Background: an optimization exercise with open tools, aiming at small area. Do not read the settings as production practice.
Function was checked by simulation only, so behaviour that the tests miss may differ from the original.
Some runs may be left out. An edit can pass the tests and still lose a function that they never use.
Power is estimated from default activity; no workload was simulated.

<file path="design/flow/config.mk">
export PLATFORM = sky130hd
export DESIGN_NAME = cpu
export DESIGN_NICKNAME = cpu
export VERILOG_FILES = /design/flow/design.v
export SDC_FILE = /design/flow/constraint.sdc
export NUM_CORES = 4
export LEC_CHECK = 0
export CAP_MARGIN = 20
export CORE_MARGIN = 2
export CORE_UTILIZATION = 40
export SLEW_MARGIN = 20
</file>
<file path="design/flow/constraint.sdc">
create_clock -name core_clock -period 9.0 [get_ports {clk}]
set_input_delay 1.8000 -clock core_clock [delete_from_list [all_inputs] [get_ports {clk}]]
set_output_delay 1.8000 -clock core_clock [all_outputs]
set_load 0.01 [all_outputs]
</file>
<file path="design/flow/design.v">
module dff (q, d, wen, clk, rst);
    output         q;  
    input          d;  
    input 	   wen;  
    input          clk;  
    input          rst;  
    reg            state;
    assign q = state;
    always @(posedge clk) begin
      state <= rst ? 0 : (wen ? d : state);
    end
endmodule
module pipeline_reg #(parameter WIDTH = 16)(
    input clk,
    input rst_n,
    input [WIDTH-1:0] d,
    input clr,
    input wren,
    output [WIDTH-1:0] q
);
   dff ff [WIDTH-1:0](
      .q(q),
      .d(clr ? {WIDTH{1'b0}} : d),   
      .wen(wren),                   
      .clk(clk),                    
      .rst(~rst_n)                   
   );
endmodule
module pc_reg (
    input clk,                
    input rst_n,              
	input wen,
    input [15:0] pc_next,     
    output [15:0] pc      
);
	dff iDFF0(.d(pc_next[0]), .q(pc[0]), .wen(wen), .clk(clk), .rst(rst_n));
	dff iDFF1(.d(pc_next[1]), .q(pc[1]), .wen(wen), .clk(clk), .rst(rst_n));
	dff iDFF2(.d(pc_next[2]), .q(pc[2]), .wen(wen), .clk(clk), .rst(rst_n));
	dff iDFF3(.d(pc_next[3]), .q(pc[3]), .wen(wen), .clk(clk), .rst(rst_n));
	dff iDFF4(.d(pc_next[4]), .q(pc[4]), .wen(wen), .clk(clk), .rst(rst_n));
	dff iDFF5(.d(pc_next[5]), .q(pc[5]), .wen(wen), .clk(clk), .rst(rst_n));
	dff iDFF6(.d(pc_next[6]), .q(pc[6]), .wen(wen), .clk(clk), .rst(rst_n));
	dff iDFF7(.d(pc_next[7]), .q(pc[7]), .wen(wen), .clk(clk), .rst(rst_n));
	dff iDFF8(.d(pc_next[8]), .q(pc[8]), .wen(wen), .clk(clk), .rst(rst_n));
	dff iDFF9(.d(pc_next[9]), .q(pc[9]), .wen(wen), .clk(clk), .rst(rst_n));
	dff iDFF10(.d(pc_next[10]), .q(pc[10]), .wen(wen), .clk(clk), .rst(rst_n));
	dff iDFF11(.d(pc_next[11]), .q(pc[11]), .wen(wen), .clk(clk), .rst(rst_n));
	dff iDFF12(.d(pc_next[12]), .q(pc[12]), .wen(wen), .clk(clk), .rst(rst_n));
	dff iDFF13(.d(pc_next[13]), .q(pc[13]), .wen(wen), .clk(clk), .rst(rst_n));
	dff iDFF14(.d(pc_next[14]), .q(pc[14]), .wen(wen), .clk(clk), .rst(rst_n));
	dff iDFF15(.d(pc_next[15]), .q(pc[15]), .wen(wen), .clk(clk), .rst(rst_n));
endmodule
module full_adder_1bit(A, B, Cin, Sum, Cout);
	input A, B;			 
	input Cin;			 
	output Sum, Cout;		 
	wire A_xor_B;
	wire Cout_in0, Cout_in1;
	xor iXOR0(A_xor_B, A, B);
	xor iXOR1(Sum, A_xor_B, Cin);
	and iAND0(Cout_in0, A_xor_B, Cin);
	and iAND1(Cout_in1, A, B);
	or iOR0(Cout, Cout_in0, Cout_in1);
endmodule
module CLA(
	input [3:0] A,
	input [3:0] B,
	input Cin,
	output Cout,
	output [3:0] Sum,
	output Gg,
	output Pg);
	wire [3:0] carry;
	wire [3:0] g;
	wire [3:0] p;
	assign g[0] = A[0] & B[0];
	assign g[1] = A[1] & B[1];
	assign g[2] = A[2] & B[2];
	assign g[3] = A[3] & B[3];
	assign p[0] = A[0] | B[0];
	assign p[1] = A[1] | B[1];
	assign p[2] = A[2] | B[2];
	assign p[3] = A[3] | B[3];
	assign Pg = p[3] & p[2] & p[1] & p[0];
	assign Gg = g[3] | (p[3] & g[2]) | (p[3] & p[2] & g[1]) | (p[3] & p[2] & p[1] & g[0]);
	assign carry[0] = Cin;
	assign carry[1] = g[0] | (p[0] & carry[0]);
	assign carry[2] = g[1] | (p[1] & carry[1]);
	assign carry[3] = g[2] | (p[2] & carry[2]);
	assign Cout = g[3] | (p[3] & carry[3]);
	full_adder_1bit iFA0(.A(A[0]), .B(B[0]), .Cin(carry[0]), .Sum(Sum[0]), .Cout());
	full_adder_1bit iFA1(.A(A[1]), .B(B[1]), .Cin(carry[1]), .Sum(Sum[1]), .Cout());
	full_adder_1bit iFA2(.A(A[2]), .B(B[2]), .Cin(carry[2]), .Sum(Sum[2]), .Cout());
	full_adder_1bit iFA3(.A(A[3]), .B(B[3]), .Cin(carry[3]), .Sum(Sum[3]), .Cout());
endmodule
module CLA_5bit(
    input  [4:0] A,
    input  [4:0] B,
    input        Cin,
    output [4:0] Sum,
    output       Cout
);
    wire [3:0] sum_lower;
    wire       carry_lower;
    CLA cla4_inst(
        .A(A[3:0]),
        .B(B[3:0]),
        .Cin(Cin),
        .Cout(carry_lower),
        .Sum(sum_lower),
        .Gg(),  
        .Pg()   
    );
    wire carry_upper;
    full_adder_1bit fa_upper(
        .A(A[4]),
        .B(B[4]),
        .Cin(carry_lower),
        .Sum(Sum[4]),
        .Cout(carry_upper)
    );
    assign Sum[3:0] = sum_lower;
    assign Cout     = carry_upper;
endmodule
module CLA_6bit(
    input  [5:0] A,
    input  [5:0] B,
    input        Cin,
    output [5:0] Sum,
    output       Cout
);
    wire [3:0] sum_lower;
    wire       carry_lower;
    CLA cla4_inst(
        .A(A[3:0]),
        .B(B[3:0]),
        .Cin(Cin),
        .Cout(carry_lower),
        .Sum(sum_lower),
        .Gg(),  
        .Pg()   
    );
    wire sum_bit4, carry_bit4;
    full_adder_1bit fa4(
        .A(A[4]),
        .B(B[4]),
        .Cin(carry_lower),
        .Sum(sum_bit4),
        .Cout(carry_bit4)
    );
    wire sum_bit5, carry_bit5;
    full_adder_1bit fa5(
        .A(A[5]),
        .B(B[5]),
        .Cin(carry_bit4),
        .Sum(sum_bit5),
        .Cout(carry_bit5)
    );
    assign Sum = {sum_bit5, sum_bit4, sum_lower};
    assign Cout = carry_bit5;
endmodule
module CLA_7bit(
    input  [6:0] A,
    input  [6:0] B,
    input        Cin,
    output [6:0] Sum,
    output       Cout
);
    wire [3:0] sum_lower;
    wire       carry_lower;
    CLA cla4_inst(
        .A(A[3:0]),
        .B(B[3:0]),
        .Cin(Cin),
        .Cout(carry_lower),
        .Sum(sum_lower),
        .Gg(),
        .Pg()
    );
    wire sum_bit4, carry_bit4;
    full_adder_1bit fa4(
        .A(A[4]),
        .B(B[4]),
        .Cin(carry_lower),
        .Sum(sum_bit4),
        .Cout(carry_bit4)
    );
    wire sum_bit5, carry_bit5;
    full_adder_1bit fa5(
        .A(A[5]),
        .B(B[5]),
        .Cin(carry_bit4),
        .Sum(sum_bit5),
        .Cout(carry_bit5)
    );
    wire sum_bit6, carry_bit6;
    full_adder_1bit fa6(
        .A(A[6]),
        .B(B[6]),
        .Cin(carry_bit5),
        .Sum(sum_bit6),
        .Cout(carry_bit6)
    );
    assign Sum = {sum_bit6, sum_bit5, sum_bit4, sum_lower};
    assign Cout = carry_bit6;
endmodule
module adder(
	input [15:0] A,
	input [15:0] B,
	input Sub,
	output [15:0] Sum,
	output Ovfl);
	wire [15:0] B_in;		 
	wire [4:0] C;			 
	wire [15:0] Unsat_Sum;		 
	wire [3:0] Pg;			 
	wire [3:0] Gg;			 
	assign B_in = Sub ? (~B) : B;
	assign C[0] = Sub;
	assign C[1] = Gg[0] | (Pg[0] & C[0]);
	assign C[2] = Gg[1] | (Pg[1] & C[1]);
	assign C[3] = Gg[2] | (Pg[2] & C[2]);
	assign C[4] = Gg[3] | (Pg[3] & C[3]);
	CLA iCLA0(.A(A[3:0]), .B(B_in[3:0]), .Cin(C[0]), .Cout(), .Sum(Unsat_Sum[3:0]), .Gg(Gg[0]), .Pg(Pg[0]));
	CLA iCLA1(.A(A[7:4]), .B(B_in[7:4]), .Cin(C[1]), .Cout(), .Sum(Unsat_Sum[7:4]), .Gg(Gg[1]), .Pg(Pg[1]));
	CLA iCLA2(.A(A[11:8]), .B(B_in[11:8]), .Cin(C[2]), .Cout(), .Sum(Unsat_Sum[11:8]), .Gg(Gg[2]), .Pg(Pg[2]));
	CLA iCLA3(.A(A[15:12]), .B(B_in[15:12]), .Cin(C[3]), .Cout(), .Sum(Unsat_Sum[15:12]), .Gg(Gg[3]), .Pg(Pg[3]));
	assign Ovfl = (~A[15] & ~B_in[15] & Unsat_Sum[15]) | (A[15] & B_in[15] & ~Unsat_Sum[15]);
	assign Sum = Ovfl ? 
             ((~A[15] & ~B_in[15]) ? 16'h7FFF : 
             ((A[15] & B_in[15]) ? 16'h8000 : Unsat_Sum)) 
             : Unsat_Sum;
endmodule
module adder_16bit(
	input [15:0] A,
	input [15:0] B,
	input Sub,
	output [15:0] Sum
);
	wire [15:0] B_in;		 
	wire [4:0] C;			 
	wire [3:0] Pg;			 
	wire [3:0] Gg;			 
	assign B_in = Sub ? (~B) : B;
	assign C[0] = Sub;
	assign C[1] = Gg[0] | (Pg[0] & C[0]);
	assign C[2] = Gg[1] | (Pg[1] & C[1]);
	assign C[3] = Gg[2] | (Pg[2] & C[2]);
	assign C[4] = Gg[3] | (Pg[3] & C[3]);
	CLA iCLA0(.A(A[3:0]), .B(B_in[3:0]), .Cin(C[0]), .Cout(), .Sum(Sum[3:0]), .Gg(Gg[0]), .Pg(Pg[0]));
	CLA iCLA1(.A(A[7:4]), .B(B_in[7:4]), .Cin(C[1]), .Cout(), .Sum(Sum[7:4]), .Gg(Gg[1]), .Pg(Pg[1]));
	CLA iCLA2(.A(A[11:8]), .B(B_in[11:8]), .Cin(C[2]), .Cout(), .Sum(Sum[11:8]), .Gg(Gg[2]), .Pg(Pg[2]));
	CLA iCLA3(.A(A[15:12]), .B(B_in[15:12]), .Cin(C[3]), .Cout(), .Sum(Sum[15:12]), .Gg(Gg[3]), .Pg(Pg[3]));
endmodule
module addsub_4bit (Sum, Ovfl, A, B, sub);
	input [3:0] A, B;  
	input sub;  
	output [3:0] Sum;  
	output Ovfl;  
	wire Cin_bit0;
	wire Cout_bit0, Cout_bit1, Cout_bit2, Cout_bit3;
	wire [3:0] B_operand;
	assign Cin_bit0 = sub ? 1 : 0;
	assign B_operand = sub ? ~B : B;
	full_adder_1bit FA0(.A(A[0]), .B(B_operand[0]), .Cin(Cin_bit0), .Sum(Sum[0]), .Cout(Cout_bit0));
	full_adder_1bit FA1(.A(A[1]), .B(B_operand[1]), .Cin(Cout_bit0), .Sum(Sum[1]), .Cout(Cout_bit1));
	full_adder_1bit FA2(.A(A[2]), .B(B_operand[2]), .Cin(Cout_bit1), .Sum(Sum[2]), .Cout(Cout_bit2));
	full_adder_1bit FA3(.A(A[3]), .B(B_operand[3]), .Cin(Cout_bit2), .Sum(Sum[3]), .Cout(Cout_bit3));
	assign Ovfl = (~A[3] & ~B_operand[3] & Sum[3]) | (A[3] & B_operand[3] & ~Sum[3]);
endmodule
module PADDSB (Sum, A, B);
	input [15:0] A, B;  
	output [15:0] Sum;  
	wire Ovfl0, Ovfl1, Ovfl2, Ovfl3;
	wire sub;
	assign sub = 0;
	wire [15:0] result;
	addsub_4bit iAS0(.A(A[3:0]), .B(B[3:0]), .Sum(result[3:0]), .Ovfl(Ovfl0), .sub(sub));
	addsub_4bit iAS1(.A(A[7:4]), .B(B[7:4]), .Sum(result[7:4]), .Ovfl(Ovfl1), .sub(sub));
	addsub_4bit iAS2(.A(A[11:8]), .B(B[11:8]), .Sum(result[11:8]), .Ovfl(Ovfl2), .sub(sub));
	addsub_4bit iAS3(.A(A[15:12]), .B(B[15:12]), .Sum(result[15:12]), .Ovfl(Ovfl3), .sub(sub));
	assign Sum[3:0] = Ovfl0 ? ((A[3] == B[3]) ? (A[3] ? 4'b1000 : 4'b0111) : result[3:0]) : result[3:0];
	assign Sum[7:4] = Ovfl1 ? ((A[7] == B[7]) ? (A[7] ? 4'b1000 : 4'b0111) : result[7:4]) : result[7:4];
	assign Sum[11:8] = Ovfl2 ? ((A[11] == B[11]) ? (A[11] ? 4'b1000 : 4'b0111) : result[11:8]) : result[11:8];
	assign Sum[15:12] = Ovfl3 ? ((A[15] == B[15]) ? (A[15] ? 4'b1000 : 4'b0111) : result[15:12]) : result[15:12];
endmodule
module RED(
    input  [15:0] A,
    input  [15:0] B,
    output [15:0] R
);
    wire signed [4:0] a0, a1, a2, a3;
    wire signed [4:0] b0, b1, b2, b3;
    assign a0 = {A[3],   A[3:0]};
    assign a1 = {A[7],   A[7:4]};
    assign a2 = {A[11],  A[11:8]};
    assign a3 = {A[15],  A[15:12]};
    assign b0 = {B[3],   B[3:0]};
    assign b1 = {B[7],   B[7:4]};
    assign b2 = {B[11],  B[11:8]};
    assign b3 = {B[15],  B[15:12]};
    wire [4:0] sum0, sum1, sum2, sum3;
    CLA_5bit cla5_0(.A(a0), .B(b0), .Cin(1'b0), .Sum(sum0), .Cout());
    CLA_5bit cla5_1(.A(a1), .B(b1), .Cin(1'b0), .Sum(sum1), .Cout());
    CLA_5bit cla5_2(.A(a2), .B(b2), .Cin(1'b0), .Sum(sum2), .Cout());
    CLA_5bit cla5_3(.A(a3), .B(b3), .Cin(1'b0), .Sum(sum3), .Cout());
    wire signed [5:0] s0, s1, s2, s3;
    assign s0 = {sum0[4], sum0};
    assign s1 = {sum1[4], sum1};
    assign s2 = {sum2[4], sum2};
    assign s3 = {sum3[4], sum3};
    wire [5:0] partial0, partial1;
    CLA_6bit cla6_0(.A(s0), .B(s1), .Cin(1'b0), .Sum(partial0), .Cout());
    CLA_6bit cla6_1(.A(s2), .B(s3), .Cin(1'b0), .Sum(partial1), .Cout());
    wire signed [6:0] p0, p1;
    assign p0 = {partial0[5], partial0};
    assign p1 = {partial1[5], partial1};
    wire [6:0] final_sum;
    CLA_7bit cla7_0(.A(p0), .B(p1), .Cin(1'b0), .Sum(final_sum), .Cout());
    assign R = {{9{final_sum[6]}}, final_sum};
endmodule
module Shifter (Shift_Out, Shift_In, Shift_Val, Mode);
	input [15:0] Shift_In;  
	input [3:0] Shift_Val;  
	input Mode;  
	output [15:0] Shift_Out;  
	wire [15:0] SRA_Stage1, SRA_Stage2, SRA_Stage3, SRA_Stage4;
	wire [15:0] SLL_Stage1, SLL_Stage2, SLL_Stage3, SLL_Stage4;
	wire [15:0] Stage1_Result, Stage2_Result, Stage3_Result; 
	assign SRA_Stage1 = Shift_Val[0] ? {Shift_In[15], Shift_In[15:1]} : Shift_In;
	assign SLL_Stage1 = Shift_Val[0] ? {Shift_In[14:0], 1'b0} : Shift_In;
	assign Stage1_Result = Mode ? SRA_Stage1 : SLL_Stage1;
	assign SRA_Stage2 = Shift_Val[1] ? {{2{Stage1_Result[15]}}, Stage1_Result[15:2]} : Stage1_Result;
	assign SLL_Stage2 = Shift_Val[1] ? {Stage1_Result[13:0], 2'b00} : Stage1_Result;
	assign Stage2_Result = Mode ? SRA_Stage2 : SLL_Stage2;
	assign SRA_Stage3 = Shift_Val[2] ? {{4{Stage2_Result[15]}}, Stage2_Result[15:4]} : Stage2_Result;
	assign SLL_Stage3 = Shift_Val[2] ? {Stage2_Result[11:0], 4'b0000} : Stage2_Result;
	assign Stage3_Result = Mode ? SRA_Stage3 : SLL_Stage3;
	assign SRA_Stage4 = Shift_Val[3] ? {{8{Stage3_Result[15]}}, Stage3_Result[15:8]} : Stage3_Result;
	assign SLL_Stage4 = Shift_Val[3] ? {Stage3_Result[7:0], 8'b00000000} : Stage3_Result;
	assign Shift_Out = Mode ? SRA_Stage4 : SLL_Stage4;
endmodule
module rotate_right(ROR_In, ROR_Val, ROR_Out);
	input [15:0] ROR_In;
	input [3:0] ROR_Val;
	output [15:0] ROR_Out;
	wire [15:0] ror_stage1, ror_stage2, ror_stage3;
	assign ror_stage1 = ROR_Val[0] ? {ROR_In[0], ROR_In[15:1]} : ROR_In;
	assign ror_stage2 = ROR_Val[1] ? {ror_stage1[1:0], ror_stage1[15:2]} : ror_stage1;
	assign ror_stage3 = ROR_Val[2] ? {ror_stage2[3:0], ror_stage2[15:4]} : ror_stage2;
	assign ROR_Out = ROR_Val[3] ? {ror_stage3[7:0], ror_stage3[15:8]} : ror_stage3;
endmodule
module alu(
	input [15:0] a,
	input [15:0] b,
	input [3:0] op,
	output [15:0] result,
	output [2:0] flags
	);
	wire sub;
	wire shift_mode;
	wire [15:0] sum;
	wire [15:0] xor_result;
	wire [15:0] red_result;
	wire [15:0] shift_result;
	wire [15:0] ror_result;
	wire [15:0] paddsb_result;
	wire [15:0] add_sub, xor_red, adder_xorred, shift_rorpaddsb;
	wire [15:0] level3_mux1, level3_mux2;
	wire [15:0] llb_result, lhb_result, lb_result;
	wire [15:0] addr_result;
	wire V, Z_flag_op;
	assign sub = op[0];
	adder iadd_sub(.A(a), .B(b), .Sub(sub), .Sum(sum), .Ovfl(V));
	adder iLWSW(.A({a & 16'hFFFE}), .B(b), .Sub(1'b0), .Sum(addr_result), .Ovfl());
	assign xor_result = a ^ b;
	RED iRED(.A(a), .B(b), .R(red_result));
	assign shift_mode = op[0];
	Shifter iShift(.Shift_In(a), .Shift_Val(b[3:0]), .Shift_Out(shift_result), .Mode(shift_mode));
	rotate_right iROR(.ROR_In(a), .ROR_Val(b[3:0]), .ROR_Out(ror_result));
	PADDSB ipaddsb(.A(a), .B(b), .Sum(paddsb_result));
	assign flags[0] = V & (op == 4'b0000 | op == 4'b0001);
	assign Z_flag_op = ((op == 4'b0000) | (op == 4'b0001) | (op == 4'b0010) | (op == 4'b0100) | (op == 4'b0101) | (op == 4'b0110));
	assign flags[1] = (result == 16'h0000) & (Z_flag_op);
	assign flags[2] = (sum[15] == 1'b1) & (op == 4'b0000 | op == 4'b0001);
	assign llb_result = {a[15:8], b[7:0]};
	assign lhb_result = {b[7:0], a[7:0]};
	assign lb_result = op[0] ? lhb_result : llb_result;
	reg [15:0] final_result;
	always @* begin
		case(op)
			4'b0000: final_result = sum;                
			4'b0001: final_result = sum;                
			4'b0010: final_result = xor_result;         
			4'b0011: final_result = red_result;         
			4'b0100: final_result = shift_result;       
			4'b0101: final_result = shift_result;       
			4'b0110: final_result = ror_result;         
			4'b0111: final_result = paddsb_result;      
			4'b1000: final_result = addr_result;        
			4'b1001: final_result = addr_result;        
			4'b1010: final_result = llb_result;         
			4'b1011: final_result = lhb_result;         
			4'b1110: final_result = a;				    
			default: final_result = 16'h0000;           
		endcase
	end
	assign result = final_result;
endmodule
module BitCell( input clk, input rst, input D, input WriteEnable, input ReadEnable1, input
	ReadEnable2, output Bitline1, output Bitline2);
	wire Q_Out;
	dff iDFF0 (.clk(clk), .rst(rst), .d(D), .wen(WriteEnable), .q(Q_Out));
	assign Bitline1 = (ReadEnable1) ? Q_Out : 1'b0;
	assign Bitline2 = (ReadEnable2) ? Q_Out : 1'b0;
endmodule
module Register( input clk, input rst, input [15:0] D, input WriteReg, input ReadEnable1, input
	ReadEnable2, output [15:0] Bitline1, output [15:0] Bitline2);
	BitCell iBC0(.clk(clk), .rst(rst), .D(D[0]), .WriteEnable(WriteReg), .ReadEnable1(ReadEnable1), .ReadEnable2(ReadEnable2), .Bitline1(Bitline1[0]), .Bitline2(Bitline2[0]));
	BitCell iBC1(.clk(clk), .rst(rst), .D(D[1]), .WriteEnable(WriteReg), .ReadEnable1(ReadEnable1), .ReadEnable2(ReadEnable2), .Bitline1(Bitline1[1]), .Bitline2(Bitline2[1]));
	BitCell iBC2(.clk(clk), .rst(rst), .D(D[2]), .WriteEnable(WriteReg), .ReadEnable1(ReadEnable1), .ReadEnable2(ReadEnable2), .Bitline1(Bitline1[2]), .Bitline2(Bitline2[2]));
	BitCell iBC3(.clk(clk), .rst(rst), .D(D[3]), .WriteEnable(WriteReg), .ReadEnable1(ReadEnable1), .ReadEnable2(ReadEnable2), .Bitline1(Bitline1[3]), .Bitline2(Bitline2[3]));
	BitCell iBC4(.clk(clk), .rst(rst), .D(D[4]), .WriteEnable(WriteReg), .ReadEnable1(ReadEnable1), .ReadEnable2(ReadEnable2), .Bitline1(Bitline1[4]), .Bitline2(Bitline2[4]));
	BitCell iBC5(.clk(clk), .rst(rst), .D(D[5]), .WriteEnable(WriteReg), .ReadEnable1(ReadEnable1), .ReadEnable2(ReadEnable2), .Bitline1(Bitline1[5]), .Bitline2(Bitline2[5]));
	BitCell iBC6(.clk(clk), .rst(rst), .D(D[6]), .WriteEnable(WriteReg), .ReadEnable1(ReadEnable1), .ReadEnable2(ReadEnable2), .Bitline1(Bitline1[6]), .Bitline2(Bitline2[6]));
	BitCell iBC7(.clk(clk), .rst(rst), .D(D[7]), .WriteEnable(WriteReg), .ReadEnable1(ReadEnable1), .ReadEnable2(ReadEnable2), .Bitline1(Bitline1[7]), .Bitline2(Bitline2[7]));
	BitCell iBC8(.clk(clk), .rst(rst), .D(D[8]), .WriteEnable(WriteReg), .ReadEnable1(ReadEnable1), .ReadEnable2(ReadEnable2), .Bitline1(Bitline1[8]), .Bitline2(Bitline2[8]));
	BitCell iBC9(.clk(clk), .rst(rst), .D(D[9]), .WriteEnable(WriteReg), .ReadEnable1(ReadEnable1), .ReadEnable2(ReadEnable2), .Bitline1(Bitline1[9]), .Bitline2(Bitline2[9]));
	BitCell iBC10(.clk(clk), .rst(rst), .D(D[10]), .WriteEnable(WriteReg), .ReadEnable1(ReadEnable1), .ReadEnable2(ReadEnable2), .Bitline1(Bitline1[10]), .Bitline2(Bitline2[10]));
	BitCell iBC11(.clk(clk), .rst(rst), .D(D[11]), .WriteEnable(WriteReg), .ReadEnable1(ReadEnable1), .ReadEnable2(ReadEnable2), .Bitline1(Bitline1[11]), .Bitline2(Bitline2[11]));
	BitCell iBC12(.clk(clk), .rst(rst), .D(D[12]), .WriteEnable(WriteReg), .ReadEnable1(ReadEnable1), .ReadEnable2(ReadEnable2), .Bitline1(Bitline1[12]), .Bitline2(Bitline2[12]));
	BitCell iBC13(.clk(clk), .rst(rst), .D(D[13]), .WriteEnable(WriteReg), .ReadEnable1(ReadEnable1), .ReadEnable2(ReadEnable2), .Bitline1(Bitline1[13]), .Bitline2(Bitline2[13]));
	BitCell iBC14(.clk(clk), .rst(rst), .D(D[14]), .WriteEnable(WriteReg), .ReadEnable1(ReadEnable1), .ReadEnable2(ReadEnable2), .Bitline1(Bitline1[14]), .Bitline2(Bitline2[14]));
	BitCell iBC15(.clk(clk), .rst(rst), .D(D[15]), .WriteEnable(WriteReg), .ReadEnable1(ReadEnable1), .ReadEnable2(ReadEnable2), .Bitline1(Bitline1[15]), .Bitline2(Bitline2[15]));
endmodule	
module ReadDecoder_4_16(input [3:0] RegId, output [15:0] Wordline);
	assign Wordline[0] = (RegId == 4'b0000) ? 1 : 0;
	assign Wordline[1] = (RegId == 4'b0001) ? 1 : 0;
	assign Wordline[2] = (RegId == 4'b0010) ? 1 : 0;
	assign Wordline[3] = (RegId == 4'b0011) ? 1 : 0;
	assign Wordline[4] = (RegId == 4'b0100) ? 1 : 0;
	assign Wordline[5] = (RegId == 4'b0101) ? 1 : 0;
	assign Wordline[6] = (RegId == 4'b0110) ? 1 : 0;
	assign Wordline[7] = (RegId == 4'b0111) ? 1 : 0;
	assign Wordline[8] = (RegId == 4'b1000) ? 1 : 0;
	assign Wordline[9] = (RegId == 4'b1001) ? 1 : 0;
	assign Wordline[10] = (RegId == 4'b1010) ? 1 : 0;
	assign Wordline[11] = (RegId == 4'b1011) ? 1 : 0;
	assign Wordline[12] = (RegId == 4'b1100) ? 1 : 0;
	assign Wordline[13] = (RegId == 4'b1101) ? 1 : 0;
	assign Wordline[14] = (RegId == 4'b1110) ? 1 : 0;
	assign Wordline[15] = (RegId == 4'b1111) ? 1 : 0;
endmodule
module WriteDecoder_4_16(input [3:0] RegId, input WriteReg, output [15:0] Wordline);
	assign Wordline[0] = 1'b0;
	assign Wordline[1] = ((RegId == 4'b0001) & WriteReg) ? 1 : 0;
	assign Wordline[2] = ((RegId == 4'b0010) & WriteReg) ? 1 : 0;
	assign Wordline[3] = ((RegId == 4'b0011) & WriteReg) ? 1 : 0;
	assign Wordline[4] = ((RegId == 4'b0100) & WriteReg) ? 1 : 0;
	assign Wordline[5] = ((RegId == 4'b0101) & WriteReg) ? 1 : 0;
	assign Wordline[6] = ((RegId == 4'b0110) & WriteReg) ? 1 : 0;
	assign Wordline[7] = ((RegId == 4'b0111) & WriteReg) ? 1 : 0;
	assign Wordline[8] = ((RegId == 4'b1000) & WriteReg) ? 1 : 0;
	assign Wordline[9] = ((RegId == 4'b1001) & WriteReg) ? 1 : 0;
	assign Wordline[10] = ((RegId == 4'b1010) & WriteReg) ? 1 : 0;
	assign Wordline[11] = ((RegId == 4'b1011) & WriteReg) ? 1 : 0;
	assign Wordline[12] = ((RegId == 4'b1100) & WriteReg) ? 1 : 0;
	assign Wordline[13] = ((RegId == 4'b1101) & WriteReg) ? 1 : 0;
	assign Wordline[14] = ((RegId == 4'b1110) & WriteReg) ? 1 : 0;
	assign Wordline[15] = ((RegId == 4'b1111) & WriteReg) ? 1 : 0;
endmodule
module RegisterFile(input clk, input rst, input [3:0] SrcReg1, input [3:0] SrcReg2, input [3:0]
	DstReg, input WriteReg, input [15:0] DstData, output [15:0] SrcData1, output [15:0] SrcData2);
	wire [15:0] SrcReg1_Sel, SrcReg2_Sel;
	wire [15:0] WriteEn;
	wire [15:0] Data_Out1, Data_Out2;
	wire [15:0] Rd1 [0:15];
	wire [15:0] Rd2 [0:15];
	ReadDecoder_4_16 iRD0 (.RegId(SrcReg1), .Wordline(SrcReg1_Sel));
	ReadDecoder_4_16 iRD1 (.RegId(SrcReg2), .Wordline(SrcReg2_Sel));
	WriteDecoder_4_16 iWD0 (.RegId(DstReg), .WriteReg(WriteReg), .Wordline(WriteEn));
	Register iReg0(.clk(clk), .rst(rst), .D(DstData), .WriteReg(WriteEn[0]), .ReadEnable1(SrcReg1_Sel[0]), .ReadEnable2(SrcReg2_Sel[0]), .Bitline1(Rd1[0]), .Bitline2(Rd2[0]));
	Register iReg1(.clk(clk), .rst(rst), .D(DstData), .WriteReg(WriteEn[1]), .ReadEnable1(SrcReg1_Sel[1]), .ReadEnable2(SrcReg2_Sel[1]), .Bitline1(Rd1[1]), .Bitline2(Rd2[1]));
	Register iReg2(.clk(clk), .rst(rst), .D(DstData), .WriteReg(WriteEn[2]), .ReadEnable1(SrcReg1_Sel[2]), .ReadEnable2(SrcReg2_Sel[2]), .Bitline1(Rd1[2]), .Bitline2(Rd2[2]));
	Register iReg3(.clk(clk), .rst(rst), .D(DstData), .WriteReg(WriteEn[3]), .ReadEnable1(SrcReg1_Sel[3]), .ReadEnable2(SrcReg2_Sel[3]), .Bitline1(Rd1[3]), .Bitline2(Rd2[3]));
	Register iReg4(.clk(clk), .rst(rst), .D(DstData), .WriteReg(WriteEn[4]), .ReadEnable1(SrcReg1_Sel[4]), .ReadEnable2(SrcReg2_Sel[4]), .Bitline1(Rd1[4]), .Bitline2(Rd2[4]));
	Register iReg5(.clk(clk), .rst(rst), .D(DstData), .WriteReg(WriteEn[5]), .ReadEnable1(SrcReg1_Sel[5]), .ReadEnable2(SrcReg2_Sel[5]), .Bitline1(Rd1[5]), .Bitline2(Rd2[5]));
	Register iReg6(.clk(clk), .rst(rst), .D(DstData), .WriteReg(WriteEn[6]), .ReadEnable1(SrcReg1_Sel[6]), .ReadEnable2(SrcReg2_Sel[6]), .Bitline1(Rd1[6]), .Bitline2(Rd2[6]));
	Register iReg7(.clk(clk), .rst(rst), .D(DstData), .WriteReg(WriteEn[7]), .ReadEnable1(SrcReg1_Sel[7]), .ReadEnable2(SrcReg2_Sel[7]), .Bitline1(Rd1[7]), .Bitline2(Rd2[7]));
	Register iReg8(.clk(clk), .rst(rst), .D(DstData), .WriteReg(WriteEn[8]), .ReadEnable1(SrcReg1_Sel[8]), .ReadEnable2(SrcReg2_Sel[8]), .Bitline1(Rd1[8]), .Bitline2(Rd2[8]));
	Register iReg9(.clk(clk), .rst(rst), .D(DstData), .WriteReg(WriteEn[9]), .ReadEnable1(SrcReg1_Sel[9]), .ReadEnable2(SrcReg2_Sel[9]), .Bitline1(Rd1[9]), .Bitline2(Rd2[9]));
	Register iReg10(.clk(clk), .rst(rst), .D(DstData), .WriteReg(WriteEn[10]), .ReadEnable1(SrcReg1_Sel[10]), .ReadEnable2(SrcReg2_Sel[10]), .Bitline1(Rd1[10]), .Bitline2(Rd2[10]));
	Register iReg11(.clk(clk), .rst(rst), .D(DstData), .WriteReg(WriteEn[11]), .ReadEnable1(SrcReg1_Sel[11]), .ReadEnable2(SrcReg2_Sel[11]), .Bitline1(Rd1[11]), .Bitline2(Rd2[11]));
	Register iReg12(.clk(clk), .rst(rst), .D(DstData), .WriteReg(WriteEn[12]), .ReadEnable1(SrcReg1_Sel[12]), .ReadEnable2(SrcReg2_Sel[12]), .Bitline1(Rd1[12]), .Bitline2(Rd2[12]));
	Register iReg13(.clk(clk), .rst(rst), .D(DstData), .WriteReg(WriteEn[13]), .ReadEnable1(SrcReg1_Sel[13]), .ReadEnable2(SrcReg2_Sel[13]), .Bitline1(Rd1[13]), .Bitline2(Rd2[13]));
	Register iReg14(.clk(clk), .rst(rst), .D(DstData), .WriteReg(WriteEn[14]), .ReadEnable1(SrcReg1_Sel[14]), .ReadEnable2(SrcReg2_Sel[14]), .Bitline1(Rd1[14]), .Bitline2(Rd2[14]));
	Register iReg15(.clk(clk), .rst(rst), .D(DstData), .WriteReg(WriteEn[15]), .ReadEnable1(SrcReg1_Sel[15]), .ReadEnable2(SrcReg2_Sel[15]), .Bitline1(Rd1[15]), .Bitline2(Rd2[15]));
	assign Data_Out1 = Rd1[0] | Rd1[1] | Rd1[2] | Rd1[3] | Rd1[4] | Rd1[5] | Rd1[6] | Rd1[7] |
	                   Rd1[8] | Rd1[9] | Rd1[10] | Rd1[11] | Rd1[12] | Rd1[13] | Rd1[14] | Rd1[15];
	assign Data_Out2 = Rd2[0] | Rd2[1] | Rd2[2] | Rd2[3] | Rd2[4] | Rd2[5] | Rd2[6] | Rd2[7] |
	                   Rd2[8] | Rd2[9] | Rd2[10] | Rd2[11] | Rd2[12] | Rd2[13] | Rd2[14] | Rd2[15];
	assign SrcData1 = (WriteReg && (SrcReg1 == DstReg)) ? DstData : Data_Out1;
	assign SrcData2 = (WriteReg && (SrcReg2 == DstReg)) ? DstData : Data_Out2;
endmodule
module control (
    input [15:0] instruction,
    output RR1Mux,
    output RR2Mux,
    output [1:0] ImmMux,
    output ALUSrcMux,
    output MemtoRegMux,
    output PCSMux,
    output HaltMux,
    output BranchRegMux,
    output BranchMux,
    output RegWrite,
    output MemWrite,
    output MemRead,
    output Flag_Enable,
    output [3:0] ALUop
);
    wire [3:0] op;
    assign op = instruction[15:12];
    assign ALUop = op;
    assign MemWrite = (op == 4'b1001);  
    assign MemRead = (op == 4'b1000);
    assign RR1Mux = (op[3] & ~op[2] & op[1]);
    assign RR2Mux = MemWrite;
    assign ImmMux[1] = op[3] & ~op[2] & op[1];  
    assign ImmMux[0] = op[3] & ~op[2] & ~op[1];  
    assign ALUSrcMux = (~op[3] & op[2] & ~(op[1] & op[0])) |  
                   (op[3] & (~op[2] | ~op[1]));          
    assign MemtoRegMux = MemRead;
    assign PCSMux = (op == 4'b1110);
    assign HaltMux = (op == 4'b1111); 
    assign BranchMux = (op == 4'b1100);
    assign BranchRegMux = (op == 4'b1101);
    assign RegWrite = ~op[3] |                 
                     (op == 4'b1000) |         
                     (op == 4'b1010) |         
                     (op == 4'b1011) |         
                     (op == 4'b1110);          
    assign Flag_Enable = ((op == 4'b0000) | 
        (op == 4'b0001) | (op == 4'b0010) | (op == 4'b0100) | (op == 4'b0101) | (op == 4'b0110));
endmodule
module branch_unit(
    input         clk,               
    input         rst_n,             
    input         Flag_Enable_D,     
    input  [2:0]  branch_condition,  
    input  [15:0] a,                 
    input  [15:0] b,                 
    input  [3:0]  op,                
    output        branch_taken       
);
    wire sub;
    wire [15:0] sum;
    wire overflow;
    wire computed_V, computed_Z, computed_N;
    wire Z_flag_op;
    wire N, Z, V;
    assign sub = op[0];
    adder iadd_sub(
        .A(a),
        .B(b),
        .Sub(sub),
        .Sum(sum),
        .Ovfl(overflow)
    );
    assign computed_V = overflow & ((op == 4'b0000) | (op == 4'b0001));
    assign Z_flag_op = (op == 4'b0000) | (op == 4'b0001) |
                       (op == 4'b0010) | (op == 4'b0100) |
                       (op == 4'b0101) | (op == 4'b0110);
    assign computed_Z = (sum == 16'h0000) & Z_flag_op;
    assign computed_N = (sum[15] == 1'b1) & ((op == 4'b0000) | (op == 4'b0001));
    dff idff0(.d(computed_N), .q(N), .wen(Flag_Enable_D), .clk(clk), .rst(~rst_n));  
    dff idff1(.d(computed_Z), .q(Z), .wen(Flag_Enable_D), .clk(clk), .rst(~rst_n));  
    dff idff2(.d(computed_V), .q(V), .wen(Flag_Enable_D), .clk(clk), .rst(~rst_n));  
    reg Branch;
    always @(*) begin
        case (branch_condition)
            3'b000: Branch = ~Z;           
            3'b001: Branch = Z;            
            3'b010: Branch = ~Z & ~N;      
            3'b011: Branch = N;            
            3'b100: Branch = Z | (~Z & ~N);  
            3'b101: Branch = N | Z;        
            3'b110: Branch = V;            
            3'b111: Branch = 1'b1;         
            default: Branch = 1'b0;
        endcase
    end
    assign branch_taken = Branch;
endmodule
module hazard_forward(
    input         ALUSrcMux,
    input         reg_wr_enX,       
    input         reg_wr_enM,       
    input         reg_wr_enW,       
    input  [3:0]  write_regX,       
    input  [3:0]  write_regM,       
    input  [3:0]  write_regW,       
    input  [3:0]  rr1_reg_D,        
    input  [3:0]  rr2_reg_D,        
    input  [3:0]  rr1_reg_X,        
    input  [3:0]  rr2_reg_X,        
    input MemWriteD,
    input         mem_to_regX,      
    input         mem_to_regM,      
    output        stallFD,          
    output [1:0]  forwardD,         
    output [1:0]  forward_A_selX,   
    output [1:0]  forward_B_selX,    
    output forward_M_selM
);
    assign forwardD =
          (reg_wr_enX & (rr1_reg_D == write_regX)) ? 2'b01 :
          (reg_wr_enM & (rr1_reg_D == write_regM)) ? 2'b10 :
          (reg_wr_enW & (rr1_reg_D == write_regW)) ? 2'b11 : 2'b00;
    wire fwdA_ex_mem, fwdB_ex_mem;
    assign fwdA_ex_mem = reg_wr_enM & (write_regM != 4'b0000) & (write_regM == rr1_reg_X);
    assign fwdB_ex_mem = reg_wr_enM & (write_regM != 4'b0000) & (write_regM == rr2_reg_X);  
    wire fwdA_mem_wb, fwdB_mem_wb;
    assign fwdA_mem_wb = reg_wr_enW & (write_regW != 4'b0000) & (write_regW == rr1_reg_X);
    assign fwdB_mem_wb = reg_wr_enW & (write_regW != 4'b0000) & (write_regW == rr2_reg_X);  
    assign forward_A_selX = fwdA_ex_mem ? 2'b01 : (fwdA_mem_wb ? 2'b10 : 2'b00);
    assign forward_B_selX = fwdB_ex_mem ? 2'b01 : (fwdB_mem_wb ? 2'b10 : 2'b00);
    wire fwd_mem_to_mem;
    assign fwd_mem_to_mem = (write_regM != 4'b0000) & (write_regM == write_regW);
    assign forward_M_selM = fwd_mem_to_mem;
    wire load_hazard;
    assign load_hazard = mem_to_regX & (write_regX != 4'b0000) &
                     ((write_regX == rr1_reg_D) |
                       ( (write_regX == rr2_reg_D) & (~MemWriteD) ) );
    assign stallFD = load_hazard;
endmodule
module fetch(
    input clk,                     
    input rst_n,                   
    input stall,                   
    input flush,                   
    input [15:0] branch_target,    
    input [15:0] instruction,      
    output [15:0] pc,              
    output [31:0] F_out    
);
    wire [15:0] pc_next;           
    wire [15:0] pc_plus_2;         
    wire halt_PC;
    wire pc_en;
    assign pc_en = ~(stall);
    assign pc_next = (halt_PC & !flush)? pc :      
                 flush ? branch_target :         
                 pc_plus_2;                       
    pc_reg PC(
        .clk(clk),
        .rst_n(~rst_n),
        .wen(pc_en),
        .pc_next(pc_next),
        .pc(pc)
    );
    adder_16bit pc_incrementer(
        .A(pc),
        .B(16'h0002),
        .Sub(1'b0),
        .Sum(pc_plus_2)
    );
    assign halt_PC = &instruction[15:12];
    assign F_out = {pc_plus_2, instruction};
endmodule
module decode (
    input clk,
    input rst_n,
    input [31:0] D_in,
    input [15:0] write_data_W,
    input [3:0] wr_reg_W,
    input RegWrite_W,
    input [15:0] branch_fwrd,
    input [1:0] forwardD,
    output flush,
    output [15:0] branch_target,
    output [70:0] D_out
);
    wire [15:0] pc_plus_2_F;
    wire [15:0] instruction_F;
    wire [3:0] rr1_reg_D;                
    wire [3:0] rr2_reg_D;                
    wire [3:0] wr_reg_D;                 
    wire [15:0] rr1_data_D;              
    wire [15:0] rr2_data_D;              
    wire [15:0] imm_value_D;             
    wire RR1Mux_D;                       
    wire RR2Mux_D;                       
    wire [1:0] ImmMux_D;                 
    wire ALUSrcMux_D;                    
    wire MemtoRegMux_D;                  
    wire PCSMux_D;                       
    wire HaltMux_D;                      
    wire BranchRegMux_D;                 
    wire BranchMux_D;                    
    wire RegWrite_D;                     
    wire MemWrite_D;                     
    wire MemRead_D;                      
    wire Flag_Enable_D;                  
    wire [3:0] ALUop_D;                  
    assign pc_plus_2_F = D_in[31:16];     
    assign instruction_F = D_in[15:0];    
    control ctrl_unit(
        .instruction(instruction_F),
        .RR1Mux(RR1Mux_D),
        .RR2Mux(RR2Mux_D),
        .ImmMux(ImmMux_D),
        .ALUSrcMux(ALUSrcMux_D),
        .MemtoRegMux(MemtoRegMux_D),
        .PCSMux(PCSMux_D),
        .HaltMux(HaltMux_D),  
        .BranchRegMux(BranchRegMux_D),
        .BranchMux(BranchMux_D),
        .RegWrite(RegWrite_D),
        .MemWrite(MemWrite_D),
        .MemRead(MemRead_D),
        .Flag_Enable(Flag_Enable_D),
        .ALUop(ALUop_D)
    );
    assign rr1_reg_D = RR1Mux_D ? instruction_F[11:8] : instruction_F[7:4];     
    assign rr2_reg_D = (MemWrite_D | MemRead_D) ? instruction_F[11:8] : instruction_F[3:0];  
    assign wr_reg_D = instruction_F[11:8];  
    RegisterFile RF(
        .clk(clk),
        .rst(~rst_n),                   
        .SrcReg1(rr1_reg_D),
        .SrcReg2(rr2_reg_D),
        .DstReg(wr_reg_W),           
        .WriteReg(RegWrite_W),       
        .DstData(write_data_W),      
        .SrcData1(rr1_data_D), 
        .SrcData2(rr2_data_D)
    );
    assign imm_value_D = (ImmMux_D == 2'b00) ? {{12{1'b0}}, instruction_F[3:0]} :              
                       (ImmMux_D == 2'b01) ? {{11{instruction_F[3]}}, instruction_F[3:0], 1'b0} :  
                       {{8{1'b0}}, instruction_F[7:0]};                                      
    wire branch_taken;
    branch_unit branch_inst(
        .clk(clk),
        .rst_n(rst_n),
        .Flag_Enable_D(Flag_Enable_D),
        .branch_condition(instruction_F[11:9]),
        .a(rr1_data_D),         
        .b(rr2_data_D),         
        .op(ALUop_D),
        .branch_taken(branch_taken)
    );
    wire [15:0] extended_imm;
    wire [15:0] branch_imm;
    assign extended_imm = {{6{instruction_F[8]}}, instruction_F[8:0], 1'b0};  
    adder_16bit branch_adder(
        .A(pc_plus_2_F),
        .B(extended_imm),
        .Sub(1'b0),
        .Sum(branch_imm)
    );
    assign D_out = {
        PCSMux_D ? pc_plus_2_F : rr1_data_D,      
        rr2_data_D,      
        imm_value_D,     
        rr1_reg_D,       
        rr2_reg_D,       
        wr_reg_D,        
        ALUop_D,         
        ALUSrcMux_D,     
        MemtoRegMux_D,   
        RegWrite_D,      
        MemWrite_D,      
        MemRead_D,       
        Flag_Enable_D,   
        HaltMux_D        
    };
    assign flush = (branch_taken && (BranchMux_D || BranchRegMux_D));
    wire internal_data_select;
    assign internal_data_select = (forwardD == 2'b00);
    assign branch_target = internal_data_select ? ((flush) ? (BranchMux_D ? branch_imm : rr1_data_D) : 16'h0000) : branch_fwrd;
endmodule
module execute(
    input clk,
    input rst_n,
    input [70:0] X_in,
    input [1:0] fwdMuxSel_A,
    input [1:0] fwdMuxSel_B,
    input [15:0] fwd_dataMux_A,
    input [15:0] fwd_dataMux_B,
    output [48:0] X_out       
);
    wire [3:0] wr_reg_X;         
    wire [3:0] rr2_reg_X;        
    wire [3:0] rr1_reg_X;        
    wire [15:0] imm_value_X;     
    wire [15:0] rr2_data_X;      
    wire [15:0] rr1_data_X;      
    wire HaltMux_X;              
    wire Flag_Enable_X;          
    wire MemRead_X;              
    wire MemWrite_X;             
    wire RegWrite_X;             
    wire MemtoRegMux_X;          
    wire ALUSrcMux_X;            
    wire [3:0] ALUop_X;          
    assign {
        rr1_data_X,       
        rr2_data_X,       
        imm_value_X,      
        rr1_reg_X,        
        rr2_reg_X,        
        wr_reg_X,         
        ALUop_X,          
        ALUSrcMux_X,      
        MemtoRegMux_X,    
        RegWrite_X,       
        MemWrite_X,       
        MemRead_X,        
        Flag_Enable_X,    
        HaltMux_X         
    } = X_in;
    wire [15:0] alu_input_a;
    wire [15:0] alu_input_b;
    wire internal_a, internal_b;
    assign internal_a = (fwdMuxSel_A == 2'b00) || (fwdMuxSel_A == 2'b11);
    assign internal_b = (fwdMuxSel_B == 2'b00) || (fwdMuxSel_B == 2'b11);
    assign alu_input_a = internal_a ? rr1_data_X : fwd_dataMux_A;
    assign alu_input_b = ALUSrcMux_X ? imm_value_X : (internal_b ? rr2_data_X : fwd_dataMux_B);
    wire [15:0] alu_result_X;
    wire [2:0] flags;
    alu ALU(
        .a(alu_input_a),
        .b(alu_input_b),
        .op(ALUop_X),             
        .result(alu_result_X),
        .flags(flags)             
    );
    assign X_out = {
    rr1_reg_X,            
    rr2_reg_X,            
    alu_result_X,       
    rr2_data_X,       
    wr_reg_X,         
    MemWrite_X,       
    MemtoRegMux_X,    
    RegWrite_X,       
    HaltMux_X,        
    MemRead_X         
};
endmodule
module memory(
    input clk,
    input rst_n,
    input [48:0] M_in,
    input fwdMuxSel_M,
    input [15:0] fwdDataWB,
    output [38:0] M_out,
    output [15:0] mem_addr,
    output [15:0] mem_wdata,
    output mem_we,
    output mem_re,
    input [15:0] mem_rdata
);
    wire [3:0] wr_reg_M;         
    wire [15:0] alu_result_M;
    wire [15:0] rr2_data_M, MemDataIn;      
    wire [3:0] rr1_reg_M, rr2_reg_M;  
    wire MemRead_M;              
    wire MemWrite_M;             
    wire RegWrite_M;             
    wire MemtoRegMux_M;          
    wire HaltMux_M;              
assign {
    rr1_reg_M,            
    rr2_reg_M,            
    alu_result_M,       
    rr2_data_M,       
    wr_reg_M,         
    MemWrite_M,       
    MemtoRegMux_M,    
    RegWrite_M,       
    HaltMux_M,        
    MemRead_M         
} = M_in;
    assign MemDataIn = fwdMuxSel_M ? fwdDataWB : rr2_data_M;
    wire [15:0] mem_data_out;
    assign mem_addr = alu_result_M;          
    assign mem_wdata = MemDataIn;            
    assign mem_we = MemWrite_M;              
    assign mem_re = MemRead_M;               
    assign mem_data_out = mem_rdata;         
    assign M_out = {
        alu_result_M,        
        mem_data_out,      
        wr_reg_M,          
        HaltMux_M,         
        RegWrite_M,        
        MemtoRegMux_M      
    };
endmodule
module writeback(
    input [38:0] W_in,
    output HaltMux_W,    
    output RegWrite_W,  
    output [15:0] write_data_W,
    output [3:0] wr_reg_W
);
    wire [15:0] alu_result;
    wire [15:0] mem_data_out;
    wire MemtoRegMux_W;
    assign {
        alu_result,        
        mem_data_out,      
        wr_reg_W,          
        HaltMux_W,         
        RegWrite_W,        
        MemtoRegMux_W      
    } = W_in;
    assign write_data_W = MemtoRegMux_W ? mem_data_out : alu_result;
endmodule
module cpu(
    input clk,
    input rst_n,
    output hlt,
    output [15:0] pc,
    input [15:0] imem_data,
    output [15:0] dmem_addr,
    output [15:0] dmem_wdata,
    output dmem_we,
    output dmem_re,
    input [15:0] dmem_rdata
);
    wire flush;
    wire stallFD;       
    wire fwdMuxSel_M;   
    wire [15:0] branch_target;
    wire [15:0] write_data_W;
    wire [3:0] wr_reg_W;
    wire RegWrite_W;
    wire [31:0] FD_pipe_in, FD_pipe_out;
    wire [70:0] DX_pipe_in, DX_pipe_out;
    wire [48:0] XM_pipe_in, XM_pipe_out;
    wire [38:0] MW_pipe_in, MW_pipe_out;
    wire [1:0] fwdMuxSel_A, fwdMuxSel_B;
    wire [1:0] forwardD;
    wire forward_M_selM;
     hazard_forward hazard (
         .ALUSrcMux(DX_pipe_in[6]),
         .reg_wr_enX(XM_pipe_in[4]),        
         .reg_wr_enM(MW_pipe_in[1]),        
         .reg_wr_enW(RegWrite_W),      
         .write_regX(XM_pipe_in[8:5]),      
         .write_regM(MW_pipe_in[6:3]),      
         .write_regW(wr_reg_W),        
         .rr1_reg_D(DX_pipe_in[22:19]),        
         .rr2_reg_D(DX_pipe_in[18:15]),        
         .MemWriteD(DX_pipe_in[3]),
         .rr1_reg_X(XM_pipe_in[48:45]),        
         .rr2_reg_X(XM_pipe_in[44:41]),        
         .mem_to_regX(XM_pipe_in[3]),
         .mem_to_regM(MW_pipe_in[0]),
         .stallFD(stallFD),              
         .forwardD(forwardD),            
         .forward_A_selX(fwdMuxSel_A),   
         .forward_B_selX(fwdMuxSel_B),    
         .forward_M_selM(fwdMuxSel_M)
    );
    fetch fetch(
        .clk(clk),
        .rst_n(rst_n),
        .stall(stallFD),                
        .flush(flush),                   
        .branch_target(branch_target),   
        .pc(pc),                         
        .instruction(imem_data),         
        .F_out(FD_pipe_in)             
    );
    pipeline_reg #(.WIDTH(32)) ID_pipeline(
        .clk(clk),
        .rst_n(rst_n),
        .d(FD_pipe_in),
        .clr(flush),         
        .wren(~stallFD),     
        .q(FD_pipe_out)
    );
    wire [15:0] branch_fwrd, alu_result_X, alu_result_M;
    assign alu_result_X = XM_pipe_in[40:25];
    assign alu_result_M = MW_pipe_in[38:23];
    assign branch_fwrd =
                     forwardD == 2'b11 ? write_data_W :  
                     forwardD == 2'b01 ? alu_result_X :  
                     forwardD == 2'b10 ? alu_result_M :  
                     16'h0000;                           
    decode decode(
    .clk(clk),
    .rst_n(rst_n),
    .D_in(FD_pipe_out),
    .flush(flush),           
    .branch_target(branch_target),
    .D_out(DX_pipe_in),
    .write_data_W(write_data_W),
    .wr_reg_W(wr_reg_W),
    .RegWrite_W(RegWrite_W),
    .forwardD(forwardD),      
    .branch_fwrd(branch_fwrd)    
    );  
    pipeline_reg #(.WIDTH(71)) DX_pipeline(
        .clk(clk),
        .rst_n(rst_n),
        .d(DX_pipe_in),
        .clr(1'b0),        
        .wren(1'b1),       
        .q(DX_pipe_out)
    );
    wire [15:0] fwd_dataMux_A, fwd_dataMux_B;
    assign fwd_dataMux_A = 
                fwdMuxSel_A == 2'b10 ? write_data_W :  
                fwdMuxSel_A == 2'b01 ? alu_result_M :   
                16'h0000;
    assign fwd_dataMux_B = 
                fwdMuxSel_B == 2'b10 ? write_data_W :  
                fwdMuxSel_B == 2'b01 ? alu_result_M :   
                16'h0000;
    execute execute(
        .clk(clk),
        .rst_n(rst_n),
        .X_in(DX_pipe_out),
        .X_out(XM_pipe_in),
        .fwdMuxSel_A(fwdMuxSel_A),
        .fwdMuxSel_B(fwdMuxSel_B),
        .fwd_dataMux_A(fwd_dataMux_A),
        .fwd_dataMux_B(fwd_dataMux_B)
    );
    pipeline_reg #(.WIDTH(49)) XM_pipeline(
        .clk(clk),
        .rst_n(rst_n),
        .d(XM_pipe_in),
        .clr(1'b0),     
        .wren(1'b1),    
        .q(XM_pipe_out)
    );
    memory memory(
        .clk(clk),
        .rst_n(rst_n),
        .M_in(XM_pipe_out),
        .M_out(MW_pipe_in),
        .fwdDataWB(write_data_W),
        .fwdMuxSel_M(fwdMuxSel_M),
        .mem_addr(dmem_addr),
        .mem_wdata(dmem_wdata),
        .mem_we(dmem_we),
        .mem_re(dmem_re),
        .mem_rdata(dmem_rdata)
    );
    pipeline_reg #(.WIDTH(39)) MW_pipeline(
        .clk(clk),
        .rst_n(rst_n),
        .d(MW_pipe_in),
        .clr(1'b0),       
        .wren(1'b1),     
        .q(MW_pipe_out)
    );
    writeback writeback(
        .W_in(MW_pipe_out),
        .HaltMux_W(hlt),    
        .write_data_W(write_data_W),
        .wr_reg_W(wr_reg_W),
        .RegWrite_W(RegWrite_W)
    );
endmodule
</file>
<file path="design/flow/run.sh">
#!/bin/bash
# synth_recipe.tcl (not shown) runs the flow's synth.tcl, then flattens the netlist and writes it again
# the make line also repeats each setting of config.mk as NAME=value (left out here)
make -C /OpenROAD-flow-scripts/flow DESIGN_CONFIG=/design/flow/config.mk WORK_HOME=/design/flow/orfs CLKGATE_MAP_FILE= SYNTH_SCRIPT=/design/flow/synth_recipe.tcl finish
</file>
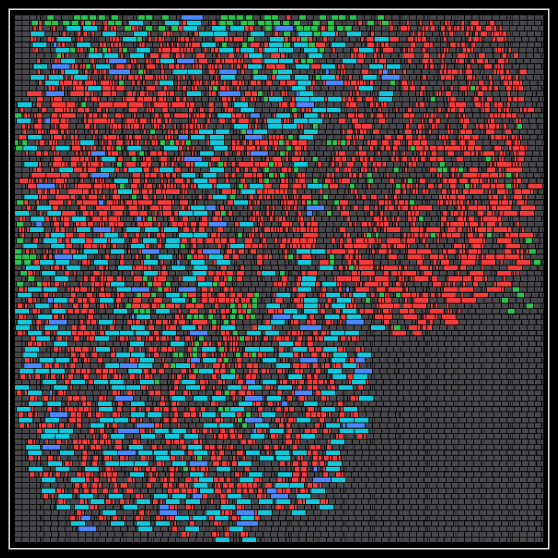
*Cell classes on the final placement, run 1*
Scale: 2 px per um. Fill, decap, tap and diode cells in gray.
color	class	cells	share of their area
blue	clock drivers and dummy loads	81	5.2%
cyan	registers	432	28%
red	remaining logic cells	2717	60%
green	remaining buffers and delay cells	237	6.5%
fin area: 31700 sq um
post-layout util: 45.4%
core area: 69800 sq um

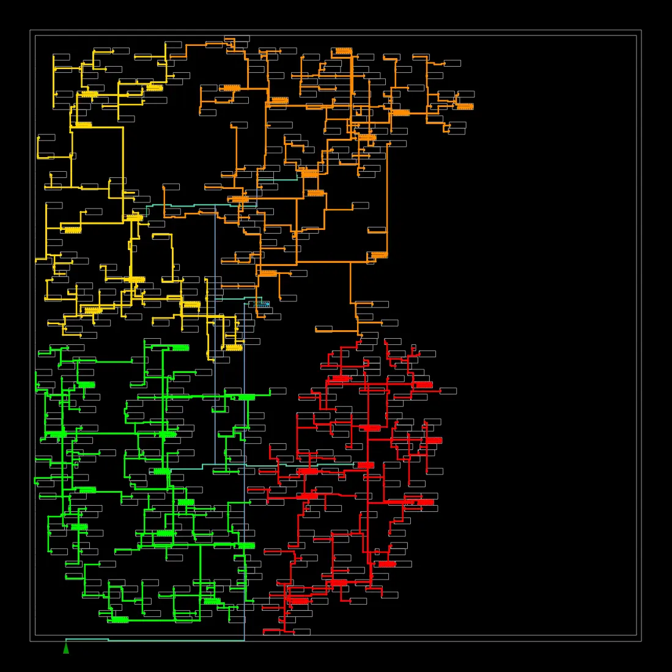
*Clock tree after CTS, run 1*
sequential cell count: 432
CTS Root Cell: clkbuf_16

==> run notes, run 1 <==
- Fill count: between 6000 and 7000
- GRT overflow: 0
- Most common cell after layout, fill and taps aside: nor2_1
- Avg Synthesized Cell Area: a little over 8 sq um
- Non-Filler Instances: 4408
- Total Power: 4.92 mW
- Reg with most FFs: DX_pipeline.ff.state
- Wire length of the first global-routing pass: 176 mm
- Worst-path fanout max: 22
- Largest net degree at the start of global routing: roughly 130
- P_sw: roughly 1.5 mW
- Max FFs per register: 62
- Time the worst path needs with I/O delays and setup: between 8 and 9 ns
- Min-Delay Endpoint: MW_pipeline.ff[2].state
- CP Data Required Time: 9.49 ns
- I/O pin cnt: 85
- Share of cells above drive strength 1: around 10%
- Die area: between 70000 and 80000 sq um
- Fmax: between 100 and 150 MHz
- Seq/total area: between 20% and 30%
- Placed cell areas: 30000 sq um
- CTS H-tree depth: 2
- Inst Count DP: 4325
- Clock-cell share of area: ~5%
- Int Pwr: about 3.4 mW
- Largest class: multi-input combinational cells
- Synthesized cell area: about 28000 sq um
- # resized after CTS: 0
- Final setup margin: 0.574 ns
- Status: complete, no violations
- Sequential power share: a little over 40%
- Initial Utilization: between 40% and 50%
- Slew headroom: 23.2%
- Placer Congestion: between 1 and 1.5
- Startpoint Class: flip-flop
- Final nets: between 3000 and 4000
- Met1 usage: 45.6%
- Setup Skew: 0.0279 ns
- Initial DRC count: around 4000
- Area taken by multi-input logic gates: around 18000 sq um
- TritonRoute pass-1 iters: 7
- Post-Synthesis Cells: 3474
- Post-synthesis xor/xnor area fraction: about 2.7%
- Die X: between 200 and 300 um
- Die height: 269 um
- DR vias: between 20000 and 30000
- Largest regs: DX_pipeline.ff.state (62), XM_pipeline.ff.state (40), MW_pipeline.ff.state (39)
- Area leader, netlist: dfxtp_1
- Critical Path Source: MW_pipeline.ff[4].state
- Clk latency of the worst-skew pair: 0.61 ns
- Post-synth EDFFs: 0
- Dominant cells by area after synthesis: dfxtp_1 31%, a211oi_1 6.9%, nor2_1 6.6%
- Post-CTS setup buffer count: 0
- Worst path top cell family by delay: adder cells
- Post-synthesis mux area share: about 4.1%
- Worst R2R Start: MW_pipeline.ff[4].state
- Met2 routed WL: slightly above 50 mm
- Setup crit end kind: flip-flop
- Total track usage: approximately a third
- Combinational Power Share: 17.6%
- Cts hold-fix bufs: 0
- RSZ-0062 raised after global routing: no
- Crit Reg-Reg Endpoint: fetch.PC.iDFF15.state
- Most frequent CP cell: fa_1
- Final Max Tran Viols: 0
- M3 GR Usage: under 10%
- Residual DRC count: 0
- Pre-CTS setup slack: between 0.8 and 0.9 ns
- Crit path cell chain: xor2_1 > nor2_1 > nand2_1 > a21oi_1 > o21ai_0 > o21ai_0 > inv_1 > ha_1 > fa_1 > fa_1 > inv_1 > fa_1 > fa_1 > fa_1 > fa_1 > inv_1 > fa_1 > nor2_1 > a2111oi_0 > o21ai_0 > a221oi_1 > o21ai_0 > nor4_1 > nor2_1
- Yosys warnings: 4
- Site row count: 97
- Seq pwr: slightly above 2 mW
- Largest family of logic cells by synthesized area: compound AO/OA/AOI/OAI gates
- Crit path to: fetch.PC.iDFF15.state
- TNS Setup: 0 ns
- Hold Crit Depth: 1
- Top pwr grp: clock
- Min-delay src: XM_pipeline.ff[1].state
- Most frequent cells in the layout: 484 x nor2_1, 431 x dfxtp_1, 257 x a211oi_1, 211 x nand2_1, 182 x a21oi_1
- Multi-input combinational area share: a little under three fifths
- Inserted Clock Buffers: 45
- Vias/cell: 6.30
- Power per Cell Area: 156 nW/um^2
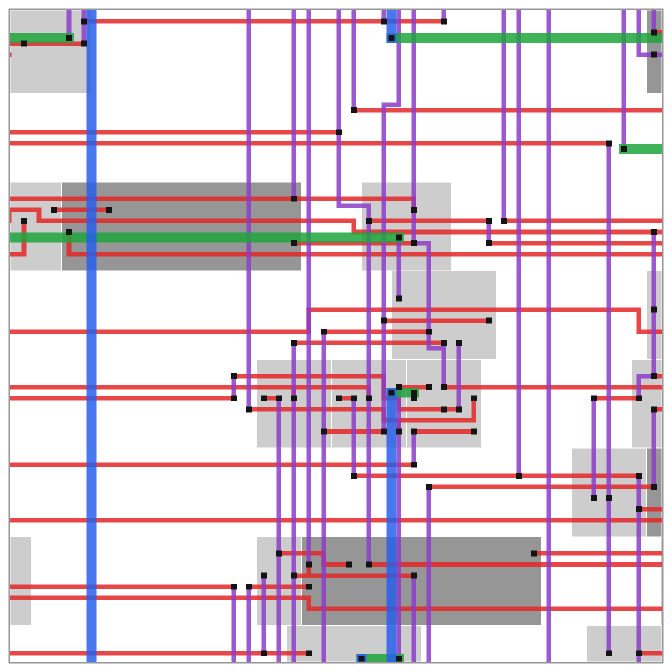
*Layout detail, run 1*
Region (124, 124) to (144, 144) um. Cells in gray, sequential cells in the stronger gray; small squares are vias.
color	layer
red	M1
green	M3
purple	M2
blue	M4
sequential cells in the window	2
netlist names of flops here include	DX_pipeline.ff.state (2)
cells with their middle in the window	11
most frequent	dfxtp_1 (2), nor2b_1 (2), and2_1 (2)

### The routed nets, run 1

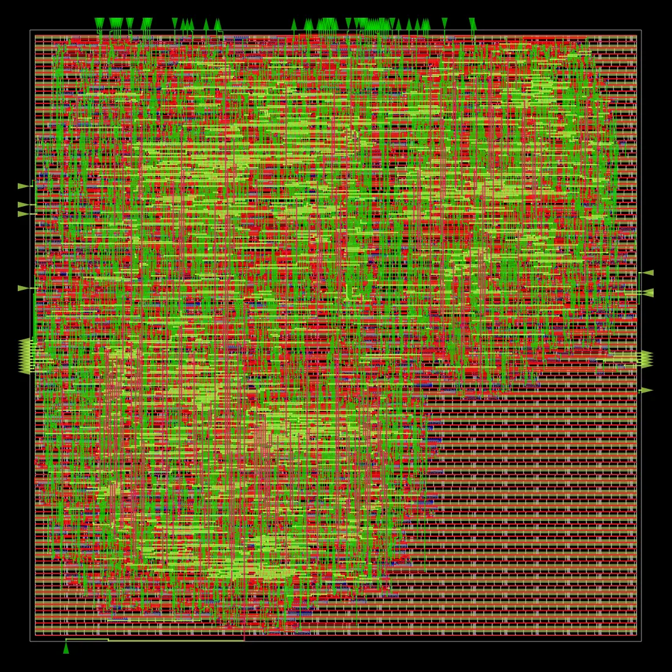

## Run 2: files that changed since run 1, shown whole
==> design/flow/design.v <==
module cpu(
    input clk,
    input rst_n,
    output hlt,
    output [15:0] pc,
    input [15:0] imem_data,
    output [15:0] dmem_addr,
    output [15:0] dmem_wdata,
    output dmem_we,
    output dmem_re,
    input [15:0] dmem_rdata
);
    wire rst = ~rst_n;
    reg  [15:0] pc_q;                  
    reg  [15:0] fd_i;                  
    reg  [15:0] dx_a, dx_b, dx_i;      
    reg         fl_n, fl_z, fl_v;      
    reg  [15:0] xm_alu, xm_b;          
    reg  [3:0]  xm_wr;
    reg         xm_sw, xm_lw, xm_rw, xm_hlt;
    reg  [15:0] mw_wd;                 
    reg  [3:0]  mw_wr;
    reg         mw_rw, mw_hlt;
    assign pc  = pc_q;
    assign hlt = mw_hlt;
    wire [15:0] rf_wd = mw_wd & {16{rst_n}};
    wire [15:0] rf_q [0:15];
    assign rf_q[0] = 16'h0000;
    genvar g;
    generate
        for (g = 1; g < 16; g = g + 1) begin : R
            reg [15:0] q;
            wire we = rst | (mw_rw & (mw_wr == g));
            always @(posedge clk)
                if (we) q <= rf_wd;
            assign rf_q[g] = q;
        end
    endgenerate
    wire [3:0] op_d  = fd_i[15:12];
    wire       d_lb  = op_d[3] & ~op_d[2] & op_d[1];        
    wire       d_mem = op_d[3] & ~op_d[2] & ~op_d[1];       
    wire       d_sw  = d_mem & op_d[0];
    wire [3:0] rr1_d = d_lb  ? fd_i[11:8] : fd_i[7:4];
    wire [3:0] rr2_d = d_mem ? fd_i[11:8] : fd_i[3:0];
    wire byp1 = mw_rw & (rr1_d == mw_wr);
    wire byp2 = mw_rw & (rr2_d == mw_wr);
    reg [15:0] rd1, rd2;
    integer k;
    always @* begin
        rd1 = {16{byp1}} & mw_wd;
        rd2 = {16{byp2}} & mw_wd;
        for (k = 1; k < 16; k = k + 1) begin
            rd1 = rd1 | ({16{~byp1 & (rr1_d == k)}} & rf_q[k]);
            rd2 = rd2 | ({16{~byp2 & (rr2_d == k)}} & rf_q[k]);
        end
    end
    wire        f_sub = op_d[0];
    wire [15:0] f_b   = f_sub ? ~rd2 : rd2;
    wire [15:0] f_s;
    wire [16:0] f_c;
    assign f_c[0] = f_sub;
    generate
        for (g = 0; g < 16; g = g + 1) begin : FA
            assign f_s[g]   = rd1[g] ^ f_b[g] ^ f_c[g];
            assign f_c[g+1] = (rd1[g] & f_b[g]) | (f_c[g] & (rd1[g] ^ f_b[g]));
        end
    endgenerate
    wire f_ovf  = (rd1[15] == f_b[15]) & (f_s[15] != rd1[15]);
    wire f_as   = ~op_d[3] & ~op_d[2] & ~op_d[1];           
    wire f_en   = ~op_d[3] & ~(op_d[1] & op_d[0]);
    wire f_n    = f_as & (f_ovf ? rd1[15] : f_s[15]);
    wire f_z    = ~f_ovf & ~|f_s;
    wire f_v    = f_as & f_ovf;
    reg taken;
    always @* begin
        case (fd_i[11:9])
            3'b000: taken = ~fl_z;
            3'b001: taken = fl_z;
            3'b010: taken = ~fl_z & ~fl_n;
            3'b011: taken = fl_n;
            3'b100: taken = fl_z | ~fl_n;
            3'b101: taken = fl_n | fl_z;
            3'b110: taken = fl_v;
            default: taken = 1'b1;
        endcase
    end
    wire flush = taken & op_d[3] & op_d[2] & ~op_d[1];      
    wire [3:0] op_x  = dx_i[15:12];
    wire       x_lb  = op_x[3] & ~op_x[2] & op_x[1];
    wire       x_mem = op_x[3] & ~op_x[2] & ~op_x[1];
    wire       x_sw  = x_mem & op_x[0];
    wire       x_lw  = x_mem & ~op_x[0];
    wire [3:0] wr_x  = dx_i[11:8];
    wire [3:0] rr1_x = x_lb  ? dx_i[11:8] : dx_i[7:4];
    wire [3:0] rr2_x = x_mem ? dx_i[11:8] : dx_i[3:0];
    wire       x_rw  = ~op_x[3] | x_lw | x_lb | (op_x == 4'b1110);
    wire m_fw  = xm_rw & (xm_wr != 4'd0);
    wire w_fw  = mw_rw & (mw_wr != 4'd0);
    wire fam   = m_fw & (xm_wr == rr1_x);
    wire faw   = w_fw & (mw_wr == rr1_x) & ~fam;
    wire fbm   = m_fw & (xm_wr == rr2_x);
    wire fbw   = w_fw & (mw_wr == rr2_x) & ~fbm;
    wire [15:0] a  = ({16{fam}} & xm_alu) | ({16{faw}} & mw_wd) | ({16{~fam & ~faw}} & dx_a);
    wire [15:0] br = ({16{fbm}} & xm_alu) | ({16{fbw}} & mw_wd) | ({16{~fbm & ~fbw}} & dx_b);
    wire        x_sub  = (op_x == 4'b0001);
    wire        x_nib  = ~op_x[3] & op_x[1] & op_x[0];      
    wire [15:0] ad_a   = {a[15:1], a[0] & ~op_x[3]};
    wire [15:0] ad_b0  = op_x[3] ? {{11{dx_i[3]}}, dx_i[3:0], 1'b0} : br;
    wire [15:0] ad_b   = x_sub ? ~ad_b0 : ad_b0;
    wire [15:0] ad_p   = ad_a ^ ad_b;
    wire [15:0] ad_s;
    wire [16:0] ad_c;
    wire [3:0]  nib_co;
    assign ad_c[0] = x_sub;
    generate
        for (g = 0; g < 16; g = g + 1) begin : AD
            wire co = (ad_a[g] & ad_b[g]) | (ad_c[g] & ad_p[g]);
            assign ad_s[g] = ad_p[g] ^ ad_c[g];
            if (g % 4 == 3) begin : NB
                assign nib_co[g/4] = co;
                assign ad_c[g+1] = co & ~x_nib;
            end else begin : NN
                assign ad_c[g+1] = co;
            end
        end
    endgenerate
    wire        ad_ovf = (ad_a[15] == ad_b[15]) & (ad_s[15] != ad_a[15]);
    wire [15:0] r_add  = ad_ovf ? {ad_a[15], {15{~ad_a[15]}}} : ad_s;
    wire [15:0] r_pad;
    wire [4:0]  nsum [0:3];
    generate
        for (g = 0; g < 4; g = g + 1) begin : PD
            wire ov = (ad_a[4*g+3] == ad_b[4*g+3]) & (ad_s[4*g+3] != ad_a[4*g+3]);
            assign r_pad[4*g+3:4*g] = ov ? {ad_a[4*g+3], {3{~ad_a[4*g+3]}}} : ad_s[4*g+3:4*g];
            assign nsum[g] = {ad_p[4*g+3] ^ nib_co[g], ad_s[4*g+3:4*g]};
        end
    endgenerate
    wire [5:0]  red0 = {nsum[0][4], nsum[0]} + {nsum[1][4], nsum[1]};
    wire [5:0]  red1 = {nsum[2][4], nsum[2]} + {nsum[3][4], nsum[3]};
    wire [6:0]  red  = {red0[5], red0} + {red1[5], red1};
    wire [15:0] r_red = {{9{red[6]}}, red};
    wire [3:0]  sh_n   = dx_i[3:0];
    wire        x_sll  = (op_x == 4'b0100);
    wire        x_sra  = (op_x == 4'b0101);
    wire [3:0]  rot_n  = x_sll ? (4'd0 - sh_n) : sh_n;
    wire [15:0] rot1   = rot_n[0] ? {a[0],      a[15:1]}     : a;
    wire [15:0] rot2   = rot_n[1] ? {rot1[1:0], rot1[15:2]}  : rot1;
    wire [15:0] rot4   = rot_n[2] ? {rot2[3:0], rot2[15:4]}  : rot2;
    wire [15:0] rot8   = rot_n[3] ? {rot4[7:0], rot4[15:8]}  : rot4;
    wire [15:0] therm;                        
    wire [15:0] r_sh;
    generate
        for (g = 0; g < 16; g = g + 1) begin : SH
            assign therm[g] = (sh_n <= g);
            wire keep = x_sll ? therm[g] : (x_sra ? therm[15-g] : 1'b1);
            assign r_sh[g] = keep ? rot8[g] : (x_sra & a[15]);
        end
    endgenerate
    wire s_add = (~op_x[3] & ~op_x[2] & ~op_x[1]) | x_mem;
    wire s_xor = (op_x == 4'b0010);
    wire s_red = (op_x == 4'b0011);
    wire s_sh  = ~op_x[3] & op_x[2] & ~(op_x[1] & op_x[0]);
    wire s_pad = (op_x == 4'b0111);
    wire s_llb = (op_x == 4'b1010);
    wire s_lhb = (op_x == 4'b1011);
    wire s_pcs = (op_x == 4'b1110);
    wire [15:0] alu_x =
          ({16{s_add}} & r_add)
        | ({16{s_xor}} & (a ^ br))
        | ({16{s_red}} & r_red)
        | ({16{s_sh}}  & r_sh)
        | ({16{s_pad}} & r_pad)
        | ({16{s_llb}} & {a[15:8], dx_i[7:0]})
        | ({16{s_lhb}} & {dx_i[7:0], a[7:0]})
        | ({16{s_pcs}} & a);
    wire stall = x_lw & (wr_x != 4'd0) &
                 ((wr_x == rr1_d) | ((wr_x == rr2_d) & ~d_sw));
    wire fdx = x_sw  & (fd_i[7:4] == wr_x);
    wire fdm = xm_rw & (fd_i[7:4] == xm_wr);
    wire fdw = mw_rw & (fd_i[7:4] == mw_wr);
    wire [15:0] b_tgt  = pc_q + {{6{fd_i[8]}}, fd_i[8:0], 1'b0};
    wire [15:0] tgt    = fdx ? alu_x : fdm ? xm_alu : fdw ? mw_wd :
                         (op_d[0] ? rd1 : b_tgt);
    wire        halt_f = &imem_data[15:12];
    wire [15:0] pc_p2  = {pc_q[15:1] + 15'd1, pc_q[0]};
    wire [15:0] pc_nx  = flush ? tgt : (halt_f ? pc_q : pc_p2);
    assign dmem_addr  = xm_alu;
    assign dmem_we    = xm_sw;
    assign dmem_re    = xm_lw;
    assign dmem_wdata = ((xm_wr != 4'd0) & (xm_wr == mw_wr)) ? mw_wd : xm_b;
    always @(posedge clk) begin
        if (rst) begin
            pc_q <= 16'h0000;
            fd_i <= 16'h0000;
        end else if (~stall) begin
            pc_q <= pc_nx;
            fd_i <= flush ? 16'h0000 : imem_data;
        end
    end
    always @(posedge clk) begin
        if (rst) begin
            fl_n <= 1'b0; fl_z <= 1'b0; fl_v <= 1'b0;
        end else if (f_en) begin
            fl_n <= f_n; fl_z <= f_z; fl_v <= f_v;
        end
    end
    always @(posedge clk) begin
        if (rst) begin
            dx_a <= 16'h0000; dx_b <= 16'h0000;
            dx_i <= 16'hC000;    
            xm_alu <= 16'h0000; xm_b <= 16'h0000; xm_wr <= 4'd0;
            xm_sw <= 1'b0; xm_lw <= 1'b0; xm_rw <= 1'b0; xm_hlt <= 1'b0;
            mw_wd <= 16'h0000; mw_wr <= 4'd0; mw_rw <= 1'b0; mw_hlt <= 1'b0;
        end else begin
            dx_a <= (op_d == 4'b1110) ? pc_q : rd1;
            dx_b <= rd2;
            dx_i <= fd_i;
            xm_alu <= alu_x; xm_b <= dx_b; xm_wr <= wr_x;
            xm_sw <= x_sw; xm_lw <= x_lw; xm_rw <= x_rw; xm_hlt <= (op_x == 4'b1111);
            mw_wd <= xm_lw ? dmem_rdata : xm_alu;
            mw_wr <= xm_wr; mw_rw <= xm_rw; mw_hlt <= xm_hlt;
        end
    end
endmodule
==> design/flow/config.mk <==
export PLATFORM = sky130hd
export DESIGN_NAME = cpu
export DESIGN_NICKNAME = cpu
export VERILOG_FILES = /design/flow/design.v
export SDC_FILE = /design/flow/constraint.sdc
export NUM_CORES = 4
export LEC_CHECK = 0
export ABC_AREA = 1
export CAP_MARGIN = 20
export CORE_MARGIN = 2
export CORE_UTILIZATION = 60
export SLEW_MARGIN = 20
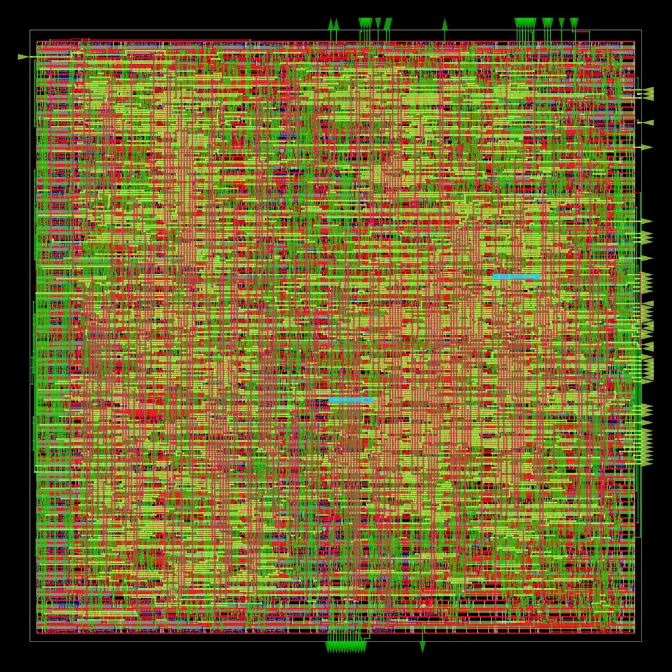
*The routed nets, run 2*
met3 WL: 18.2 mm
max layer used: met5

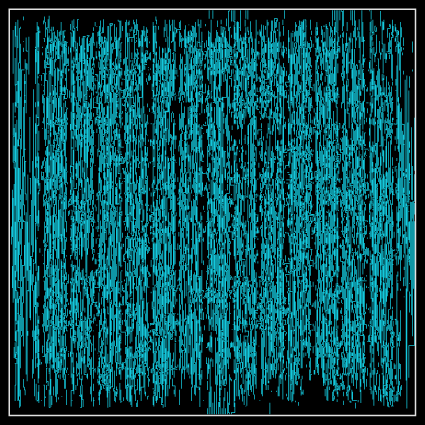
*Met2 routing, run 2*
Scale: 2 px per um.
nets with wire on the layer	2932
wire length on this layer	44.2 mm
grt met2 use: 76.3%
final wirelength: 109 mm
DR vias: 26374

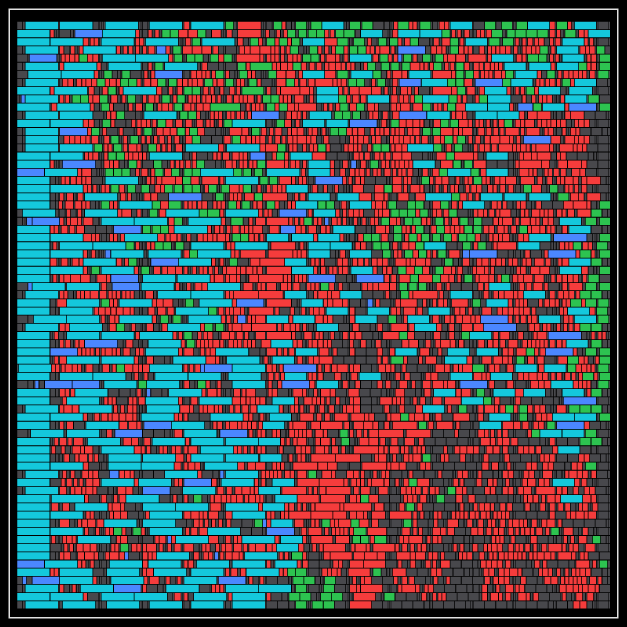
*Cell classes on the final placement, run 2*
Scale: 3 px per um. Fill, decap, tap and diode cells in gray.
site row count: 72
fin area: 29200 sq um

==> run 2 against run 1 <==
  * The layout now fails its checks (negative setup slack)
  * Sequential power up 8%
  * First-iteration DRC count increased by 15%
  * Register-to-register slack worse by 0.84 ns
  * Worst hold slack got worse by 0.025 ns
  * Synthesized area shrank 16%
  * Utilization increased by 30 points
  * Clock skew up 0.0096 ns
  * Critical endpoint is now pc_q[13]
==> run notes, run 2 <==
- Worst R2R Start: dx_i[15]
- Setup crit end kind: flip-flop
- Inst Count DP: 3802 (-12%)
- Status: complete, but fails checks
- Worst path depth: 49
- Reg with most FFs: R.q
- Combinational Power Share: 35.6% (+18 points)
- Dpl hpwl: between 70 and 80 mm
- Seq/total area: 34.7% (+7.3 points)
- Die height: 202 um (-25%)
- Startpoint Class: flip-flop
- Cts hold-fix bufs: 0 (unchanged)
- Die X: 202 um (-25%)
- Fill count: 2877 (-59%)
- Largest class: multi-input combinational cells
- Post-Synthesis Cells: 3019 (-13%)
- Top pwr grp: combinational logic
- Final setup margin: -0.266 ns (-0.839 ns)
- Power per Cell Area: 216 nW/um^2 (+39%)
- Largest net degree at the start of global routing: 84 (-35%)
- Post-synthesis sequential area ratio: approximately 43%
- RSZ-0062 raised after global routing: yes
- Die area: 41000 sq um (-43%)
- Violated checks: negative setup slack
- Largest family of logic cells by synthesized area: simple AND/OR/NAND/NOR gates
- Fin crit share: 103%
- Inserted Clock Buffers: 42 (-6.7%)
- Most frequent cells in the layout: 564 x nand2_1, 413 x inv_1, 320 x buf_4, 277 x nand3_1, 240 x edfxtp_1
- CTS tree: yes
- Post-synthesis mux area share: 0% (-4.1 points)
- Sequential power share: 34.5% (-6.5 points)
- Post-layout util: 75.4% (+30 points)
- Post-synth EDFFs: 240 (+240)
- Dominant cells by area after synthesis: edfxtp_1 31%, dfxtp_1 12%, nand2_1 9.4%
- Post-CTS setup buffer count: 22 (+22)
- Placed cell areas: 27100 sq um (-9.9%)
- Time the worst path needs with I/O delays and setup: 9.27 ns (+0.839 ns)
- TritonRoute pass-1 iters: 9 (+2)
- Min-delay src: dx_b[15]
- Total track usage: 52.5% (+20 points)
- GRT overflow: 0 (unchanged)
- Synthesized cell area: 23600 sq um (-16%)
- Avg Synthesized Cell Area: 7.82 sq um (-3.3%)
- Most common cell after layout, fill and taps aside: nand2_1
- Area taken by multi-input logic gates: 11900 sq um (-33%)
- CP Buf/Inv Count: 9
- Initial DRC count: 4683 (+15%)
- Seq pwr: 2.18 mW (+8%)
- Clk latency of the worst-skew pair: 0.61 ns (about the same)
- Multi-input combinational area share: 40.6% (-15 points)
- Final nets: 3464 (-5.5%)
- Crit path to: pc_q[13]
- Hold Crit Depth: 2 (+1)
- Max FFs per register: 240 (+290%)
- P_sw: 2.32 mW (+54%)
- Grt peak-use layer: met2
- Yosys warnings: 1 (-3)
- Clock-cell share of area: 5.06% (+0.055 points)
- Count leader, synth: nand2_1
- Post-synthesis xor/xnor area fraction: 2.30% (-0.41 points)
- Met2 routed WL: 44.2 mm (-15%)
- Worst slew pin tran: approximately 1.2 ns
- Crit Reg-Reg Endpoint: pc_q[13]
- Core area: 38700 sq um (-44%)
- Vias/cell: 6.74 (+7.0%)
- Area leader, netlist: edfxtp_1
- Met1 usage: 61.8% (+16 points)
- Share of cells above drive strength 1: 18.3% (+8.3 points)
- Worst path top cell family by delay: adder cells
- Slew headroom: 20.1% (-3.1 points)
- I/O pin cnt: 85 (unchanged)
- M3 GR Usage: 20.5% (+14 points)
- Initial Utilization: 60.9% (+21 points)
- TNS Setup: -3.48 ns (-3.48 ns)
- Most frequent CP cell: fa_2
- Final Max Tran Viols: 0 (unchanged)
- Min-Delay Endpoint: xm_b[15]
- CTS H-tree depth: 2 (unchanged)
- CP Data Required Time: 9.47 ns (-0.02 ns)
- CTS Root Cell: clkbuf_16
- Pre-CTS setup slack: -0.471 ns (-1.28 ns)
- Critical Path Source: dx_i[15]
- Non-Filler Instances: 3912 (-11%)
- Residual DRC count: 0 (unchanged)
- Sequential cell count: 385 (-11%)
- Fmax: 108 MHz (-9.1%)
- Int Pwr: 3.99 mW (+17%)
- Setup Skew: 0.0375 ns (+0.00961 ns)
- WL met1: around 35 mm
- # resized after CTS: 59 (+59)
- Worst-path fanout max: 8 (-64%)
- Setup-failing EPs final: 23
- Total Power: 6.32 mW (+28%)
- Placer Congestion: 1.17 (+15%)
- Max Cap Violations: 0
- Wire length of the first global-routing pass: 157 mm (-11%)
### Where the registers sit, run 2

Scale: 2 px per um.
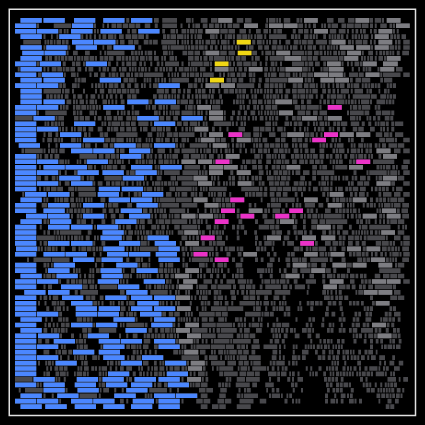

==> run 3: a larger rewrite; changed files in full <==
removed: design/flow/run.sh
==> design/flow/design.v <==
module cpu(
    input clk,
    input rst_n,
    output hlt,
    output [15:0] pc,
    input [15:0] imem_data,
    output [15:0] dmem_addr,
    output [15:0] dmem_wdata,
    output dmem_we,
    output dmem_re,
    input [15:0] dmem_rdata
);
    wire rst = ~rst_n;
    genvar g;
    reg  [15:0] pc_q;                  
    reg  [15:0] fd_i;                  
    reg  [15:0] dx_a, dx_b, dx_i;      
    reg         dx_bub;                
    reg         dx_fam, dx_faw;        
    reg         dx_fbm, dx_fbw;        
    reg         fl_n, fl_z, fl_v;      
    reg  [15:0] xm_alu, xm_b;          
    reg  [3:0]  xm_wr;
    reg         xm_sw, xm_lw, xm_rw, xm_hlt;
    reg  [15:0] mw_wd;                 
    reg  [3:0]  mw_wr;
    reg         mw_rw, mw_hlt;
    assign pc  = pc_q;
    assign hlt = mw_hlt;
    wire [15:0] rf_wd;
    wire [15:0] rf_q [0:15];
    assign rf_q[0] = mw_wd;            
    wire [15:1] rf_we;
    wdec u_wdec(.wr(mw_wr), .rw(mw_rw), .rst(rst), .we(rf_we));
    generate
        for (g = 0; g < 16; g = g + 1) begin : WD
            g_and2 u(.a(mw_wd[g]), .b(rst_n), .y(rf_wd[g]));
        end
        for (g = 1; g < 16; g = g + 1) begin : R
            reg [15:0] q;
            always @(posedge clk)
                if (rf_we[g]) q <= rf_wd;
            assign rf_q[g] = q;
        end
    endgenerate
    wire [3:0] op_d  = fd_i[15:12];
    wire       d_lb  = op_d[3] & ~op_d[2] & op_d[1];        
    wire       d_mem = op_d[3] & ~op_d[2] & ~op_d[1];       
    wire       d_sw  = d_mem & op_d[0];
    wire       d_pcs = (op_d == 4'b1110);
    wire [3:0] rr1_d = d_lb  ? fd_i[11:8] : fd_i[7:4];
    wire [3:0] rr2_d = d_mem ? fd_i[11:8] : fd_i[3:0];
    wire [3:0] op_x  = dx_i[15:12];
    wire [3:0] wr_x  = dx_i[11:8];
    wire       x_lb  = op_x[3] & ~op_x[2] & op_x[1];
    wire       x_mem = op_x[3] & ~op_x[2] & ~op_x[1];
    wire       x_sw  = ~dx_bub & x_mem & op_x[0];
    wire       x_lw  = ~dx_bub & x_mem & ~op_x[0];
    wire       x_rw  = ~dx_bub & (~op_x[3] | (x_mem & ~op_x[0]) | x_lb | (op_x == 4'b1110));
    wire       x_hlt = ~dx_bub & (op_x == 4'b1111);
    wire       x_nz  = (wr_x != 4'd0);
    wire       m_fw  = xm_rw & (xm_wr != 4'd0);
    wire e1x, e2x, e1m, e2m, e1w, e2w;
    eq4 u_e1x(.a(rr1_d), .b(wr_x),  .y(e1x));
    eq4 u_e2x(.a(rr2_d), .b(wr_x),  .y(e2x));
    eq4 u_e1m(.a(rr1_d), .b(xm_wr), .y(e1m));
    eq4 u_e2m(.a(rr2_d), .b(xm_wr), .y(e2m));
    eq4 u_e1w(.a(rr1_d), .b(mw_wr), .y(e1w));
    eq4 u_e2w(.a(rr2_d), .b(mw_wr), .y(e2w));
    wire byp1 = mw_rw & e1w;
    wire byp2 = mw_rw & e2w;
    wire [16:0] s1, s2;
    rdsel u_s1(.rr(rr1_d), .byp(byp1), .pcs(d_pcs), .sel(s1));
    rdsel u_s2(.rr(rr2_d), .byp(byp2), .pcs(1'b0),  .sel(s2));
    wire [15:0] rd1, rd2;              
    generate
        for (g = 0; g < 16; g = g + 1) begin : B
            wire [16:0] col;
            genvar h;
            for (h = 0; h < 16; h = h + 1) begin : C
                assign col[h] = rf_q[h][g];
            end
            assign col[16] = pc_q[g];
            ao17 u_r1(.s(s1), .d(col), .y(rd1[g]));
            ao16 u_r2(.s(s2[15:0]), .d(col[15:0]), .y(rd2[g]));
        end
    endgenerate
    wire f_n, f_z, f_v;
    flagcalc u_fl(.a(rd1), .b(rd2), .sub(op_d[0]), .n(f_n), .z(f_z), .v(f_v));
    wire f_as = ~op_d[3] & ~op_d[2] & ~op_d[1];             
    wire f_en = ~op_d[3] & ~(op_d[1] & op_d[0]);
    reg taken;
    always @* begin
        case (fd_i[11:9])
            3'b000: taken = ~fl_z;
            3'b001: taken = fl_z;
            3'b010: taken = ~fl_z & ~fl_n;
            3'b011: taken = fl_n;
            3'b100: taken = fl_z | ~fl_n;
            3'b101: taken = fl_n | fl_z;
            3'b110: taken = fl_v;
            default: taken = 1'b1;
        endcase
    end
    wire flush = taken & op_d[3] & op_d[2] & ~op_d[1];      
    wire stall = x_lw & x_nz & (e1x | (e2x & ~d_sw));
    wire [15:0] alu_x;
    alu u_alu(.op(op_x), .imm(dx_i[7:0]), .dx_a(dx_a), .dx_b(dx_b),
              .m_val(xm_alu), .w_val(mw_wd),
              .fam(dx_fam), .faw(dx_faw), .fbm(dx_fbm), .fbw(dx_fbw),
              .y(alu_x));
    wire fdx = x_sw & e1x;
    wire fdm = xm_rw & e1m;
    wire go  = rst_n & ~stall;
    wire halt_f = &imem_data[15:12];
    wire sel_x  = go & flush & fdx;
    wire sel_m  = go & flush & ~fdx & fdm;
    wire sel_r  = go & flush & ~fdx & ~fdm & (byp1 | op_d[0]);
    wire sel_ad = go & (flush ? (~fdx & ~fdm & ~byp1 & ~op_d[0]) : ~halt_f);
    wire sel_pc = rst_n & (stall | (~flush & halt_f));
    wire [15:0] pc_add;
    pcadd u_pca(.pc(pc_q), .off(fd_i[8:0]), .br(flush), .y(pc_add));
    wire [15:0] pc_nx;
    generate
        for (g = 0; g < 16; g = g + 1) begin : P
            ao5 u_p(.s({sel_pc, sel_ad, sel_r, sel_m, sel_x}),
                    .d({pc_q[g], pc_add[g], rd1[g], xm_alu[g], alu_x[g]}),
                    .y(pc_nx[g]));
        end
    endgenerate
    wire sfw_eq;
    eq4 u_sfw(.a(xm_wr), .b(mw_wr), .y(sfw_eq));
    wire sfw = sfw_eq & (xm_wr != 4'd0);       
    wire [15:0] wd_nx, fd_nx;
    wire fd_hold = rst_n & stall;
    wire fd_take = go & ~flush;
    generate
        for (g = 0; g < 16; g = g + 1) begin : MX
            g_mux2 u_sd(.a0(xm_b[g]), .a1(mw_wd[g]), .s(sfw), .y(dmem_wdata[g]));
            g_mux2 u_wd(.a0(xm_alu[g]), .a1(dmem_rdata[g]), .s(xm_lw), .y(wd_nx[g]));
            g_ao22 u_fd(.a(fd_i[g]), .b(fd_hold), .c(imem_data[g]), .d(fd_take), .y(fd_nx[g]));
        end
    endgenerate
    assign dmem_addr = xm_alu;
    assign dmem_we   = xm_sw;
    assign dmem_re   = xm_lw;
    always @(posedge clk) begin
        pc_q <= pc_nx;
        fd_i <= fd_nx;
    end
    always @(posedge clk) begin
        if (rst) begin
            fl_n <= 1'b0; fl_z <= 1'b0; fl_v <= 1'b0;
        end else if (f_en) begin
            fl_n <= f_as & f_n; fl_z <= f_z; fl_v <= f_as & f_v;
        end
    end
    always @(posedge clk) begin
        dx_a   <= rd1;
        dx_b   <= rd2;
        dx_i   <= fd_i;
        dx_fam <= e1x & x_rw & x_nz;
        dx_faw <= e1m & m_fw;
        dx_fbm <= e2x & x_rw & x_nz;
        dx_fbw <= e2m & m_fw;
        xm_alu <= alu_x;
        xm_b   <= dx_b;
        mw_wd  <= wd_nx;
    end
    always @(posedge clk) begin
        dx_bub <= rst;
        if (rst) begin
            xm_wr <= 4'd0;
            xm_sw <= 1'b0; xm_lw <= 1'b0; xm_rw <= 1'b0; xm_hlt <= 1'b0;
            mw_wr <= 4'd0; mw_rw <= 1'b0; mw_hlt <= 1'b0;
        end else begin
            xm_wr <= dx_bub ? 4'd0 : wr_x;
            xm_sw <= x_sw; xm_lw <= x_lw; xm_rw <= x_rw; xm_hlt <= x_hlt;
            mw_wr <= xm_wr; mw_rw <= xm_rw; mw_hlt <= xm_hlt;
        end
    end
endmodule
module wdec(input [3:0] wr, input rw, input rst, output [15:1] we);
    genvar g;
    generate
        for (g = 1; g < 16; g = g + 1) begin : W
            assign we[g] = rst | (rw & (wr == g));
        end
    endgenerate
endmodule
module eq4(input [3:0] a, input [3:0] b, output y);
    assign y = (a == b);
endmodule
module rdsel(input [3:0] rr, input byp, input pcs, output [16:0] sel);
    wire en = ~pcs & ~byp;
    genvar g;
    generate
        for (g = 1; g < 16; g = g + 1) begin : S
            assign sel[g] = en & (rr == g);
        end
    endgenerate
    assign sel[0]  = ~pcs & byp;
    assign sel[16] = pcs;
endmodule
module ao17(input [16:0] s, input [16:0] d, output y);
    wire [5:0] n;
    g_aoi222 u0(.a(s[0]),  .b(d[0]),  .c(s[1]),  .d(d[1]),  .e(s[2]),  .f(d[2]),  .y(n[0]));
    g_aoi222 u1(.a(s[3]),  .b(d[3]),  .c(s[4]),  .d(d[4]),  .e(s[5]),  .f(d[5]),  .y(n[1]));
    g_aoi222 u2(.a(s[6]),  .b(d[6]),  .c(s[7]),  .d(d[7]),  .e(s[8]),  .f(d[8]),  .y(n[2]));
    g_aoi222 u3(.a(s[9]),  .b(d[9]),  .c(s[10]), .d(d[10]), .e(s[11]), .f(d[11]), .y(n[3]));
    g_aoi222 u4(.a(s[12]), .b(d[12]), .c(s[13]), .d(d[13]), .e(s[14]), .f(d[14]), .y(n[4]));
    g_aoi22  u5(.a(s[15]), .b(d[15]), .c(s[16]), .d(d[16]), .y(n[5]));
    wire m;
    g_and3  u6(.a(n[0]), .b(n[1]), .c(n[2]), .y(m));
    g_nand4 u7(.a(m), .b(n[3]), .c(n[4]), .d(n[5]), .y(y));
endmodule
module ao16(input [15:0] s, input [15:0] d, output y);
    wire [5:0] n;
    g_aoi222 u0(.a(s[0]),  .b(d[0]),  .c(s[1]),  .d(d[1]),  .e(s[2]),  .f(d[2]),  .y(n[0]));
    g_aoi222 u1(.a(s[3]),  .b(d[3]),  .c(s[4]),  .d(d[4]),  .e(s[5]),  .f(d[5]),  .y(n[1]));
    g_aoi222 u2(.a(s[6]),  .b(d[6]),  .c(s[7]),  .d(d[7]),  .e(s[8]),  .f(d[8]),  .y(n[2]));
    g_aoi222 u3(.a(s[9]),  .b(d[9]),  .c(s[10]), .d(d[10]), .e(s[11]), .f(d[11]), .y(n[3]));
    g_aoi222 u4(.a(s[12]), .b(d[12]), .c(s[13]), .d(d[13]), .e(s[14]), .f(d[14]), .y(n[4]));
    g_nand2  u5(.a(s[15]), .b(d[15]), .y(n[5]));
    wire m;
    g_and3  u6(.a(n[0]), .b(n[1]), .c(n[2]), .y(m));
    g_nand4 u7(.a(m), .b(n[3]), .c(n[4]), .d(n[5]), .y(y));
endmodule
module ao5(input [4:0] s, input [4:0] d, output y);
    wire n0, n1;
    g_aoi222 u0(.a(s[0]), .b(d[0]), .c(s[1]), .d(d[1]), .e(s[2]), .f(d[2]), .y(n0));
    g_aoi22  u1(.a(s[3]), .b(d[3]), .c(s[4]), .d(d[4]), .y(n1));
    g_nand2  u2(.a(n0), .b(n1), .y(y));
endmodule
module ao3(input [2:0] s, input [2:0] d, output y);
    wire n;
    g_aoi222 u0(.a(s[0]), .b(d[0]), .c(s[1]), .d(d[1]), .e(s[2]), .f(d[2]), .y(n));
    g_inv    u1(.a(n), .y(y));
endmodule
module nadd16(input [15:0] a, input [15:0] b, input cin, input kill,
              output [15:0] bs, output [3:0] nco, output [15:0] s);
    genvar g;
    wire [16:0] rc;
    generate
        for (g = 0; g < 16; g = g + 1) begin : F
            wire ci = (g == 0) ? cin : ((g % 4 == 0) ? 1'b0 : rc[g]);
            g_fa u(.a(a[g]), .b(b[g]), .c(ci), .s(bs[g]), .co(rc[g+1]));
        end
    endgenerate
    assign nco = {rc[16], rc[12], rc[8], rc[4]};
    wire [3:0] allp;                   
    wire [3:1] c;                      
    generate
        for (g = 1; g < 4; g = g + 1) begin : N
            wire p01, p012;
            g_and2 u0(.a(bs[4*g]),   .b(bs[4*g+1]), .y(p01));
            g_and2 u1(.a(p01),       .b(bs[4*g+2]), .y(p012));
            g_and2 u2(.a(p012),      .b(bs[4*g+3]), .y(allp[g]));
            wire cj;
            if (g == 1) begin : C1
                assign cj = nco[0];
            end else begin : CN
                g_ao21 u3(.a(allp[g-1]), .b(c[g-1]), .c(nco[g-1]), .y(cj));
            end
            g_andn u4(.a(cj), .b(kill), .y(c[g]));
            wire t1, t2, t3;
            g_and2 u5(.a(c[g]), .b(bs[4*g]),   .y(t1));
            g_and2 u6(.a(c[g]), .b(p01),       .y(t2));
            g_and2 u7(.a(c[g]), .b(p012),      .y(t3));
            g_xor2 x0(.a(bs[4*g]),   .b(c[g]), .y(s[4*g]));
            g_xor2 x1(.a(bs[4*g+1]), .b(t1),   .y(s[4*g+1]));
            g_xor2 x2(.a(bs[4*g+2]), .b(t2),   .y(s[4*g+2]));
            g_xor2 x3(.a(bs[4*g+3]), .b(t3),   .y(s[4*g+3]));
        end
    endgenerate
    assign allp[0] = 1'b0;
    assign s[3:0] = bs[3:0];
endmodule
module flagcalc(input [15:0] a, input [15:0] b, input sub, output n, output z, output v);
    wire [15:0] bb, bs, s;
    wire [3:0]  nco;
    genvar g;
    generate
        for (g = 0; g < 16; g = g + 1) begin : X
            g_xor2 u(.a(b[g]), .b(sub), .y(bb[g]));
        end
    endgenerate
    nadd16 u_add(.a(a), .b(bb), .cin(sub), .kill(1'b0), .bs(bs), .nco(nco), .s(s));
    wire ovf = (a[15] == bb[15]) & (s[15] != a[15]);
    assign n = ovf ? a[15] : s[15];
    assign z = ~ovf & ~|s;
    assign v = ovf;
endmodule
module pcadd(input [15:0] pc, input [8:0] off, input br, output [15:0] y);
    wire [15:1] ad;
    assign ad[1] = br ? off[0] : 1'b1;
    genvar g;
    generate
        for (g = 2; g < 16; g = g + 1) begin : A
            assign ad[g] = br & off[(g < 10) ? g - 1 : 8];
        end
    endgenerate
    wire [16:1] c;
    assign c[1] = 1'b0;
    generate
        for (g = 1; g < 16; g = g + 1) begin : F
            g_fa u(.a(pc[g]), .b(ad[g]), .c(c[g]), .s(y[g]), .co(c[g+1]));
        end
    endgenerate
    assign y[0] = pc[0];
endmodule
module alu(
    input  [3:0]  op,
    input  [7:0]  imm,             
    input  [15:0] dx_a, dx_b, m_val, w_val,
    input         fam, faw, fbm, fbw,
    output [15:0] y
);
    wire x_lb  = op[3] & ~op[2] & op[1];
    wire x_mem = op[3] & ~op[2] & ~op[1];
    wire isrc  = (~op[3] & op[2] & ~(op[1] & op[0])) | (op[3] & ~(op[2] & op[1]));
    wire sub   = (op == 4'b0001);
    wire nib   = ~op[3] & op[1] & op[0];                     
    wire sa_m = fam, sa_w = ~fam & faw, sa_r = ~fam & ~faw;
    wire sb_m = ~isrc & fbm, sb_w = ~isrc & ~fbm & fbw, sb_r = ~isrc & ~fbm & ~fbw;
    wire [15:0] ib = x_lb  ? {8'h00, imm} :
                     x_mem ? {{11{imm[3]}}, imm[3:0], 1'b0} : {12'h000, imm[3:0]};
    wire [15:0] ibs = ib & {16{isrc}};
    wire [15:0] a, aa, b, p;
    genvar g;
    generate
        for (g = 0; g < 16; g = g + 1) begin : BIT
            ao3 u_a(.s({sa_r, sa_w, sa_m}), .d({dx_a[g], w_val[g], m_val[g]}), .y(a[g]));
            opb u_b(.s({sb_r, sb_w, sb_m}), .d({dx_b[g], w_val[g], m_val[g]}), .i(ibs[g]), .inv(sub), .y(b[g]));
            g_xor2 u_p(.a(aa[g]), .b(b[g]), .y(p[g]));
        end
    endgenerate
    assign aa = {a[15:1], a[0] & ~op[3]};              
    wire [15:0] bs, s;
    wire [3:0]  nco;
    nadd16 u_add(.a(aa), .b(b), .cin(sub), .kill(nib), .bs(bs), .nco(nco), .s(s));
    wire [4:0] x0 = {p[3]  ^ nco[0], bs[3:0]};
    wire [4:0] x1 = {p[7]  ^ nco[1], bs[7:4]};
    wire [4:0] x2 = {p[11] ^ nco[2], bs[11:8]};
    wire [4:0] x3 = {p[15] ^ nco[3], bs[15:12]};
    wire [5:0] u, v;
    wire [6:0] red;
    sadd5 u_u(.a(x0), .b(x1), .y(u));
    sadd5 u_v(.a(x2), .b(x3), .y(v));
    sadd6 u_r(.a(u), .b(v), .y(red));
    wire [3:0]  sh_n = imm[3:0];
    wire        sll  = (op == 4'b0100);
    wire [3:0]  rn   = sll ? (4'd0 - sh_n) : sh_n;
    wire [15:0] rot;
    rotr u_rot(.a(a), .n(rn), .y(rot));
    wire [3:0]  a3 = {aa[15], aa[11], aa[7], aa[3]};
    wire [3:0]  b3 = {b[15], b[11], b[7], b[3]};
    wire [3:0]  s3 = {s[15], s[11], s[7], s[3]};
    wire [15:0] thr;
    wire [3:0]  gs;
    wire [7:0]  cn;
    wire        c_sll, c_sra, c_ror, c_fill, s_xor, s_red, sa_lo, sa_hi, s_llb, s_lhb;
    aluctl u_ctl(.op(op), .n(sh_n), .a3(a3), .b3(b3), .s3(s3), .red6(red[6]),
                 .thr(thr), .gs(gs), .cn(cn),
                 .sll(c_sll), .sra(c_sra), .ror(c_ror), .fill(c_fill),
                 .s_xor(s_xor), .s_red(s_red), .sa_lo(sa_lo), .sa_hi(sa_hi),
                 .s_llb(s_llb), .s_lhb(s_lhb));
    generate
        for (g = 0; g < 16; g = g + 1) begin : RS
            wire kk, nk;
            shmask u_m(.tl(thr[g]), .tr(thr[15-g]), .sll(c_sll), .sra(c_sra), .ror(c_ror),
                       .fill(c_fill), .c(cn[2*(g/4) + ((g % 4 == 3) ? 1 : 0)]), .kk(kk), .nk(nk));
            if (g < 7) begin : LO
                rbit6 u_r(.s(s[g]), .gs(gs[g/4]), .p(p[g]), .sx(s_xor), .rot(rot[g]), .kk(kk),
                          .r(red[g]), .sr(s_red), .a(a[g]), .sa(sa_lo), .b(b[g]), .sb(s_llb),
                          .nk(nk), .y(y[g]));
            end else if (g < 8) begin : L7
                rbit5 u_r(.s(s[g]), .gs(gs[g/4]), .p(p[g]), .sx(s_xor), .rot(rot[g]), .kk(kk),
                          .a(a[g]), .sa(sa_lo), .b(b[g]), .sb(s_llb), .nk(nk), .y(y[g]));
            end else begin : HI
                rbit5 u_r(.s(s[g]), .gs(gs[g/4]), .p(p[g]), .sx(s_xor), .rot(rot[g]), .kk(kk),
                          .a(a[g]), .sa(sa_hi), .b(b[g-8]), .sb(s_lhb), .nk(nk), .y(y[g]));
            end
        end
    endgenerate
endmodule
module opb(input [2:0] s, input [2:0] d, input i, input inv, output y);
    wire o = (s[0] & d[0]) | (s[1] & d[1]) | (s[2] & d[2]) | i;
    assign y = o ^ inv;
endmodule
module shmask(input tl, input tr, input sll, input sra, input ror, input fill,
              input c, output kk, output nk);
    assign kk = ror | (sll & tl) | (sra & tr);
    assign nk = ~(c | (fill & ~tr));
endmodule
module rbit6(input s, gs, p, sx, rot, kk, r, sr, a, sa, b, sb, nk, output y);
    wire n0, n1;
    g_aoi222 u0(.a(s), .b(gs), .c(p), .d(sx), .e(rot), .f(kk), .y(n0));
    g_aoi222 u1(.a(r), .b(sr), .c(a), .d(sa), .e(b), .f(sb), .y(n1));
    g_nand3  u2(.a(n0), .b(n1), .c(nk), .y(y));
endmodule
module rbit5(input s, gs, p, sx, rot, kk, a, sa, b, sb, nk, output y);
    wire n0, n1;
    g_aoi222 u0(.a(s), .b(gs), .c(p), .d(sx), .e(rot), .f(kk), .y(n0));
    g_aoi22  u1(.a(a), .b(sa), .c(b), .d(sb), .y(n1));
    g_nand3  u2(.a(n0), .b(n1), .c(nk), .y(y));
endmodule
module sadd5(input [4:0] a, input [4:0] b, output [5:0] y);
    wire [5:0] c;
    g_ha u0(.a(a[0]), .b(b[0]), .s(y[0]), .co(c[1]));
    g_fa u1(.a(a[1]), .b(b[1]), .c(c[1]), .s(y[1]), .co(c[2]));
    g_fa u2(.a(a[2]), .b(b[2]), .c(c[2]), .s(y[2]), .co(c[3]));
    g_fa u3(.a(a[3]), .b(b[3]), .c(c[3]), .s(y[3]), .co(c[4]));
    g_fa u4(.a(a[4]), .b(b[4]), .c(c[4]), .s(y[4]), .co(c[5]));
    assign y[5] = a[4] ^ b[4] ^ c[5];
endmodule
module sadd6(input [5:0] a, input [5:0] b, output [6:0] y);
    wire [6:0] c;
    g_ha u0(.a(a[0]), .b(b[0]), .s(y[0]), .co(c[1]));
    g_fa u1(.a(a[1]), .b(b[1]), .c(c[1]), .s(y[1]), .co(c[2]));
    g_fa u2(.a(a[2]), .b(b[2]), .c(c[2]), .s(y[2]), .co(c[3]));
    g_fa u3(.a(a[3]), .b(b[3]), .c(c[3]), .s(y[3]), .co(c[4]));
    g_fa u4(.a(a[4]), .b(b[4]), .c(c[4]), .s(y[4]), .co(c[5]));
    g_fa u5(.a(a[5]), .b(b[5]), .c(c[5]), .s(y[5]), .co(c[6]));
    assign y[6] = a[5] ^ b[5] ^ c[6];
endmodule
module rotr(input [15:0] a, input [3:0] n, output [15:0] y);
    wire [15:0] r1, r2, r4, r8;
    genvar g;
    generate
        for (g = 0; g < 16; g = g + 1) begin : M
            g_mux2i m1(.a0(a[g]),  .a1(a[(g+1)%16]),  .s(n[0]), .y(r1[g]));
            g_mux2i m2(.a0(r1[g]), .a1(r1[(g+2)%16]), .s(n[1]), .y(r2[g]));
            g_mux2i m4(.a0(r2[g]), .a1(r2[(g+4)%16]), .s(n[2]), .y(r4[g]));
            g_mux2i m8(.a0(r4[g]), .a1(r4[(g+8)%16]), .s(n[3]), .y(r8[g]));
        end
    endgenerate
    assign y = r8;
endmodule
module aluctl(
    input [3:0] op, input [3:0] n,
    input [3:0] a3, input [3:0] b3, input [3:0] s3,    
    input red6,
    output [15:0] thr, output [3:0] gs, output [7:0] cn,
    output sll, output sra, output ror, output fill,
    output s_xor, output s_red, output sa_lo, output sa_hi, output s_llb, output s_lhb
);
    wire x_mem = op[3] & ~op[2] & ~op[1];
    wire s_add = (~op[3] & ~op[2] & ~op[1]) | x_mem;
    wire s_pad = (op == 4'b0111);
    wire s_pcs = (op == 4'b1110);
    assign sll   = (op == 4'b0100);
    assign sra   = (op == 4'b0101);
    assign ror   = (op == 4'b0110);
    assign fill  = sra & a3[3];
    assign s_xor = (op == 4'b0010);
    assign s_red = (op == 4'b0011);
    assign s_llb = (op == 4'b1010);
    assign s_lhb = (op == 4'b1011);
    assign sa_lo = s_pcs | s_lhb;
    assign sa_hi = s_pcs | s_llb;
    genvar g;
    generate
        for (g = 0; g < 16; g = g + 1) begin : T
            assign thr[g] = (n <= g);
        end
    endgenerate
    wire [3:0] ov;
    generate
        for (g = 0; g < 4; g = g + 1) begin : O
            assign ov[g] = (a3[g] == b3[g]) & (s3[g] != a3[g]);
            assign gs[g] = (s_add & ~ov[3]) | (s_pad & ~ov[g]);
            wire sat_add = s_add & ov[3];
            wire sat_pad = s_pad & ov[g];
            wire rs = s_red & red6;
            assign cn[2*g]   = (sat_add & ~a3[3]) | (sat_pad & ~a3[g]) | ((g >= 2) ? rs : 1'b0);
            assign cn[2*g+1] = (sat_add & ((g == 3) ? a3[3] : ~a3[3])) | (sat_pad & a3[g]) |
                               ((g >= 1) ? rs : 1'b0);
        end
    endgenerate
endmodule
module g_aoi222(input a, b, c, d, e, f, output y);
    assign y = ~((a & b) | (c & d) | (e & f));
endmodule
module g_aoi22(input a, b, c, d, output y);
    assign y = ~((a & b) | (c & d));
endmodule
module g_ao22(input a, b, c, d, output y);
    assign y = (a & b) | (c & d);
endmodule
module g_ao21(input a, b, c, output y);
    assign y = (a & b) | c;
endmodule
module g_nand2(input a, b, output y);
    assign y = ~(a & b);
endmodule
module g_and2(input a, b, output y);
    assign y = a & b;
endmodule
module g_andn(input a, b, output y);
    assign y = a & ~b;
endmodule
module g_and3(input a, b, c, output y);
    assign y = a & b & c;
endmodule
module g_nand3(input a, b, c, output y);
    assign y = ~(a & b & c);
endmodule
module g_nand4(input a, b, c, d, output y);
    assign y = ~(a & b & c & d);
endmodule
module g_inv(input a, output y);
    assign y = ~a;
endmodule
module g_xor2(input a, b, output y);
    assign y = a ^ b;
endmodule
module g_mux2(input a0, a1, s, output y);
    assign y = s ? a1 : a0;
endmodule
module g_mux2i(input a0, a1, s, output y);
    assign y = ~(s ? a1 : a0);
endmodule
module g_fa(input a, b, c, output s, co);
    assign s  = a ^ b ^ c;
    assign co = (a & b) | (c & (a ^ b));
endmodule
module g_ha(input a, b, output s, co);
    assign s  = a ^ b;
    assign co = a & b;
endmodule
==> design/flow/flow/run.sh <==
#!/bin/bash
# Layout flow: the standard ORFS flow (standard.sh), with the port
# buffers made of the smallest buffer cell and the clock tree built with
# larger sink clusters and without dummy loads.
set -euo pipefail
export BUFFER_PORTS_ARGS="-buffer_cell sky130_fd_sc_hd__buf_1"
export CTS_ARGS="-sink_clustering_enable -repair_clock_nets -sink_clustering_size 25 -sink_clustering_max_diameter 100 -dont_use_dummy_load"
bash standard.sh > orfs_make.log 2>&1
==> design/flow/standard.sh <==
#!/bin/bash
# synth_recipe.tcl (not shown) runs the flow's synth.tcl, then flattens the netlist and writes it again
# the make line also repeats each setting of config.mk as NAME=value (left out here)
make -C /OpenROAD-flow-scripts/flow DESIGN_CONFIG=/design/flow/config.mk WORK_HOME=/design/flow/orfs CLKGATE_MAP_FILE= SYNTH_SCRIPT=/design/flow/synth_recipe.tcl "${@:-finish}"
==> design/flow/config.mk <==
export PLATFORM = sky130hd
export DESIGN_NAME = cpu
export DESIGN_NICKNAME = cpu
export VERILOG_FILES = /design/flow/design.v
export SDC_FILE = /design/flow/constraint.sdc
export NUM_CORES = 4
export LEC_CHECK = 0
export CAP_MARGIN = 20
export CORE_MARGIN = 2
export CORE_UTILIZATION = 60
export SLEW_MARGIN = 20
export SYNTH_HIERARCHICAL = 1
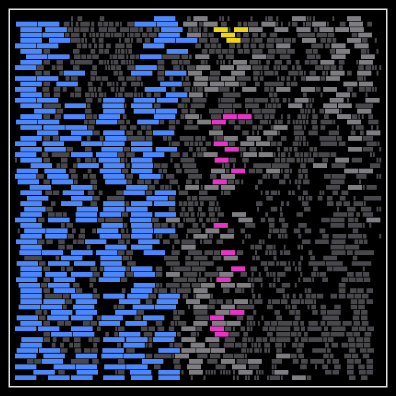
*Where the registers sit, run 3*
Scale: 2 px per um.
color	netlist name	placed flops
yellow	xm_wr	4
magenta	dx_a	16
blue	R.q	240
register area: 10200 sq um
Seq/total area: 46.3%
post-layout util: 65.9%
seq pwr: 2.62 mW

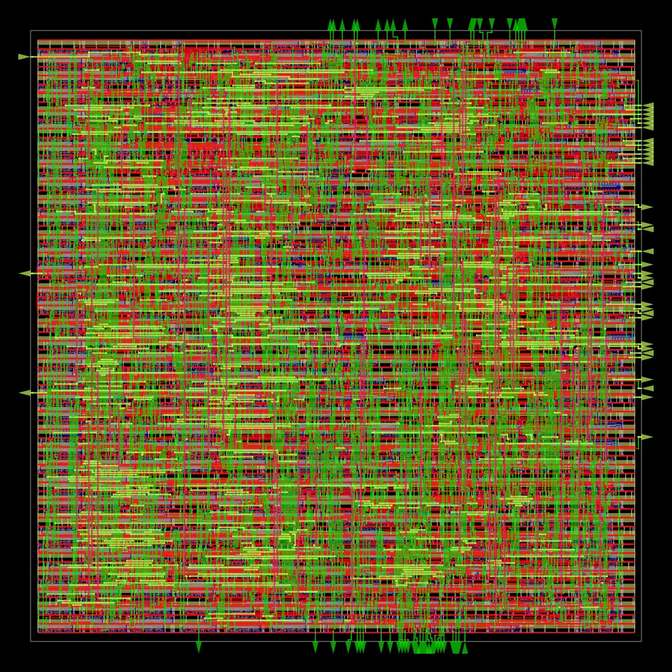
*The routed nets, run 3*
max layer used: met4
met2 routed WL: 30.0 mm
final wirelength: 64.7 mm

==> run 3 against run 2 <==
  * Now clean on timing, DRC and antenna
  * Register-to-register slack improved by 1.5 ns
  * First-iteration DRC count decreased by 43%
  * Sequential cell count increased by 5
  * Non-clock buffer count decreased by 263
  * Final cell count decreased by 45%
  * Sequential share of layout area increased by 12 points
  * Setup slack improved by 1.5 ns
  * Utilization decreased by 9.5 points
  * Clock power decreased by about 50%
==> run notes, run 3 <==
- Startpoint Class: flip-flop
- M3 GR Usage: 5.48% (-15 points)
- CTS tree: yes
- Final setup margin: 1.24 ns (+1.51 ns)
- Status: complete, no violations
- Grt peak-use layer: met2
- Min-delay src: dx_b[10]
- Largest net degree at the start of global routing: 30 (-64%)
- Crit path to: pc_q[7]
- Clk latency of the worst-skew pair: 0.56 ns (-0.05 ns)
- Sequential cell count: 390 (+1.3%)
- Inserted Clock Buffers: 20 (-52%)
- RSZ-0062 raised after global routing: no
- Die X: 188 um (-7.1%)
- Non-Filler Instances: 2137 (-45%)
- Die area: 35300 sq um (-14%)
- Cts hold-fix bufs: 0 (unchanged)
- Site row count: 67 (-6.9%)
- Die height: 188 um (-7.1%)
- CTS Root Cell: clkbuf_16
- Max Cap Violations: 0 (unchanged)
- Hold Crit Depth: 0 (-2)
- P_sw: 2.13 mW (-8.2%)
- Worst-path fanout max: 21 (+13)
- TNS Setup: 0 ns (+3.48 ns)
- Pre-CTS setup slack: 1.33 ns (+1.81 ns)
- Time the worst path needs with I/O delays and setup: 7.76 ns (-1.51 ns)
- Setup Skew: 0.0943 ns (+0.0568 ns)
- Total track usage: 36.3% (-16 points)
- CP Data Required Time: 9.43 ns (-0.04 ns)
- Residual DRC count: 0 (unchanged)
- # resized after CTS: 0 (-100%)
- Initial DRC count: 2672 (-43%)
- Most frequent CP cell: fa_1
- Dpl hpwl: 47.9 mm (-39%)
- Fill count: 2484 (-14%)
- Most common cell after layout, fill and taps aside: edfxtp_1
- Fin area: 22100 sq um (-25%)
- Setup-failing EPs final: 0 (-100%)
- Inst Count DP: 2116 (-44%)
- WL met1: 25.3 mm (-27%)
- Largest class: flip-flops and latches
- Met3 WL: 6.57 mm (-64%)
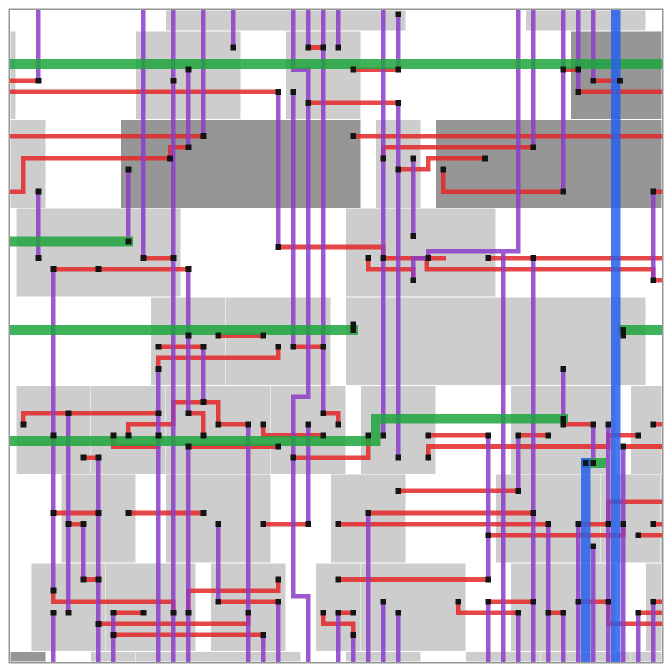
*Layout detail, run 3*
Region (84, 84) to (104, 104) um. Cells in gray, sequential cells in the stronger gray; small squares are vias.
color	layer
blue	M4
purple	M2
red	M1
green	M3
cells with their middle in the window	29
most frequent	xor2_1 (8), and2_1 (7)
sequential cells in the window	2
netlist names of flops here include	dx_b (1), pc_q (1)

### Met2 routing, run 3

Scale: 2 px per um.
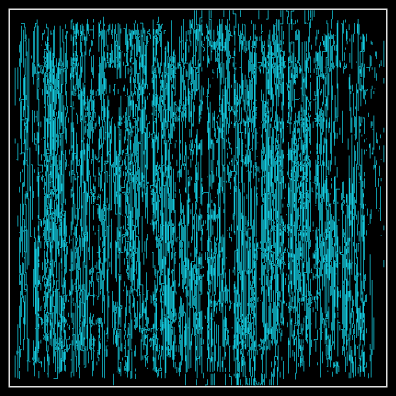

==> inputs of run 4 (changes only) <==
==> design/flow/run.sh (new file) <==
#!/bin/bash
# synth_recipe.tcl (not shown) runs the flow's synth.tcl, then flattens the netlist and writes it again
# the make line also repeats each setting of config.mk as NAME=value (left out here)
make -C /OpenROAD-flow-scripts/flow DESIGN_CONFIG=/design/flow/config.mk WORK_HOME=/design/flow/orfs CLKGATE_MAP_FILE= SYNTH_SCRIPT=/design/flow/synth_recipe.tcl finish
removed: design/flow/flow/run.sh
removed: design/flow/standard.sh
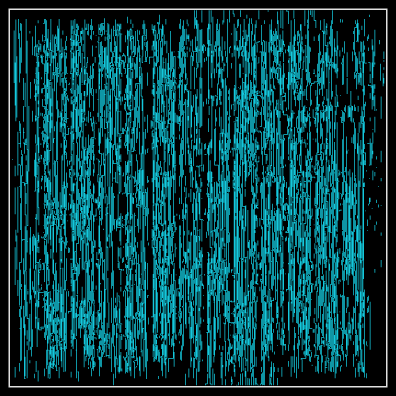
*Met2 routing, run 4*
Scale: 2 px per um.
DR vias: 16026
grt met2 use: 59.8%

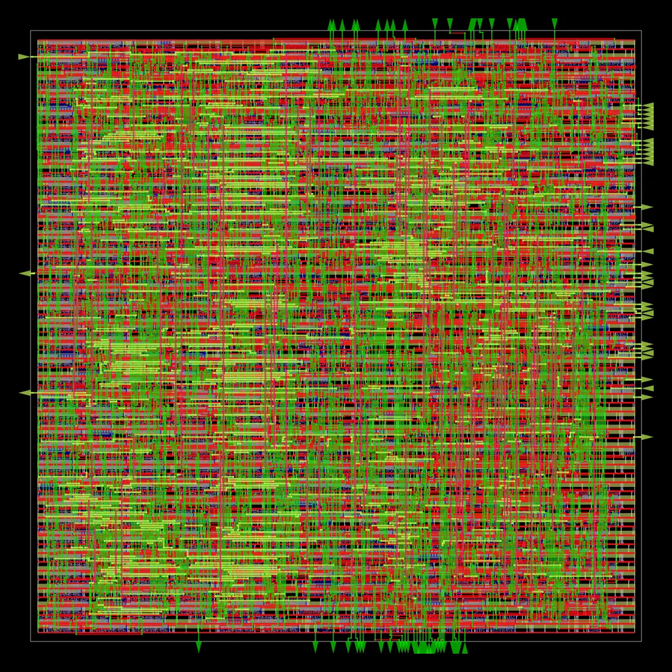
*The routed nets, run 4*
met3 WL: 6.79 mm
final wirelength: 65.9 mm
WL met1: 24.8 mm
wire per inst: 29.9 um

==> run 4 against run 3 <==
  * Register-to-register slack got worse by 0.096 ns
  * Worst hold slack got worse by 0.020 ns
  * Combinational power rose by 3%
  * Clock-buffer cell count rose by 28
  * Clock power rose by 96%
  * Largest cell class unchanged
  * Largest power group unchanged
==> run notes, run 4 <==
- CTS Root Cell: clkbuf_16
- Clock sinks: ~400
- Final nets: approximately 1800
- Max Cap Violations: 0 (unchanged)
- Slew headroom: approximately a quarter
- Setup Skew: 0.0249 ns (-0.0694 ns)
- NonClk Buf Share: roughly 6%
- Most frequent CP cell: fa_1
- Worst R2R Start: dx_i[14]
- Avg Synthesized Cell Area: ~13 sq um
- Crit path to: pc_q[8]
- Time the worst path needs with I/O delays and setup: 7.85 ns (+0.0957 ns)
- Register clock-pin slew on the reported worst setup and hold paths: 0.06 ns
- Final setup margin: 1.15 ns (-0.0957 ns)
- TritonRoute pass-1 iters: 14
- Max layer used: met4
- Clk latency of the worst-skew pair: 0.58 ns (+0.02 ns)
- Residual DRC count: 0 (unchanged)
- Sequential cell count: 390 (unchanged)
- Power share of the clock group: between 20% and 30%
- P_sw: 2.34 mW (+9.7%)
- CP Buf/Inv Count: 0
- Most common cell after layout, fill and taps aside: edfxtp_1
- CP Data Required Time: 9.45 ns (+0.02 ns)
- Non-Filler Instances: 2203 (+3.1%)
- Dpl hpwl: 47.7 mm (-0.28%)
- Initial antenna violation count: 0
- Share of cells above drive strength 1: between 10% and 20%
- Setup-failing EPs final: 0 (unchanged)
- # resized after CTS: 0 (unchanged)
- Register area: 10200 sq um (unchanged)
- Most frequent cells in the layout: 240 x edfxtp_1, 215 x a222oi_1, 150 x dfxtp_1, 104 x xor2_1, 84 x clkdlybuf4s50_1
- Top pwr grp: sequential cells
- Static Leakage: about 9.2 nW
- RSZ-0062 raised after global routing: no
- Initial DRC count: 2550 (-4.6%)
- Site row count: 67 (unchanged)
- Total track usage: 37.2% (+0.83 points)
- Fin crit share: 87.3%
- Fin area: 23600 sq um (+6.9%)
- Post-CTS setup buffer count: 0
- Min-delay src: dx_b[15]
- Inst Count DP: 2123 (+0.33%)
- Met1 usage: between 40% and 50%
- TNS Setup: 0 ns (unchanged)
- GRT overflow: 0
- Min-Delay Endpoint: xm_b[15]
- Setup crit end kind: flip-flop
- Met2 routed WL: 30.9 mm (+2.8%)
- Status: complete, no violations
- Placer Congestion: between 1 and 1.5
- Wire length of the first global-routing pass: between 90 and 100 mm
- Final-layout clock buffer total: 48
- Synthesized cell area: 20300 sq um
- Die area: 35300 sq um (unchanged)
- Inserted Clock Buffers: 43 (+110%)
- I/O Buffers: 84
- Total Power: 6.67 mW
- Worst-path fanout max: 21 (unchanged)
- Crit path arrival time: 8.31 ns
- Non-clock buffers: between 150 and 200
- Cts hold-fix bufs: 0 (unchanged)
- Non-clock inverter count: 42
- Largest class: flip-flops and latches
- Pre-CTS setup slack: 1.31 ns (-0.0207 ns)
- Fill count: 2329 (-6.2%)
- CTS max path bufs: 3
- Crit Reg-Reg Endpoint: pc_q[8]
- CP max stage delay: 0.94 ns
- Initial Utilization: between 60 and 70%
- Worst path depth: 20
- Hold Crit Depth: 0 (unchanged)
- Max FFs per register: 240
- Multi-input combinational area share: about two fifths
- Largest net degree at the start of global routing: 30 (unchanged)
- Die height: 188 um (unchanged)
- M3 GR Usage: 6.12% (+0.64 points)
- Power per Cell Area: 283 nW/um^2
- Grt peak-use layer: met2
- Startpoint Class: flip-flop
- Die X: 188 um (unchanged)
- Multi-input combinational gate total: ~1100
- Area taken by multi-input logic gates: between 9000 and 10000 sq um
- CTS tree: yes
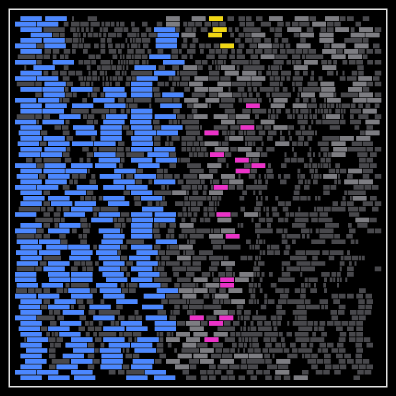
*Where the registers sit, run 4*
Scale: 2 px per um.
post-layout util: 70.5%
seq pwr: 2.63 mW
Seq/total area: 43.3%

### Clock tree after CTS, run 4

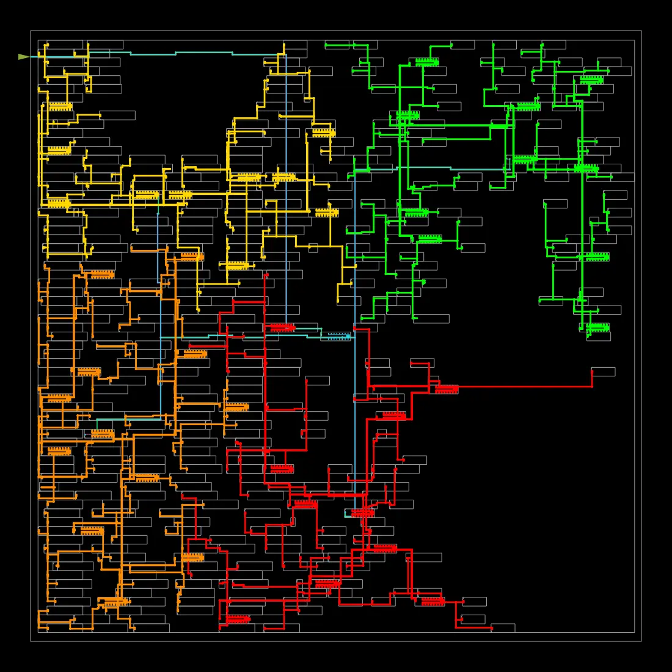

==> inputs of run 5 (changes only) <==
--- a/design/flow/config.mk
+++ b/design/flow/config.mk
@@ -8,5 +8,7 @@
 export CAP_MARGIN = 20
 export CORE_MARGIN = 2
 export CORE_UTILIZATION = 60
+export CTS_CLUSTER_DIAMETER = 100
+export CTS_CLUSTER_SIZE = 25
 export SLEW_MARGIN = 20
 export SYNTH_HIERARCHICAL = 1
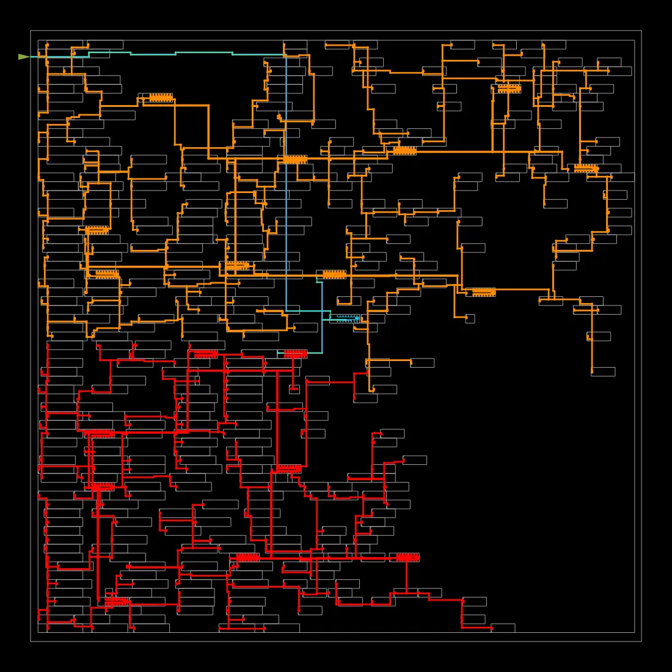
*Clock tree after CTS, run 5*
clock sinks: 390
Inserted Clock Buffers: 19
sequential cell count: 390
CTS H-tree depth: 1

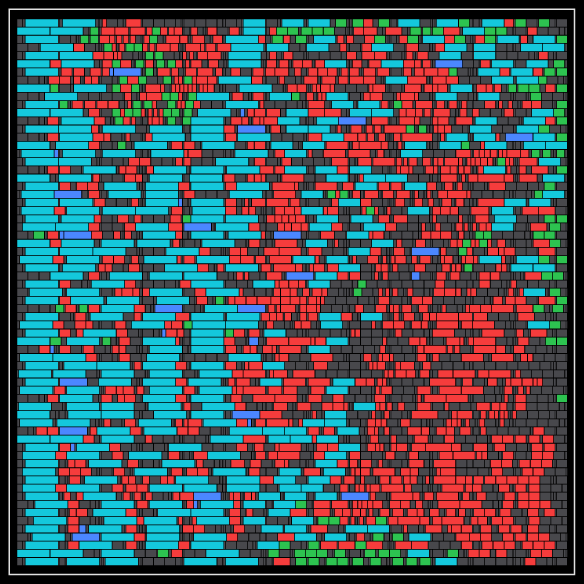
*Cell classes on the final placement, run 5*
Scale: 3 px per um. Fill, decap, tap and diode cells in gray.
color	class	cells	share of their area
red	remaining logic cells	1129	45%
cyan	registers	390	46%
blue	clock drivers and dummy loads	32	2.4%
green	remaining buffers and delay cells	156	6.3%

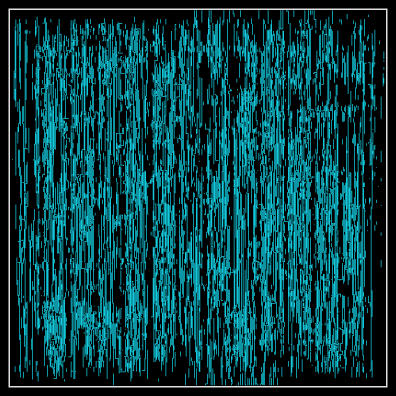
*Met2 routing, run 5*
Scale: 2 px per um.
nets with wire on the layer	1611
main direction	vertical
wire length on this layer	31.0 mm
DR vias: 15760
final wirelength: 64.9 mm

==> run 5 against run 4 <==
  * Power shrank 14%
  * Maximum frequency is 0.71% lower
  * Largest cell class unchanged
  * Global-route usage fell by 0.96 points
  * Sequential share of layout area up 1.8 points
  * Clock power fell by 48%
  * Sequential power about the same
  * Final cell count is 2.2% lower
  * Clock-buffer cell count shrank 19
  * First-iteration DRC count down 1.8%
==> run notes, run 5 <==
- Status: complete, no violations
- RSZ-0062 raised after global routing: no
- Number of global-route vias before repair: approximately 15000
- Fmax: approximately 130 MHz
- Worst Hold Class: flip-flop to flip-flop
- Hold Crit Depth: 0 (unchanged)
- Pre-CTS setup slack: 1.31 ns (unchanged)
- Placer Congestion: 1.01 (unchanged)
- Site row count: 67 (unchanged)
- Non-Filler Instances: 2155 (-2.2%)
- Most frequent CP cell: fa_1
- TritonRoute pass-1 iters: 10 (-4)
- M3 GR Usage: 5.35% (-0.77 points)
- Worst path top cell family by delay: adder cells
- Met1 usage: 48.7% (-0.41 points)
- Slowest CP cell: nor4_2
- Slew headroom: 21.6% (-3.4 points)
- Register clock-pin slew on the reported worst setup and hold paths: 0.10 ns (+0.04 ns)
- Critical Path Source: dx_i[14]
- Peak supply drop: between 0.2 and 0.3 mV
- Placed cell areas: between 20000 and 25000 sq um
- Max FFs per register: 240 (unchanged)
- GRT overflow: 0 (unchanged)
- CP max stage delay: 0.98 ns (+0.04 ns)
- Int Pwr: between 3 and 4 mW
- Seq/total area: 45.1% (+1.8 points)
- Hold Worst Slack: around 0.34 ns
- Multi-input combinational gate total: 1087 (unchanged)
- Sequential power share: a little under half
- Multi-input combinational area share: 43.2% (+1.7 points)
- Largest net degree at the start of global routing: 30 (unchanged)
- Worst path depth: 20 (unchanged)
- CTS tree: yes
- P_sw: 2.14 mW (-8.6%)
- Final nets: 1794 (-1.3%)
- # resized after CTS: 0 (unchanged)
- Total Power: 5.77 mW (-14%)
- Die X: 188 um (unchanged)
- Setup-failing EPs final: 0 (unchanged)
- Fin area: 22600 sq um (-4.0%)
- Met3 WL: 6.24 mm (-8.1%)
- Flop-to-flop setup slack: around 1.1 ns
- Max Cap Violations: 0 (unchanged)
- Clk latency of the worst-skew pair: 0.54 ns (-0.04 ns)
- Power per Cell Area: 255 nW/um^2 (-10%)
- Dpl hpwl: 47.7 mm (unchanged)
- CTS max path bufs: 3 (unchanged)
- Initial DRC count: 2505 (-1.8%)
- Crit Reg-Reg Endpoint: pc_q[8]
- Non-clock buffers: 156 (unchanged)
- Inst Count DP: 2123 (unchanged)
- NonClk Buf Share: 6.10% (+0.24 points)
- Initial Utilization: 60.7% (unchanged)
- Largest class: flip-flops and latches
- Avg Synthesized Cell Area: 13.1 sq um (unchanged)
- Non-clock inverter count: 42 (unchanged)
- Wire per inst: 30.1 um (+0.67%)
- Final-layout clock buffer total: 29 (-40%)
- Ant diodes: 0
- Top pwr grp: sequential cells
- Register area: 10200 sq um (unchanged)
- TNS Setup: 0 ns (unchanged)
- Worst R2R Start: dx_i[14]
- Max layer used: met4
- Final setup margin: 1.09 ns (-0.0562 ns)
- CP Data Required Time: 9.42 ns (-0.03 ns)
- I/O Buffers: 84 (unchanged)
- Post-CTS setup buffer count: 0 (unchanged)
- Synthesized cell area: 20300 sq um (unchanged)
- Initial antenna violation count: 0 (unchanged)
- Total track usage: 36.2% (-0.96 points)
- Grt met2 use: 59.7% (-0.11 points)
- Min-Delay Endpoint: xm_b[15]
- Most common cell after layout, fill and taps aside: edfxtp_1
- I/O pin cnt: 85
- FF-to-FF path depth: 20
- Crit path to: pc_q[8]
- Fin crit share: 87.9% (+0.62 points)
- Post-layout util: 67.7% (-2.8 points)
- Crit path arrival time: 8.33 ns (+0.02 ns)
- Seq pwr: 2.62 mW (about the same)
- Time the worst path needs with I/O delays and setup: 7.91 ns (+0.0562 ns)
- Most frequent cells in the layout: 240 x edfxtp_1, 215 x a222oi_1, 150 x dfxtp_1, 104 x xor2_1, 84 x clkdlybuf4s50_1
- Clock-cell share of area: around 2.4%
- Share of cells above drive strength 1: 14.1% (-2.4 points)
- Setup crit end kind: flip-flop
- Combinational Power Share: 37.9%
- Startpoint Class: flip-flop
- Min-delay src: dx_b[15]
- Area taken by multi-input logic gates: 9790 sq um (unchanged)
- Met2 routed WL: 31.0 mm (+0.41%)
- Setup Skew: 0.0350 ns (+0.0101 ns)
- Die area: 35300 sq um (unchanged)
- Layout area overhead: 11.5%
- Die height: 188 um (unchanged)
- Fill count: 2423 (+4.0%)
- Worst-path fanout max: 21 (unchanged)
- Grt peak-use layer: met2
- P_comb: between 2 and 2.5 mW
- CTS Root Cell: clkbuf_16
- Post-Synthesis Cells: 1547
- Static Leakage: 8.70 nW (-5.1%)
- Wire length of the first global-routing pass: 96.0 mm (-1.8%)
- Cts hold-fix bufs: 0 (unchanged)
- WL met1: 25.0 mm (+0.52%)
- Setup CP Type: flip-flop to flip-flop
- Power share of the clock group: 16.6% (-11 points)
- Residual DRC count: 0 (unchanged)
- CP Buf/Inv Count: 0 (unchanged)
- Switching share of power: approximately 37%
### Layout detail, run 5

Region (84, 84) to (104, 104) um. Cells in gray, sequential cells in the stronger gray; small squares are vias.
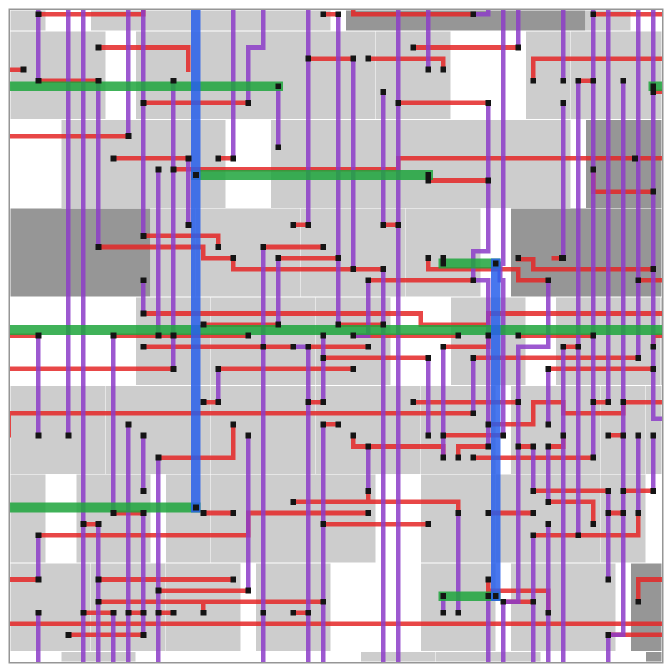

==> inputs of run 6 (changes only) <==
--- a/design/flow/design.v
+++ b/design/flow/design.v
@@ -277,18 +277,35 @@
     assign s[3:0] = bs[3:0];
 endmodule
 module flagcalc(input [15:0] a, input [15:0] b, input sub, output n, output z, output v);
-    wire [15:0] bb, bs, s;
-    wire [3:0]  nco;
+    wire [15:0] bb, bs;
+    wire [16:0] rc;
     genvar g;
     generate
-        for (g = 0; g < 16; g = g + 1) begin : X
-            g_xor2 u(.a(b[g]), .b(sub), .y(bb[g]));
+        for (g = 0; g < 16; g = g + 1) begin : F
+            g_xor2 u_x(.a(b[g]), .b(sub), .y(bb[g]));
+            wire ci = (g == 0) ? sub : ((g % 4 == 0) ? 1'b0 : rc[g]);
+            g_fa u(.a(a[g]), .b(bb[g]), .c(ci), .s(bs[g]), .co(rc[g+1]));
         end
     endgenerate
-    nadd16 u_add(.a(a), .b(bb), .cin(sub), .kill(1'b0), .bs(bs), .nco(nco), .s(s));
-    wire ovf = (a[15] == bb[15]) & (s[15] != a[15]);
-    assign n = ovf ? a[15] : s[15];
-    assign z = ~ovf & ~|s;
+    wire [3:0] allp, allz, nz;
+    wire [3:1] c;
+    generate
+        for (g = 0; g < 4; g = g + 1) begin : N
+            assign allp[g] = &bs[4*g+3:4*g];
+            assign allz[g] = ~|bs[4*g+3:4*g];
+        end
+    endgenerate
+    assign c[1] = rc[4];
+    assign c[2] = rc[8]  | (allp[1] & c[1]);
+    assign c[3] = rc[12] | (allp[2] & c[2]);
+    assign nz[0] = allz[0];
+    assign nz[1] = c[1] ? allp[1] : allz[1];
+    assign nz[2] = c[2] ? allp[2] : allz[2];
+    assign nz[3] = c[3] ? allp[3] : allz[3];
+    wire s15 = bs[15] ^ (c[3] & bs[12] & bs[13] & bs[14]);
+    wire ovf = (a[15] == bb[15]) & (s15 != a[15]);
+    assign n = ovf ? a[15] : s15;
+    assign z = ~ovf & (&nz);
     assign v = ovf;
 endmodule
 module pcadd(input [15:0] pc, input [8:0] off, input br, output [15:0] y);
==> design/flow/flow/run.sh (new file) <==
#!/bin/bash
# Layout flow: the standard ORFS flow (standard.sh), with the port
# buffers made of the smallest buffer cell and the clock tree built with
# larger sink clusters and without dummy loads.
set -euo pipefail
export BUFFER_PORTS_ARGS="-buffer_cell sky130_fd_sc_hd__buf_1"
export CTS_ARGS="-sink_clustering_enable -repair_clock_nets -sink_clustering_size 25 -sink_clustering_max_diameter 100 -dont_use_dummy_load"
bash standard.sh > orfs_make.log 2>&1
==> design/flow/standard.sh (new file) <==
#!/bin/bash
# synth_recipe.tcl (not shown) runs the flow's synth.tcl, then flattens the netlist and writes it again
# the make line also repeats each setting of config.mk as NAME=value (left out here)
make -C /OpenROAD-flow-scripts/flow DESIGN_CONFIG=/design/flow/config.mk WORK_HOME=/design/flow/orfs CLKGATE_MAP_FILE= SYNTH_SCRIPT=/design/flow/synth_recipe.tcl "${@:-finish}"
--- a/design/flow/config.mk
+++ b/design/flow/config.mk
@@ -8,7 +8,5 @@
 export CAP_MARGIN = 20
 export CORE_MARGIN = 2
 export CORE_UTILIZATION = 60
-export CTS_CLUSTER_DIAMETER = 100
-export CTS_CLUSTER_SIZE = 25
 export SLEW_MARGIN = 20
 export SYNTH_HIERARCHICAL = 1
removed: design/flow/run.sh
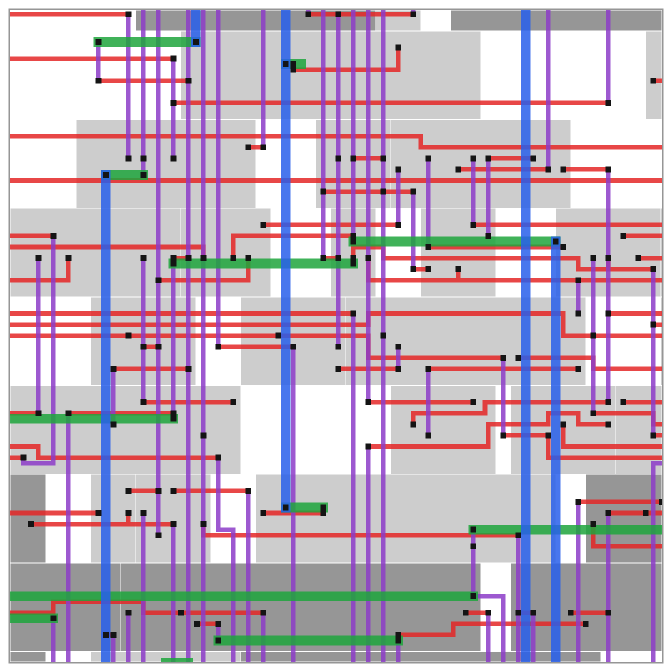
*Layout detail, run 6*
Region (84, 84) to (104, 104) um. Cells in gray, sequential cells in the stronger gray; small squares are vias.

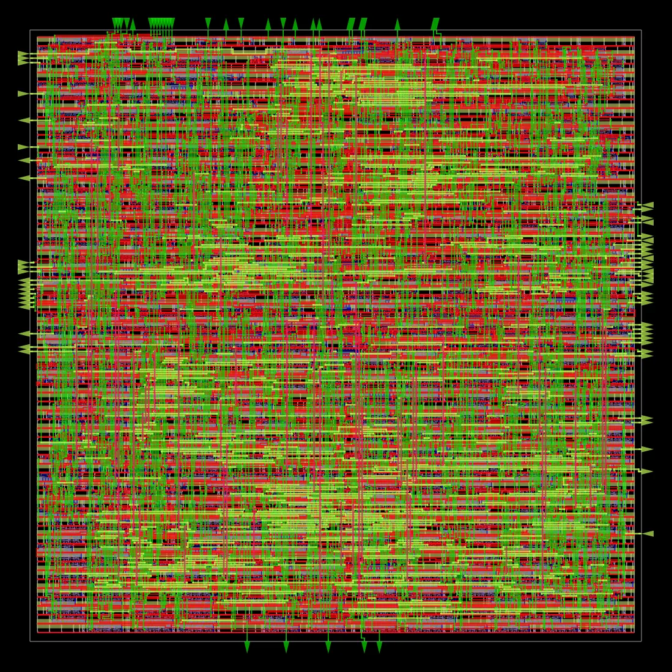
*The routed nets, run 6*
met2 routed WL: 28.8 mm
final wirelength: 65.2 mm
DR vias: 15541
WL met1: 25.7 mm

==> run 6 against run 5 <==
  * Maximum frequency up 3.8%
  * Register-to-register slack gained 0.29 ns
  * Design area down 3.1%
  * Sequential share of layout area increased by 1.4 points
  * Largest power group unchanged
==> run notes, run 6 <==
- Status: complete, no violations
- Initial DRC count: 3377 (+35%)
- Final Max Tran Viols: 0
- Setup crit end kind: flip-flop
- Setup Skew: 0.118 ns (+0.0828 ns)
- CTS max path bufs: 3 (unchanged)
- Ant diodes: 0 (unchanged)
- Min-delay src: dx_b[15]
- Max Cap Violations: 0 (unchanged)
- Clock sinks: 390 (unchanged)
- M3 GR Usage: 6.15% (+0.80 points)
- Synthesized cell area: 20100 sq um (-0.88%)
- Power share of the clock group: 16.6% (about the same)
- RSZ-0062 raised after global routing: no
- Dpl hpwl: 47.0 mm (-1.4%)
- Area taken by multi-input logic gates: 9640 sq um (-1.5%)
- Seq pwr: 2.61 mW (about the same)
- Peak supply drop: 0.229 mV (-11%)
- I/O Buffers: 84 (unchanged)
- Final-layout clock buffer total: 20 (-31%)
- CTS H-tree depth: 1 (unchanged)
- Critical Path Source: fd_i[9]
- Wire per inst: 30.7 um (+2.0%)
- Initial antenna violation count: 0 (unchanged)
- Avg Synthesized Cell Area: 13.2 sq um (+0.75%)
- P_comb: 2.11 mW (-3%)
- Hold Worst Slack: 0.356 ns (+0.0114 ns)
- Combinational Power Share: 37.3% (-0.6 points)
- Most frequent cells in the layout: 240 x edfxtp_1, 215 x a222oi_1, 150 x dfxtp_1, 92 x xor2_1, 84 x buf_1
- Final setup margin: 1.38 ns (+0.291 ns)
- Initial Utilization: 60.5% (-0.23 points)
- Die X: 187 um (-0.43%)
- Fmax: 131 MHz (+3.8%)
- # resized after CTS: 0 (unchanged)
- Crit path arrival time: 8.08 ns (-0.25 ns)
- CP max stage delay: 0.49 ns (-0.49 ns)
- Site row count: 67 (unchanged)
- Crit Reg-Reg Endpoint: pc_q[15]
- Int Pwr: 3.54 mW (-2.4%)
- Inserted Clock Buffers: 20 (+1)
- Setup-failing EPs final: 0 (unchanged)
- Hold Crit Depth: 0 (unchanged)
- Die height: 187 um (-0.43%)
- Placed cell areas: 21400 sq um (-3.0%)
- Flop-to-flop setup slack: 1.38 ns (+0.29 ns)
- Non-clock buffers: 157 (+0.64%)
- Static Leakage: 8.36 nW (-4.0%)
- Final nets: 1773 (-1.2%)
- FF-to-FF path depth: 22 (+10%)
- Cts hold-fix bufs: 0 (unchanged)
- Largest net degree at the start of global routing: 30 (unchanged)
- Max layer used: met4
- Layout area overhead: 9.02%
- Share of cells above drive strength 1: 14.5% (+0.47 points)
- NonClk Buf Share: 3.94% (-2.2 points)
- Clk latency of the worst-skew pair: 0.57 ns (+0.03 ns)
- Multi-input combinational area share: 43.9% (+0.70 points)
- Non-Filler Instances: 2121 (-1.6%)
- Slowest CP cell: dfxtp_1
- Number of global-route vias before repair: 14639 (-5.3%)
- Register area: 10200 sq um (unchanged)
- Worst path top cell family by delay: adder cells
- CTS Root Cell: clkbuf_16
- Residual DRC count: 0 (unchanged)
- I/O pin cnt: 85 (unchanged)
- Most frequent CP cell: fa_1
- Clock-cell share of area: 2.28% (-0.085 points)
- Total track usage: 36.6% (+0.35 points)
- Setup CP Type: flip-flop to flip-flop
- Post-Synthesis Cells: 1522 (-1.6%)
- Slew headroom: 25.4% (+3.9 points)
- Multi-input combinational gate total: 1063 (-2.2%)
- Met1 usage: 54.3% (+5.6 points)
- Met3 WL: 8.50 mm (+36%)
- Post-layout util: 65.9% (-1.7 points)
- CP Buf/Inv Count: 1 (+1)
- Sequential cell count: 390 (unchanged)
- Worst-path fanout max: 12 (-43%)
- Sequential power share: 46.1% (+0.6 points)
- Placer Congestion: 0.981 (-3.1%)
- Fill count: 2553 (+5.4%)
- Die area: 35000 sq um (-0.85%)
- Min-Delay Endpoint: xm_b[15]
- Crit path to: pc_q[15]
- Wire length of the first global-routing pass: 95.2 mm (-0.85%)
- Total Power: 5.65 mW (-2.0%)
- Power per Cell Area: 258 nW/um^2 (+1.1%)
- Pre-CTS setup slack: 1.35 ns (+0.0390 ns)
- P_sw: 2.11 mW (-1.3%)
- Fin crit share: 84.7% (-3.2 points)
- Top pwr grp: sequential cells
- Worst R2R Start: fd_i[9]
- TNS Setup: 0 ns (unchanged)
- Switching share of power: 37.3% (+0.25 points)
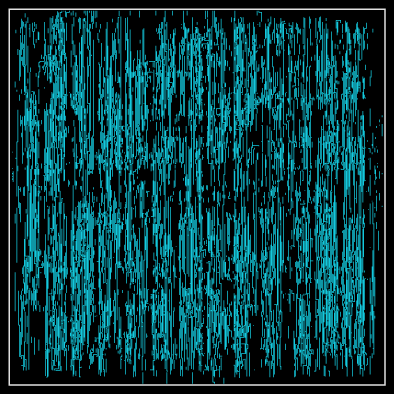
*Met2 routing, run 6*
Scale: 2 px per um.
grt met2 use: 55.4%

### Clock tree after CTS, run 6

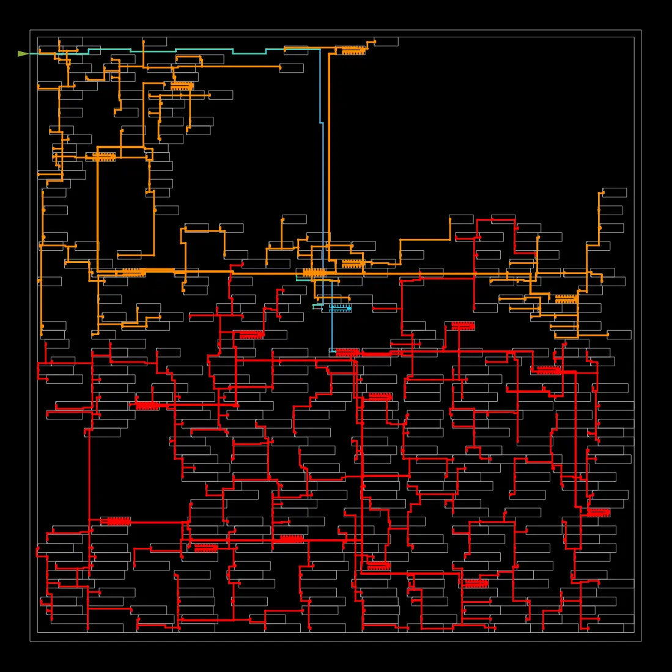

==> inputs of run 7 (changes only) <==
==> design/flow/flow/run.sh (replaced) <==
#!/bin/bash
# Layout flow: the standard ORFS flow (standard.sh) in two parts.
#  1. standard synthesis, unchanged;
#  2. every combinational cell that synthesis sized above drive strength 1
#     is set back to drive strength 1 (flow/downsize.tcl); placement and
#     timing repair size cells up again where the layout needs it;
#  3. the rest of the standard flow, with the port buffers made of the
#     smallest buffer cell and the clock tree built with larger sink
#     clusters and without dummy loads.
# Each tool's output goes to a log file of its own in this folder (and ORFS
# keeps its per-step logs under orfs/logs).
set -euo pipefail
export BUFFER_PORTS_ARGS="-buffer_cell sky130_fd_sc_hd__buf_1"
export CTS_ARGS="-sink_clustering_enable -repair_clock_nets -sink_clustering_size 25 -sink_clustering_max_diameter 100 -dont_use_dummy_load"
bash standard.sh synth > synth_make.log 2>&1
RESULTS_DIR="$PWD/orfs/results/$FLOW_PLATFORM/cpu/base" \
    openroad -no_init -exit flow/downsize.tcl > downsize.log 2>&1
bash standard.sh > layout_make.log 2>&1
==> design/flow/flow/downsize.tcl (new file) <==
# Set every combinational cell that synthesis gave a drive strength above 1
# back to drive strength 1; placement and timing repair size up where needed.
read_db $::env(RESULTS_DIR)/1_synth.odb
set db [ord::get_db]
set block [[$db getChip] getBlock]
set n 0
foreach inst [$block getInsts] {
  set name [[$inst getMaster] getName]
  if {![regexp {^(sky130_fd_sc_hd__[a-z0-9]+)_([0-9]+)$} $name -> base drive]} { continue }
  if {$drive == 1} { continue }
  if {[regexp {__(df|edf|sdf|dl|sdl|conb|clk|tap|fill|decap|diode|lpflow)} $base]} { continue }
  set m [$db findMaster ${base}_1]
  if {$m == "NULL"} { continue }
  $inst swapMaster $m
  incr n
}
puts "downsize: $n instances set to drive strength 1"
write_db $::env(RESULTS_DIR)/1_synth.odb
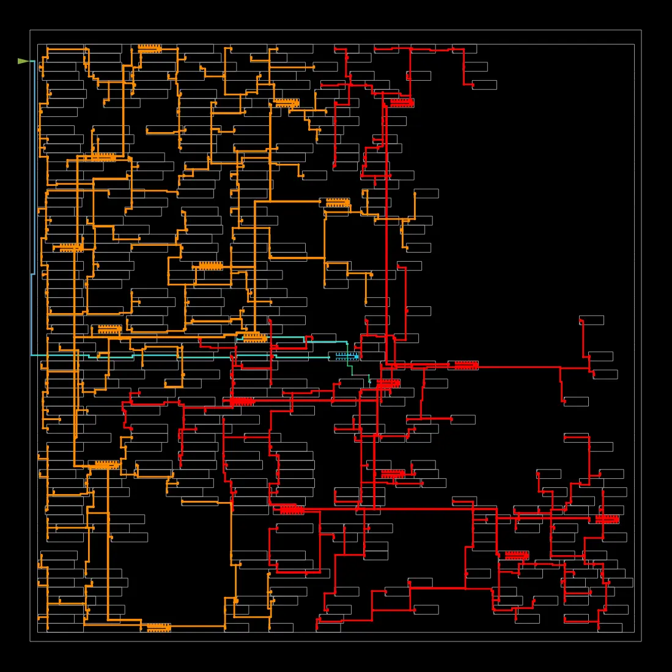
*Clock tree after CTS, run 7*

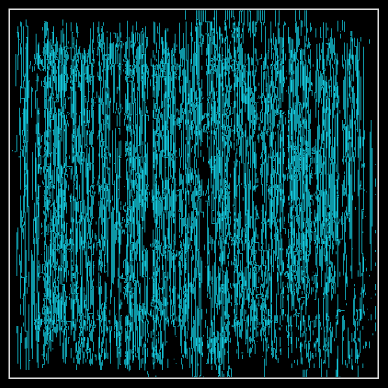
*Met2 routing, run 7*
Scale: 2 px per um.
wire length on this layer	30.0 mm
main direction	vertical
share of all routed wire	47%
longest straight run	97.2 um
DR vias: 15662
grt met2 use: 60.9%
final wirelength: 63.8 mm

==> run 7 against run 6 <==
  * Synthesized cell count is the same
  * Critical path depth is the same
  * First-iteration DRC count shrank 18%
  * Global-route usage grew 0.97 points
  * Critical path type unchanged
  * Largest power group unchanged
==> run notes, run 7 <==
- Avg Synthesized Cell Area: 12.7 sq um (-3.6%)
- Combinational Power Share: 38.4% (+1.1 points)
- Most frequent cells in the layout: 240 x edfxtp_1, 215 x a222oi_1, 150 x dfxtp_1, 92 x xor2_1, 84 x buf_1
- Seq pwr: 2.60 mW (about the same)
- Dpl hpwl: 46.2 mm (-1.8%)
- Power per Cell Area: 269 nW/um^2 (+4.3%)
- Top pwr grp: sequential cells
- Hold Crit Depth: 0 (unchanged)
- Met2 routed WL: 30.0 mm (+4.0%)
- Register area: 10200 sq um (unchanged)
- Initial antenna violation count: 1 (+1)
- Total Power: 5.70 mW (+0.92%)
- Number of global-route vias before repair: 15209 (+3.9%)
- Switching share of power: 38.7% (+1.3 points)
- Peak supply drop: 0.410 mV (+79%)
- Crit Reg-Reg Endpoint: pc_q[15]
- Most frequent CP cell: fa_1
- P_sw: 2.21 mW (+4.5%)
- TNS Setup: 0 ns (unchanged)
- Layout area overhead: 9.46%
- CTS Root Cell: clkbuf_16
- Slew headroom: 26.0% (+0.56 points)
- RSZ-0062 raised after global routing: no
- Wire length of the first global-routing pass: 94.1 mm (-1.1%)
- # resized after CTS: 0 (unchanged)
- Synthesized cell area: 19400 sq um (-3.6%)
- Max Cap Violations: 0 (unchanged)
- Met1 usage: 49.2% (-5.1 points)
- M3 GR Usage: 7.25% (+1.1 points)
- CP Buf/Inv Count: 1 (unchanged)
- Share of cells above drive strength 1: 6.73% (-7.8 points)
- CP max stage delay: 0.50 ns (about the same)
- Worst path top cell family by delay: adder cells
- Min-Delay Endpoint: xm_b[3]
- Final Max Tran Viols: 0 (unchanged)
- Die area: 33800 sq um (-3.5%)
- Min-delay src: dx_b[3]
- Worst-path fanout max: 12 (unchanged)
- Critical Path Source: fd_i[9]
- WL met1: 23.0 mm (-10%)
- Status: complete, no violations
- Met3 WL: 7.88 mm (-7.3%)
- Hold Worst Slack: 0.365 ns (+0.00916 ns)
- NonClk Buf Share: 3.82% (-0.12 points)
- Worst R2R Start: fd_i[9]
- I/O Buffers: 84 (unchanged)
- Final nets: 1765 (-0.45%)
- Initial Utilization: 61.2% (+0.69 points)
- CTS H-tree depth: 1 (unchanged)
- Multi-input combinational area share: 42.7% (-1.2 points)
- Cts hold-fix bufs: 0 (unchanged)
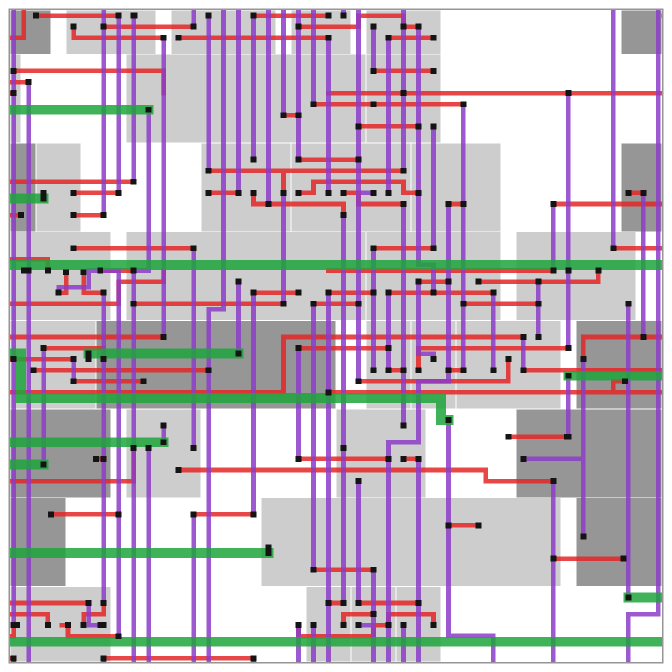
*Layout detail, run 7*
Region (82, 82) to (102, 102) um. Cells in gray, sequential cells in the stronger gray; small squares are vias.
color	layer
green	M3
red	M1
purple	M2
most frequent	nand2_1 (3), nor2_1 (3)
sequential cells in the window	2
netlist names of flops here include	dx_b (1), mw_wd (1)
cells with their middle in the window	23

### Where the registers sit, run 7

Scale: 2 px per um.
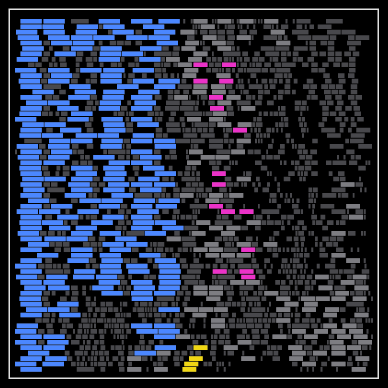

==> inputs of run 8 (changes only) <==
--- a/design/flow/design.v
+++ b/design/flow/design.v
@@ -27,19 +27,15 @@
     reg         mw_rw, mw_hlt;
     assign pc  = pc_q;
     assign hlt = mw_hlt;
-    wire [15:0] rf_wd;
     wire [15:0] rf_q [0:15];
     assign rf_q[0] = mw_wd;            
     wire [15:1] rf_we;
-    wdec u_wdec(.wr(mw_wr), .rw(mw_rw), .rst(rst), .we(rf_we));
+    wdec u_wdec(.wr(mw_wr), .rw(mw_rw), .rst(dx_bub), .we(rf_we));
     generate
-        for (g = 0; g < 16; g = g + 1) begin : WD
-            g_and2 u(.a(mw_wd[g]), .b(rst_n), .y(rf_wd[g]));
-        end
         for (g = 1; g < 16; g = g + 1) begin : R
             reg [15:0] q;
             always @(posedge clk)
-                if (rf_we[g]) q <= rf_wd;
+                if (rf_we[g]) q <= mw_wd;
             assign rf_q[g] = q;
         end
     endgenerate
@@ -133,11 +129,13 @@
     wire sfw = sfw_eq & (xm_wr != 4'd0);       
     wire [15:0] wd_nx, fd_nx;
     wire fd_hold = rst_n & stall;
+    wire wd_ld = rst_n & xm_lw;                
+    wire wd_al = rst_n & ~xm_lw;               
     wire fd_take = go & ~flush;
     generate
         for (g = 0; g < 16; g = g + 1) begin : MX
             g_mux2 u_sd(.a0(xm_b[g]), .a1(mw_wd[g]), .s(sfw), .y(dmem_wdata[g]));
-            g_mux2 u_wd(.a0(xm_alu[g]), .a1(dmem_rdata[g]), .s(xm_lw), .y(wd_nx[g]));
+            g_ao22 u_wd(.a(xm_alu[g]), .b(wd_al), .c(dmem_rdata[g]), .d(wd_ld), .y(wd_nx[g]));
             g_ao22 u_fd(.a(fd_i[g]), .b(fd_hold), .c(imem_data[g]), .d(fd_take), .y(fd_nx[g]));
         end
     endgenerate
@@ -149,9 +147,7 @@
         fd_i <= fd_nx;
     end
     always @(posedge clk) begin
-        if (rst) begin
-            fl_n <= 1'b0; fl_z <= 1'b0; fl_v <= 1'b0;
-        end else if (f_en) begin
+        if (f_en) begin
             fl_n <= f_as & f_n; fl_z <= f_z; fl_v <= f_as & f_v;
         end
     end
@@ -169,14 +165,15 @@
     end
     always @(posedge clk) begin
         dx_bub <= rst;
+        xm_wr  <= dx_bub ? 4'd0 : wr_x;
+        mw_wr  <= xm_wr;
+        mw_rw  <= xm_rw;
         if (rst) begin
-            xm_wr <= 4'd0;
             xm_sw <= 1'b0; xm_lw <= 1'b0; xm_rw <= 1'b0; xm_hlt <= 1'b0;
-            mw_wr <= 4'd0; mw_rw <= 1'b0; mw_hlt <= 1'b0;
+            mw_hlt <= 1'b0;
         end else begin
-            xm_wr <= dx_bub ? 4'd0 : wr_x;
             xm_sw <= x_sw; xm_lw <= x_lw; xm_rw <= x_rw; xm_hlt <= x_hlt;
-            mw_wr <= xm_wr; mw_rw <= xm_rw; mw_hlt <= xm_hlt;
+            mw_hlt <= xm_hlt;
         end
     end
 endmodule
@@ -342,13 +339,13 @@
     wire sb_m = ~isrc & fbm, sb_w = ~isrc & ~fbm & fbw, sb_r = ~isrc & ~fbm & ~fbw;
     wire [15:0] ib = x_lb  ? {8'h00, imm} :
                      x_mem ? {{11{imm[3]}}, imm[3:0], 1'b0} : {12'h000, imm[3:0]};
-    wire [15:0] ibs = ib & {16{isrc}};
+    wire [15:0] nibs = ~(ib & {16{isrc}});
     wire [15:0] a, aa, b, p;
     genvar g;
     generate
         for (g = 0; g < 16; g = g + 1) begin : BIT
             ao3 u_a(.s({sa_r, sa_w, sa_m}), .d({dx_a[g], w_val[g], m_val[g]}), .y(a[g]));
-            opb u_b(.s({sb_r, sb_w, sb_m}), .d({dx_b[g], w_val[g], m_val[g]}), .i(ibs[g]), .inv(sub), .y(b[g]));
+            opb u_b(.s({sb_r, sb_w, sb_m}), .d({dx_b[g], w_val[g], m_val[g]}), .ni(nibs[g]), .inv(sub), .y(b[g]));
             g_xor2 u_p(.a(aa[g]), .b(b[g]), .y(p[g]));
         end
     endgenerate
@@ -401,9 +398,11 @@
         end
     endgenerate
 endmodule
-module opb(input [2:0] s, input [2:0] d, input i, input inv, output y);
-    wire o = (s[0] & d[0]) | (s[1] & d[1]) | (s[2] & d[2]) | i;
-    assign y = o ^ inv;
+module opb(input [2:0] s, input [2:0] d, input ni, input inv, output y);
+    wire n, o;
+    g_aoi222 u0(.a(s[0]), .b(d[0]), .c(s[1]), .d(d[1]), .e(s[2]), .f(d[2]), .y(n));
+    g_nand2  u1(.a(n), .b(ni), .y(o));
+    g_xor2   u2(.a(o), .b(inv), .y(y));
 endmodule
 module shmask(input tl, input tr, input sll, input sra, input ror, input fill,
               input c, output kk, output nk);
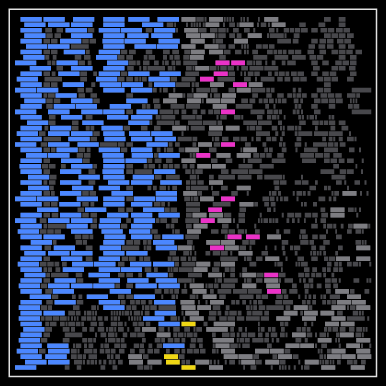
*Where the registers sit, run 8*
Scale: 2 px per um.
color	netlist name	placed flops
magenta	dx_a	16
blue	R.q	240
yellow	xm_wr	4
not colored	130

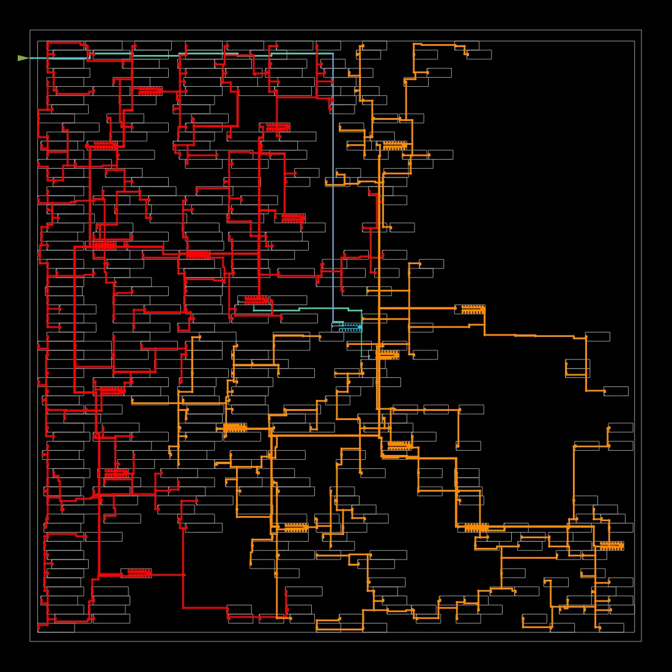
*Clock tree after CTS, run 8*

==> run 8 against run 7 <==
  * Synthesized cell count down 2.4%
  * First-iteration DRC count fell by 1.2%
  * Largest cell class unchanged
  * Highest routed layer unchanged
  * Non-clock buffer count increased by 6
  * Clock skew is 0.018 ns lower
  * Die area decreased by 1.1%
  * Clock power barely moved
  * Global-route usage is 1.1 points lower
  * Clock-buffer cell count did not move
  * Critical path type unchanged
  * Design area is 0.77% lower
  * Sequential power about the same
==> run notes, run 8 <==
- Clock-cell share of area: 2.26%
- Register area: 10200 sq um (+0.29%)
- Worst path depth: 23
- Core area: around 32000 sq um
- Status: complete, no violations
- Final-layout clock buffer total: 19
- Cts hold-fix bufs: 0 (unchanged)
- TAP cells: ~400
- Multi-input combinational area share: 41.9% (-0.81 points)
- Initial Utilization: 60.8% (-0.35 points)
- Worst R2R Start: fd_i[11]
- CTS H-tree depth: 1 (unchanged)
- Wire length of the first global-routing pass: 91.3 mm (-3.0%)
- Largest net degree at the start of global routing: 26
- CP Buf/Inv Count: 1 (unchanged)
- Top pwr grp: sequential cells
- Avg Synthesized Cell Area: 12.9 sq um (+1.3%)
- Hold Crit Depth: 0 (unchanged)
- Power Clock: 0.911 mW
- Max FFs per register: 240
- Number of global-route vias before repair: 14560 (-4.3%)
- Setup-failing EPs final: 0
- Time the worst path needs with I/O delays and setup: 8.26 ns
- Met2 routed WL: 29.5 mm (-1.7%)
- Worst path top cell family by delay: adder cells
- Max Cap Violations: 0 (unchanged)
- Vias/cell: approximately 7.5
- CTS Root Cell: clkbuf_16
- Met3 WL: 5.96 mm (-24%)
- Layout area overhead: 9.80%
- Crit Reg-Reg Endpoint: pc_q[15]
- Share of cells above drive strength 1: 7.03% (+0.30 points)
- Setup Skew: slightly below 0.03 ns
- Total Power: 5.52 mW (-3.2%)
- Hold Worst Slack: 0.370 ns (+0.00457 ns)
- Register clock-pin slew on the reported worst setup and hold paths: around 0.10 ns
- Final Max Tran Viols: 0 (unchanged)
- NonClk Buf Share: 4.06% (+0.24 points)
- Ant diodes: 0
- Min-delay src: dx_b[6]
- WL met1: 23.1 mm (+0.30%)
- Placer Congestion: approximately 1.0
- Power per Cell Area: 262 nW/um^2 (-2.4%)
- Min-Delay Endpoint: xm_b[6]
- Inserted Clock Buffers: 19
- Synthesized cell area: 19200 sq um (-1.1%)
- Most frequent CP cell: fa_1
- Peak supply drop: 0.243 mV (-41%)
- Final nets: 1736 (-1.6%)
- Initial antenna violation count: 0 (-1)
- Slew headroom: 22.3% (-3.7 points)
- Non-clock inverter count: 44
- Most frequent cells in the layout: 243 x edfxtp_1, 231 x a222oi_1, 147 x dfxtp_1, 92 x xor2_1, 84 x buf_1
- CP Data Required Time: approximately 9.4 ns
- I/O Buffers: 84 (unchanged)
- Fin area: 21100 sq um
- Largest class: flip-flops and latches
- Final setup margin: approximately 0.74 ns
- # resized after CTS: 0 (unchanged)
- TNS Setup: 0 ns (unchanged)
- Seq pwr: 2.59 mW (about the same)
- RSZ-0062 raised after global routing: no
- Switching share of power: 37.2% (-1.4 points)
- Combinational Power Share: 36.6% (-1.8 points)
- CP max stage delay: 0.50 ns (about the same)
- M3 GR Usage: 4.23% (-3.0 points)
- Sequential power share: 46.9%
- Worst-path fanout max: 10 (-2)
- Dpl hpwl: 45.0 mm (-2.7%)
- Non-clock buffers: approximately 160
- Final hold viol count: 0
- Die area: 33400 sq um (-1.1%)
- Met1 usage: 49.2% (about the same)
- Wire per inst: around 30 um
- Critical Path Source: fd_i[11]
- Yosys warnings: 7
- GRT overflow: 0
- P_sw: 2.06 mW (-6.7%)
- P_comb: around 2 mW
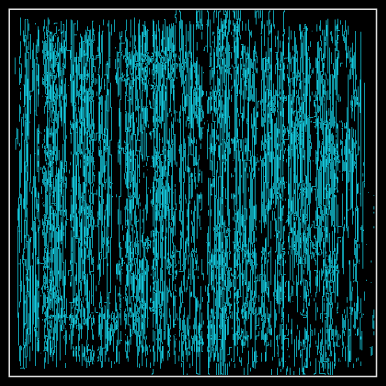
*Met2 routing, run 8*
Scale: 2 px per um.
final wirelength: 61.7 mm
grt met2 use: 60.2%
DR vias: 15338

### Layout detail, run 8

Region (81, 81) to (101, 101) um. Cells in gray, sequential cells in the stronger gray; small squares are vias.
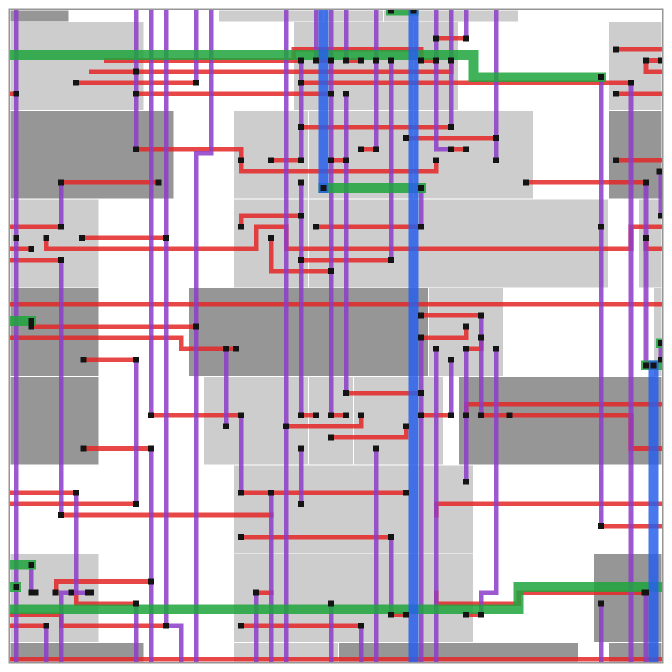

==> inputs of run 9 (changes only) <==
--- a/design/flow/design.v
+++ b/design/flow/design.v
@@ -43,7 +43,8 @@
     wire       d_lb  = op_d[3] & ~op_d[2] & op_d[1];        
     wire       d_mem = op_d[3] & ~op_d[2] & ~op_d[1];       
     wire       d_sw  = d_mem & op_d[0];
-    wire       d_pcs = (op_d == 4'b1110);
+    wire       d_pcs;                                    
+    g_and2 u_pcs(.a(op_d[3] & op_d[2]), .b(op_d[1] & ~op_d[0]), .y(d_pcs));
     wire [3:0] rr1_d = d_lb  ? fd_i[11:8] : fd_i[7:4];
     wire [3:0] rr2_d = d_mem ? fd_i[11:8] : fd_i[3:0];
     wire [3:0] op_x  = dx_i[15:12];
@@ -98,7 +99,8 @@
             default: taken = 1'b1;
         endcase
     end
-    wire flush = taken & op_d[3] & op_d[2] & ~op_d[1];      
+    wire flush;                                              
+    g_and2 u_fl2(.a(taken), .b(op_d[3] & op_d[2] & ~op_d[1]), .y(flush));
     wire stall = x_lw & x_nz & (e1x | (e2x & ~d_sw));
     wire [15:0] alu_x;
     alu u_alu(.op(op_x), .imm(dx_i[7:0]), .dx_a(dx_a), .dx_b(dx_b),
@@ -109,11 +111,13 @@
     wire fdm = xm_rw & e1m;
     wire go  = rst_n & ~stall;
     wire halt_f = &imem_data[15:12];
-    wire sel_x  = go & flush & fdx;
-    wire sel_m  = go & flush & ~fdx & fdm;
-    wire sel_r  = go & flush & ~fdx & ~fdm & (byp1 | op_d[0]);
-    wire sel_ad = go & (flush ? (~fdx & ~fdm & ~byp1 & ~op_d[0]) : ~halt_f);
-    wire sel_pc = rst_n & (stall | (~flush & halt_f));
+    wire gf = go & flush;
+    wire sel_x, sel_m, sel_r, sel_ad, sel_pc;
+    g_and2 u_sx(.a(gf), .b(fdx), .y(sel_x));
+    g_and2 u_sm(.a(gf), .b(~fdx & fdm), .y(sel_m));
+    g_and2 u_sr(.a(gf), .b(~fdx & ~fdm & (byp1 | op_d[0])), .y(sel_r));
+    g_and2 u_sa(.a(go), .b(flush ? (~fdx & ~fdm & ~byp1 & ~op_d[0]) : ~halt_f), .y(sel_ad));
+    g_and2 u_sp(.a(rst_n), .b(stall | (~flush & halt_f)), .y(sel_pc));
     wire [15:0] pc_add;
     pcadd u_pca(.pc(pc_q), .off(fd_i[8:0]), .br(flush), .y(pc_add));
     wire [15:0] pc_nx;
@@ -126,12 +130,14 @@
     endgenerate
     wire sfw_eq;
     eq4 u_sfw(.a(xm_wr), .b(mw_wr), .y(sfw_eq));
-    wire sfw = sfw_eq & (xm_wr != 4'd0);       
+    wire sfw;                                  
+    g_and2 u_sfw2(.a(sfw_eq), .b(xm_wr != 4'd0), .y(sfw));
     wire [15:0] wd_nx, fd_nx;
-    wire fd_hold = rst_n & stall;
-    wire wd_ld = rst_n & xm_lw;                
-    wire wd_al = rst_n & ~xm_lw;               
-    wire fd_take = go & ~flush;
+    wire fd_hold, fd_take, wd_ld, wd_al;
+    g_and2 u_fh(.a(rst_n), .b(stall),   .y(fd_hold));
+    g_and2 u_ft(.a(go),    .b(~flush),  .y(fd_take));
+    g_and2 u_wl(.a(rst_n), .b(xm_lw),   .y(wd_ld));     
+    g_and2 u_wa(.a(rst_n), .b(~xm_lw),  .y(wd_al));     
     generate
         for (g = 0; g < 16; g = g + 1) begin : MX
             g_mux2 u_sd(.a0(xm_b[g]), .a1(mw_wd[g]), .s(sfw), .y(dmem_wdata[g]));
@@ -178,10 +184,15 @@
     end
 endmodule
 module wdec(input [3:0] wr, input rw, input rst, output [15:1] we);
+    wire [3:0] hi, lo;
     genvar g;
     generate
+        for (g = 0; g < 4; g = g + 1) begin : D
+            assign hi[g] = rw & (wr[3:2] == g);
+            assign lo[g] = (wr[1:0] == g);
+        end
         for (g = 1; g < 16; g = g + 1) begin : W
-            assign we[g] = rst | (rw & (wr == g));
+            g_ao21 u(.a(hi[g/4]), .b(lo[g%4]), .c(rst), .y(we[g]));
         end
     endgenerate
 endmodule
@@ -190,13 +201,18 @@
 endmodule
 module rdsel(input [3:0] rr, input byp, input pcs, output [16:0] sel);
     wire en = ~pcs & ~byp;
+    wire [3:0] hi, lo;
     genvar g;
     generate
+        for (g = 0; g < 4; g = g + 1) begin : D
+            assign hi[g] = en & (rr[3:2] == g);
+            assign lo[g] = (rr[1:0] == g);
+        end
         for (g = 1; g < 16; g = g + 1) begin : S
-            assign sel[g] = en & (rr == g);
+            g_and2 u(.a(hi[g/4]), .b(lo[g%4]), .y(sel[g]));
         end
     endgenerate
-    assign sel[0]  = ~pcs & byp;
+    g_and2 u0(.a(byp), .b(~pcs), .y(sel[0]));
     assign sel[16] = pcs;
 endmodule
 module ao17(input [16:0] s, input [16:0] d, output y);
@@ -333,10 +349,16 @@
     wire x_lb  = op[3] & ~op[2] & op[1];
     wire x_mem = op[3] & ~op[2] & ~op[1];
     wire isrc  = (~op[3] & op[2] & ~(op[1] & op[0])) | (op[3] & ~(op[2] & op[1]));
-    wire sub   = (op == 4'b0001);
+    wire sub;
+    g_and2 u_sub(.a(~op[3] & ~op[2] & ~op[1]), .b(op[0]), .y(sub));
     wire nib   = ~op[3] & op[1] & op[0];                     
-    wire sa_m = fam, sa_w = ~fam & faw, sa_r = ~fam & ~faw;
-    wire sb_m = ~isrc & fbm, sb_w = ~isrc & ~fbm & fbw, sb_r = ~isrc & ~fbm & ~fbw;
+    wire sa_m = fam, sa_w, sa_r;
+    g_and2 u_saw(.a(~fam), .b(faw),  .y(sa_w));
+    g_and2 u_sar(.a(~fam), .b(~faw), .y(sa_r));
+    wire sb_m, sb_w, sb_r;
+    g_and2 u_sbm(.a(~isrc), .b(fbm), .y(sb_m));
+    g_and2 u_sbw(.a(~isrc & ~fbm), .b(fbw),  .y(sb_w));
+    g_and2 u_sbr(.a(~isrc & ~fbm), .b(~fbw), .y(sb_r));
     wire [15:0] ib = x_lb  ? {8'h00, imm} :
                      x_mem ? {{11{imm[3]}}, imm[3:0], 1'b0} : {12'h000, imm[3:0]};
     wire [15:0] nibs = ~(ib & {16{isrc}});
@@ -364,7 +386,12 @@
     sadd6 u_r(.a(u), .b(v), .y(red));
     wire [3:0]  sh_n = imm[3:0];
     wire        sll  = (op == 4'b0100);
-    wire [3:0]  rn   = sll ? (4'd0 - sh_n) : sh_n;
+    wire [3:0]  ng   = 4'd0 - sh_n;
+    wire [3:0]  rn;
+    assign rn[0] = sh_n[0];
+    g_mux2 u_rn1(.a0(sh_n[1]), .a1(ng[1]), .s(sll), .y(rn[1]));
+    g_mux2 u_rn2(.a0(sh_n[2]), .a1(ng[2]), .s(sll), .y(rn[2]));
+    g_mux2 u_rn3(.a0(sh_n[3]), .a1(ng[3]), .s(sll), .y(rn[3]));
     wire [15:0] rot;
     rotr u_rot(.a(a), .n(rn), .y(rot));
     wire [3:0]  a3 = {aa[15], aa[11], aa[7], aa[3]};
@@ -465,16 +492,19 @@
     wire s_add = (~op[3] & ~op[2] & ~op[1]) | x_mem;
     wire s_pad = (op == 4'b0111);
     wire s_pcs = (op == 4'b1110);
-    assign sll   = (op == 4'b0100);
-    assign sra   = (op == 4'b0101);
-    assign ror   = (op == 4'b0110);
-    assign fill  = sra & a3[3];
-    assign s_xor = (op == 4'b0010);
-    assign s_red = (op == 4'b0011);
-    assign s_llb = (op == 4'b1010);
-    assign s_lhb = (op == 4'b1011);
-    assign sa_lo = s_pcs | s_lhb;
-    assign sa_hi = s_pcs | s_llb;
+    wire s_rd  = (op == 4'b0011);
+    wire [3:0] oh = {op[3] & op[2], op[3] & ~op[2], ~op[3] & op[2], ~op[3] & ~op[2]};
+    wire [3:0] ol = {op[1] & op[0], op[1] & ~op[0], ~op[1] & op[0], ~op[1] & ~op[0]};
+    g_and2 u_sll(.a(oh[1]), .b(ol[0]), .y(sll));
+    g_and2 u_sra(.a(oh[1]), .b(ol[1]), .y(sra));
+    g_and2 u_ror(.a(oh[1]), .b(ol[2]), .y(ror));
+    g_and2 u_fil(.a(op == 4'b0101), .b(a3[3]), .y(fill));
+    g_and2 u_xor(.a(oh[0]), .b(ol[2]), .y(s_xor));
+    g_and2 u_red(.a(oh[0]), .b(ol[3]), .y(s_red));
+    g_and2 u_llb(.a(oh[2]), .b(ol[2]), .y(s_llb));
+    g_and2 u_lhb(.a(oh[2]), .b(ol[3]), .y(s_lhb));
+    g_or2  u_slo(.a(s_pcs), .b(op == 4'b1011), .y(sa_lo));
+    g_or2  u_shi(.a(s_pcs), .b(op == 4'b1010), .y(sa_hi));
     genvar g;
     generate
         for (g = 0; g < 16; g = g + 1) begin : T
@@ -488,7 +518,7 @@
             assign gs[g] = (s_add & ~ov[3]) | (s_pad & ~ov[g]);
             wire sat_add = s_add & ov[3];
             wire sat_pad = s_pad & ov[g];
-            wire rs = s_red & red6;
+            wire rs = s_rd & red6;
             assign cn[2*g]   = (sat_add & ~a3[3]) | (sat_pad & ~a3[g]) | ((g >= 2) ? rs : 1'b0);
             assign cn[2*g+1] = (sat_add & ((g == 3) ? a3[3] : ~a3[3])) | (sat_pad & a3[g]) |
                                ((g >= 1) ? rs : 1'b0);
@@ -545,3 +575,6 @@
     assign s  = a ^ b;
     assign co = a & b;
 endmodule
+module g_or2(input a, b, output y);
+    assign y = a | b;
+endmodule
==> design/flow/flow/run.sh (replaced) <==
#!/bin/bash
# Layout flow: the standard ORFS flow (standard.sh) in two parts.
#  1. standard synthesis, unchanged;
#  2. every combinational cell that synthesis sized above drive strength 1
#     is set back to drive strength 1 (flow/downsize.tcl); placement and
#     timing repair size cells up again where the layout needs it;
#  3. the rest of the standard flow, with
#     - the port buffers made of the smallest buffer cell,
#     - timing-driven global placement that keeps none of its trial
#       buffering (GPL_KEEP_OVERFLOW 0); the resizer step after placement
#       repairs what needs it,
#     - the clock tree built with larger sink clusters and no dummy loads.
# Each tool's output goes to a log file of its own in this folder (and ORFS
# keeps its per-step logs under orfs/logs).
set -euo pipefail
export BUFFER_PORTS_ARGS="-buffer_cell sky130_fd_sc_hd__buf_1"
export GPL_KEEP_OVERFLOW=0
export CTS_ARGS="-sink_clustering_enable -repair_clock_nets -sink_clustering_size 25 -sink_clustering_max_diameter 100 -dont_use_dummy_load"
bash standard.sh synth > synth_make.log 2>&1
RESULTS_DIR="$PWD/orfs/results/$FLOW_PLATFORM/cpu/base" \
    openroad -no_init -exit flow/downsize.tcl > downsize.log 2>&1
bash standard.sh > layout_make.log 2>&1
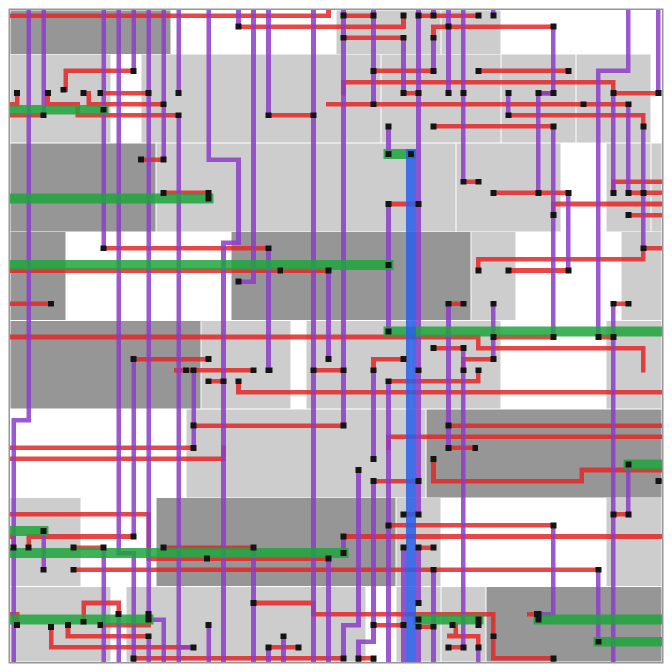
*Layout detail, run 9*
Region (82, 82) to (102, 102) um. Cells in gray, sequential cells in the stronger gray; small squares are vias.

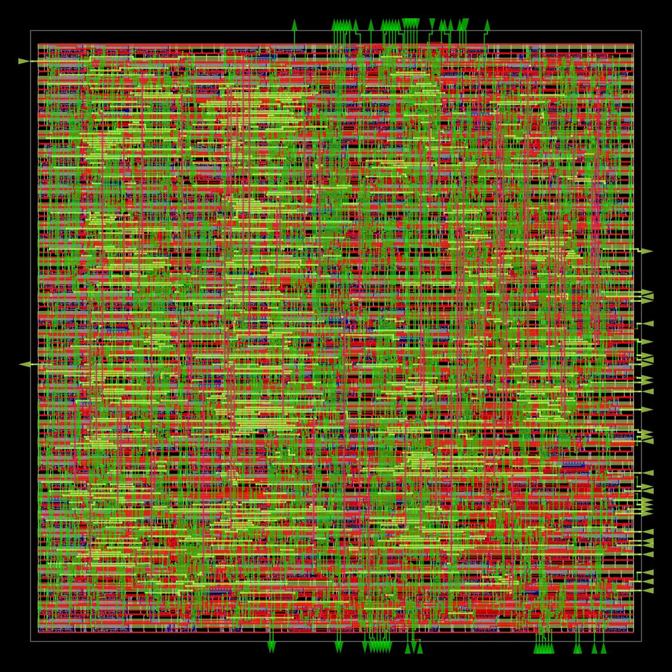
*The routed nets, run 9*
WL met1: 23.4 mm
total track usage: 36.8%
met2 routed WL: 29.7 mm

==> run 9 against run 8 <==
  * Still clean on timing, DRC and antenna
  * Sequential power about the same
  * Die area increased by 0.89%
  * Synthesized cell count increased by 0.81%
  * Worst hold slack got worse by 0.0022 ns
  * Via count about the same
  * Power decreased by 1.5%
  * Largest power group unchanged
  * Highest routed layer unchanged
==> run notes, run 9 <==
- TritonRoute pass-1 iters: 14
- Fin area: 20600 sq um (-2.2%)
- Hold Worst Slack: 0.368 ns (-0.00218 ns)
- Max Cap Violations: 0 (unchanged)
- Startpoint Class: flip-flop
- M3 GR Usage: 4.71% (+0.49 points)
- Time the worst path needs with I/O delays and setup: 8.27 ns (+0.00563 ns)
- Top pwr grp: sequential cells
- Site row count: 65
- Setup CP Type: flip-flop to flip-flop
- Crit Reg-Reg Endpoint: pc_q[5]
- P_sw: 2.00 mW (-2.9%)
- Ant diodes: 0 (unchanged)
- Final Max Tran Viols: 0 (unchanged)
- Seq pwr: 2.62 mW (about the same)
- Worst R2R Start: dx_i[15]
- P_comb: 1.87 mW (-7%)
- Critical Path Source: dx_i[15]
- Initial Utilization: 61.2% (+0.39 points)
- Power per Cell Area: 264 nW/um^2 (+0.72%)
- Static Leakage: ~7.9 nW
- Worst-path fanout max: 17 (+7)
- ANT nets after route: 0
- Die height: ~180 um
- Setup Skew: 0.101 ns (+0.0725 ns)
- Register area: 10200 sq um (about the same)
- Final setup margin: 0.730 ns (-0.00563 ns)
- Peak supply drop: 0.221 mV (-8.7%)
- Fill count: 2428
- Most frequent cells in the layout: 243 x edfxtp_1, 231 x a222oi_1, 145 x dfxtp_1, 105 x and2_1, 92 x xor2_1
- Combinational Power Share: 34.5% (-2.1 points)
- I/O pin cnt: between 80 and 90
- Clock-cell share of area: 2.43% (+0.17 points)
- Pre-CTS setup slack: between 0.9 and 1 ns
- CP Data Required Time: 9.40 ns (-0.02 ns)
- DR vias: 15353 (+0.098%)
- Final hold viol count: 0 (unchanged)
- Min-Delay Endpoint: xm_b[15]
- CP Buf/Inv Count: 0 (-1)
- CP max stage delay: 0.74 ns (+0.24 ns)
- Switching share of power: 36.7% (-0.52 points)
- Yosys warnings: 7 (unchanged)
- FF-to-FF path depth: 25
- Max FFs per register: 240 (unchanged)
- Final nets: 1681 (-3.2%)
- RSZ-0062 raised after global routing: no
- Met3 WL: 6.72 mm (+13%)
- Cts hold-fix bufs: 0 (unchanged)
- Hold Crit Depth: 0 (unchanged)
- Synthesized cell area: 19400 sq um (+0.91%)
- Inst Count DP: around 2000
- Largest class: flip-flops and latches
- Die X: 184 um
- Placer Congestion: 1.05 (+0.36%)
- Register clock-pin slew on the reported worst setup and hold paths: 0.11 ns (about the same)
- Wire per inst: 31.6 um (+4.5%)
- NonClk Buf Share: 1.53% (-2.5 points)
- Grt met2 use: 60.6% (+0.39 points)
- Residual DRC count: 0
- Number of global-route vias before repair: 14682 (+0.84%)
- Dpl hpwl: 44.1 mm (-2.1%)
- Sequential power share: 48.2% (+1.3 points)
- Final-layout clock buffer total: 20 (+1)
- Initial DRC count: 2967
- Worst path depth: 25 (+8.7%)
- Grt peak-use layer: met2
- I/O Buffers: 84 (unchanged)
- Total Power: 5.44 mW (-1.5%)
- Worst Hold Class: flip-flop to flip-flop
- GRT overflow: 0 (unchanged)
- Fmax: 121 MHz
- Non-clock inverter count: 49 (+11%)
- Worst path top cell family by delay: simple AND/OR/NAND/NOR gates
- Min-delay src: dx_b[15]
- Multi-input combinational area share: 43.0% (+1.1 points)
- Worst slew pin tran: 1.23 ns
- Slowest CP cell: dfxtp_1
- Met1 usage: 49.3% (+0.087 points)
- TNS Setup: 0 ns (unchanged)
- CTS Root Cell: clkbuf_16
- Die area: 33700 sq um (+0.89%)
- Core area: 31600 sq um (+0.26%)
- Final wirelength: 62.7 mm (+1.7%)
- Status: complete, no violations
- Vias/cell: 7.74 (+2.9%)
- Wire length of the first global-routing pass: 92.5 mm (+1.3%)
- Layout area overhead: 6.42%
- CTS H-tree depth: 1 (unchanged)
- Power Clock: 0.946 mW (+3.8%)
- Non-clock buffers: 84 (-46%)
- Share of cells above drive strength 1: 1.39% (-5.6 points)
- Crit path to: pc_q[5]
- Avg Synthesized Cell Area: 12.9 sq um (about the same)
- Slew headroom: 18.0% (-4.3 points)
- Initial antenna violation count: 0 (unchanged)
- # resized after CTS: 0 (unchanged)
- Setup-failing EPs final: 0 (unchanged)
- Setup crit end kind: flip-flop
- Seq/total area: between 40% and 50%
- Area taken by multi-input logic gates: between 8000 and 9000 sq um
- TAP cells: 402 (unchanged)
- Largest net degree at the start of global routing: 26 (unchanged)
- Non-Filler Instances: 1983
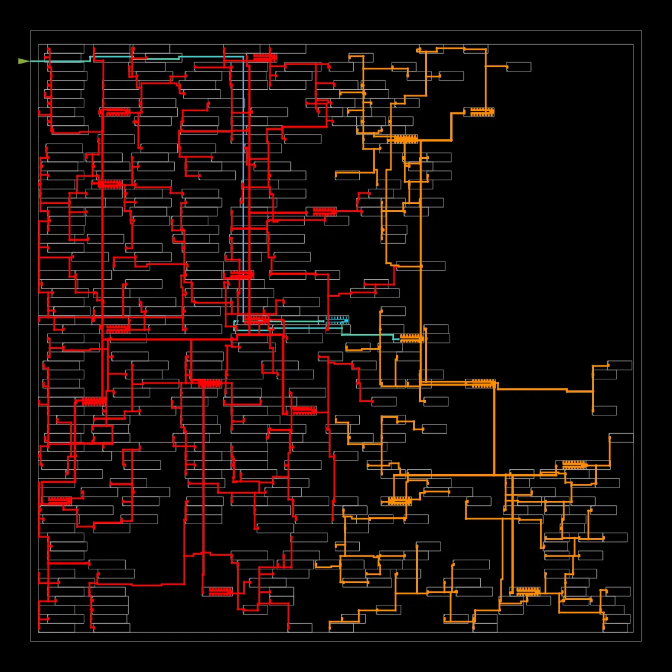
*Clock tree after CTS, run 9*
Inserted Clock Buffers: 20

### Met2 routing, run 9

Scale: 2 px per um.
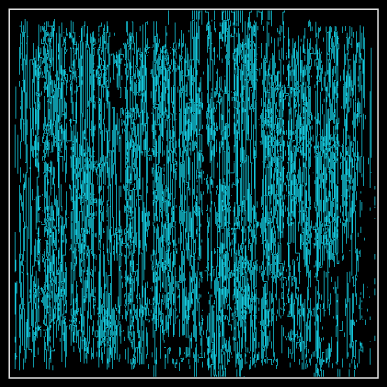

==> inputs of run 10 (changes only) <==
--- a/design/flow/design.v
+++ b/design/flow/design.v
@@ -65,10 +65,12 @@
     eq4 u_e1w(.a(rr1_d), .b(mw_wr), .y(e1w));
     eq4 u_e2w(.a(rr2_d), .b(mw_wr), .y(e2w));
     wire byp1 = mw_rw & e1w;
-    wire byp2 = mw_rw & e2w;
+    wire byp2;                                  
+    g_and2 u_byp2(.a(mw_rw), .b(e2w), .y(byp2));
     wire [16:0] s1, s2;
     rdsel u_s1(.rr(rr1_d), .byp(byp1), .pcs(d_pcs), .sel(s1));
-    rdsel u_s2(.rr(rr2_d), .byp(byp2), .pcs(1'b0),  .sel(s2));
+    rdsel2 u_s2(.rr(rr2_d), .byp(byp2), .sel(s2[15:0]));
+    assign s2[16] = 1'b0;
     wire [15:0] rd1, rd2;              
     generate
         for (g = 0; g < 16; g = g + 1) begin : B
@@ -215,6 +217,21 @@
     g_and2 u0(.a(byp), .b(~pcs), .y(sel[0]));
     assign sel[16] = pcs;
 endmodule
+module rdsel2(input [3:0] rr, input byp, output [15:0] sel);
+    wire en = ~byp;
+    wire [3:0] hi, lo;
+    genvar g;
+    generate
+        for (g = 0; g < 4; g = g + 1) begin : D
+            assign hi[g] = en & (rr[3:2] == g);
+            assign lo[g] = (rr[1:0] == g);
+        end
+        for (g = 1; g < 16; g = g + 1) begin : S
+            g_and2 u(.a(hi[g/4]), .b(lo[g%4]), .y(sel[g]));
+        end
+    endgenerate
+    assign sel[0] = byp;
+endmodule
 module ao17(input [16:0] s, input [16:0] d, output y);
     wire [5:0] n;
     g_aoi222 u0(.a(s[0]),  .b(d[0]),  .c(s[1]),  .d(d[1]),  .e(s[2]),  .f(d[2]),  .y(n[0]));
@@ -256,8 +273,11 @@
     wire [16:0] rc;
     generate
         for (g = 0; g < 16; g = g + 1) begin : F
-            wire ci = (g == 0) ? cin : ((g % 4 == 0) ? 1'b0 : rc[g]);
-            g_fa u(.a(a[g]), .b(b[g]), .c(ci), .s(bs[g]), .co(rc[g+1]));
+            if (g % 4 == 0 && g > 0) begin : H
+                g_ha u(.a(a[g]), .b(b[g]), .s(bs[g]), .co(rc[g+1]));
+            end else begin : A
+                g_fa u(.a(a[g]), .b(b[g]), .c((g == 0) ? cin : rc[g]), .s(bs[g]), .co(rc[g+1]));
+            end
         end
     endgenerate
     assign nco = {rc[16], rc[12], rc[8], rc[4]};
@@ -296,8 +316,11 @@
     generate
         for (g = 0; g < 16; g = g + 1) begin : F
             g_xor2 u_x(.a(b[g]), .b(sub), .y(bb[g]));
-            wire ci = (g == 0) ? sub : ((g % 4 == 0) ? 1'b0 : rc[g]);
-            g_fa u(.a(a[g]), .b(bb[g]), .c(ci), .s(bs[g]), .co(rc[g+1]));
+            if (g % 4 == 0 && g > 0) begin : H
+                g_ha u(.a(a[g]), .b(bb[g]), .s(bs[g]), .co(rc[g+1]));
+            end else begin : A
+                g_fa u(.a(a[g]), .b(bb[g]), .c((g == 0) ? sub : rc[g]), .s(bs[g]), .co(rc[g+1]));
+            end
         end
     endgenerate
     wire [3:0] allp, allz, nz;
@@ -330,10 +353,10 @@
             assign ad[g] = br & off[(g < 10) ? g - 1 : 8];
         end
     endgenerate
-    wire [16:1] c;
-    assign c[1] = 1'b0;
+    wire [16:2] c;
+    g_ha u1(.a(pc[1]), .b(ad[1]), .s(y[1]), .co(c[2]));
     generate
-        for (g = 1; g < 16; g = g + 1) begin : F
+        for (g = 2; g < 16; g = g + 1) begin : F
             g_fa u(.a(pc[g]), .b(ad[g]), .c(c[g]), .s(y[g]), .co(c[g+1]));
         end
     endgenerate
@@ -352,7 +375,8 @@
     wire sub;
     g_and2 u_sub(.a(~op[3] & ~op[2] & ~op[1]), .b(op[0]), .y(sub));
     wire nib   = ~op[3] & op[1] & op[0];                     
-    wire sa_m = fam, sa_w, sa_r;
+    wire sa_m = fam;
+    wire sa_w, sa_r;
     g_and2 u_saw(.a(~fam), .b(faw),  .y(sa_w));
     g_and2 u_sar(.a(~fam), .b(~faw), .y(sa_r));
     wire sb_m, sb_w, sb_r;
@@ -399,18 +423,18 @@
     wire [3:0]  s3 = {s[15], s[11], s[7], s[3]};
     wire [15:0] thr;
     wire [3:0]  gs;
-    wire [7:0]  cn;
-    wire        c_sll, c_sra, c_ror, c_fill, s_xor, s_red, sa_lo, sa_hi, s_llb, s_lhb;
+    wire [7:0]  ncn;
+    wire        c_sll, c_sra, c_ror, c_nfill, s_xor, s_red, sa_lo, sa_hi, s_llb, s_lhb;
     aluctl u_ctl(.op(op), .n(sh_n), .a3(a3), .b3(b3), .s3(s3), .red6(red[6]),
-                 .thr(thr), .gs(gs), .cn(cn),
-                 .sll(c_sll), .sra(c_sra), .ror(c_ror), .fill(c_fill),
+                 .thr(thr), .gs(gs), .ncn(ncn),
+                 .sll(c_sll), .sra(c_sra), .ror(c_ror), .nfill(c_nfill),
                  .s_xor(s_xor), .s_red(s_red), .sa_lo(sa_lo), .sa_hi(sa_hi),
                  .s_llb(s_llb), .s_lhb(s_lhb));
     generate
         for (g = 0; g < 16; g = g + 1) begin : RS
             wire kk, nk;
             shmask u_m(.tl(thr[g]), .tr(thr[15-g]), .sll(c_sll), .sra(c_sra), .ror(c_ror),
-                       .fill(c_fill), .c(cn[2*(g/4) + ((g % 4 == 3) ? 1 : 0)]), .kk(kk), .nk(nk));
+                       .nfill(c_nfill), .nc(ncn[2*(g/4) + ((g % 4 == 3) ? 1 : 0)]), .kk(kk), .nk(nk));
             if (g < 7) begin : LO
                 rbit6 u_r(.s(s[g]), .gs(gs[g/4]), .p(p[g]), .sx(s_xor), .rot(rot[g]), .kk(kk),
                           .r(red[g]), .sr(s_red), .a(a[g]), .sa(sa_lo), .b(b[g]), .sb(s_llb),
@@ -431,10 +455,10 @@
     g_nand2  u1(.a(n), .b(ni), .y(o));
     g_xor2   u2(.a(o), .b(inv), .y(y));
 endmodule
-module shmask(input tl, input tr, input sll, input sra, input ror, input fill,
-              input c, output kk, output nk);
+module shmask(input tl, input tr, input sll, input sra, input ror, input nfill,
+              input nc, output kk, output nk);
     assign kk = ror | (sll & tl) | (sra & tr);
-    assign nk = ~(c | (fill & ~tr));
+    assign nk = nc & (nfill | tr);
 endmodule
 module rbit6(input s, gs, p, sx, rot, kk, r, sr, a, sa, b, sb, nk, output y);
     wire n0, n1;
@@ -484,8 +508,8 @@
     input [3:0] op, input [3:0] n,
     input [3:0] a3, input [3:0] b3, input [3:0] s3,    
     input red6,
-    output [15:0] thr, output [3:0] gs, output [7:0] cn,
-    output sll, output sra, output ror, output fill,
+    output [15:0] thr, output [3:0] gs, output [7:0] ncn,
+    output sll, output sra, output ror, output nfill,
     output s_xor, output s_red, output sa_lo, output sa_hi, output s_llb, output s_lhb
 );
     wire x_mem = op[3] & ~op[2] & ~op[1];
@@ -498,7 +522,7 @@
     g_and2 u_sll(.a(oh[1]), .b(ol[0]), .y(sll));
     g_and2 u_sra(.a(oh[1]), .b(ol[1]), .y(sra));
     g_and2 u_ror(.a(oh[1]), .b(ol[2]), .y(ror));
-    g_and2 u_fil(.a(op == 4'b0101), .b(a3[3]), .y(fill));
+    assign nfill = ~((op == 4'b0101) & a3[3]);
     g_and2 u_xor(.a(oh[0]), .b(ol[2]), .y(s_xor));
     g_and2 u_red(.a(oh[0]), .b(ol[3]), .y(s_red));
     g_and2 u_llb(.a(oh[2]), .b(ol[2]), .y(s_llb));
@@ -519,9 +543,9 @@
             wire sat_add = s_add & ov[3];
             wire sat_pad = s_pad & ov[g];
             wire rs = s_rd & red6;
-            assign cn[2*g]   = (sat_add & ~a3[3]) | (sat_pad & ~a3[g]) | ((g >= 2) ? rs : 1'b0);
-            assign cn[2*g+1] = (sat_add & ((g == 3) ? a3[3] : ~a3[3])) | (sat_pad & a3[g]) |
-                               ((g >= 1) ? rs : 1'b0);
+            assign ncn[2*g]   = ~((sat_add & ~a3[3]) | (sat_pad & ~a3[g]) | ((g >= 2) ? rs : 1'b0));
+            assign ncn[2*g+1] = ~((sat_add & ((g == 3) ? a3[3] : ~a3[3])) | (sat_pad & a3[g]) |
+                                ((g >= 1) ? rs : 1'b0));
         end
     endgenerate
 endmodule
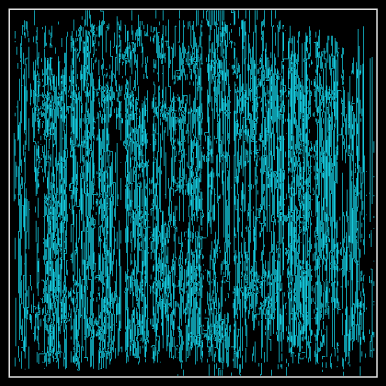
*Met2 routing, run 10*
Scale: 2 px per um.
main direction	vertical
wire length on this layer	30.2 mm
nets with wire on the layer	1479
share of all routed wire	46%

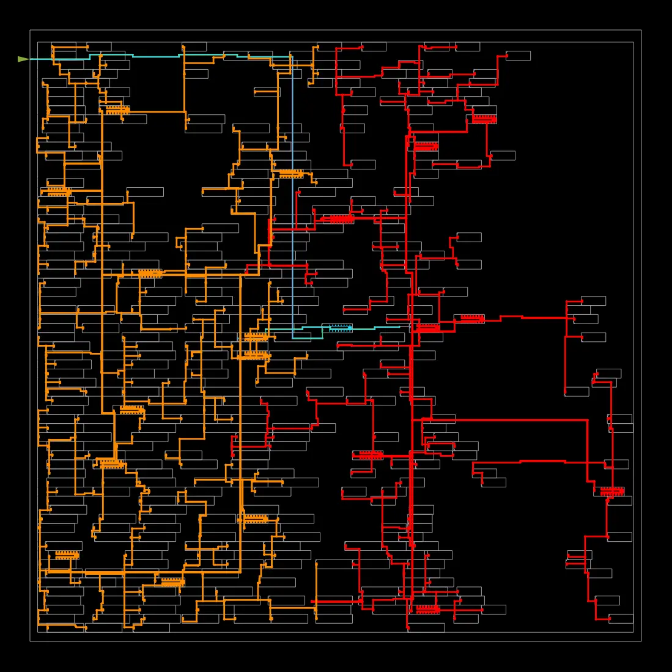
*Clock tree after CTS, run 10*

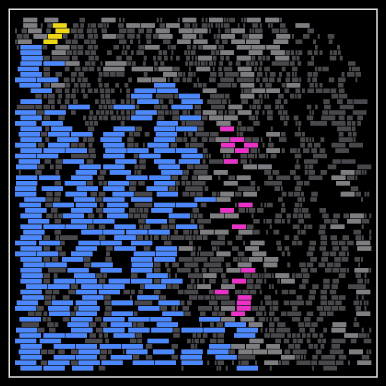
*Where the registers sit, run 10*
Scale: 2 px per um.
color	netlist name	placed flops
yellow	xm_wr	4
magenta	dx_a	16
blue	R.q	240
Seq/total area: 50.1%
seq pwr: 2.66 mW
register area: 10200 sq um
post-layout util: 64.8%

==> run 10 against run 9 <==
  * Synthesized area down 0.53%
  * Critical path depth down 6
  * Setup slack worse by 0.23 ns
  * Maximum frequency down 2.7%
  * First-iteration DRC count up 12%
  * Via count down 0.27%
  * Sequential power up 2%
  * Synthesized cell count down 1.5%
  * Final cell count down 1.8%
  * Power up 3.7%
  * Worst hold slack better by 0.0044 ns
  * Wire length up 5.0%
==> run notes, run 10 <==
- Status: complete, no violations
- ANT nets after route: 0 (unchanged)
- Time the worst path needs with I/O delays and setup: 8.50 ns (+0.230 ns)
- GRT overflow: 0 (unchanged)
- Slew headroom: 27.8% (+9.8 points)
- # resized after CTS: 0 (unchanged)
- Final wirelength: 65.8 mm (+5.0%)
- Cts hold-fix bufs: 0 (unchanged)
- DR vias: 15312 (-0.27%)
- Placer Congestion: 1.14 (+9.0%)
- I/O pin cnt: 85 (unchanged)
- Largest class: flip-flops and latches
- Initial Utilization: 61.0% (-0.17 points)
- Ant diodes: 1 (+1)
- Min-Delay Endpoint: xm_b[9]
- Site row count: 65 (unchanged)
- Final setup margin: 0.500 ns (-0.230 ns)
- Wire per inst: 33.8 um (+6.9%)
- Worst Hold Class: flip-flop to flip-flop
- Critical Path Source: fd_i[15]
- Worst slew pin tran: 1.08 ns (-0.150 ns)
- Avg Synthesized Cell Area: 13.1 sq um (+1.0%)
- Sequential power share: 47.1% (-1.1 points)
- Initial DRC count: 3327 (+12%)
- TNS Setup: 0 ns (unchanged)
- Core area: 31600 sq um (-0.26%)
- Most frequent cells in the layout: 243 x edfxtp_1, 231 x a222oi_1, 145 x dfxtp_1, 98 x and2_1, 92 x xor2_1
- Slowest CP cell: a2111oi_1
- CP Buf/Inv Count: 0 (unchanged)
- Final-layout clock buffer total: 20 (unchanged)
- Switching share of power: 37.6% (+0.87 points)
- NonClk Buf Share: 1.54% (+0.011 points)
- Fin area: 20500 sq um (-0.72%)
- Area taken by multi-input logic gates: 8770 sq um (-0.97%)
- Setup Skew: 0.0787 ns (-0.0227 ns)
- Residual DRC count: 0 (unchanged)
- Worst path depth: 19 (-24%)
- Yosys warnings: 7 (unchanged)
- Die area: 33500 sq um (-0.52%)
- Max FFs per register: 240 (unchanged)
- Static Leakage: 7.76 nW (-2.3%)
- Die X: 183 um (-0.26%)
- Clock-cell share of area: 2.45% (+0.018 points)
- WL met1: 23.8 mm (+1.4%)
- CP max stage delay: 0.94 ns (+0.20 ns)
- Combinational Power Share: 36.3% (+1.8 points)
- Inserted Clock Buffers: 20 (unchanged)
- Grt met2 use: 61.4% (+0.73 points)
- Power per Cell Area: 276 nW/um^2 (+4.5%)
- Min-delay src: dx_b[9]
- Power Clock: 0.938 mW (-0.8%)
- Setup CP Type: flip-flop to flip-flop
- Fmax: 118 MHz (-2.7%)
- Multi-input combinational area share: 42.9% (-0.11 points)
- Final Max Tran Viols: 0 (unchanged)
- Setup crit end kind: flip-flop
### Layout detail, run 10

Region (82, 82) to (102, 102) um. Cells in gray, sequential cells in the stronger gray; small squares are vias.
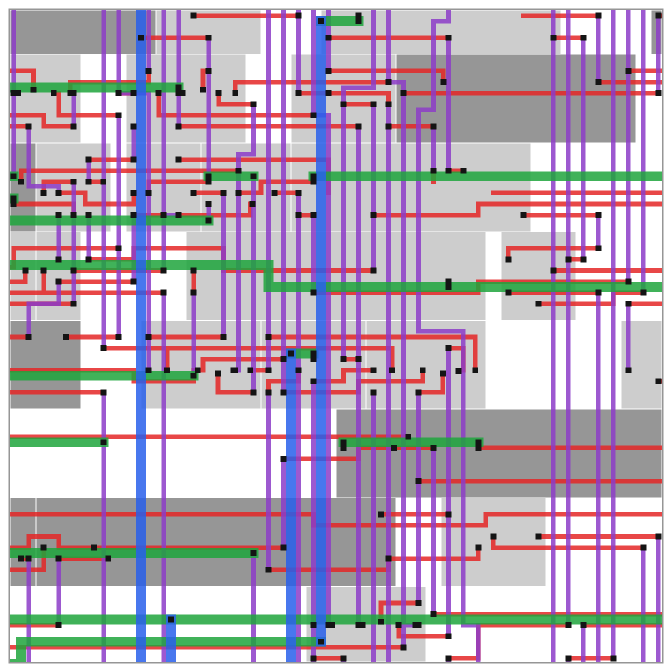

==> inputs of run 11 (changes only) <==
--- a/design/flow/design.v
+++ b/design/flow/design.v
@@ -69,8 +69,7 @@
     g_and2 u_byp2(.a(mw_rw), .b(e2w), .y(byp2));
     wire [16:0] s1, s2;
     rdsel u_s1(.rr(rr1_d), .byp(byp1), .pcs(d_pcs), .sel(s1));
-    rdsel2 u_s2(.rr(rr2_d), .byp(byp2), .sel(s2[15:0]));
-    assign s2[16] = 1'b0;
+    rdsel2 u_s2(.rr(rr2_d), .byp(byp2), .lb(d_lb), .sel(s2));
     wire [15:0] rd1, rd2;              
     generate
         for (g = 0; g < 16; g = g + 1) begin : B
@@ -81,7 +80,11 @@
             end
             assign col[16] = pc_q[g];
             ao17 u_r1(.s(s1), .d(col), .y(rd1[g]));
-            ao16 u_r2(.s(s2[15:0]), .d(col[15:0]), .y(rd2[g]));
+            if (g < 8) begin : LB
+                ao17 u_r2(.s(s2), .d({fd_i[g], col[15:0]}), .y(rd2[g]));
+            end else begin : NL
+                ao16 u_r2(.s(s2[15:0]), .d(col[15:0]), .y(rd2[g]));
+            end
         end
     endgenerate
     wire f_n, f_z, f_v;
@@ -105,7 +108,7 @@
     g_and2 u_fl2(.a(taken), .b(op_d[3] & op_d[2] & ~op_d[1]), .y(flush));
     wire stall = x_lw & x_nz & (e1x | (e2x & ~d_sw));
     wire [15:0] alu_x;
-    alu u_alu(.op(op_x), .imm(dx_i[7:0]), .dx_a(dx_a), .dx_b(dx_b),
+    alu u_alu(.op(op_x), .imm(dx_i[3:0]), .dx_a(dx_a), .dx_b(dx_b),
               .m_val(xm_alu), .w_val(mw_wd),
               .fam(dx_fam), .faw(dx_faw), .fbm(dx_fbm), .fbw(dx_fbw),
               .y(alu_x));
@@ -165,8 +168,8 @@
         dx_i   <= fd_i;
         dx_fam <= e1x & x_rw & x_nz;
         dx_faw <= e1m & m_fw;
-        dx_fbm <= e2x & x_rw & x_nz;
-        dx_fbw <= e2m & m_fw;
+        dx_fbm <= e2x & x_rw & x_nz & ~d_lb;
+        dx_fbw <= e2m & m_fw & ~d_lb;
         xm_alu <= alu_x;
         xm_b   <= dx_b;
         mw_wd  <= wd_nx;
@@ -217,8 +220,8 @@
     g_and2 u0(.a(byp), .b(~pcs), .y(sel[0]));
     assign sel[16] = pcs;
 endmodule
-module rdsel2(input [3:0] rr, input byp, output [15:0] sel);
-    wire en = ~byp;
+module rdsel2(input [3:0] rr, input byp, input lb, output [16:0] sel);
+    wire en = ~byp & ~lb;
     wire [3:0] hi, lo;
     genvar g;
     generate
@@ -230,7 +233,8 @@
             g_and2 u(.a(hi[g/4]), .b(lo[g%4]), .y(sel[g]));
         end
     endgenerate
-    assign sel[0] = byp;
+    g_and2 u0(.a(byp), .b(~lb), .y(sel[0]));
+    assign sel[16] = lb;
 endmodule
 module ao17(input [16:0] s, input [16:0] d, output y);
     wire [5:0] n;
@@ -364,14 +368,14 @@
 endmodule
 module alu(
     input  [3:0]  op,
-    input  [7:0]  imm,             
+    input  [3:0]  imm,             
     input  [15:0] dx_a, dx_b, m_val, w_val,
     input         fam, faw, fbm, fbw,
     output [15:0] y
 );
     wire x_lb  = op[3] & ~op[2] & op[1];
     wire x_mem = op[3] & ~op[2] & ~op[1];
-    wire isrc  = (~op[3] & op[2] & ~(op[1] & op[0])) | (op[3] & ~(op[2] & op[1]));
+    wire isrc  = (~op[3] & op[2] & ~(op[1] & op[0])) | (op[3] & ~op[1]);
     wire sub;
     g_and2 u_sub(.a(~op[3] & ~op[2] & ~op[1]), .b(op[0]), .y(sub));
     wire nib   = ~op[3] & op[1] & op[0];                     
@@ -383,8 +387,7 @@
     g_and2 u_sbm(.a(~isrc), .b(fbm), .y(sb_m));
     g_and2 u_sbw(.a(~isrc & ~fbm), .b(fbw),  .y(sb_w));
     g_and2 u_sbr(.a(~isrc & ~fbm), .b(~fbw), .y(sb_r));
-    wire [15:0] ib = x_lb  ? {8'h00, imm} :
-                     x_mem ? {{11{imm[3]}}, imm[3:0], 1'b0} : {12'h000, imm[3:0]};
+    wire [15:0] ib = x_mem ? {{11{imm[3]}}, imm[3:0], 1'b0} : {12'h000, imm[3:0]};
     wire [15:0] nibs = ~(ib & {16{isrc}});
     wire [15:0] a, aa, b, p;
     genvar g;
--- a/design/flow/flow/run.sh
+++ b/design/flow/flow/run.sh
@@ -15,7 +15,7 @@
 set -euo pipefail
 export BUFFER_PORTS_ARGS="-buffer_cell sky130_fd_sc_hd__buf_1"
 export GPL_KEEP_OVERFLOW=0
-export CTS_ARGS="-sink_clustering_enable -repair_clock_nets -sink_clustering_size 25 -sink_clustering_max_diameter 100 -dont_use_dummy_load"
+export CTS_ARGS="-sink_clustering_enable -repair_clock_nets -sink_clustering_size 30 -sink_clustering_max_diameter 100 -dont_use_dummy_load"
 bash standard.sh synth > synth_make.log 2>&1
 RESULTS_DIR="$PWD/orfs/results/$FLOW_PLATFORM/cpu/base" \
     openroad -no_init -exit flow/downsize.tcl > downsize.log 2>&1
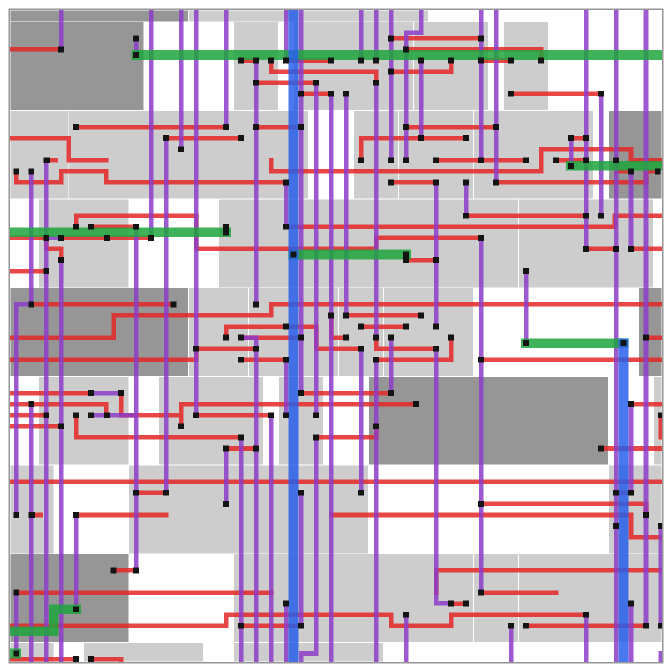
*Layout detail, run 11*
Region (81, 81) to (101, 101) um. Cells in gray, sequential cells in the stronger gray; small squares are vias.
color	layer
purple	M2
blue	M4
red	M1
green	M3
netlist names of flops here include	dx_b (2)
cells with their middle in the window	26
sequential cells in the window	2
most frequent	a22oi_1 (4), fa_1 (4), nor2_1 (3)

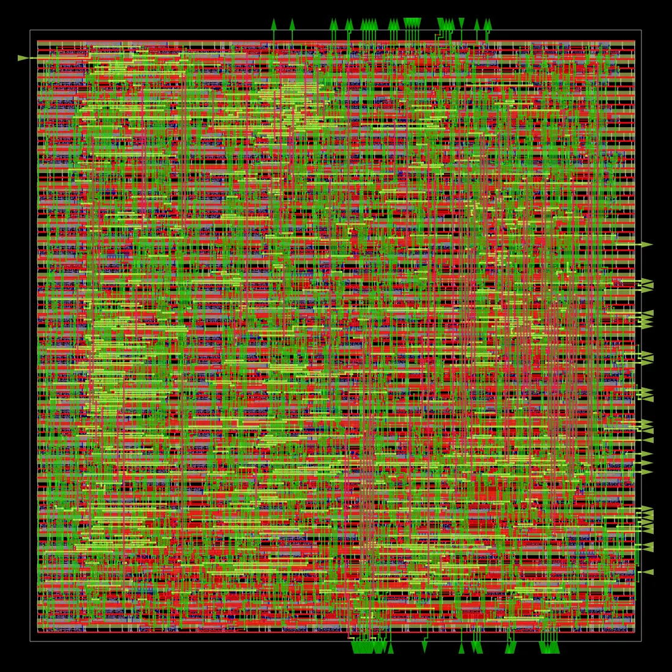
*The routed nets, run 11*
DR vias: 15015
wire per inst: 31.6 um
met2 routed WL: 28.9 mm
WL met1: 23.1 mm
met3 WL: 5.71 mm

==> run 11 against run 10 <==
  * Maximum frequency up 9.3%
  * Register-to-register slack improved by 0.72 ns
  * Highest routed layer unchanged
  * Die area down 0.39%
  * Synthesized cell count down 0.54%
  * Power is 3.1% lower
  * Global-route usage down 1.9 points
  * Critical endpoint is now pc_q[15]
  * First-iteration DRC count decreased by 24%
  * Final cell count shrank 0.56%
  * Sequential share of layout area shrank 0.064 points
  * Design area down 0.65%
  * Wire length down 7.1%
  * Utilization down 0.42 points
==> run notes, run 11 <==
- Peak supply drop: roughly 0.32 mV
- TAP cells: 402
- Final nets: between 1500 and 2000
- CP Buf/Inv Count: 0 (unchanged)
- Inst Count DP: around 1900
- Worst slew pin tran: 1.08 ns (+0.00144 ns)
- Power per Cell Area: 269 nW/um^2 (-2.5%)
- Startpoint Class: flip-flop
- Largest class: flip-flops and latches
- Crit Reg-Reg Endpoint: pc_q[15]
- Worst Hold Class: flip-flop to flip-flop
- Pre-CTS setup slack: 1.35 ns
- Clk latency of the worst-skew pair: ~0.54 ns
- Static Leakage: 7.68 nW (-1.0%)
- Share of cells above drive strength 1: approximately 1.4%
- Cts hold-fix bufs: 0 (unchanged)
- Final-layout clock buffer total: 17 (-15%)
- Sequential power share: 48.0% (+0.9 points)
- Combinational Power Share: 36.2% (about the same)
- CP max stage delay: 0.52 ns (-0.42 ns)
- Residual DRC count: 0 (unchanged)
- CTS tree: yes
- Final hold viol count: 0
- Grt met2 use: 59.8% (-1.6 points)
- CP Data Required Time: 9.42 ns
- Ant diodes: 0 (-1)
- Core area: 31600 sq um (unchanged)
- Setup Skew: 0.0539 ns (-0.0248 ns)
- Initial Utilization: 60.8% (-0.24 points)
- TNS Setup: 0 ns (unchanged)
- Synthesized cell area: around 19000 sq um
- Total track usage: between 30% and 40%
- Non-Filler Instances: 1937
- Int Pwr: roughly 3.4 mW
- Power Clock: 0.862 mW (-8.1%)
- Final setup margin: 1.22 ns (+0.720 ns)
- Yosys warnings: 7 (unchanged)
- Inserted Clock Buffers: 17 (-15%)
- Initial DRC count: 2533 (-24%)
- I/O Buffers: between 80 and 90
- Critical Path Source: fd_i[11]
- ANT nets after route: 0 (unchanged)
- NonClk Buf Share: 1.63% (+0.084 points)
- Min-delay src: dx_b[8]
- TritonRoute pass-1 iters: 10
- Fmax: 129 MHz (+9.3%)
- Multi-input combinational area share: 43.2% (+0.31 points)
- Most common cell after layout, fill and taps aside: edfxtp_1
- Die height: 183 um
- Vias/cell: between 7 and 8
- Wire length of the first global-routing pass: between 90 and 100 mm
- Fin area: 20300 sq um (-0.65%)
- Die X: 183 um (-0.19%)
- Die area: 33400 sq um (-0.39%)
- I/O pin cnt: 85 (unchanged)
- Switching share of power: 37.3% (-0.33 points)
- CTS max path bufs: 3
- Status: complete, no violations
- Post-Synthesis Cells: around 1500
- # resized after CTS: 0 (unchanged)
- Worst path depth: 22 (+3)
- Reg with most FFs: R.q
- Post-CTS setup buffer count: 0
- Min-Delay Endpoint: xm_b[8]
- GRT overflow: 0 (unchanged)
- Met1 usage: 47.8%
- Time the worst path needs with I/O delays and setup: 7.78 ns (-0.720 ns)
- Placer Congestion: 1.08 (-5.7%)
- Avg Synthesized Cell Area: 13.1 sq um (+0.15%)
- Clock-cell share of area: 2.09% (-0.35 points)
- Setup crit end kind: flip-flop
- RSZ-0062 raised after global routing: no
- Max FFs per register: 240 (unchanged)
- Final Max Tran Viols: 0 (unchanged)
- FF-to-FF path depth: 22
- Hold Crit Depth: 0
- Register clock-pin slew on the reported worst setup and hold paths: around 0.12 ns
- Slowest CP cell: dfxtp_1
- Slew headroom: 27.9% (+0.086 points)
- Final wirelength: 61.2 mm (-7.1%)
- Total Power: roughly 5.5 mW
- Most frequent cells in the layout: 243 x edfxtp_1, 231 x a222oi_1, 141 x dfxtp_1, 96 x and2_1, 92 x xor2_1
- Top pwr grp: sequential cells
- Setup CP Type: flip-flop to flip-flop
- Site row count: 65 (unchanged)
- Area taken by multi-input logic gates: 8780 sq um (about the same)
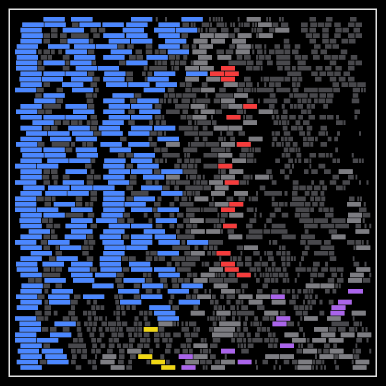
*Where the registers sit, run 11*
Scale: 2 px per um.
color	netlist name	placed flops
purple	dx_i	12
yellow	xm_wr	4
red	dx_a	16
blue	R.q	240
Seq/total area: 50.0%
seq pwr: 2.62 mW
post-layout util: 64.4%
register area: 10200 sq um

### Cell classes on the final placement, run 11

Scale: 3 px per um. Fill, decap, tap and diode cells in gray.
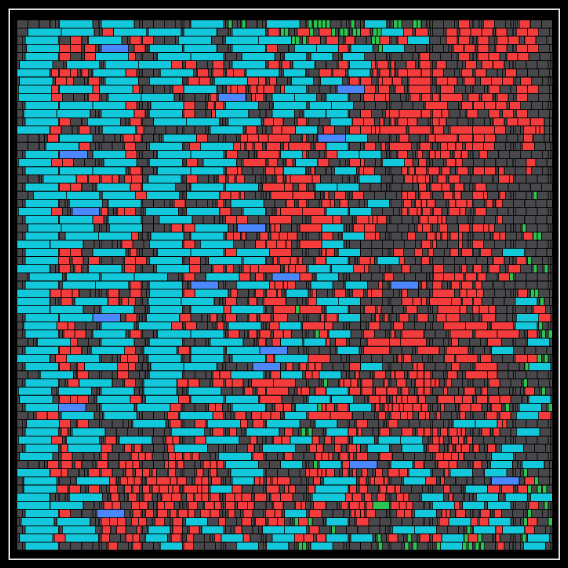

==> inputs of run 12 (changes only) <==
--- a/design/flow/design.v
+++ b/design/flow/design.v
@@ -135,8 +135,9 @@
     endgenerate
     wire sfw_eq;
     eq4 u_sfw(.a(xm_wr), .b(mw_wr), .y(sfw_eq));
-    wire sfw;                                  
+    wire sfw, nsfw;                            
     g_and2 u_sfw2(.a(sfw_eq), .b(xm_wr != 4'd0), .y(sfw));
+    g_or2  u_sfw3(.a(~sfw_eq), .b(xm_wr == 4'd0), .y(nsfw));
     wire [15:0] wd_nx, fd_nx;
     wire fd_hold, fd_take, wd_ld, wd_al;
     g_and2 u_fh(.a(rst_n), .b(stall),   .y(fd_hold));
@@ -145,7 +146,7 @@
     g_and2 u_wa(.a(rst_n), .b(~xm_lw),  .y(wd_al));     
     generate
         for (g = 0; g < 16; g = g + 1) begin : MX
-            g_mux2 u_sd(.a0(xm_b[g]), .a1(mw_wd[g]), .s(sfw), .y(dmem_wdata[g]));
+            g_ao22 u_sd(.a(xm_b[g]), .b(nsfw), .c(mw_wd[g]), .d(sfw), .y(dmem_wdata[g]));
             g_ao22 u_wd(.a(xm_alu[g]), .b(wd_al), .c(dmem_rdata[g]), .d(wd_ld), .y(wd_nx[g]));
             g_ao22 u_fd(.a(fd_i[g]), .b(fd_hold), .c(imem_data[g]), .d(fd_take), .y(fd_nx[g]));
         end
@@ -375,7 +376,7 @@
 );
     wire x_lb  = op[3] & ~op[2] & op[1];
     wire x_mem = op[3] & ~op[2] & ~op[1];
-    wire isrc  = (~op[3] & op[2] & ~(op[1] & op[0])) | (op[3] & ~op[1]);
+    wire isrc  = x_mem;
     wire sub;
     g_and2 u_sub(.a(~op[3] & ~op[2] & ~op[1]), .b(op[0]), .y(sub));
     wire nib   = ~op[3] & op[1] & op[0];                     
@@ -387,14 +388,18 @@
     g_and2 u_sbm(.a(~isrc), .b(fbm), .y(sb_m));
     g_and2 u_sbw(.a(~isrc & ~fbm), .b(fbw),  .y(sb_w));
     g_and2 u_sbr(.a(~isrc & ~fbm), .b(~fbw), .y(sb_r));
-    wire [15:0] ib = x_mem ? {{11{imm[3]}}, imm[3:0], 1'b0} : {12'h000, imm[3:0]};
+    wire [15:0] ib = {{11{imm[3]}}, imm[3:0], 1'b0};
     wire [15:0] nibs = ~(ib & {16{isrc}});
     wire [15:0] a, aa, b, p;
     genvar g;
     generate
         for (g = 0; g < 16; g = g + 1) begin : BIT
             ao3 u_a(.s({sa_r, sa_w, sa_m}), .d({dx_a[g], w_val[g], m_val[g]}), .y(a[g]));
-            opb u_b(.s({sb_r, sb_w, sb_m}), .d({dx_b[g], w_val[g], m_val[g]}), .ni(nibs[g]), .inv(sub), .y(b[g]));
+            if (g == 0) begin : B0           
+                opb0 u_b(.s({sb_r, sb_w, sb_m}), .d({dx_b[g], w_val[g], m_val[g]}), .inv(sub), .y(b[g]));
+            end else begin : BN
+                opb u_b(.s({sb_r, sb_w, sb_m}), .d({dx_b[g], w_val[g], m_val[g]}), .ni(nibs[g]), .inv(sub), .y(b[g]));
+            end
             g_xor2 u_p(.a(aa[g]), .b(b[g]), .y(p[g]));
         end
     endgenerate
@@ -475,6 +480,11 @@
     g_aoi22  u1(.a(a), .b(sa), .c(b), .d(sb), .y(n1));
     g_nand3  u2(.a(n0), .b(n1), .c(nk), .y(y));
 endmodule
+module opb0(input [2:0] s, input [2:0] d, input inv, output y);
+    wire n;
+    g_aoi222 u0(.a(s[0]), .b(d[0]), .c(s[1]), .d(d[1]), .e(s[2]), .f(d[2]), .y(n));
+    g_xnor2  u2(.a(n), .b(inv), .y(y));
+endmodule
 module sadd5(input [4:0] a, input [4:0] b, output [5:0] y);
     wire [5:0] c;
     g_ha u0(.a(a[0]), .b(b[0]), .s(y[0]), .co(c[1]));
@@ -482,7 +492,7 @@
     g_fa u2(.a(a[2]), .b(b[2]), .c(c[2]), .s(y[2]), .co(c[3]));
     g_fa u3(.a(a[3]), .b(b[3]), .c(c[3]), .s(y[3]), .co(c[4]));
     g_fa u4(.a(a[4]), .b(b[4]), .c(c[4]), .s(y[4]), .co(c[5]));
-    assign y[5] = a[4] ^ b[4] ^ c[5];
+    g_fa u5(.a(a[4]), .b(b[4]), .c(c[5]), .s(y[5]), .co());
 endmodule
 module sadd6(input [5:0] a, input [5:0] b, output [6:0] y);
     wire [6:0] c;
@@ -492,7 +502,7 @@
     g_fa u3(.a(a[3]), .b(b[3]), .c(c[3]), .s(y[3]), .co(c[4]));
     g_fa u4(.a(a[4]), .b(b[4]), .c(c[4]), .s(y[4]), .co(c[5]));
     g_fa u5(.a(a[5]), .b(b[5]), .c(c[5]), .s(y[5]), .co(c[6]));
-    assign y[6] = a[5] ^ b[5] ^ c[6];
+    g_fa u6(.a(a[5]), .b(b[5]), .c(c[6]), .s(y[6]), .co());
 endmodule
 module rotr(input [15:0] a, input [3:0] n, output [15:0] y);
     wire [15:0] r1, r2, r4, r8;
@@ -605,3 +615,6 @@
 module g_or2(input a, b, output y);
     assign y = a | b;
 endmodule
+module g_xnor2(input a, b, output y);
+    assign y = ~(a ^ b);
+endmodule
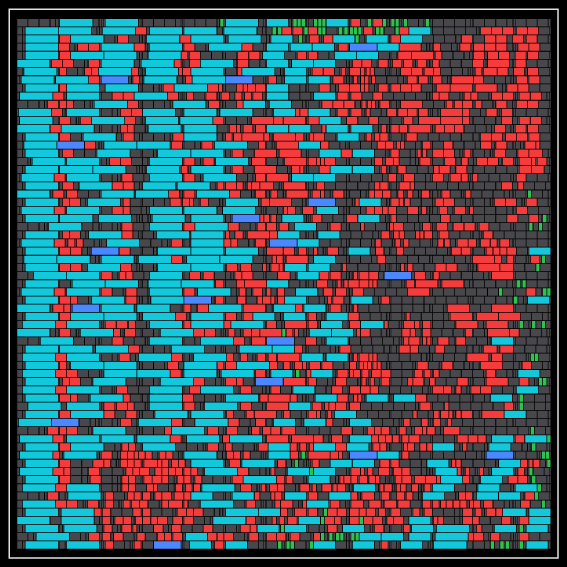
*Cell classes on the final placement, run 12*
Scale: 3 px per um. Fill, decap, tap and diode cells in gray.
Seq/total area: 50.2%
core area: 31500 sq um
fin area: 20200 sq um

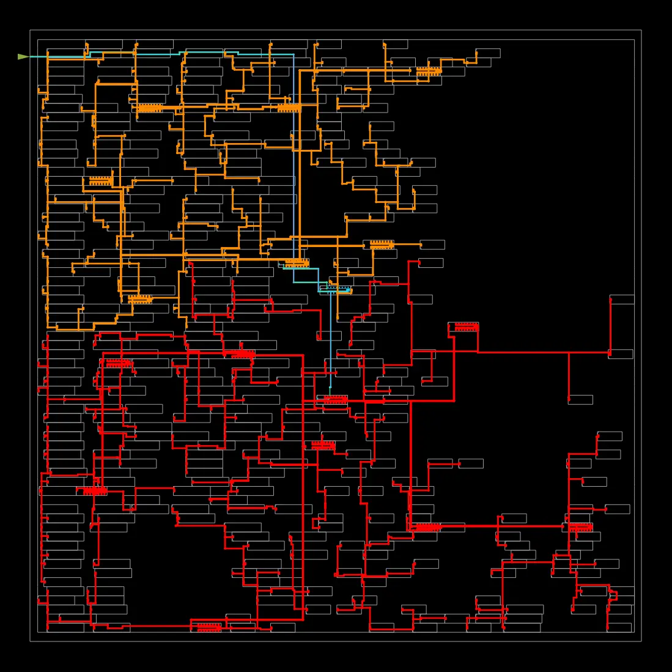
*Clock tree after CTS, run 12*
clock sinks: 386
sequential cell count: 386
Inserted Clock Buffers: 17

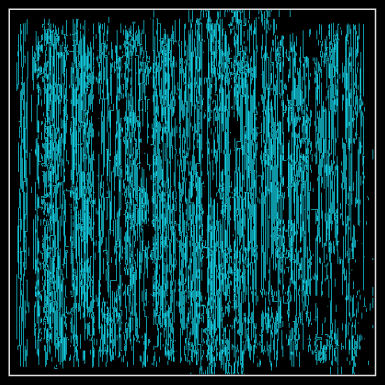
*Met2 routing, run 12*
Scale: 2 px per um.
longest straight run	97.4 um
share of all routed wire	47%
final wirelength: 62.8 mm
DR vias: 15009
grt met2 use: 62.1%

==> run 12 against run 11 <==
  * Setup slack got worse by 0.45 ns
  * Critical path depth decreased by 1
  * Still clean on timing, DRC and antenna
  * Global-route usage rose by 0.97 points
==> run notes, run 12 <==
- Status: complete, no violations
- Total track usage: 37.2% (+0.97 points)
- Yosys warnings: 7 (unchanged)
- Total Power: 5.57 mW (+1.9%)
- Post-Synthesis Cells: 1463 (-0.27%)
- CTS max path bufs: 3 (unchanged)
- Startpoint Class: flip-flop
- Site row count: 65 (unchanged)
- FF-to-FF path depth: 21 (-4.5%)
- CTS tree: yes
- Fmax: 122 MHz (-5.4%)
- Setup CP Type: flip-flop to flip-flop
- TritonRoute pass-1 iters: 10 (unchanged)
- Worst slew pin tran: 1.13 ns (+0.0501 ns)
- Inst Count DP: 1916 (-0.16%)
- Post-layout util: 64.3% (-0.13 points)
- Final nets: 1634 (-0.061%)
- Ant diodes: 1 (+1)
- Die area: 33300 sq um (-0.45%)
- I/O Buffers: 84 (unchanged)
- Register clock-pin slew on the reported worst setup and hold paths: 0.12 ns (about the same)
- NonClk Buf Share: 1.56% (-0.067 points)
- Multi-input combinational area share: 43.0% (-0.24 points)
- GRT overflow: 0 (unchanged)
- Final hold viol count: 0 (unchanged)
- Cts hold-fix bufs: 0 (unchanged)
- I/O pin cnt: 85 (unchanged)
- Final-layout clock buffer total: 17 (unchanged)
- Peak supply drop: 0.198 mV (-38%)
- Max FFs per register: 240 (unchanged)
- Final Max Tran Viols: 0 (unchanged)
- Met1 usage: 48.5% (+0.62 points)
- Largest class: flip-flops and latches
- CP Data Required Time: 9.42 ns (about the same)
- Clk latency of the worst-skew pair: 0.56 ns (+0.02 ns)
- Vias/cell: 7.76 (+0.12%)
- Power per Cell Area: 275 nW/um^2 (+2.3%)
- Reg with most FFs: R.q
- Most frequent cells in the layout: 243 x edfxtp_1, 231 x a222oi_1, 141 x dfxtp_1, 96 x and2_1, 91 x xor2_1
- Critical Path Source: dx_i[15]
- Slowest CP cell: dfxtp_1
- Wire length of the first global-routing pass: 92.2 mm (+1.8%)
- Register area: 10200 sq um (unchanged)
- TNS Setup: 0 ns (unchanged)
- Worst path depth: 21 (-4.5%)
- Switching share of power: 38.2% (+0.93 points)
- CP max stage delay: 0.71 ns (+0.19 ns)
- Combinational Power Share: 37.1% (+0.9 points)
- Seq pwr: 2.64 mW (about the same)
- Min-Delay Endpoint: xm_b[15]
- Top pwr grp: sequential cells
- Setup Skew: 0.0855 ns (+0.0316 ns)
- Final setup margin: 0.773 ns (-0.447 ns)
- Most common cell after layout, fill and taps aside: edfxtp_1
- Crit path cell chain: nor3b_1 > nor2_1 > and2_1 > a222oi_1 > xnor2_1 > fa_1 > fa_1 > fa_1 > fa_1 > fa_1 > fa_1 > fa_1 > fa_1 > fa_1 > nor3b_1 > a22o_1 > a21oi_1 > o21a_1 > nand3_1 > a222oi_1 > nand2_1
- Initial Utilization: 60.7% (-0.13 points)
- Synthesized cell area: 19100 sq um (-0.46%)
- Hold Crit Depth: 0 (unchanged)
- # resized after CTS: 0 (unchanged)
- Setup crit end kind: flip-flop
- Slew headroom: 24.6% (-3.3 points)
- Worst Hold Class: flip-flop to flip-flop
- Placer Congestion: 1.01 (-6.5%)
- RSZ-0062 raised after global routing: no
- Met2 routed WL: 29.8 mm (+3.2%)
- Residual DRC count: 0 (unchanged)
- Met3 WL: 6.56 mm (+15%)
- Die X: 182 um (-0.23%)
- Initial DRC count: 2980 (+18%)
- Time the worst path needs with I/O delays and setup: 8.23 ns (+0.447 ns)
- Die height: 182 um (-0.23%)
- Clock-cell share of area: 2.10% (+0.0096 points)
- Sequential power share: 47.4% (-0.6 points)
- Crit path arrival time: ~8.6 ns
- CP Buf/Inv Count: 0 (unchanged)
- P_sw: approximately 2.1 mW
### Layout detail, run 12

Region (81, 81) to (101, 101) um. Cells in gray, sequential cells in the stronger gray; small squares are vias.
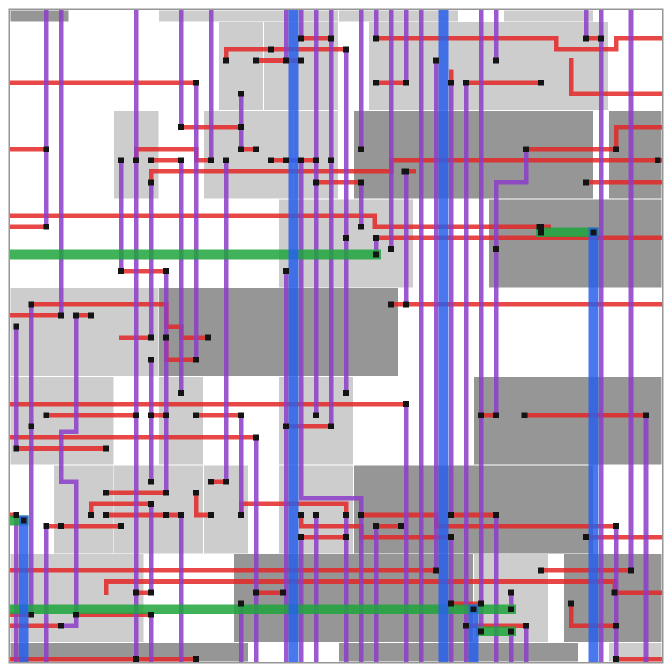

==> inputs of run 13 (changes only) <==
--- a/design/flow/flow/run.sh
+++ b/design/flow/flow/run.sh
@@ -15,7 +15,7 @@
 set -euo pipefail
 export BUFFER_PORTS_ARGS="-buffer_cell sky130_fd_sc_hd__buf_1"
 export GPL_KEEP_OVERFLOW=0
-export CTS_ARGS="-sink_clustering_enable -repair_clock_nets -sink_clustering_size 30 -sink_clustering_max_diameter 100 -dont_use_dummy_load"
+export CTS_ARGS="-sink_clustering_enable -repair_clock_nets -sink_clustering_size 25 -sink_clustering_max_diameter 100 -dont_use_dummy_load"
 bash standard.sh synth > synth_make.log 2>&1
 RESULTS_DIR="$PWD/orfs/results/$FLOW_PLATFORM/cpu/base" \
     openroad -no_init -exit flow/downsize.tcl > downsize.log 2>&1
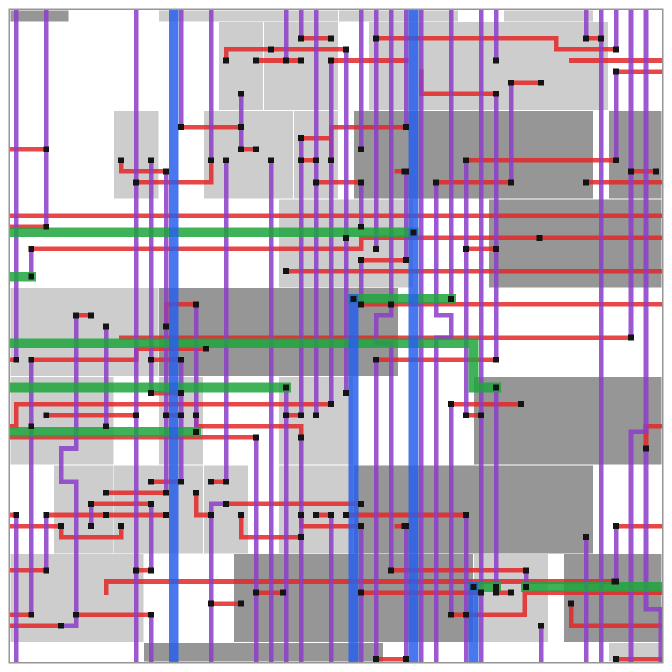
*Layout detail, run 13*
Region (81, 81) to (101, 101) um. Cells in gray, sequential cells in the stronger gray; small squares are vias.
color	layer
purple	M2
blue	M4
red	M1
green	M3
cells with their middle in the window	23
netlist names of flops here include	xm_b (3), dx_b (2)
most frequent	dfxtp_1 (6)
sequential cells in the window	6

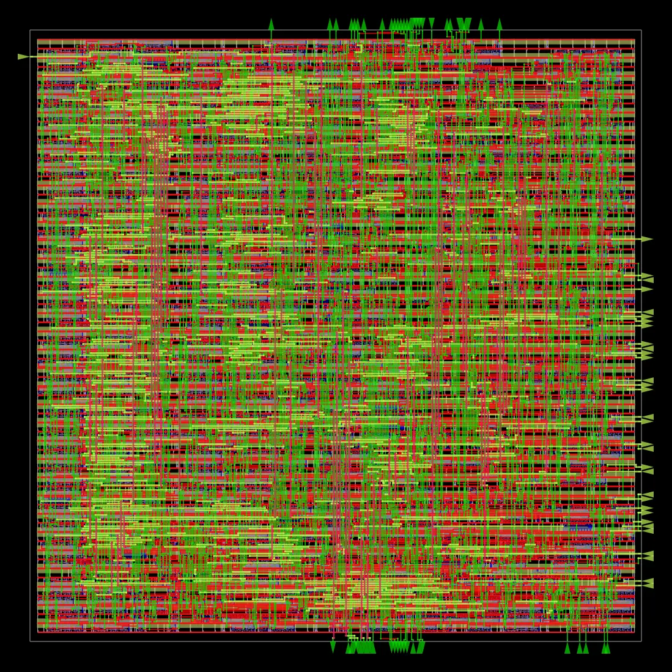
*The routed nets, run 13*
final wirelength: 63.3 mm
met3 WL: 6.92 mm
WL met1: 23.3 mm
DR vias: 15152

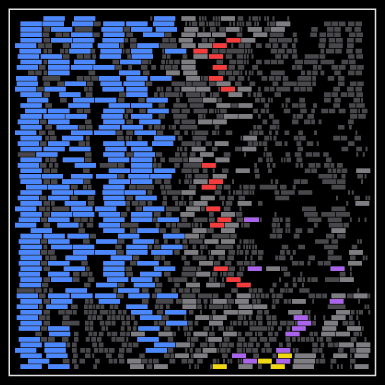
*Where the registers sit, run 13*
Scale: 2 px per um.
Seq/total area: 50.1%
seq pwr: 2.64 mW
post-layout util: 64.4%

==> run 13 against run 12 <==
  * Still clean
  * Sequential power hardly changed
  * Sequential share of layout area is 0.13 points lower
  * Worst hold slack hardly changed
  * Critical path type unchanged
  * Critical endpoint is now pc_q[8]
==> run notes, run 13 <==
- Most frequent cells in the layout: 243 x edfxtp_1, 231 x a222oi_1, 141 x dfxtp_1, 96 x and2_1, 91 x xor2_1
- Hold Worst Slack: 0.378 ns
- Crit path cell chain: nor3b_1 > inv_1 > and2_1 > a222oi_1 > xnor2_1 > fa_1 > fa_1 > fa_1 > fa_1 > fa_1 > fa_1 > fa_1 > fa_1 > fa_1 > nor3b_1 > a22o_1 > a21oi_1 > o21a_1 > nand3_1 > a222oi_1 > nand2_1
- Met2 routed WL: 29.7 mm (-0.33%)
- CP max stage delay: 0.72 ns (about the same)
- Die height: 182 um (unchanged)
- Reg with most FFs: R.q
- Max layer used: met4
- Worst path depth: 21 (unchanged)
- Residual DRC count: 0 (unchanged)
- Ant diodes: 2 (+1)
- Crit path arrival time: 8.66 ns (+0.02 ns)
- Fin area: 20300 sq um (+0.26%)
- Status: complete, no violations
- Core area: 31500 sq um (unchanged)
- Setup Skew: 0.0593 ns (-0.0263 ns)
- Slew headroom: 23.2% (-1.4 points)
- Final hold viol count: 0 (unchanged)
- Fmax: 121 MHz (-0.45%)
- Startpoint Class: flip-flop
- Initial Utilization: 60.7% (unchanged)
- Slowest CP cell: dfxtp_1
- Setup CP Type: flip-flop to flip-flop
- CTS tree: yes
- Yosys warnings: 7 (unchanged)
- TAP cells: 402
- CTS max path bufs: 3 (unchanged)
- Register area: 10200 sq um (unchanged)
- GRT overflow: 0 (unchanged)
- Inserted Clock Buffers: 19 (+2)
- Total Power: 5.64 mW (+1.3%)
- P_sw: 2.16 mW (+1.6%)
- Wire length of the first global-routing pass: 92.7 mm (+0.47%)
- Met1 usage: 48.3% (-0.14 points)
- CP Data Required Time: 9.39 ns (-0.03 ns)
- Grt met2 use: 62.2% (about the same)
- Final nets: 1636 (+0.12%)
- Largest class: flip-flops and latches
- Worst slew pin tran: 1.15 ns (+0.0206 ns)
- Non-Filler Instances: roughly 1900
- # resized after CTS: 0 (unchanged)
- Placed cell areas: between 15000 and 20000 sq um
- Die area: 33300 sq um (unchanged)
- Multi-input combinational area share: 42.8% (-0.11 points)
- Pre-CTS setup slack: around 0.90 ns
- Placer Congestion: 1.01 (unchanged)
- Setup crit end kind: flip-flop
- I/O pin cnt: 85 (unchanged)
- Final-layout clock buffer total: 19 (+2)
- I/O Buffers: 84 (unchanged)
- Synthesized cell area: 19100 sq um (unchanged)
- Site row count: 65 (unchanged)
- Post-Synthesis Cells: 1463 (unchanged)
- Top pwr grp: sequential cells
- Die X: 182 um (unchanged)
- FF-to-FF path depth: 21 (unchanged)
- Vias/cell: 7.82 (+0.80%)
- Max FFs per register: 240 (unchanged)
- Power per Cell Area: 278 nW/um^2 (+1.1%)
- Final setup margin: 0.736 ns (-0.0371 ns)
- Critical Path Source: dx_i[15]
- Combinational Power Share: 36.8% (-0.3 points)
- Peak supply drop: 0.236 mV (+19%)
- Min-Delay Endpoint: xm_b[15]
- Fill count: roughly 2400
- Most common cell after layout, fill and taps aside: edfxtp_1
- Clock-cell share of area: 2.34% (+0.24 points)
- RSZ-0062 raised after global routing: no
- Clock sinks: 386 (unchanged)
- Sequential power share: 46.8% (-0.6 points)
- Time the worst path needs with I/O delays and setup: 8.26 ns (+0.0371 ns)
- Sequential cell count: 386 (unchanged)
- Inst Count DP: 1916 (unchanged)
- Register clock-pin slew on the reported worst setup and hold paths: 0.10 ns (-0.02 ns)
- Initial DRC count: 3039 (+2.0%)
- NonClk Buf Share: 1.55% (-0.0040 points)
- TritonRoute pass-1 iters: 11 (+1)
- Multi-input combinational gate total: 1009
- Cts hold-fix bufs: 0 (unchanged)
- Clk latency of the worst-skew pair: 0.56 ns (about the same)
- TNS Setup: 0 ns (unchanged)
- Hold Crit Depth: 0 (unchanged)
- Switching share of power: 38.3% (+0.098 points)
- CP Buf/Inv Count: 1 (+1)
### Clock tree after CTS, run 13

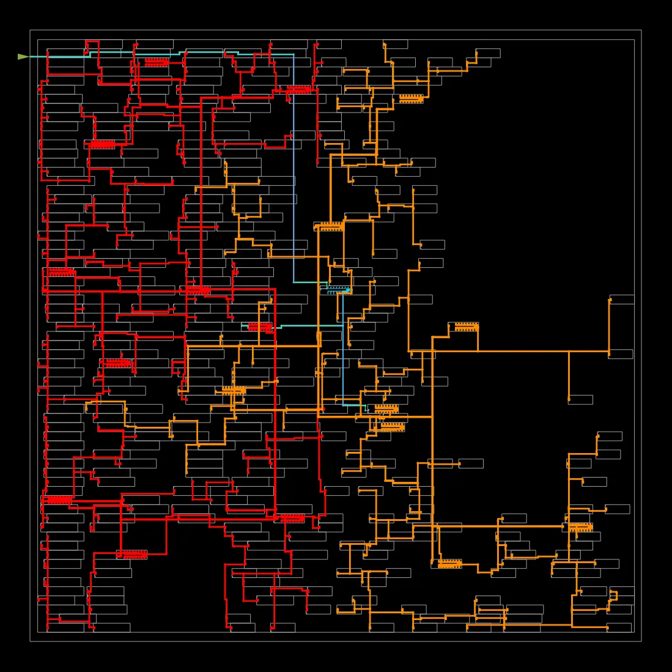

==> inputs of run 14 (changes only) <==
--- a/design/flow/design.v
+++ b/design/flow/design.v
@@ -45,8 +45,13 @@
     wire       d_sw  = d_mem & op_d[0];
     wire       d_pcs;                                    
     g_and2 u_pcs(.a(op_d[3] & op_d[2]), .b(op_d[1] & ~op_d[0]), .y(d_pcs));
-    wire [3:0] rr1_d = d_lb  ? fd_i[11:8] : fd_i[7:4];
-    wire [3:0] rr2_d = d_mem ? fd_i[11:8] : fd_i[3:0];
+    wire [3:0] rr1_d, rr2_d;
+    generate
+        for (g = 0; g < 4; g = g + 1) begin : RR
+            g_ao22 u1(.a(fd_i[8+g]), .b(d_lb),  .c(fd_i[4+g]), .d(~d_lb),  .y(rr1_d[g]));
+            g_ao22 u2(.a(fd_i[8+g]), .b(d_mem), .c(fd_i[g]),   .d(~d_mem), .y(rr2_d[g]));
+        end
+    endgenerate
     wire [3:0] op_x  = dx_i[15:12];
     wire [3:0] wr_x  = dx_i[11:8];
     wire       x_lb  = op_x[3] & ~op_x[2] & op_x[1];
@@ -272,7 +277,7 @@
     g_aoi222 u0(.a(s[0]), .b(d[0]), .c(s[1]), .d(d[1]), .e(s[2]), .f(d[2]), .y(n));
     g_inv    u1(.a(n), .y(y));
 endmodule
-module nadd16(input [15:0] a, input [15:0] b, input cin, input kill,
+module nadd16(input [15:0] a, input [15:0] b, input cin, input kill, input kx,
               output [15:0] bs, output [3:0] nco, output [15:0] s);
     genvar g;
     wire [16:0] rc;
@@ -280,8 +285,12 @@
         for (g = 0; g < 16; g = g + 1) begin : F
             if (g % 4 == 0 && g > 0) begin : H
                 g_ha u(.a(a[g]), .b(b[g]), .s(bs[g]), .co(rc[g+1]));
+            end else if (g == 0) begin : A0
+                g_fa u(.a(a[g]), .b(b[g]), .c(cin), .s(bs[g]), .co(rc[g+1]));
             end else begin : A
-                g_fa u(.a(a[g]), .b(b[g]), .c((g == 0) ? cin : rc[g]), .s(bs[g]), .co(rc[g+1]));
+                wire ci;
+                g_andn k(.a(rc[g]), .b(kx), .y(ci));
+                g_fa u(.a(a[g]), .b(b[g]), .c(ci), .s(bs[g]), .co(rc[g+1]));
             end
         end
     endgenerate
@@ -380,6 +389,7 @@
     wire sub;
     g_and2 u_sub(.a(~op[3] & ~op[2] & ~op[1]), .b(op[0]), .y(sub));
     wire nib   = ~op[3] & op[1] & op[0];                     
+    wire x_xor = (op == 4'b0010);                            
     wire sa_m = fam;
     wire sa_w, sa_r;
     g_and2 u_saw(.a(~fam), .b(faw),  .y(sa_w));
@@ -390,7 +400,8 @@
     g_and2 u_sbr(.a(~isrc & ~fbm), .b(~fbw), .y(sb_r));
     wire [15:0] ib = {{11{imm[3]}}, imm[3:0], 1'b0};
     wire [15:0] nibs = ~(ib & {16{isrc}});
-    wire [15:0] a, aa, b, p;
+    wire [15:0] a, aa, b;
+    wire [3:0]  p;                     
     genvar g;
     generate
         for (g = 0; g < 16; g = g + 1) begin : BIT
@@ -400,17 +411,19 @@
             end else begin : BN
                 opb u_b(.s({sb_r, sb_w, sb_m}), .d({dx_b[g], w_val[g], m_val[g]}), .ni(nibs[g]), .inv(sub), .y(b[g]));
             end
-            g_xor2 u_p(.a(aa[g]), .b(b[g]), .y(p[g]));
+            if (g % 4 == 3) begin : P
+                g_xor2 u_p(.a(aa[g]), .b(b[g]), .y(p[g/4]));
+            end
         end
     endgenerate
     assign aa = {a[15:1], a[0] & ~op[3]};              
     wire [15:0] bs, s;
     wire [3:0]  nco;
-    nadd16 u_add(.a(aa), .b(b), .cin(sub), .kill(nib), .bs(bs), .nco(nco), .s(s));
-    wire [4:0] x0 = {p[3]  ^ nco[0], bs[3:0]};
-    wire [4:0] x1 = {p[7]  ^ nco[1], bs[7:4]};
-    wire [4:0] x2 = {p[11] ^ nco[2], bs[11:8]};
-    wire [4:0] x3 = {p[15] ^ nco[3], bs[15:12]};
+    nadd16 u_add(.a(aa), .b(b), .cin(sub), .kill(nib | x_xor), .kx(x_xor), .bs(bs), .nco(nco), .s(s));
+    wire [4:0] x0 = {p[0] ^ nco[0], bs[3:0]};
+    wire [4:0] x1 = {p[1] ^ nco[1], bs[7:4]};
+    wire [4:0] x2 = {p[2] ^ nco[2], bs[11:8]};
+    wire [4:0] x3 = {p[3] ^ nco[3], bs[15:12]};
     wire [5:0] u, v;
     wire [6:0] red;
     sadd5 u_u(.a(x0), .b(x1), .y(u));
@@ -432,11 +445,11 @@
     wire [15:0] thr;
     wire [3:0]  gs;
     wire [7:0]  ncn;
-    wire        c_sll, c_sra, c_ror, c_nfill, s_xor, s_red, sa_lo, sa_hi, s_llb, s_lhb;
+    wire        c_sll, c_sra, c_ror, c_nfill, s_red, sa_lo, sa_hi, s_llb, s_lhb;
     aluctl u_ctl(.op(op), .n(sh_n), .a3(a3), .b3(b3), .s3(s3), .red6(red[6]),
                  .thr(thr), .gs(gs), .ncn(ncn),
                  .sll(c_sll), .sra(c_sra), .ror(c_ror), .nfill(c_nfill),
-                 .s_xor(s_xor), .s_red(s_red), .sa_lo(sa_lo), .sa_hi(sa_hi),
+                 .s_red(s_red), .sa_lo(sa_lo), .sa_hi(sa_hi),
                  .s_llb(s_llb), .s_lhb(s_lhb));
     generate
         for (g = 0; g < 16; g = g + 1) begin : RS
@@ -444,14 +457,14 @@
             shmask u_m(.tl(thr[g]), .tr(thr[15-g]), .sll(c_sll), .sra(c_sra), .ror(c_ror),
                        .nfill(c_nfill), .nc(ncn[2*(g/4) + ((g % 4 == 3) ? 1 : 0)]), .kk(kk), .nk(nk));
             if (g < 7) begin : LO
-                rbit6 u_r(.s(s[g]), .gs(gs[g/4]), .p(p[g]), .sx(s_xor), .rot(rot[g]), .kk(kk),
+                rbit6 u_r(.s(s[g]), .gs(gs[g/4]), .rot(rot[g]), .kk(kk),
                           .r(red[g]), .sr(s_red), .a(a[g]), .sa(sa_lo), .b(b[g]), .sb(s_llb),
                           .nk(nk), .y(y[g]));
             end else if (g < 8) begin : L7
-                rbit5 u_r(.s(s[g]), .gs(gs[g/4]), .p(p[g]), .sx(s_xor), .rot(rot[g]), .kk(kk),
+                rbit5 u_r(.s(s[g]), .gs(gs[g/4]), .rot(rot[g]), .kk(kk),
                           .a(a[g]), .sa(sa_lo), .b(b[g]), .sb(s_llb), .nk(nk), .y(y[g]));
             end else begin : HI
-                rbit5 u_r(.s(s[g]), .gs(gs[g/4]), .p(p[g]), .sx(s_xor), .rot(rot[g]), .kk(kk),
+                rbit5 u_r(.s(s[g]), .gs(gs[g/4]), .rot(rot[g]), .kk(kk),
                           .a(a[g]), .sa(sa_hi), .b(b[g-8]), .sb(s_lhb), .nk(nk), .y(y[g]));
             end
         end
@@ -468,15 +481,15 @@
     assign kk = ror | (sll & tl) | (sra & tr);
     assign nk = nc & (nfill | tr);
 endmodule
-module rbit6(input s, gs, p, sx, rot, kk, r, sr, a, sa, b, sb, nk, output y);
+module rbit6(input s, gs, rot, kk, r, sr, a, sa, b, sb, nk, output y);
     wire n0, n1;
-    g_aoi222 u0(.a(s), .b(gs), .c(p), .d(sx), .e(rot), .f(kk), .y(n0));
+    g_aoi22  u0(.a(s), .b(gs), .c(rot), .d(kk), .y(n0));
     g_aoi222 u1(.a(r), .b(sr), .c(a), .d(sa), .e(b), .f(sb), .y(n1));
     g_nand3  u2(.a(n0), .b(n1), .c(nk), .y(y));
 endmodule
-module rbit5(input s, gs, p, sx, rot, kk, a, sa, b, sb, nk, output y);
+module rbit5(input s, gs, rot, kk, a, sa, b, sb, nk, output y);
     wire n0, n1;
-    g_aoi222 u0(.a(s), .b(gs), .c(p), .d(sx), .e(rot), .f(kk), .y(n0));
+    g_aoi22  u0(.a(s), .b(gs), .c(rot), .d(kk), .y(n0));
     g_aoi22  u1(.a(a), .b(sa), .c(b), .d(sb), .y(n1));
     g_nand3  u2(.a(n0), .b(n1), .c(nk), .y(y));
 endmodule
@@ -523,7 +536,7 @@
     input red6,
     output [15:0] thr, output [3:0] gs, output [7:0] ncn,
     output sll, output sra, output ror, output nfill,
-    output s_xor, output s_red, output sa_lo, output sa_hi, output s_llb, output s_lhb
+    output s_red, output sa_lo, output sa_hi, output s_llb, output s_lhb
 );
     wire x_mem = op[3] & ~op[2] & ~op[1];
     wire s_add = (~op[3] & ~op[2] & ~op[1]) | x_mem;
@@ -536,7 +549,6 @@
     g_and2 u_sra(.a(oh[1]), .b(ol[1]), .y(sra));
     g_and2 u_ror(.a(oh[1]), .b(ol[2]), .y(ror));
     assign nfill = ~((op == 4'b0101) & a3[3]);
-    g_and2 u_xor(.a(oh[0]), .b(ol[2]), .y(s_xor));
     g_and2 u_red(.a(oh[0]), .b(ol[3]), .y(s_red));
     g_and2 u_llb(.a(oh[2]), .b(ol[2]), .y(s_llb));
     g_and2 u_lhb(.a(oh[2]), .b(ol[3]), .y(s_lhb));
@@ -552,7 +564,7 @@
     generate
         for (g = 0; g < 4; g = g + 1) begin : O
             assign ov[g] = (a3[g] == b3[g]) & (s3[g] != a3[g]);
-            assign gs[g] = (s_add & ~ov[3]) | (s_pad & ~ov[g]);
+            assign gs[g] = (s_add & ~ov[3]) | (s_pad & ~ov[g]) | (op == 4'b0010);
             wire sat_add = s_add & ov[3];
             wire sat_pad = s_pad & ov[g];
             wire rs = s_rd & red6;
--- a/design/flow/flow/run.sh
+++ b/design/flow/flow/run.sh
@@ -15,7 +15,7 @@
 set -euo pipefail
 export BUFFER_PORTS_ARGS="-buffer_cell sky130_fd_sc_hd__buf_1"
 export GPL_KEEP_OVERFLOW=0
-export CTS_ARGS="-sink_clustering_enable -repair_clock_nets -sink_clustering_size 25 -sink_clustering_max_diameter 100 -dont_use_dummy_load"
+export CTS_ARGS="-sink_clustering_enable -repair_clock_nets -sink_clustering_size 30 -sink_clustering_max_diameter 100 -dont_use_dummy_load"
 bash standard.sh synth > synth_make.log 2>&1
 RESULTS_DIR="$PWD/orfs/results/$FLOW_PLATFORM/cpu/base" \
     openroad -no_init -exit flow/downsize.tcl > downsize.log 2>&1
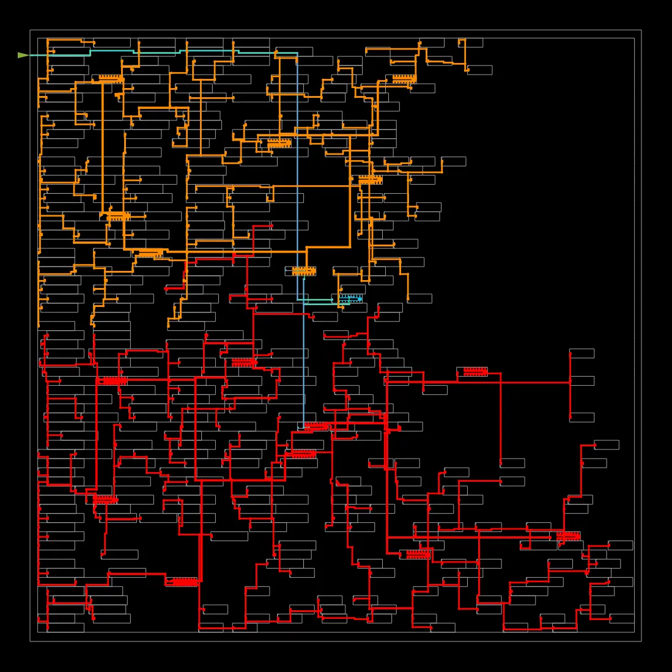
*Clock tree after CTS, run 14*

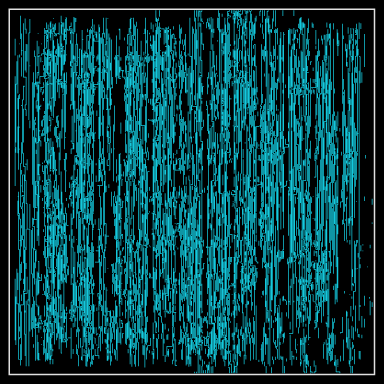
*Met2 routing, run 14*
Scale: 2 px per um.
longest straight run	125 um
share of all routed wire	48%
main direction	vertical
wire length on this layer	30.0 mm
nets with wire on the layer	1454

==> run 14 against run 13 <==
  * Sequential power about the same
  * Non-clock buffer count increased by 1
  * Wire length decreased by 1.8%
  * Critical endpoint is now pc_q[10]
  * Largest cell class unchanged
==> run notes, run 14 <==
- Power per Cell Area: 273 nW/um^2 (-1.9%)
- Clock-cell share of area: 2.11% (-0.23 points)
- Total Power: 5.50 mW (-2.6%)
- Hold Worst Slack: 0.363 ns (-0.0158 ns)
- CTS max path bufs: 3 (unchanged)
- Register clock-pin slew on the reported worst setup and hold paths: 0.12 ns (+0.02 ns)
- RSZ-0062 raised after global routing: no
- DR vias: 14843 (-2.0%)
- Most frequent cells in the layout: 243 x edfxtp_1, 215 x a222oi_1, 141 x dfxtp_1, 98 x and2_1, 84 x buf_1
- Multi-input combinational gate total: 1007 (-0.20%)
- Setup Skew: 0.0659 ns (+0.00661 ns)
- Die height: 182 um (-0.25%)
- I/O Buffers: 84 (unchanged)
- Slowest CP cell: dfxtp_1
- TAP cells: 402 (unchanged)
- WL met1: 23.5 mm (+0.94%)
- Fmax: 120 MHz (-1.0%)
- Fill count: 2384 (+1.0%)
- Die X: 182 um (-0.25%)
- Site row count: 65 (unchanged)
- CP Data Required Time: 9.40 ns (about the same)
- Sequential power share: 47.7% (+0.9 points)
- Final wirelength: 62.1 mm (-1.8%)
- Initial DRC count: 2759 (-9.2%)
- Clk latency of the worst-skew pair: 0.55 ns (about the same)
- Final-layout clock buffer total: 17 (-2)
- Inserted Clock Buffers: 17 (-2)
- Switching share of power: 38.1% (-0.14 points)
- Synthesized cell area: 19000 sq um (-0.51%)
- Met1 usage: 49.0% (+0.66 points)
- Top pwr grp: sequential cells
- Largest class: flip-flops and latches
- Critical Path Source: dx_i[15]
- Die area: 33100 sq um (-0.50%)
- Slew headroom: 31.8% (+8.6 points)
- Combinational Power Share: 36.4% (-0.4 points)
- Post-Synthesis Cells: 1461 (-0.14%)
- Most common cell after layout, fill and taps aside: edfxtp_1
- Crit path arrival time: 8.75 ns (+0.09 ns)
- Max FFs per register: 240 (unchanged)
- Crit path cell chain: nor3b_2 > nor2_1 > and2_1 > a222oi_1 > xnor2_1 > fa_1 > nor2b_1 > fa_1 > nor2b_1 > fa_1 > nor2b_1 > fa_1 > fa_1 > fa_1 > fa_1 > fa_1 > fa_1 > and3_1 > a2bb2o_1 > a21oi_1 > o21a_1 > nand3_1 > a222oi_1 > nand2_1
- Reg with most FFs: R.q
- P_sw: 2.10 mW (-2.9%)
- Min-Delay Endpoint: xm_b[9]
- GRT overflow: 0 (unchanged)
- Status: complete, no violations
- Time the worst path needs with I/O delays and setup: 8.35 ns (+0.0841 ns)
- Sequential cell count: 386 (unchanged)
- Fin area: 20200 sq um (-0.65%)
- Worst path depth: 24 (+14%)
- Pre-CTS setup slack: 0.697 ns (-0.199 ns)
- Final nets: 1635 (-0.061%)
- TritonRoute pass-1 iters: 10 (-1)
- I/O pin cnt: 85 (unchanged)
- Hold Crit Depth: 0 (unchanged)
- Wire length of the first global-routing pass: 92.1 mm (-0.64%)
- Met3 WL: 5.72 mm (-17%)
- Setup CP Type: flip-flop to flip-flop
- Clock sinks: 386 (unchanged)
- Max layer used: met5
- Register area: 10200 sq um (unchanged)
- Placer Congestion: 1.02 (+1.6%)
- Final hold viol count: 0 (unchanged)
- Grt met2 use: 63.3% (+1.1 points)
- # resized after CTS: 0 (unchanged)
- Placed cell areas: 19700 sq um (-0.42%)
- CP Buf/Inv Count: 0 (-1)
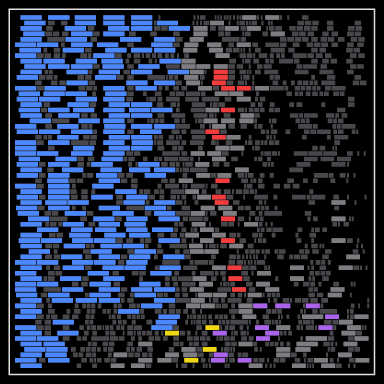
*Where the registers sit, run 14*
Scale: 2 px per um.
color	netlist name	placed flops
blue	R.q	240
purple	dx_i	12
yellow	xm_wr	4
red	dx_a	16
not colored	114
seq pwr: 2.62 mW
post-layout util: 64.2%
Seq/total area: 50.4%

### Cell classes on the final placement, run 14

Scale: 3 px per um. Fill, decap, tap and diode cells in gray.
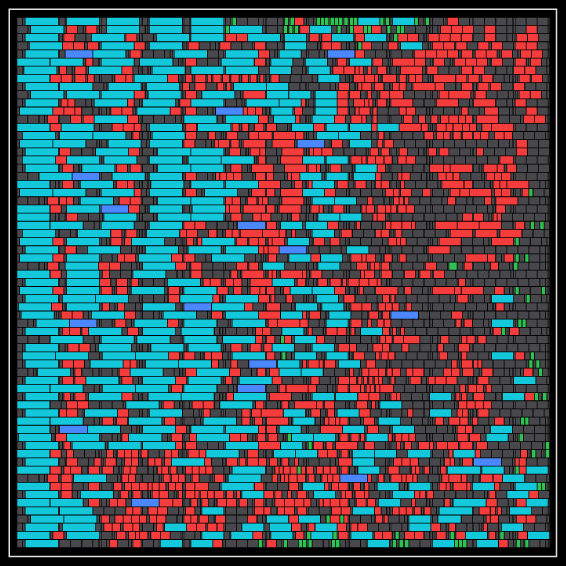

==> inputs of run 15 (changes only) <==
--- a/design/flow/flow/run.sh
+++ b/design/flow/flow/run.sh
@@ -15,7 +15,7 @@
 set -euo pipefail
 export BUFFER_PORTS_ARGS="-buffer_cell sky130_fd_sc_hd__buf_1"
 export GPL_KEEP_OVERFLOW=0
-export CTS_ARGS="-sink_clustering_enable -repair_clock_nets -sink_clustering_size 30 -sink_clustering_max_diameter 100 -dont_use_dummy_load"
+export CTS_ARGS="-sink_clustering_enable -repair_clock_nets -sink_clustering_size 25 -sink_clustering_max_diameter 100 -dont_use_dummy_load"
 bash standard.sh synth > synth_make.log 2>&1
 RESULTS_DIR="$PWD/orfs/results/$FLOW_PLATFORM/cpu/base" \
     openroad -no_init -exit flow/downsize.tcl > downsize.log 2>&1
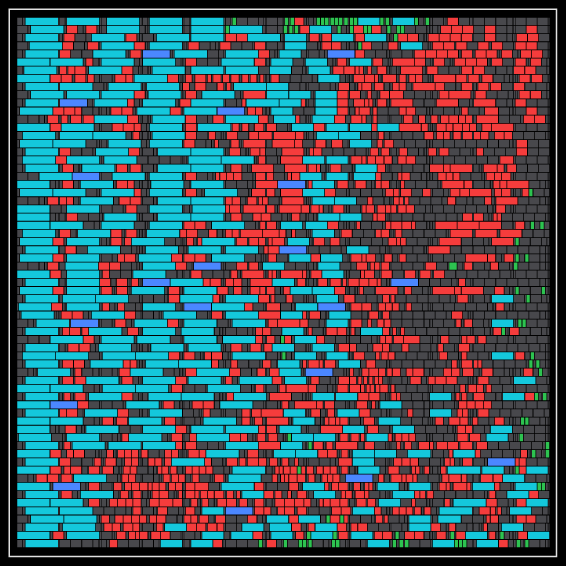
*Cell classes on the final placement, run 15*
Scale: 3 px per um. Fill, decap, tap and diode cells in gray.
color	class	cells	share of their area
green	remaining buffers and delay cells	85	1.6%
red	remaining logic cells	1044	44%
cyan	registers	386	52%
blue	clock-net drivers	19	2.4%
fin area: 20200 sq um
core area: 31400 sq um
post-layout util: 64.3%

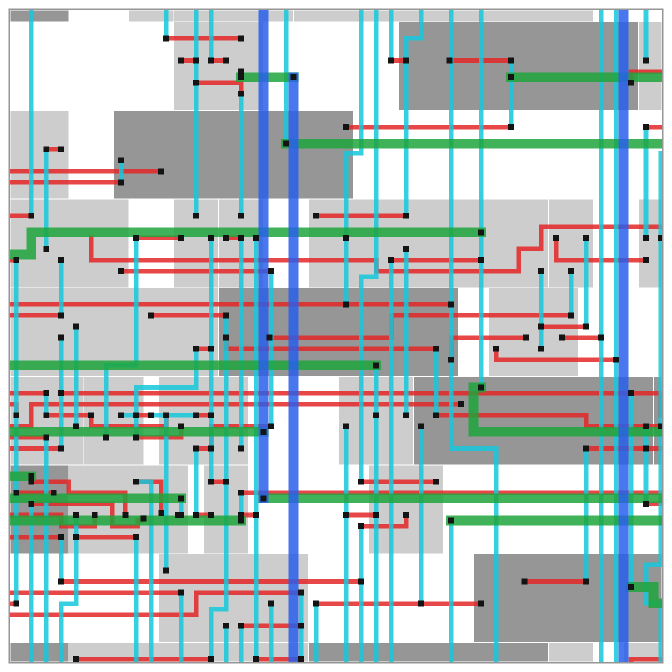
*Layout detail, run 15*
Region (81, 81) to (101, 101) um. Cells in gray, sequential cells in the stronger gray; small squares are vias.
color	layer
blue	M4
red	M1
cyan	M2
green	M3
most frequent	dfxtp_1 (5)
sequential cells in the window	5
netlist names of flops here include	dx_b (2), xm_b (2)
cells with their middle in the window	21

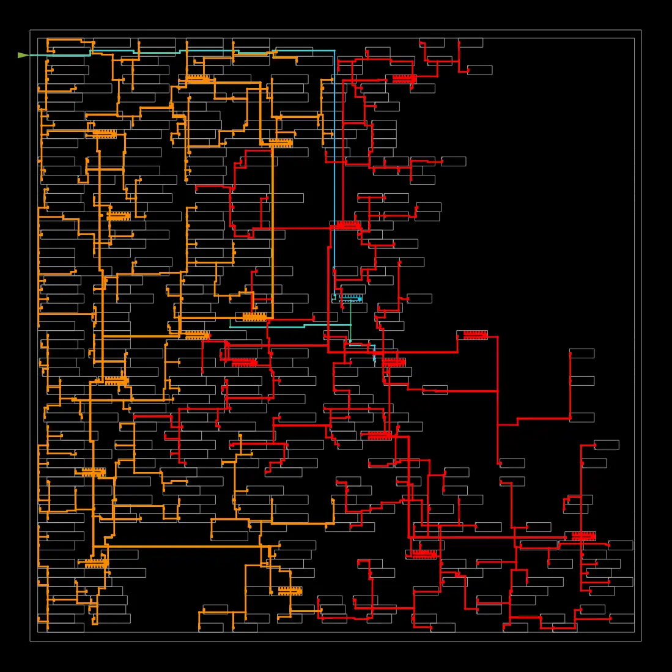
*Clock tree after CTS, run 15*
Inserted Clock Buffers: 19

==> run 15 against run 14 <==
  * Combinational power hardly changed
  * Design area is 0.22% higher
  * Final cell count is 0.10% higher
  * Critical path depth stayed put
  * Clock skew is 0.010 ns lower
  * Critical endpoint unchanged
==> run notes, run 15 <==
- I/O Buffers: 84 (unchanged)
- Reg with most FFs: R.q
- Sequential power share: 47.3% (-0.4 points)
- Final hold viol count: 0 (unchanged)
- Seq pwr: 2.62 mW (about the same)
- Synthesized cell area: 19000 sq um (unchanged)
- Crit path arrival time: 8.89 ns (+0.14 ns)
- Status: complete, no violations
- Initial DRC count: 2788 (+1.1%)
- Power per Cell Area: 274 nW/um^2 (+0.56%)
- Die area: 33100 sq um (unchanged)
- Placer Congestion: 1.02 (unchanged)
- Setup Skew: 0.0557 ns (-0.0102 ns)
- Setup CP Type: flip-flop to flip-flop
- Most common cell after layout, fill and taps aside: edfxtp_1
- Sequential cell count: 386 (unchanged)
- Slew headroom: 31.5% (-0.29 points)
- Register area: 10200 sq um (unchanged)
- Pre-CTS setup slack: 0.697 ns (unchanged)
- Clk latency of the worst-skew pair: 0.56 ns (about the same)
- Grt met2 use: 62.9% (-0.35 points)
- Max FFs per register: 240 (unchanged)
- Fill count: 2377 (-0.29%)
- Time the worst path needs with I/O delays and setup: 8.50 ns (+0.147 ns)
- Min-Delay Endpoint: xm_b[9]
- TritonRoute pass-1 iters: 15 (+5)
- WL met1: 22.9 mm (-2.7%)
- Final-layout clock buffer total: 19 (+2)
- Clock sinks: 386 (unchanged)
- Register clock-pin slew on the reported worst setup and hold paths: 0.10 ns (-0.02 ns)
- I/O pin cnt: 85 (unchanged)
- Max layer used: met5
- Met1 usage: 48.9% (-0.12 points)
- # resized after CTS: 0 (unchanged)
- TAP cells: 402 (unchanged)
- Largest class: flip-flops and latches
- Met3 WL: 6.28 mm (+9.9%)
- Hold Crit Depth: 0 (unchanged)
- Hold Worst Slack: 0.362 ns (-0.00105 ns)
- Die height: 182 um (unchanged)
- Total Power: 5.54 mW (+0.78%)
- Seq/total area: 50.3% (-0.11 points)
- Fmax: 118 MHz (-1.7%)
- Worst path depth: 24 (unchanged)
- P_sw: 2.10 mW (+0.30%)
- Crit path cell chain: nor3b_1 > nor2_1 > and2_1 > a222oi_1 > xnor2_1 > fa_1 > nor2b_1 > fa_1 > nor2b_1 > fa_1 > nor2b_1 > fa_1 > fa_1 > fa_1 > fa_1 > fa_1 > fa_1 > and3_1 > a2bb2o_1 > a21oi_1 > o21a_1 > nand3_1 > a222oi_1 > nand2_1
- CP Data Required Time: 9.40 ns (about the same)
- Site row count: 65 (unchanged)
- Placed cell areas: 19700 sq um (unchanged)

-- what the ideal ports hide --
Ports are ideal in the flow. The routed layouts listed here were re-timed in OpenROAD.
Step 1: set_driving_cell puts a clkbuf_16 on clk and a buf_2 on each other input, an assumption about the parent block.
Step 2 adds t to the input delays and takes it off the output delays; t is the mean of the earliest and latest rising clock arrival at the registers after step 1. Input paths then give back, and output paths get back, about the clock's delay inside the block.
a / b / c = ideal / step 1 / step 2; a / b = the first two.
| run | shift t [ns] | setup slack, ns | latest minus earliest clock arrival (ns) | worst data-port slew with drivers (ns) |
|---|---|---|---|---|
| run 1 | 0.653 | 0.574 / 0.574 / 0.574 | 0.030 / 0.030 | 0.06 |
| run 2 | 0.651 | -0.266 / -0.266 / -0.266 | 0.039 / 0.039 | 0.05 |
| run 3 | 0.573 | 1.242 / 1.242 / 1.242 | 0.097 / 0.097 | 0.04 |
| run 4 | 0.628 | 1.146 / 1.146 / 1.146 | 0.025 / 0.026 | 0.04 |
| run 5 | 0.581 | 1.090 / 1.090 / 1.090 | 0.035 / 0.035 | 0.04 |
| run 6 | 0.562 | 1.380 / 1.380 / 1.380 | 0.117 / 0.118 | 0.06 |
| run 7 | 0.578 | 1.117 / 1.117 / 1.117 | 0.047 / 0.047 | 0.04 |
| run 8 | 0.575 | 0.735 / 0.735 / 0.735 | 0.029 / 0.029 | 0.04 |
| run 9 | 0.572 | 0.730 / 0.730 / 0.730 | 0.102 / 0.102 | 0.04 |
| run 10 | 0.570 | 0.500 / 0.500 / 0.500 | 0.081 / 0.081 | 0.04 |
| run 11 | 0.567 | 1.220 / 1.220 / 1.220 | 0.056 / 0.057 | 0.04 |
| run 12 | 0.568 | 0.773 / 0.773 / 0.773 | 0.086 / 0.087 | 0.04 |
| run 13 | 0.587 | 0.736 / 0.736 / 0.736 | 0.060 / 0.060 | 0.04 |
| run 14 | 0.574 | 0.652 / 0.652 / 0.652 | 0.066 / 0.066 | 0.04 |
| run 15 | 0.582 | 0.505 / 0.505 / 0.505 | 0.056 / 0.056 | 0.04 |
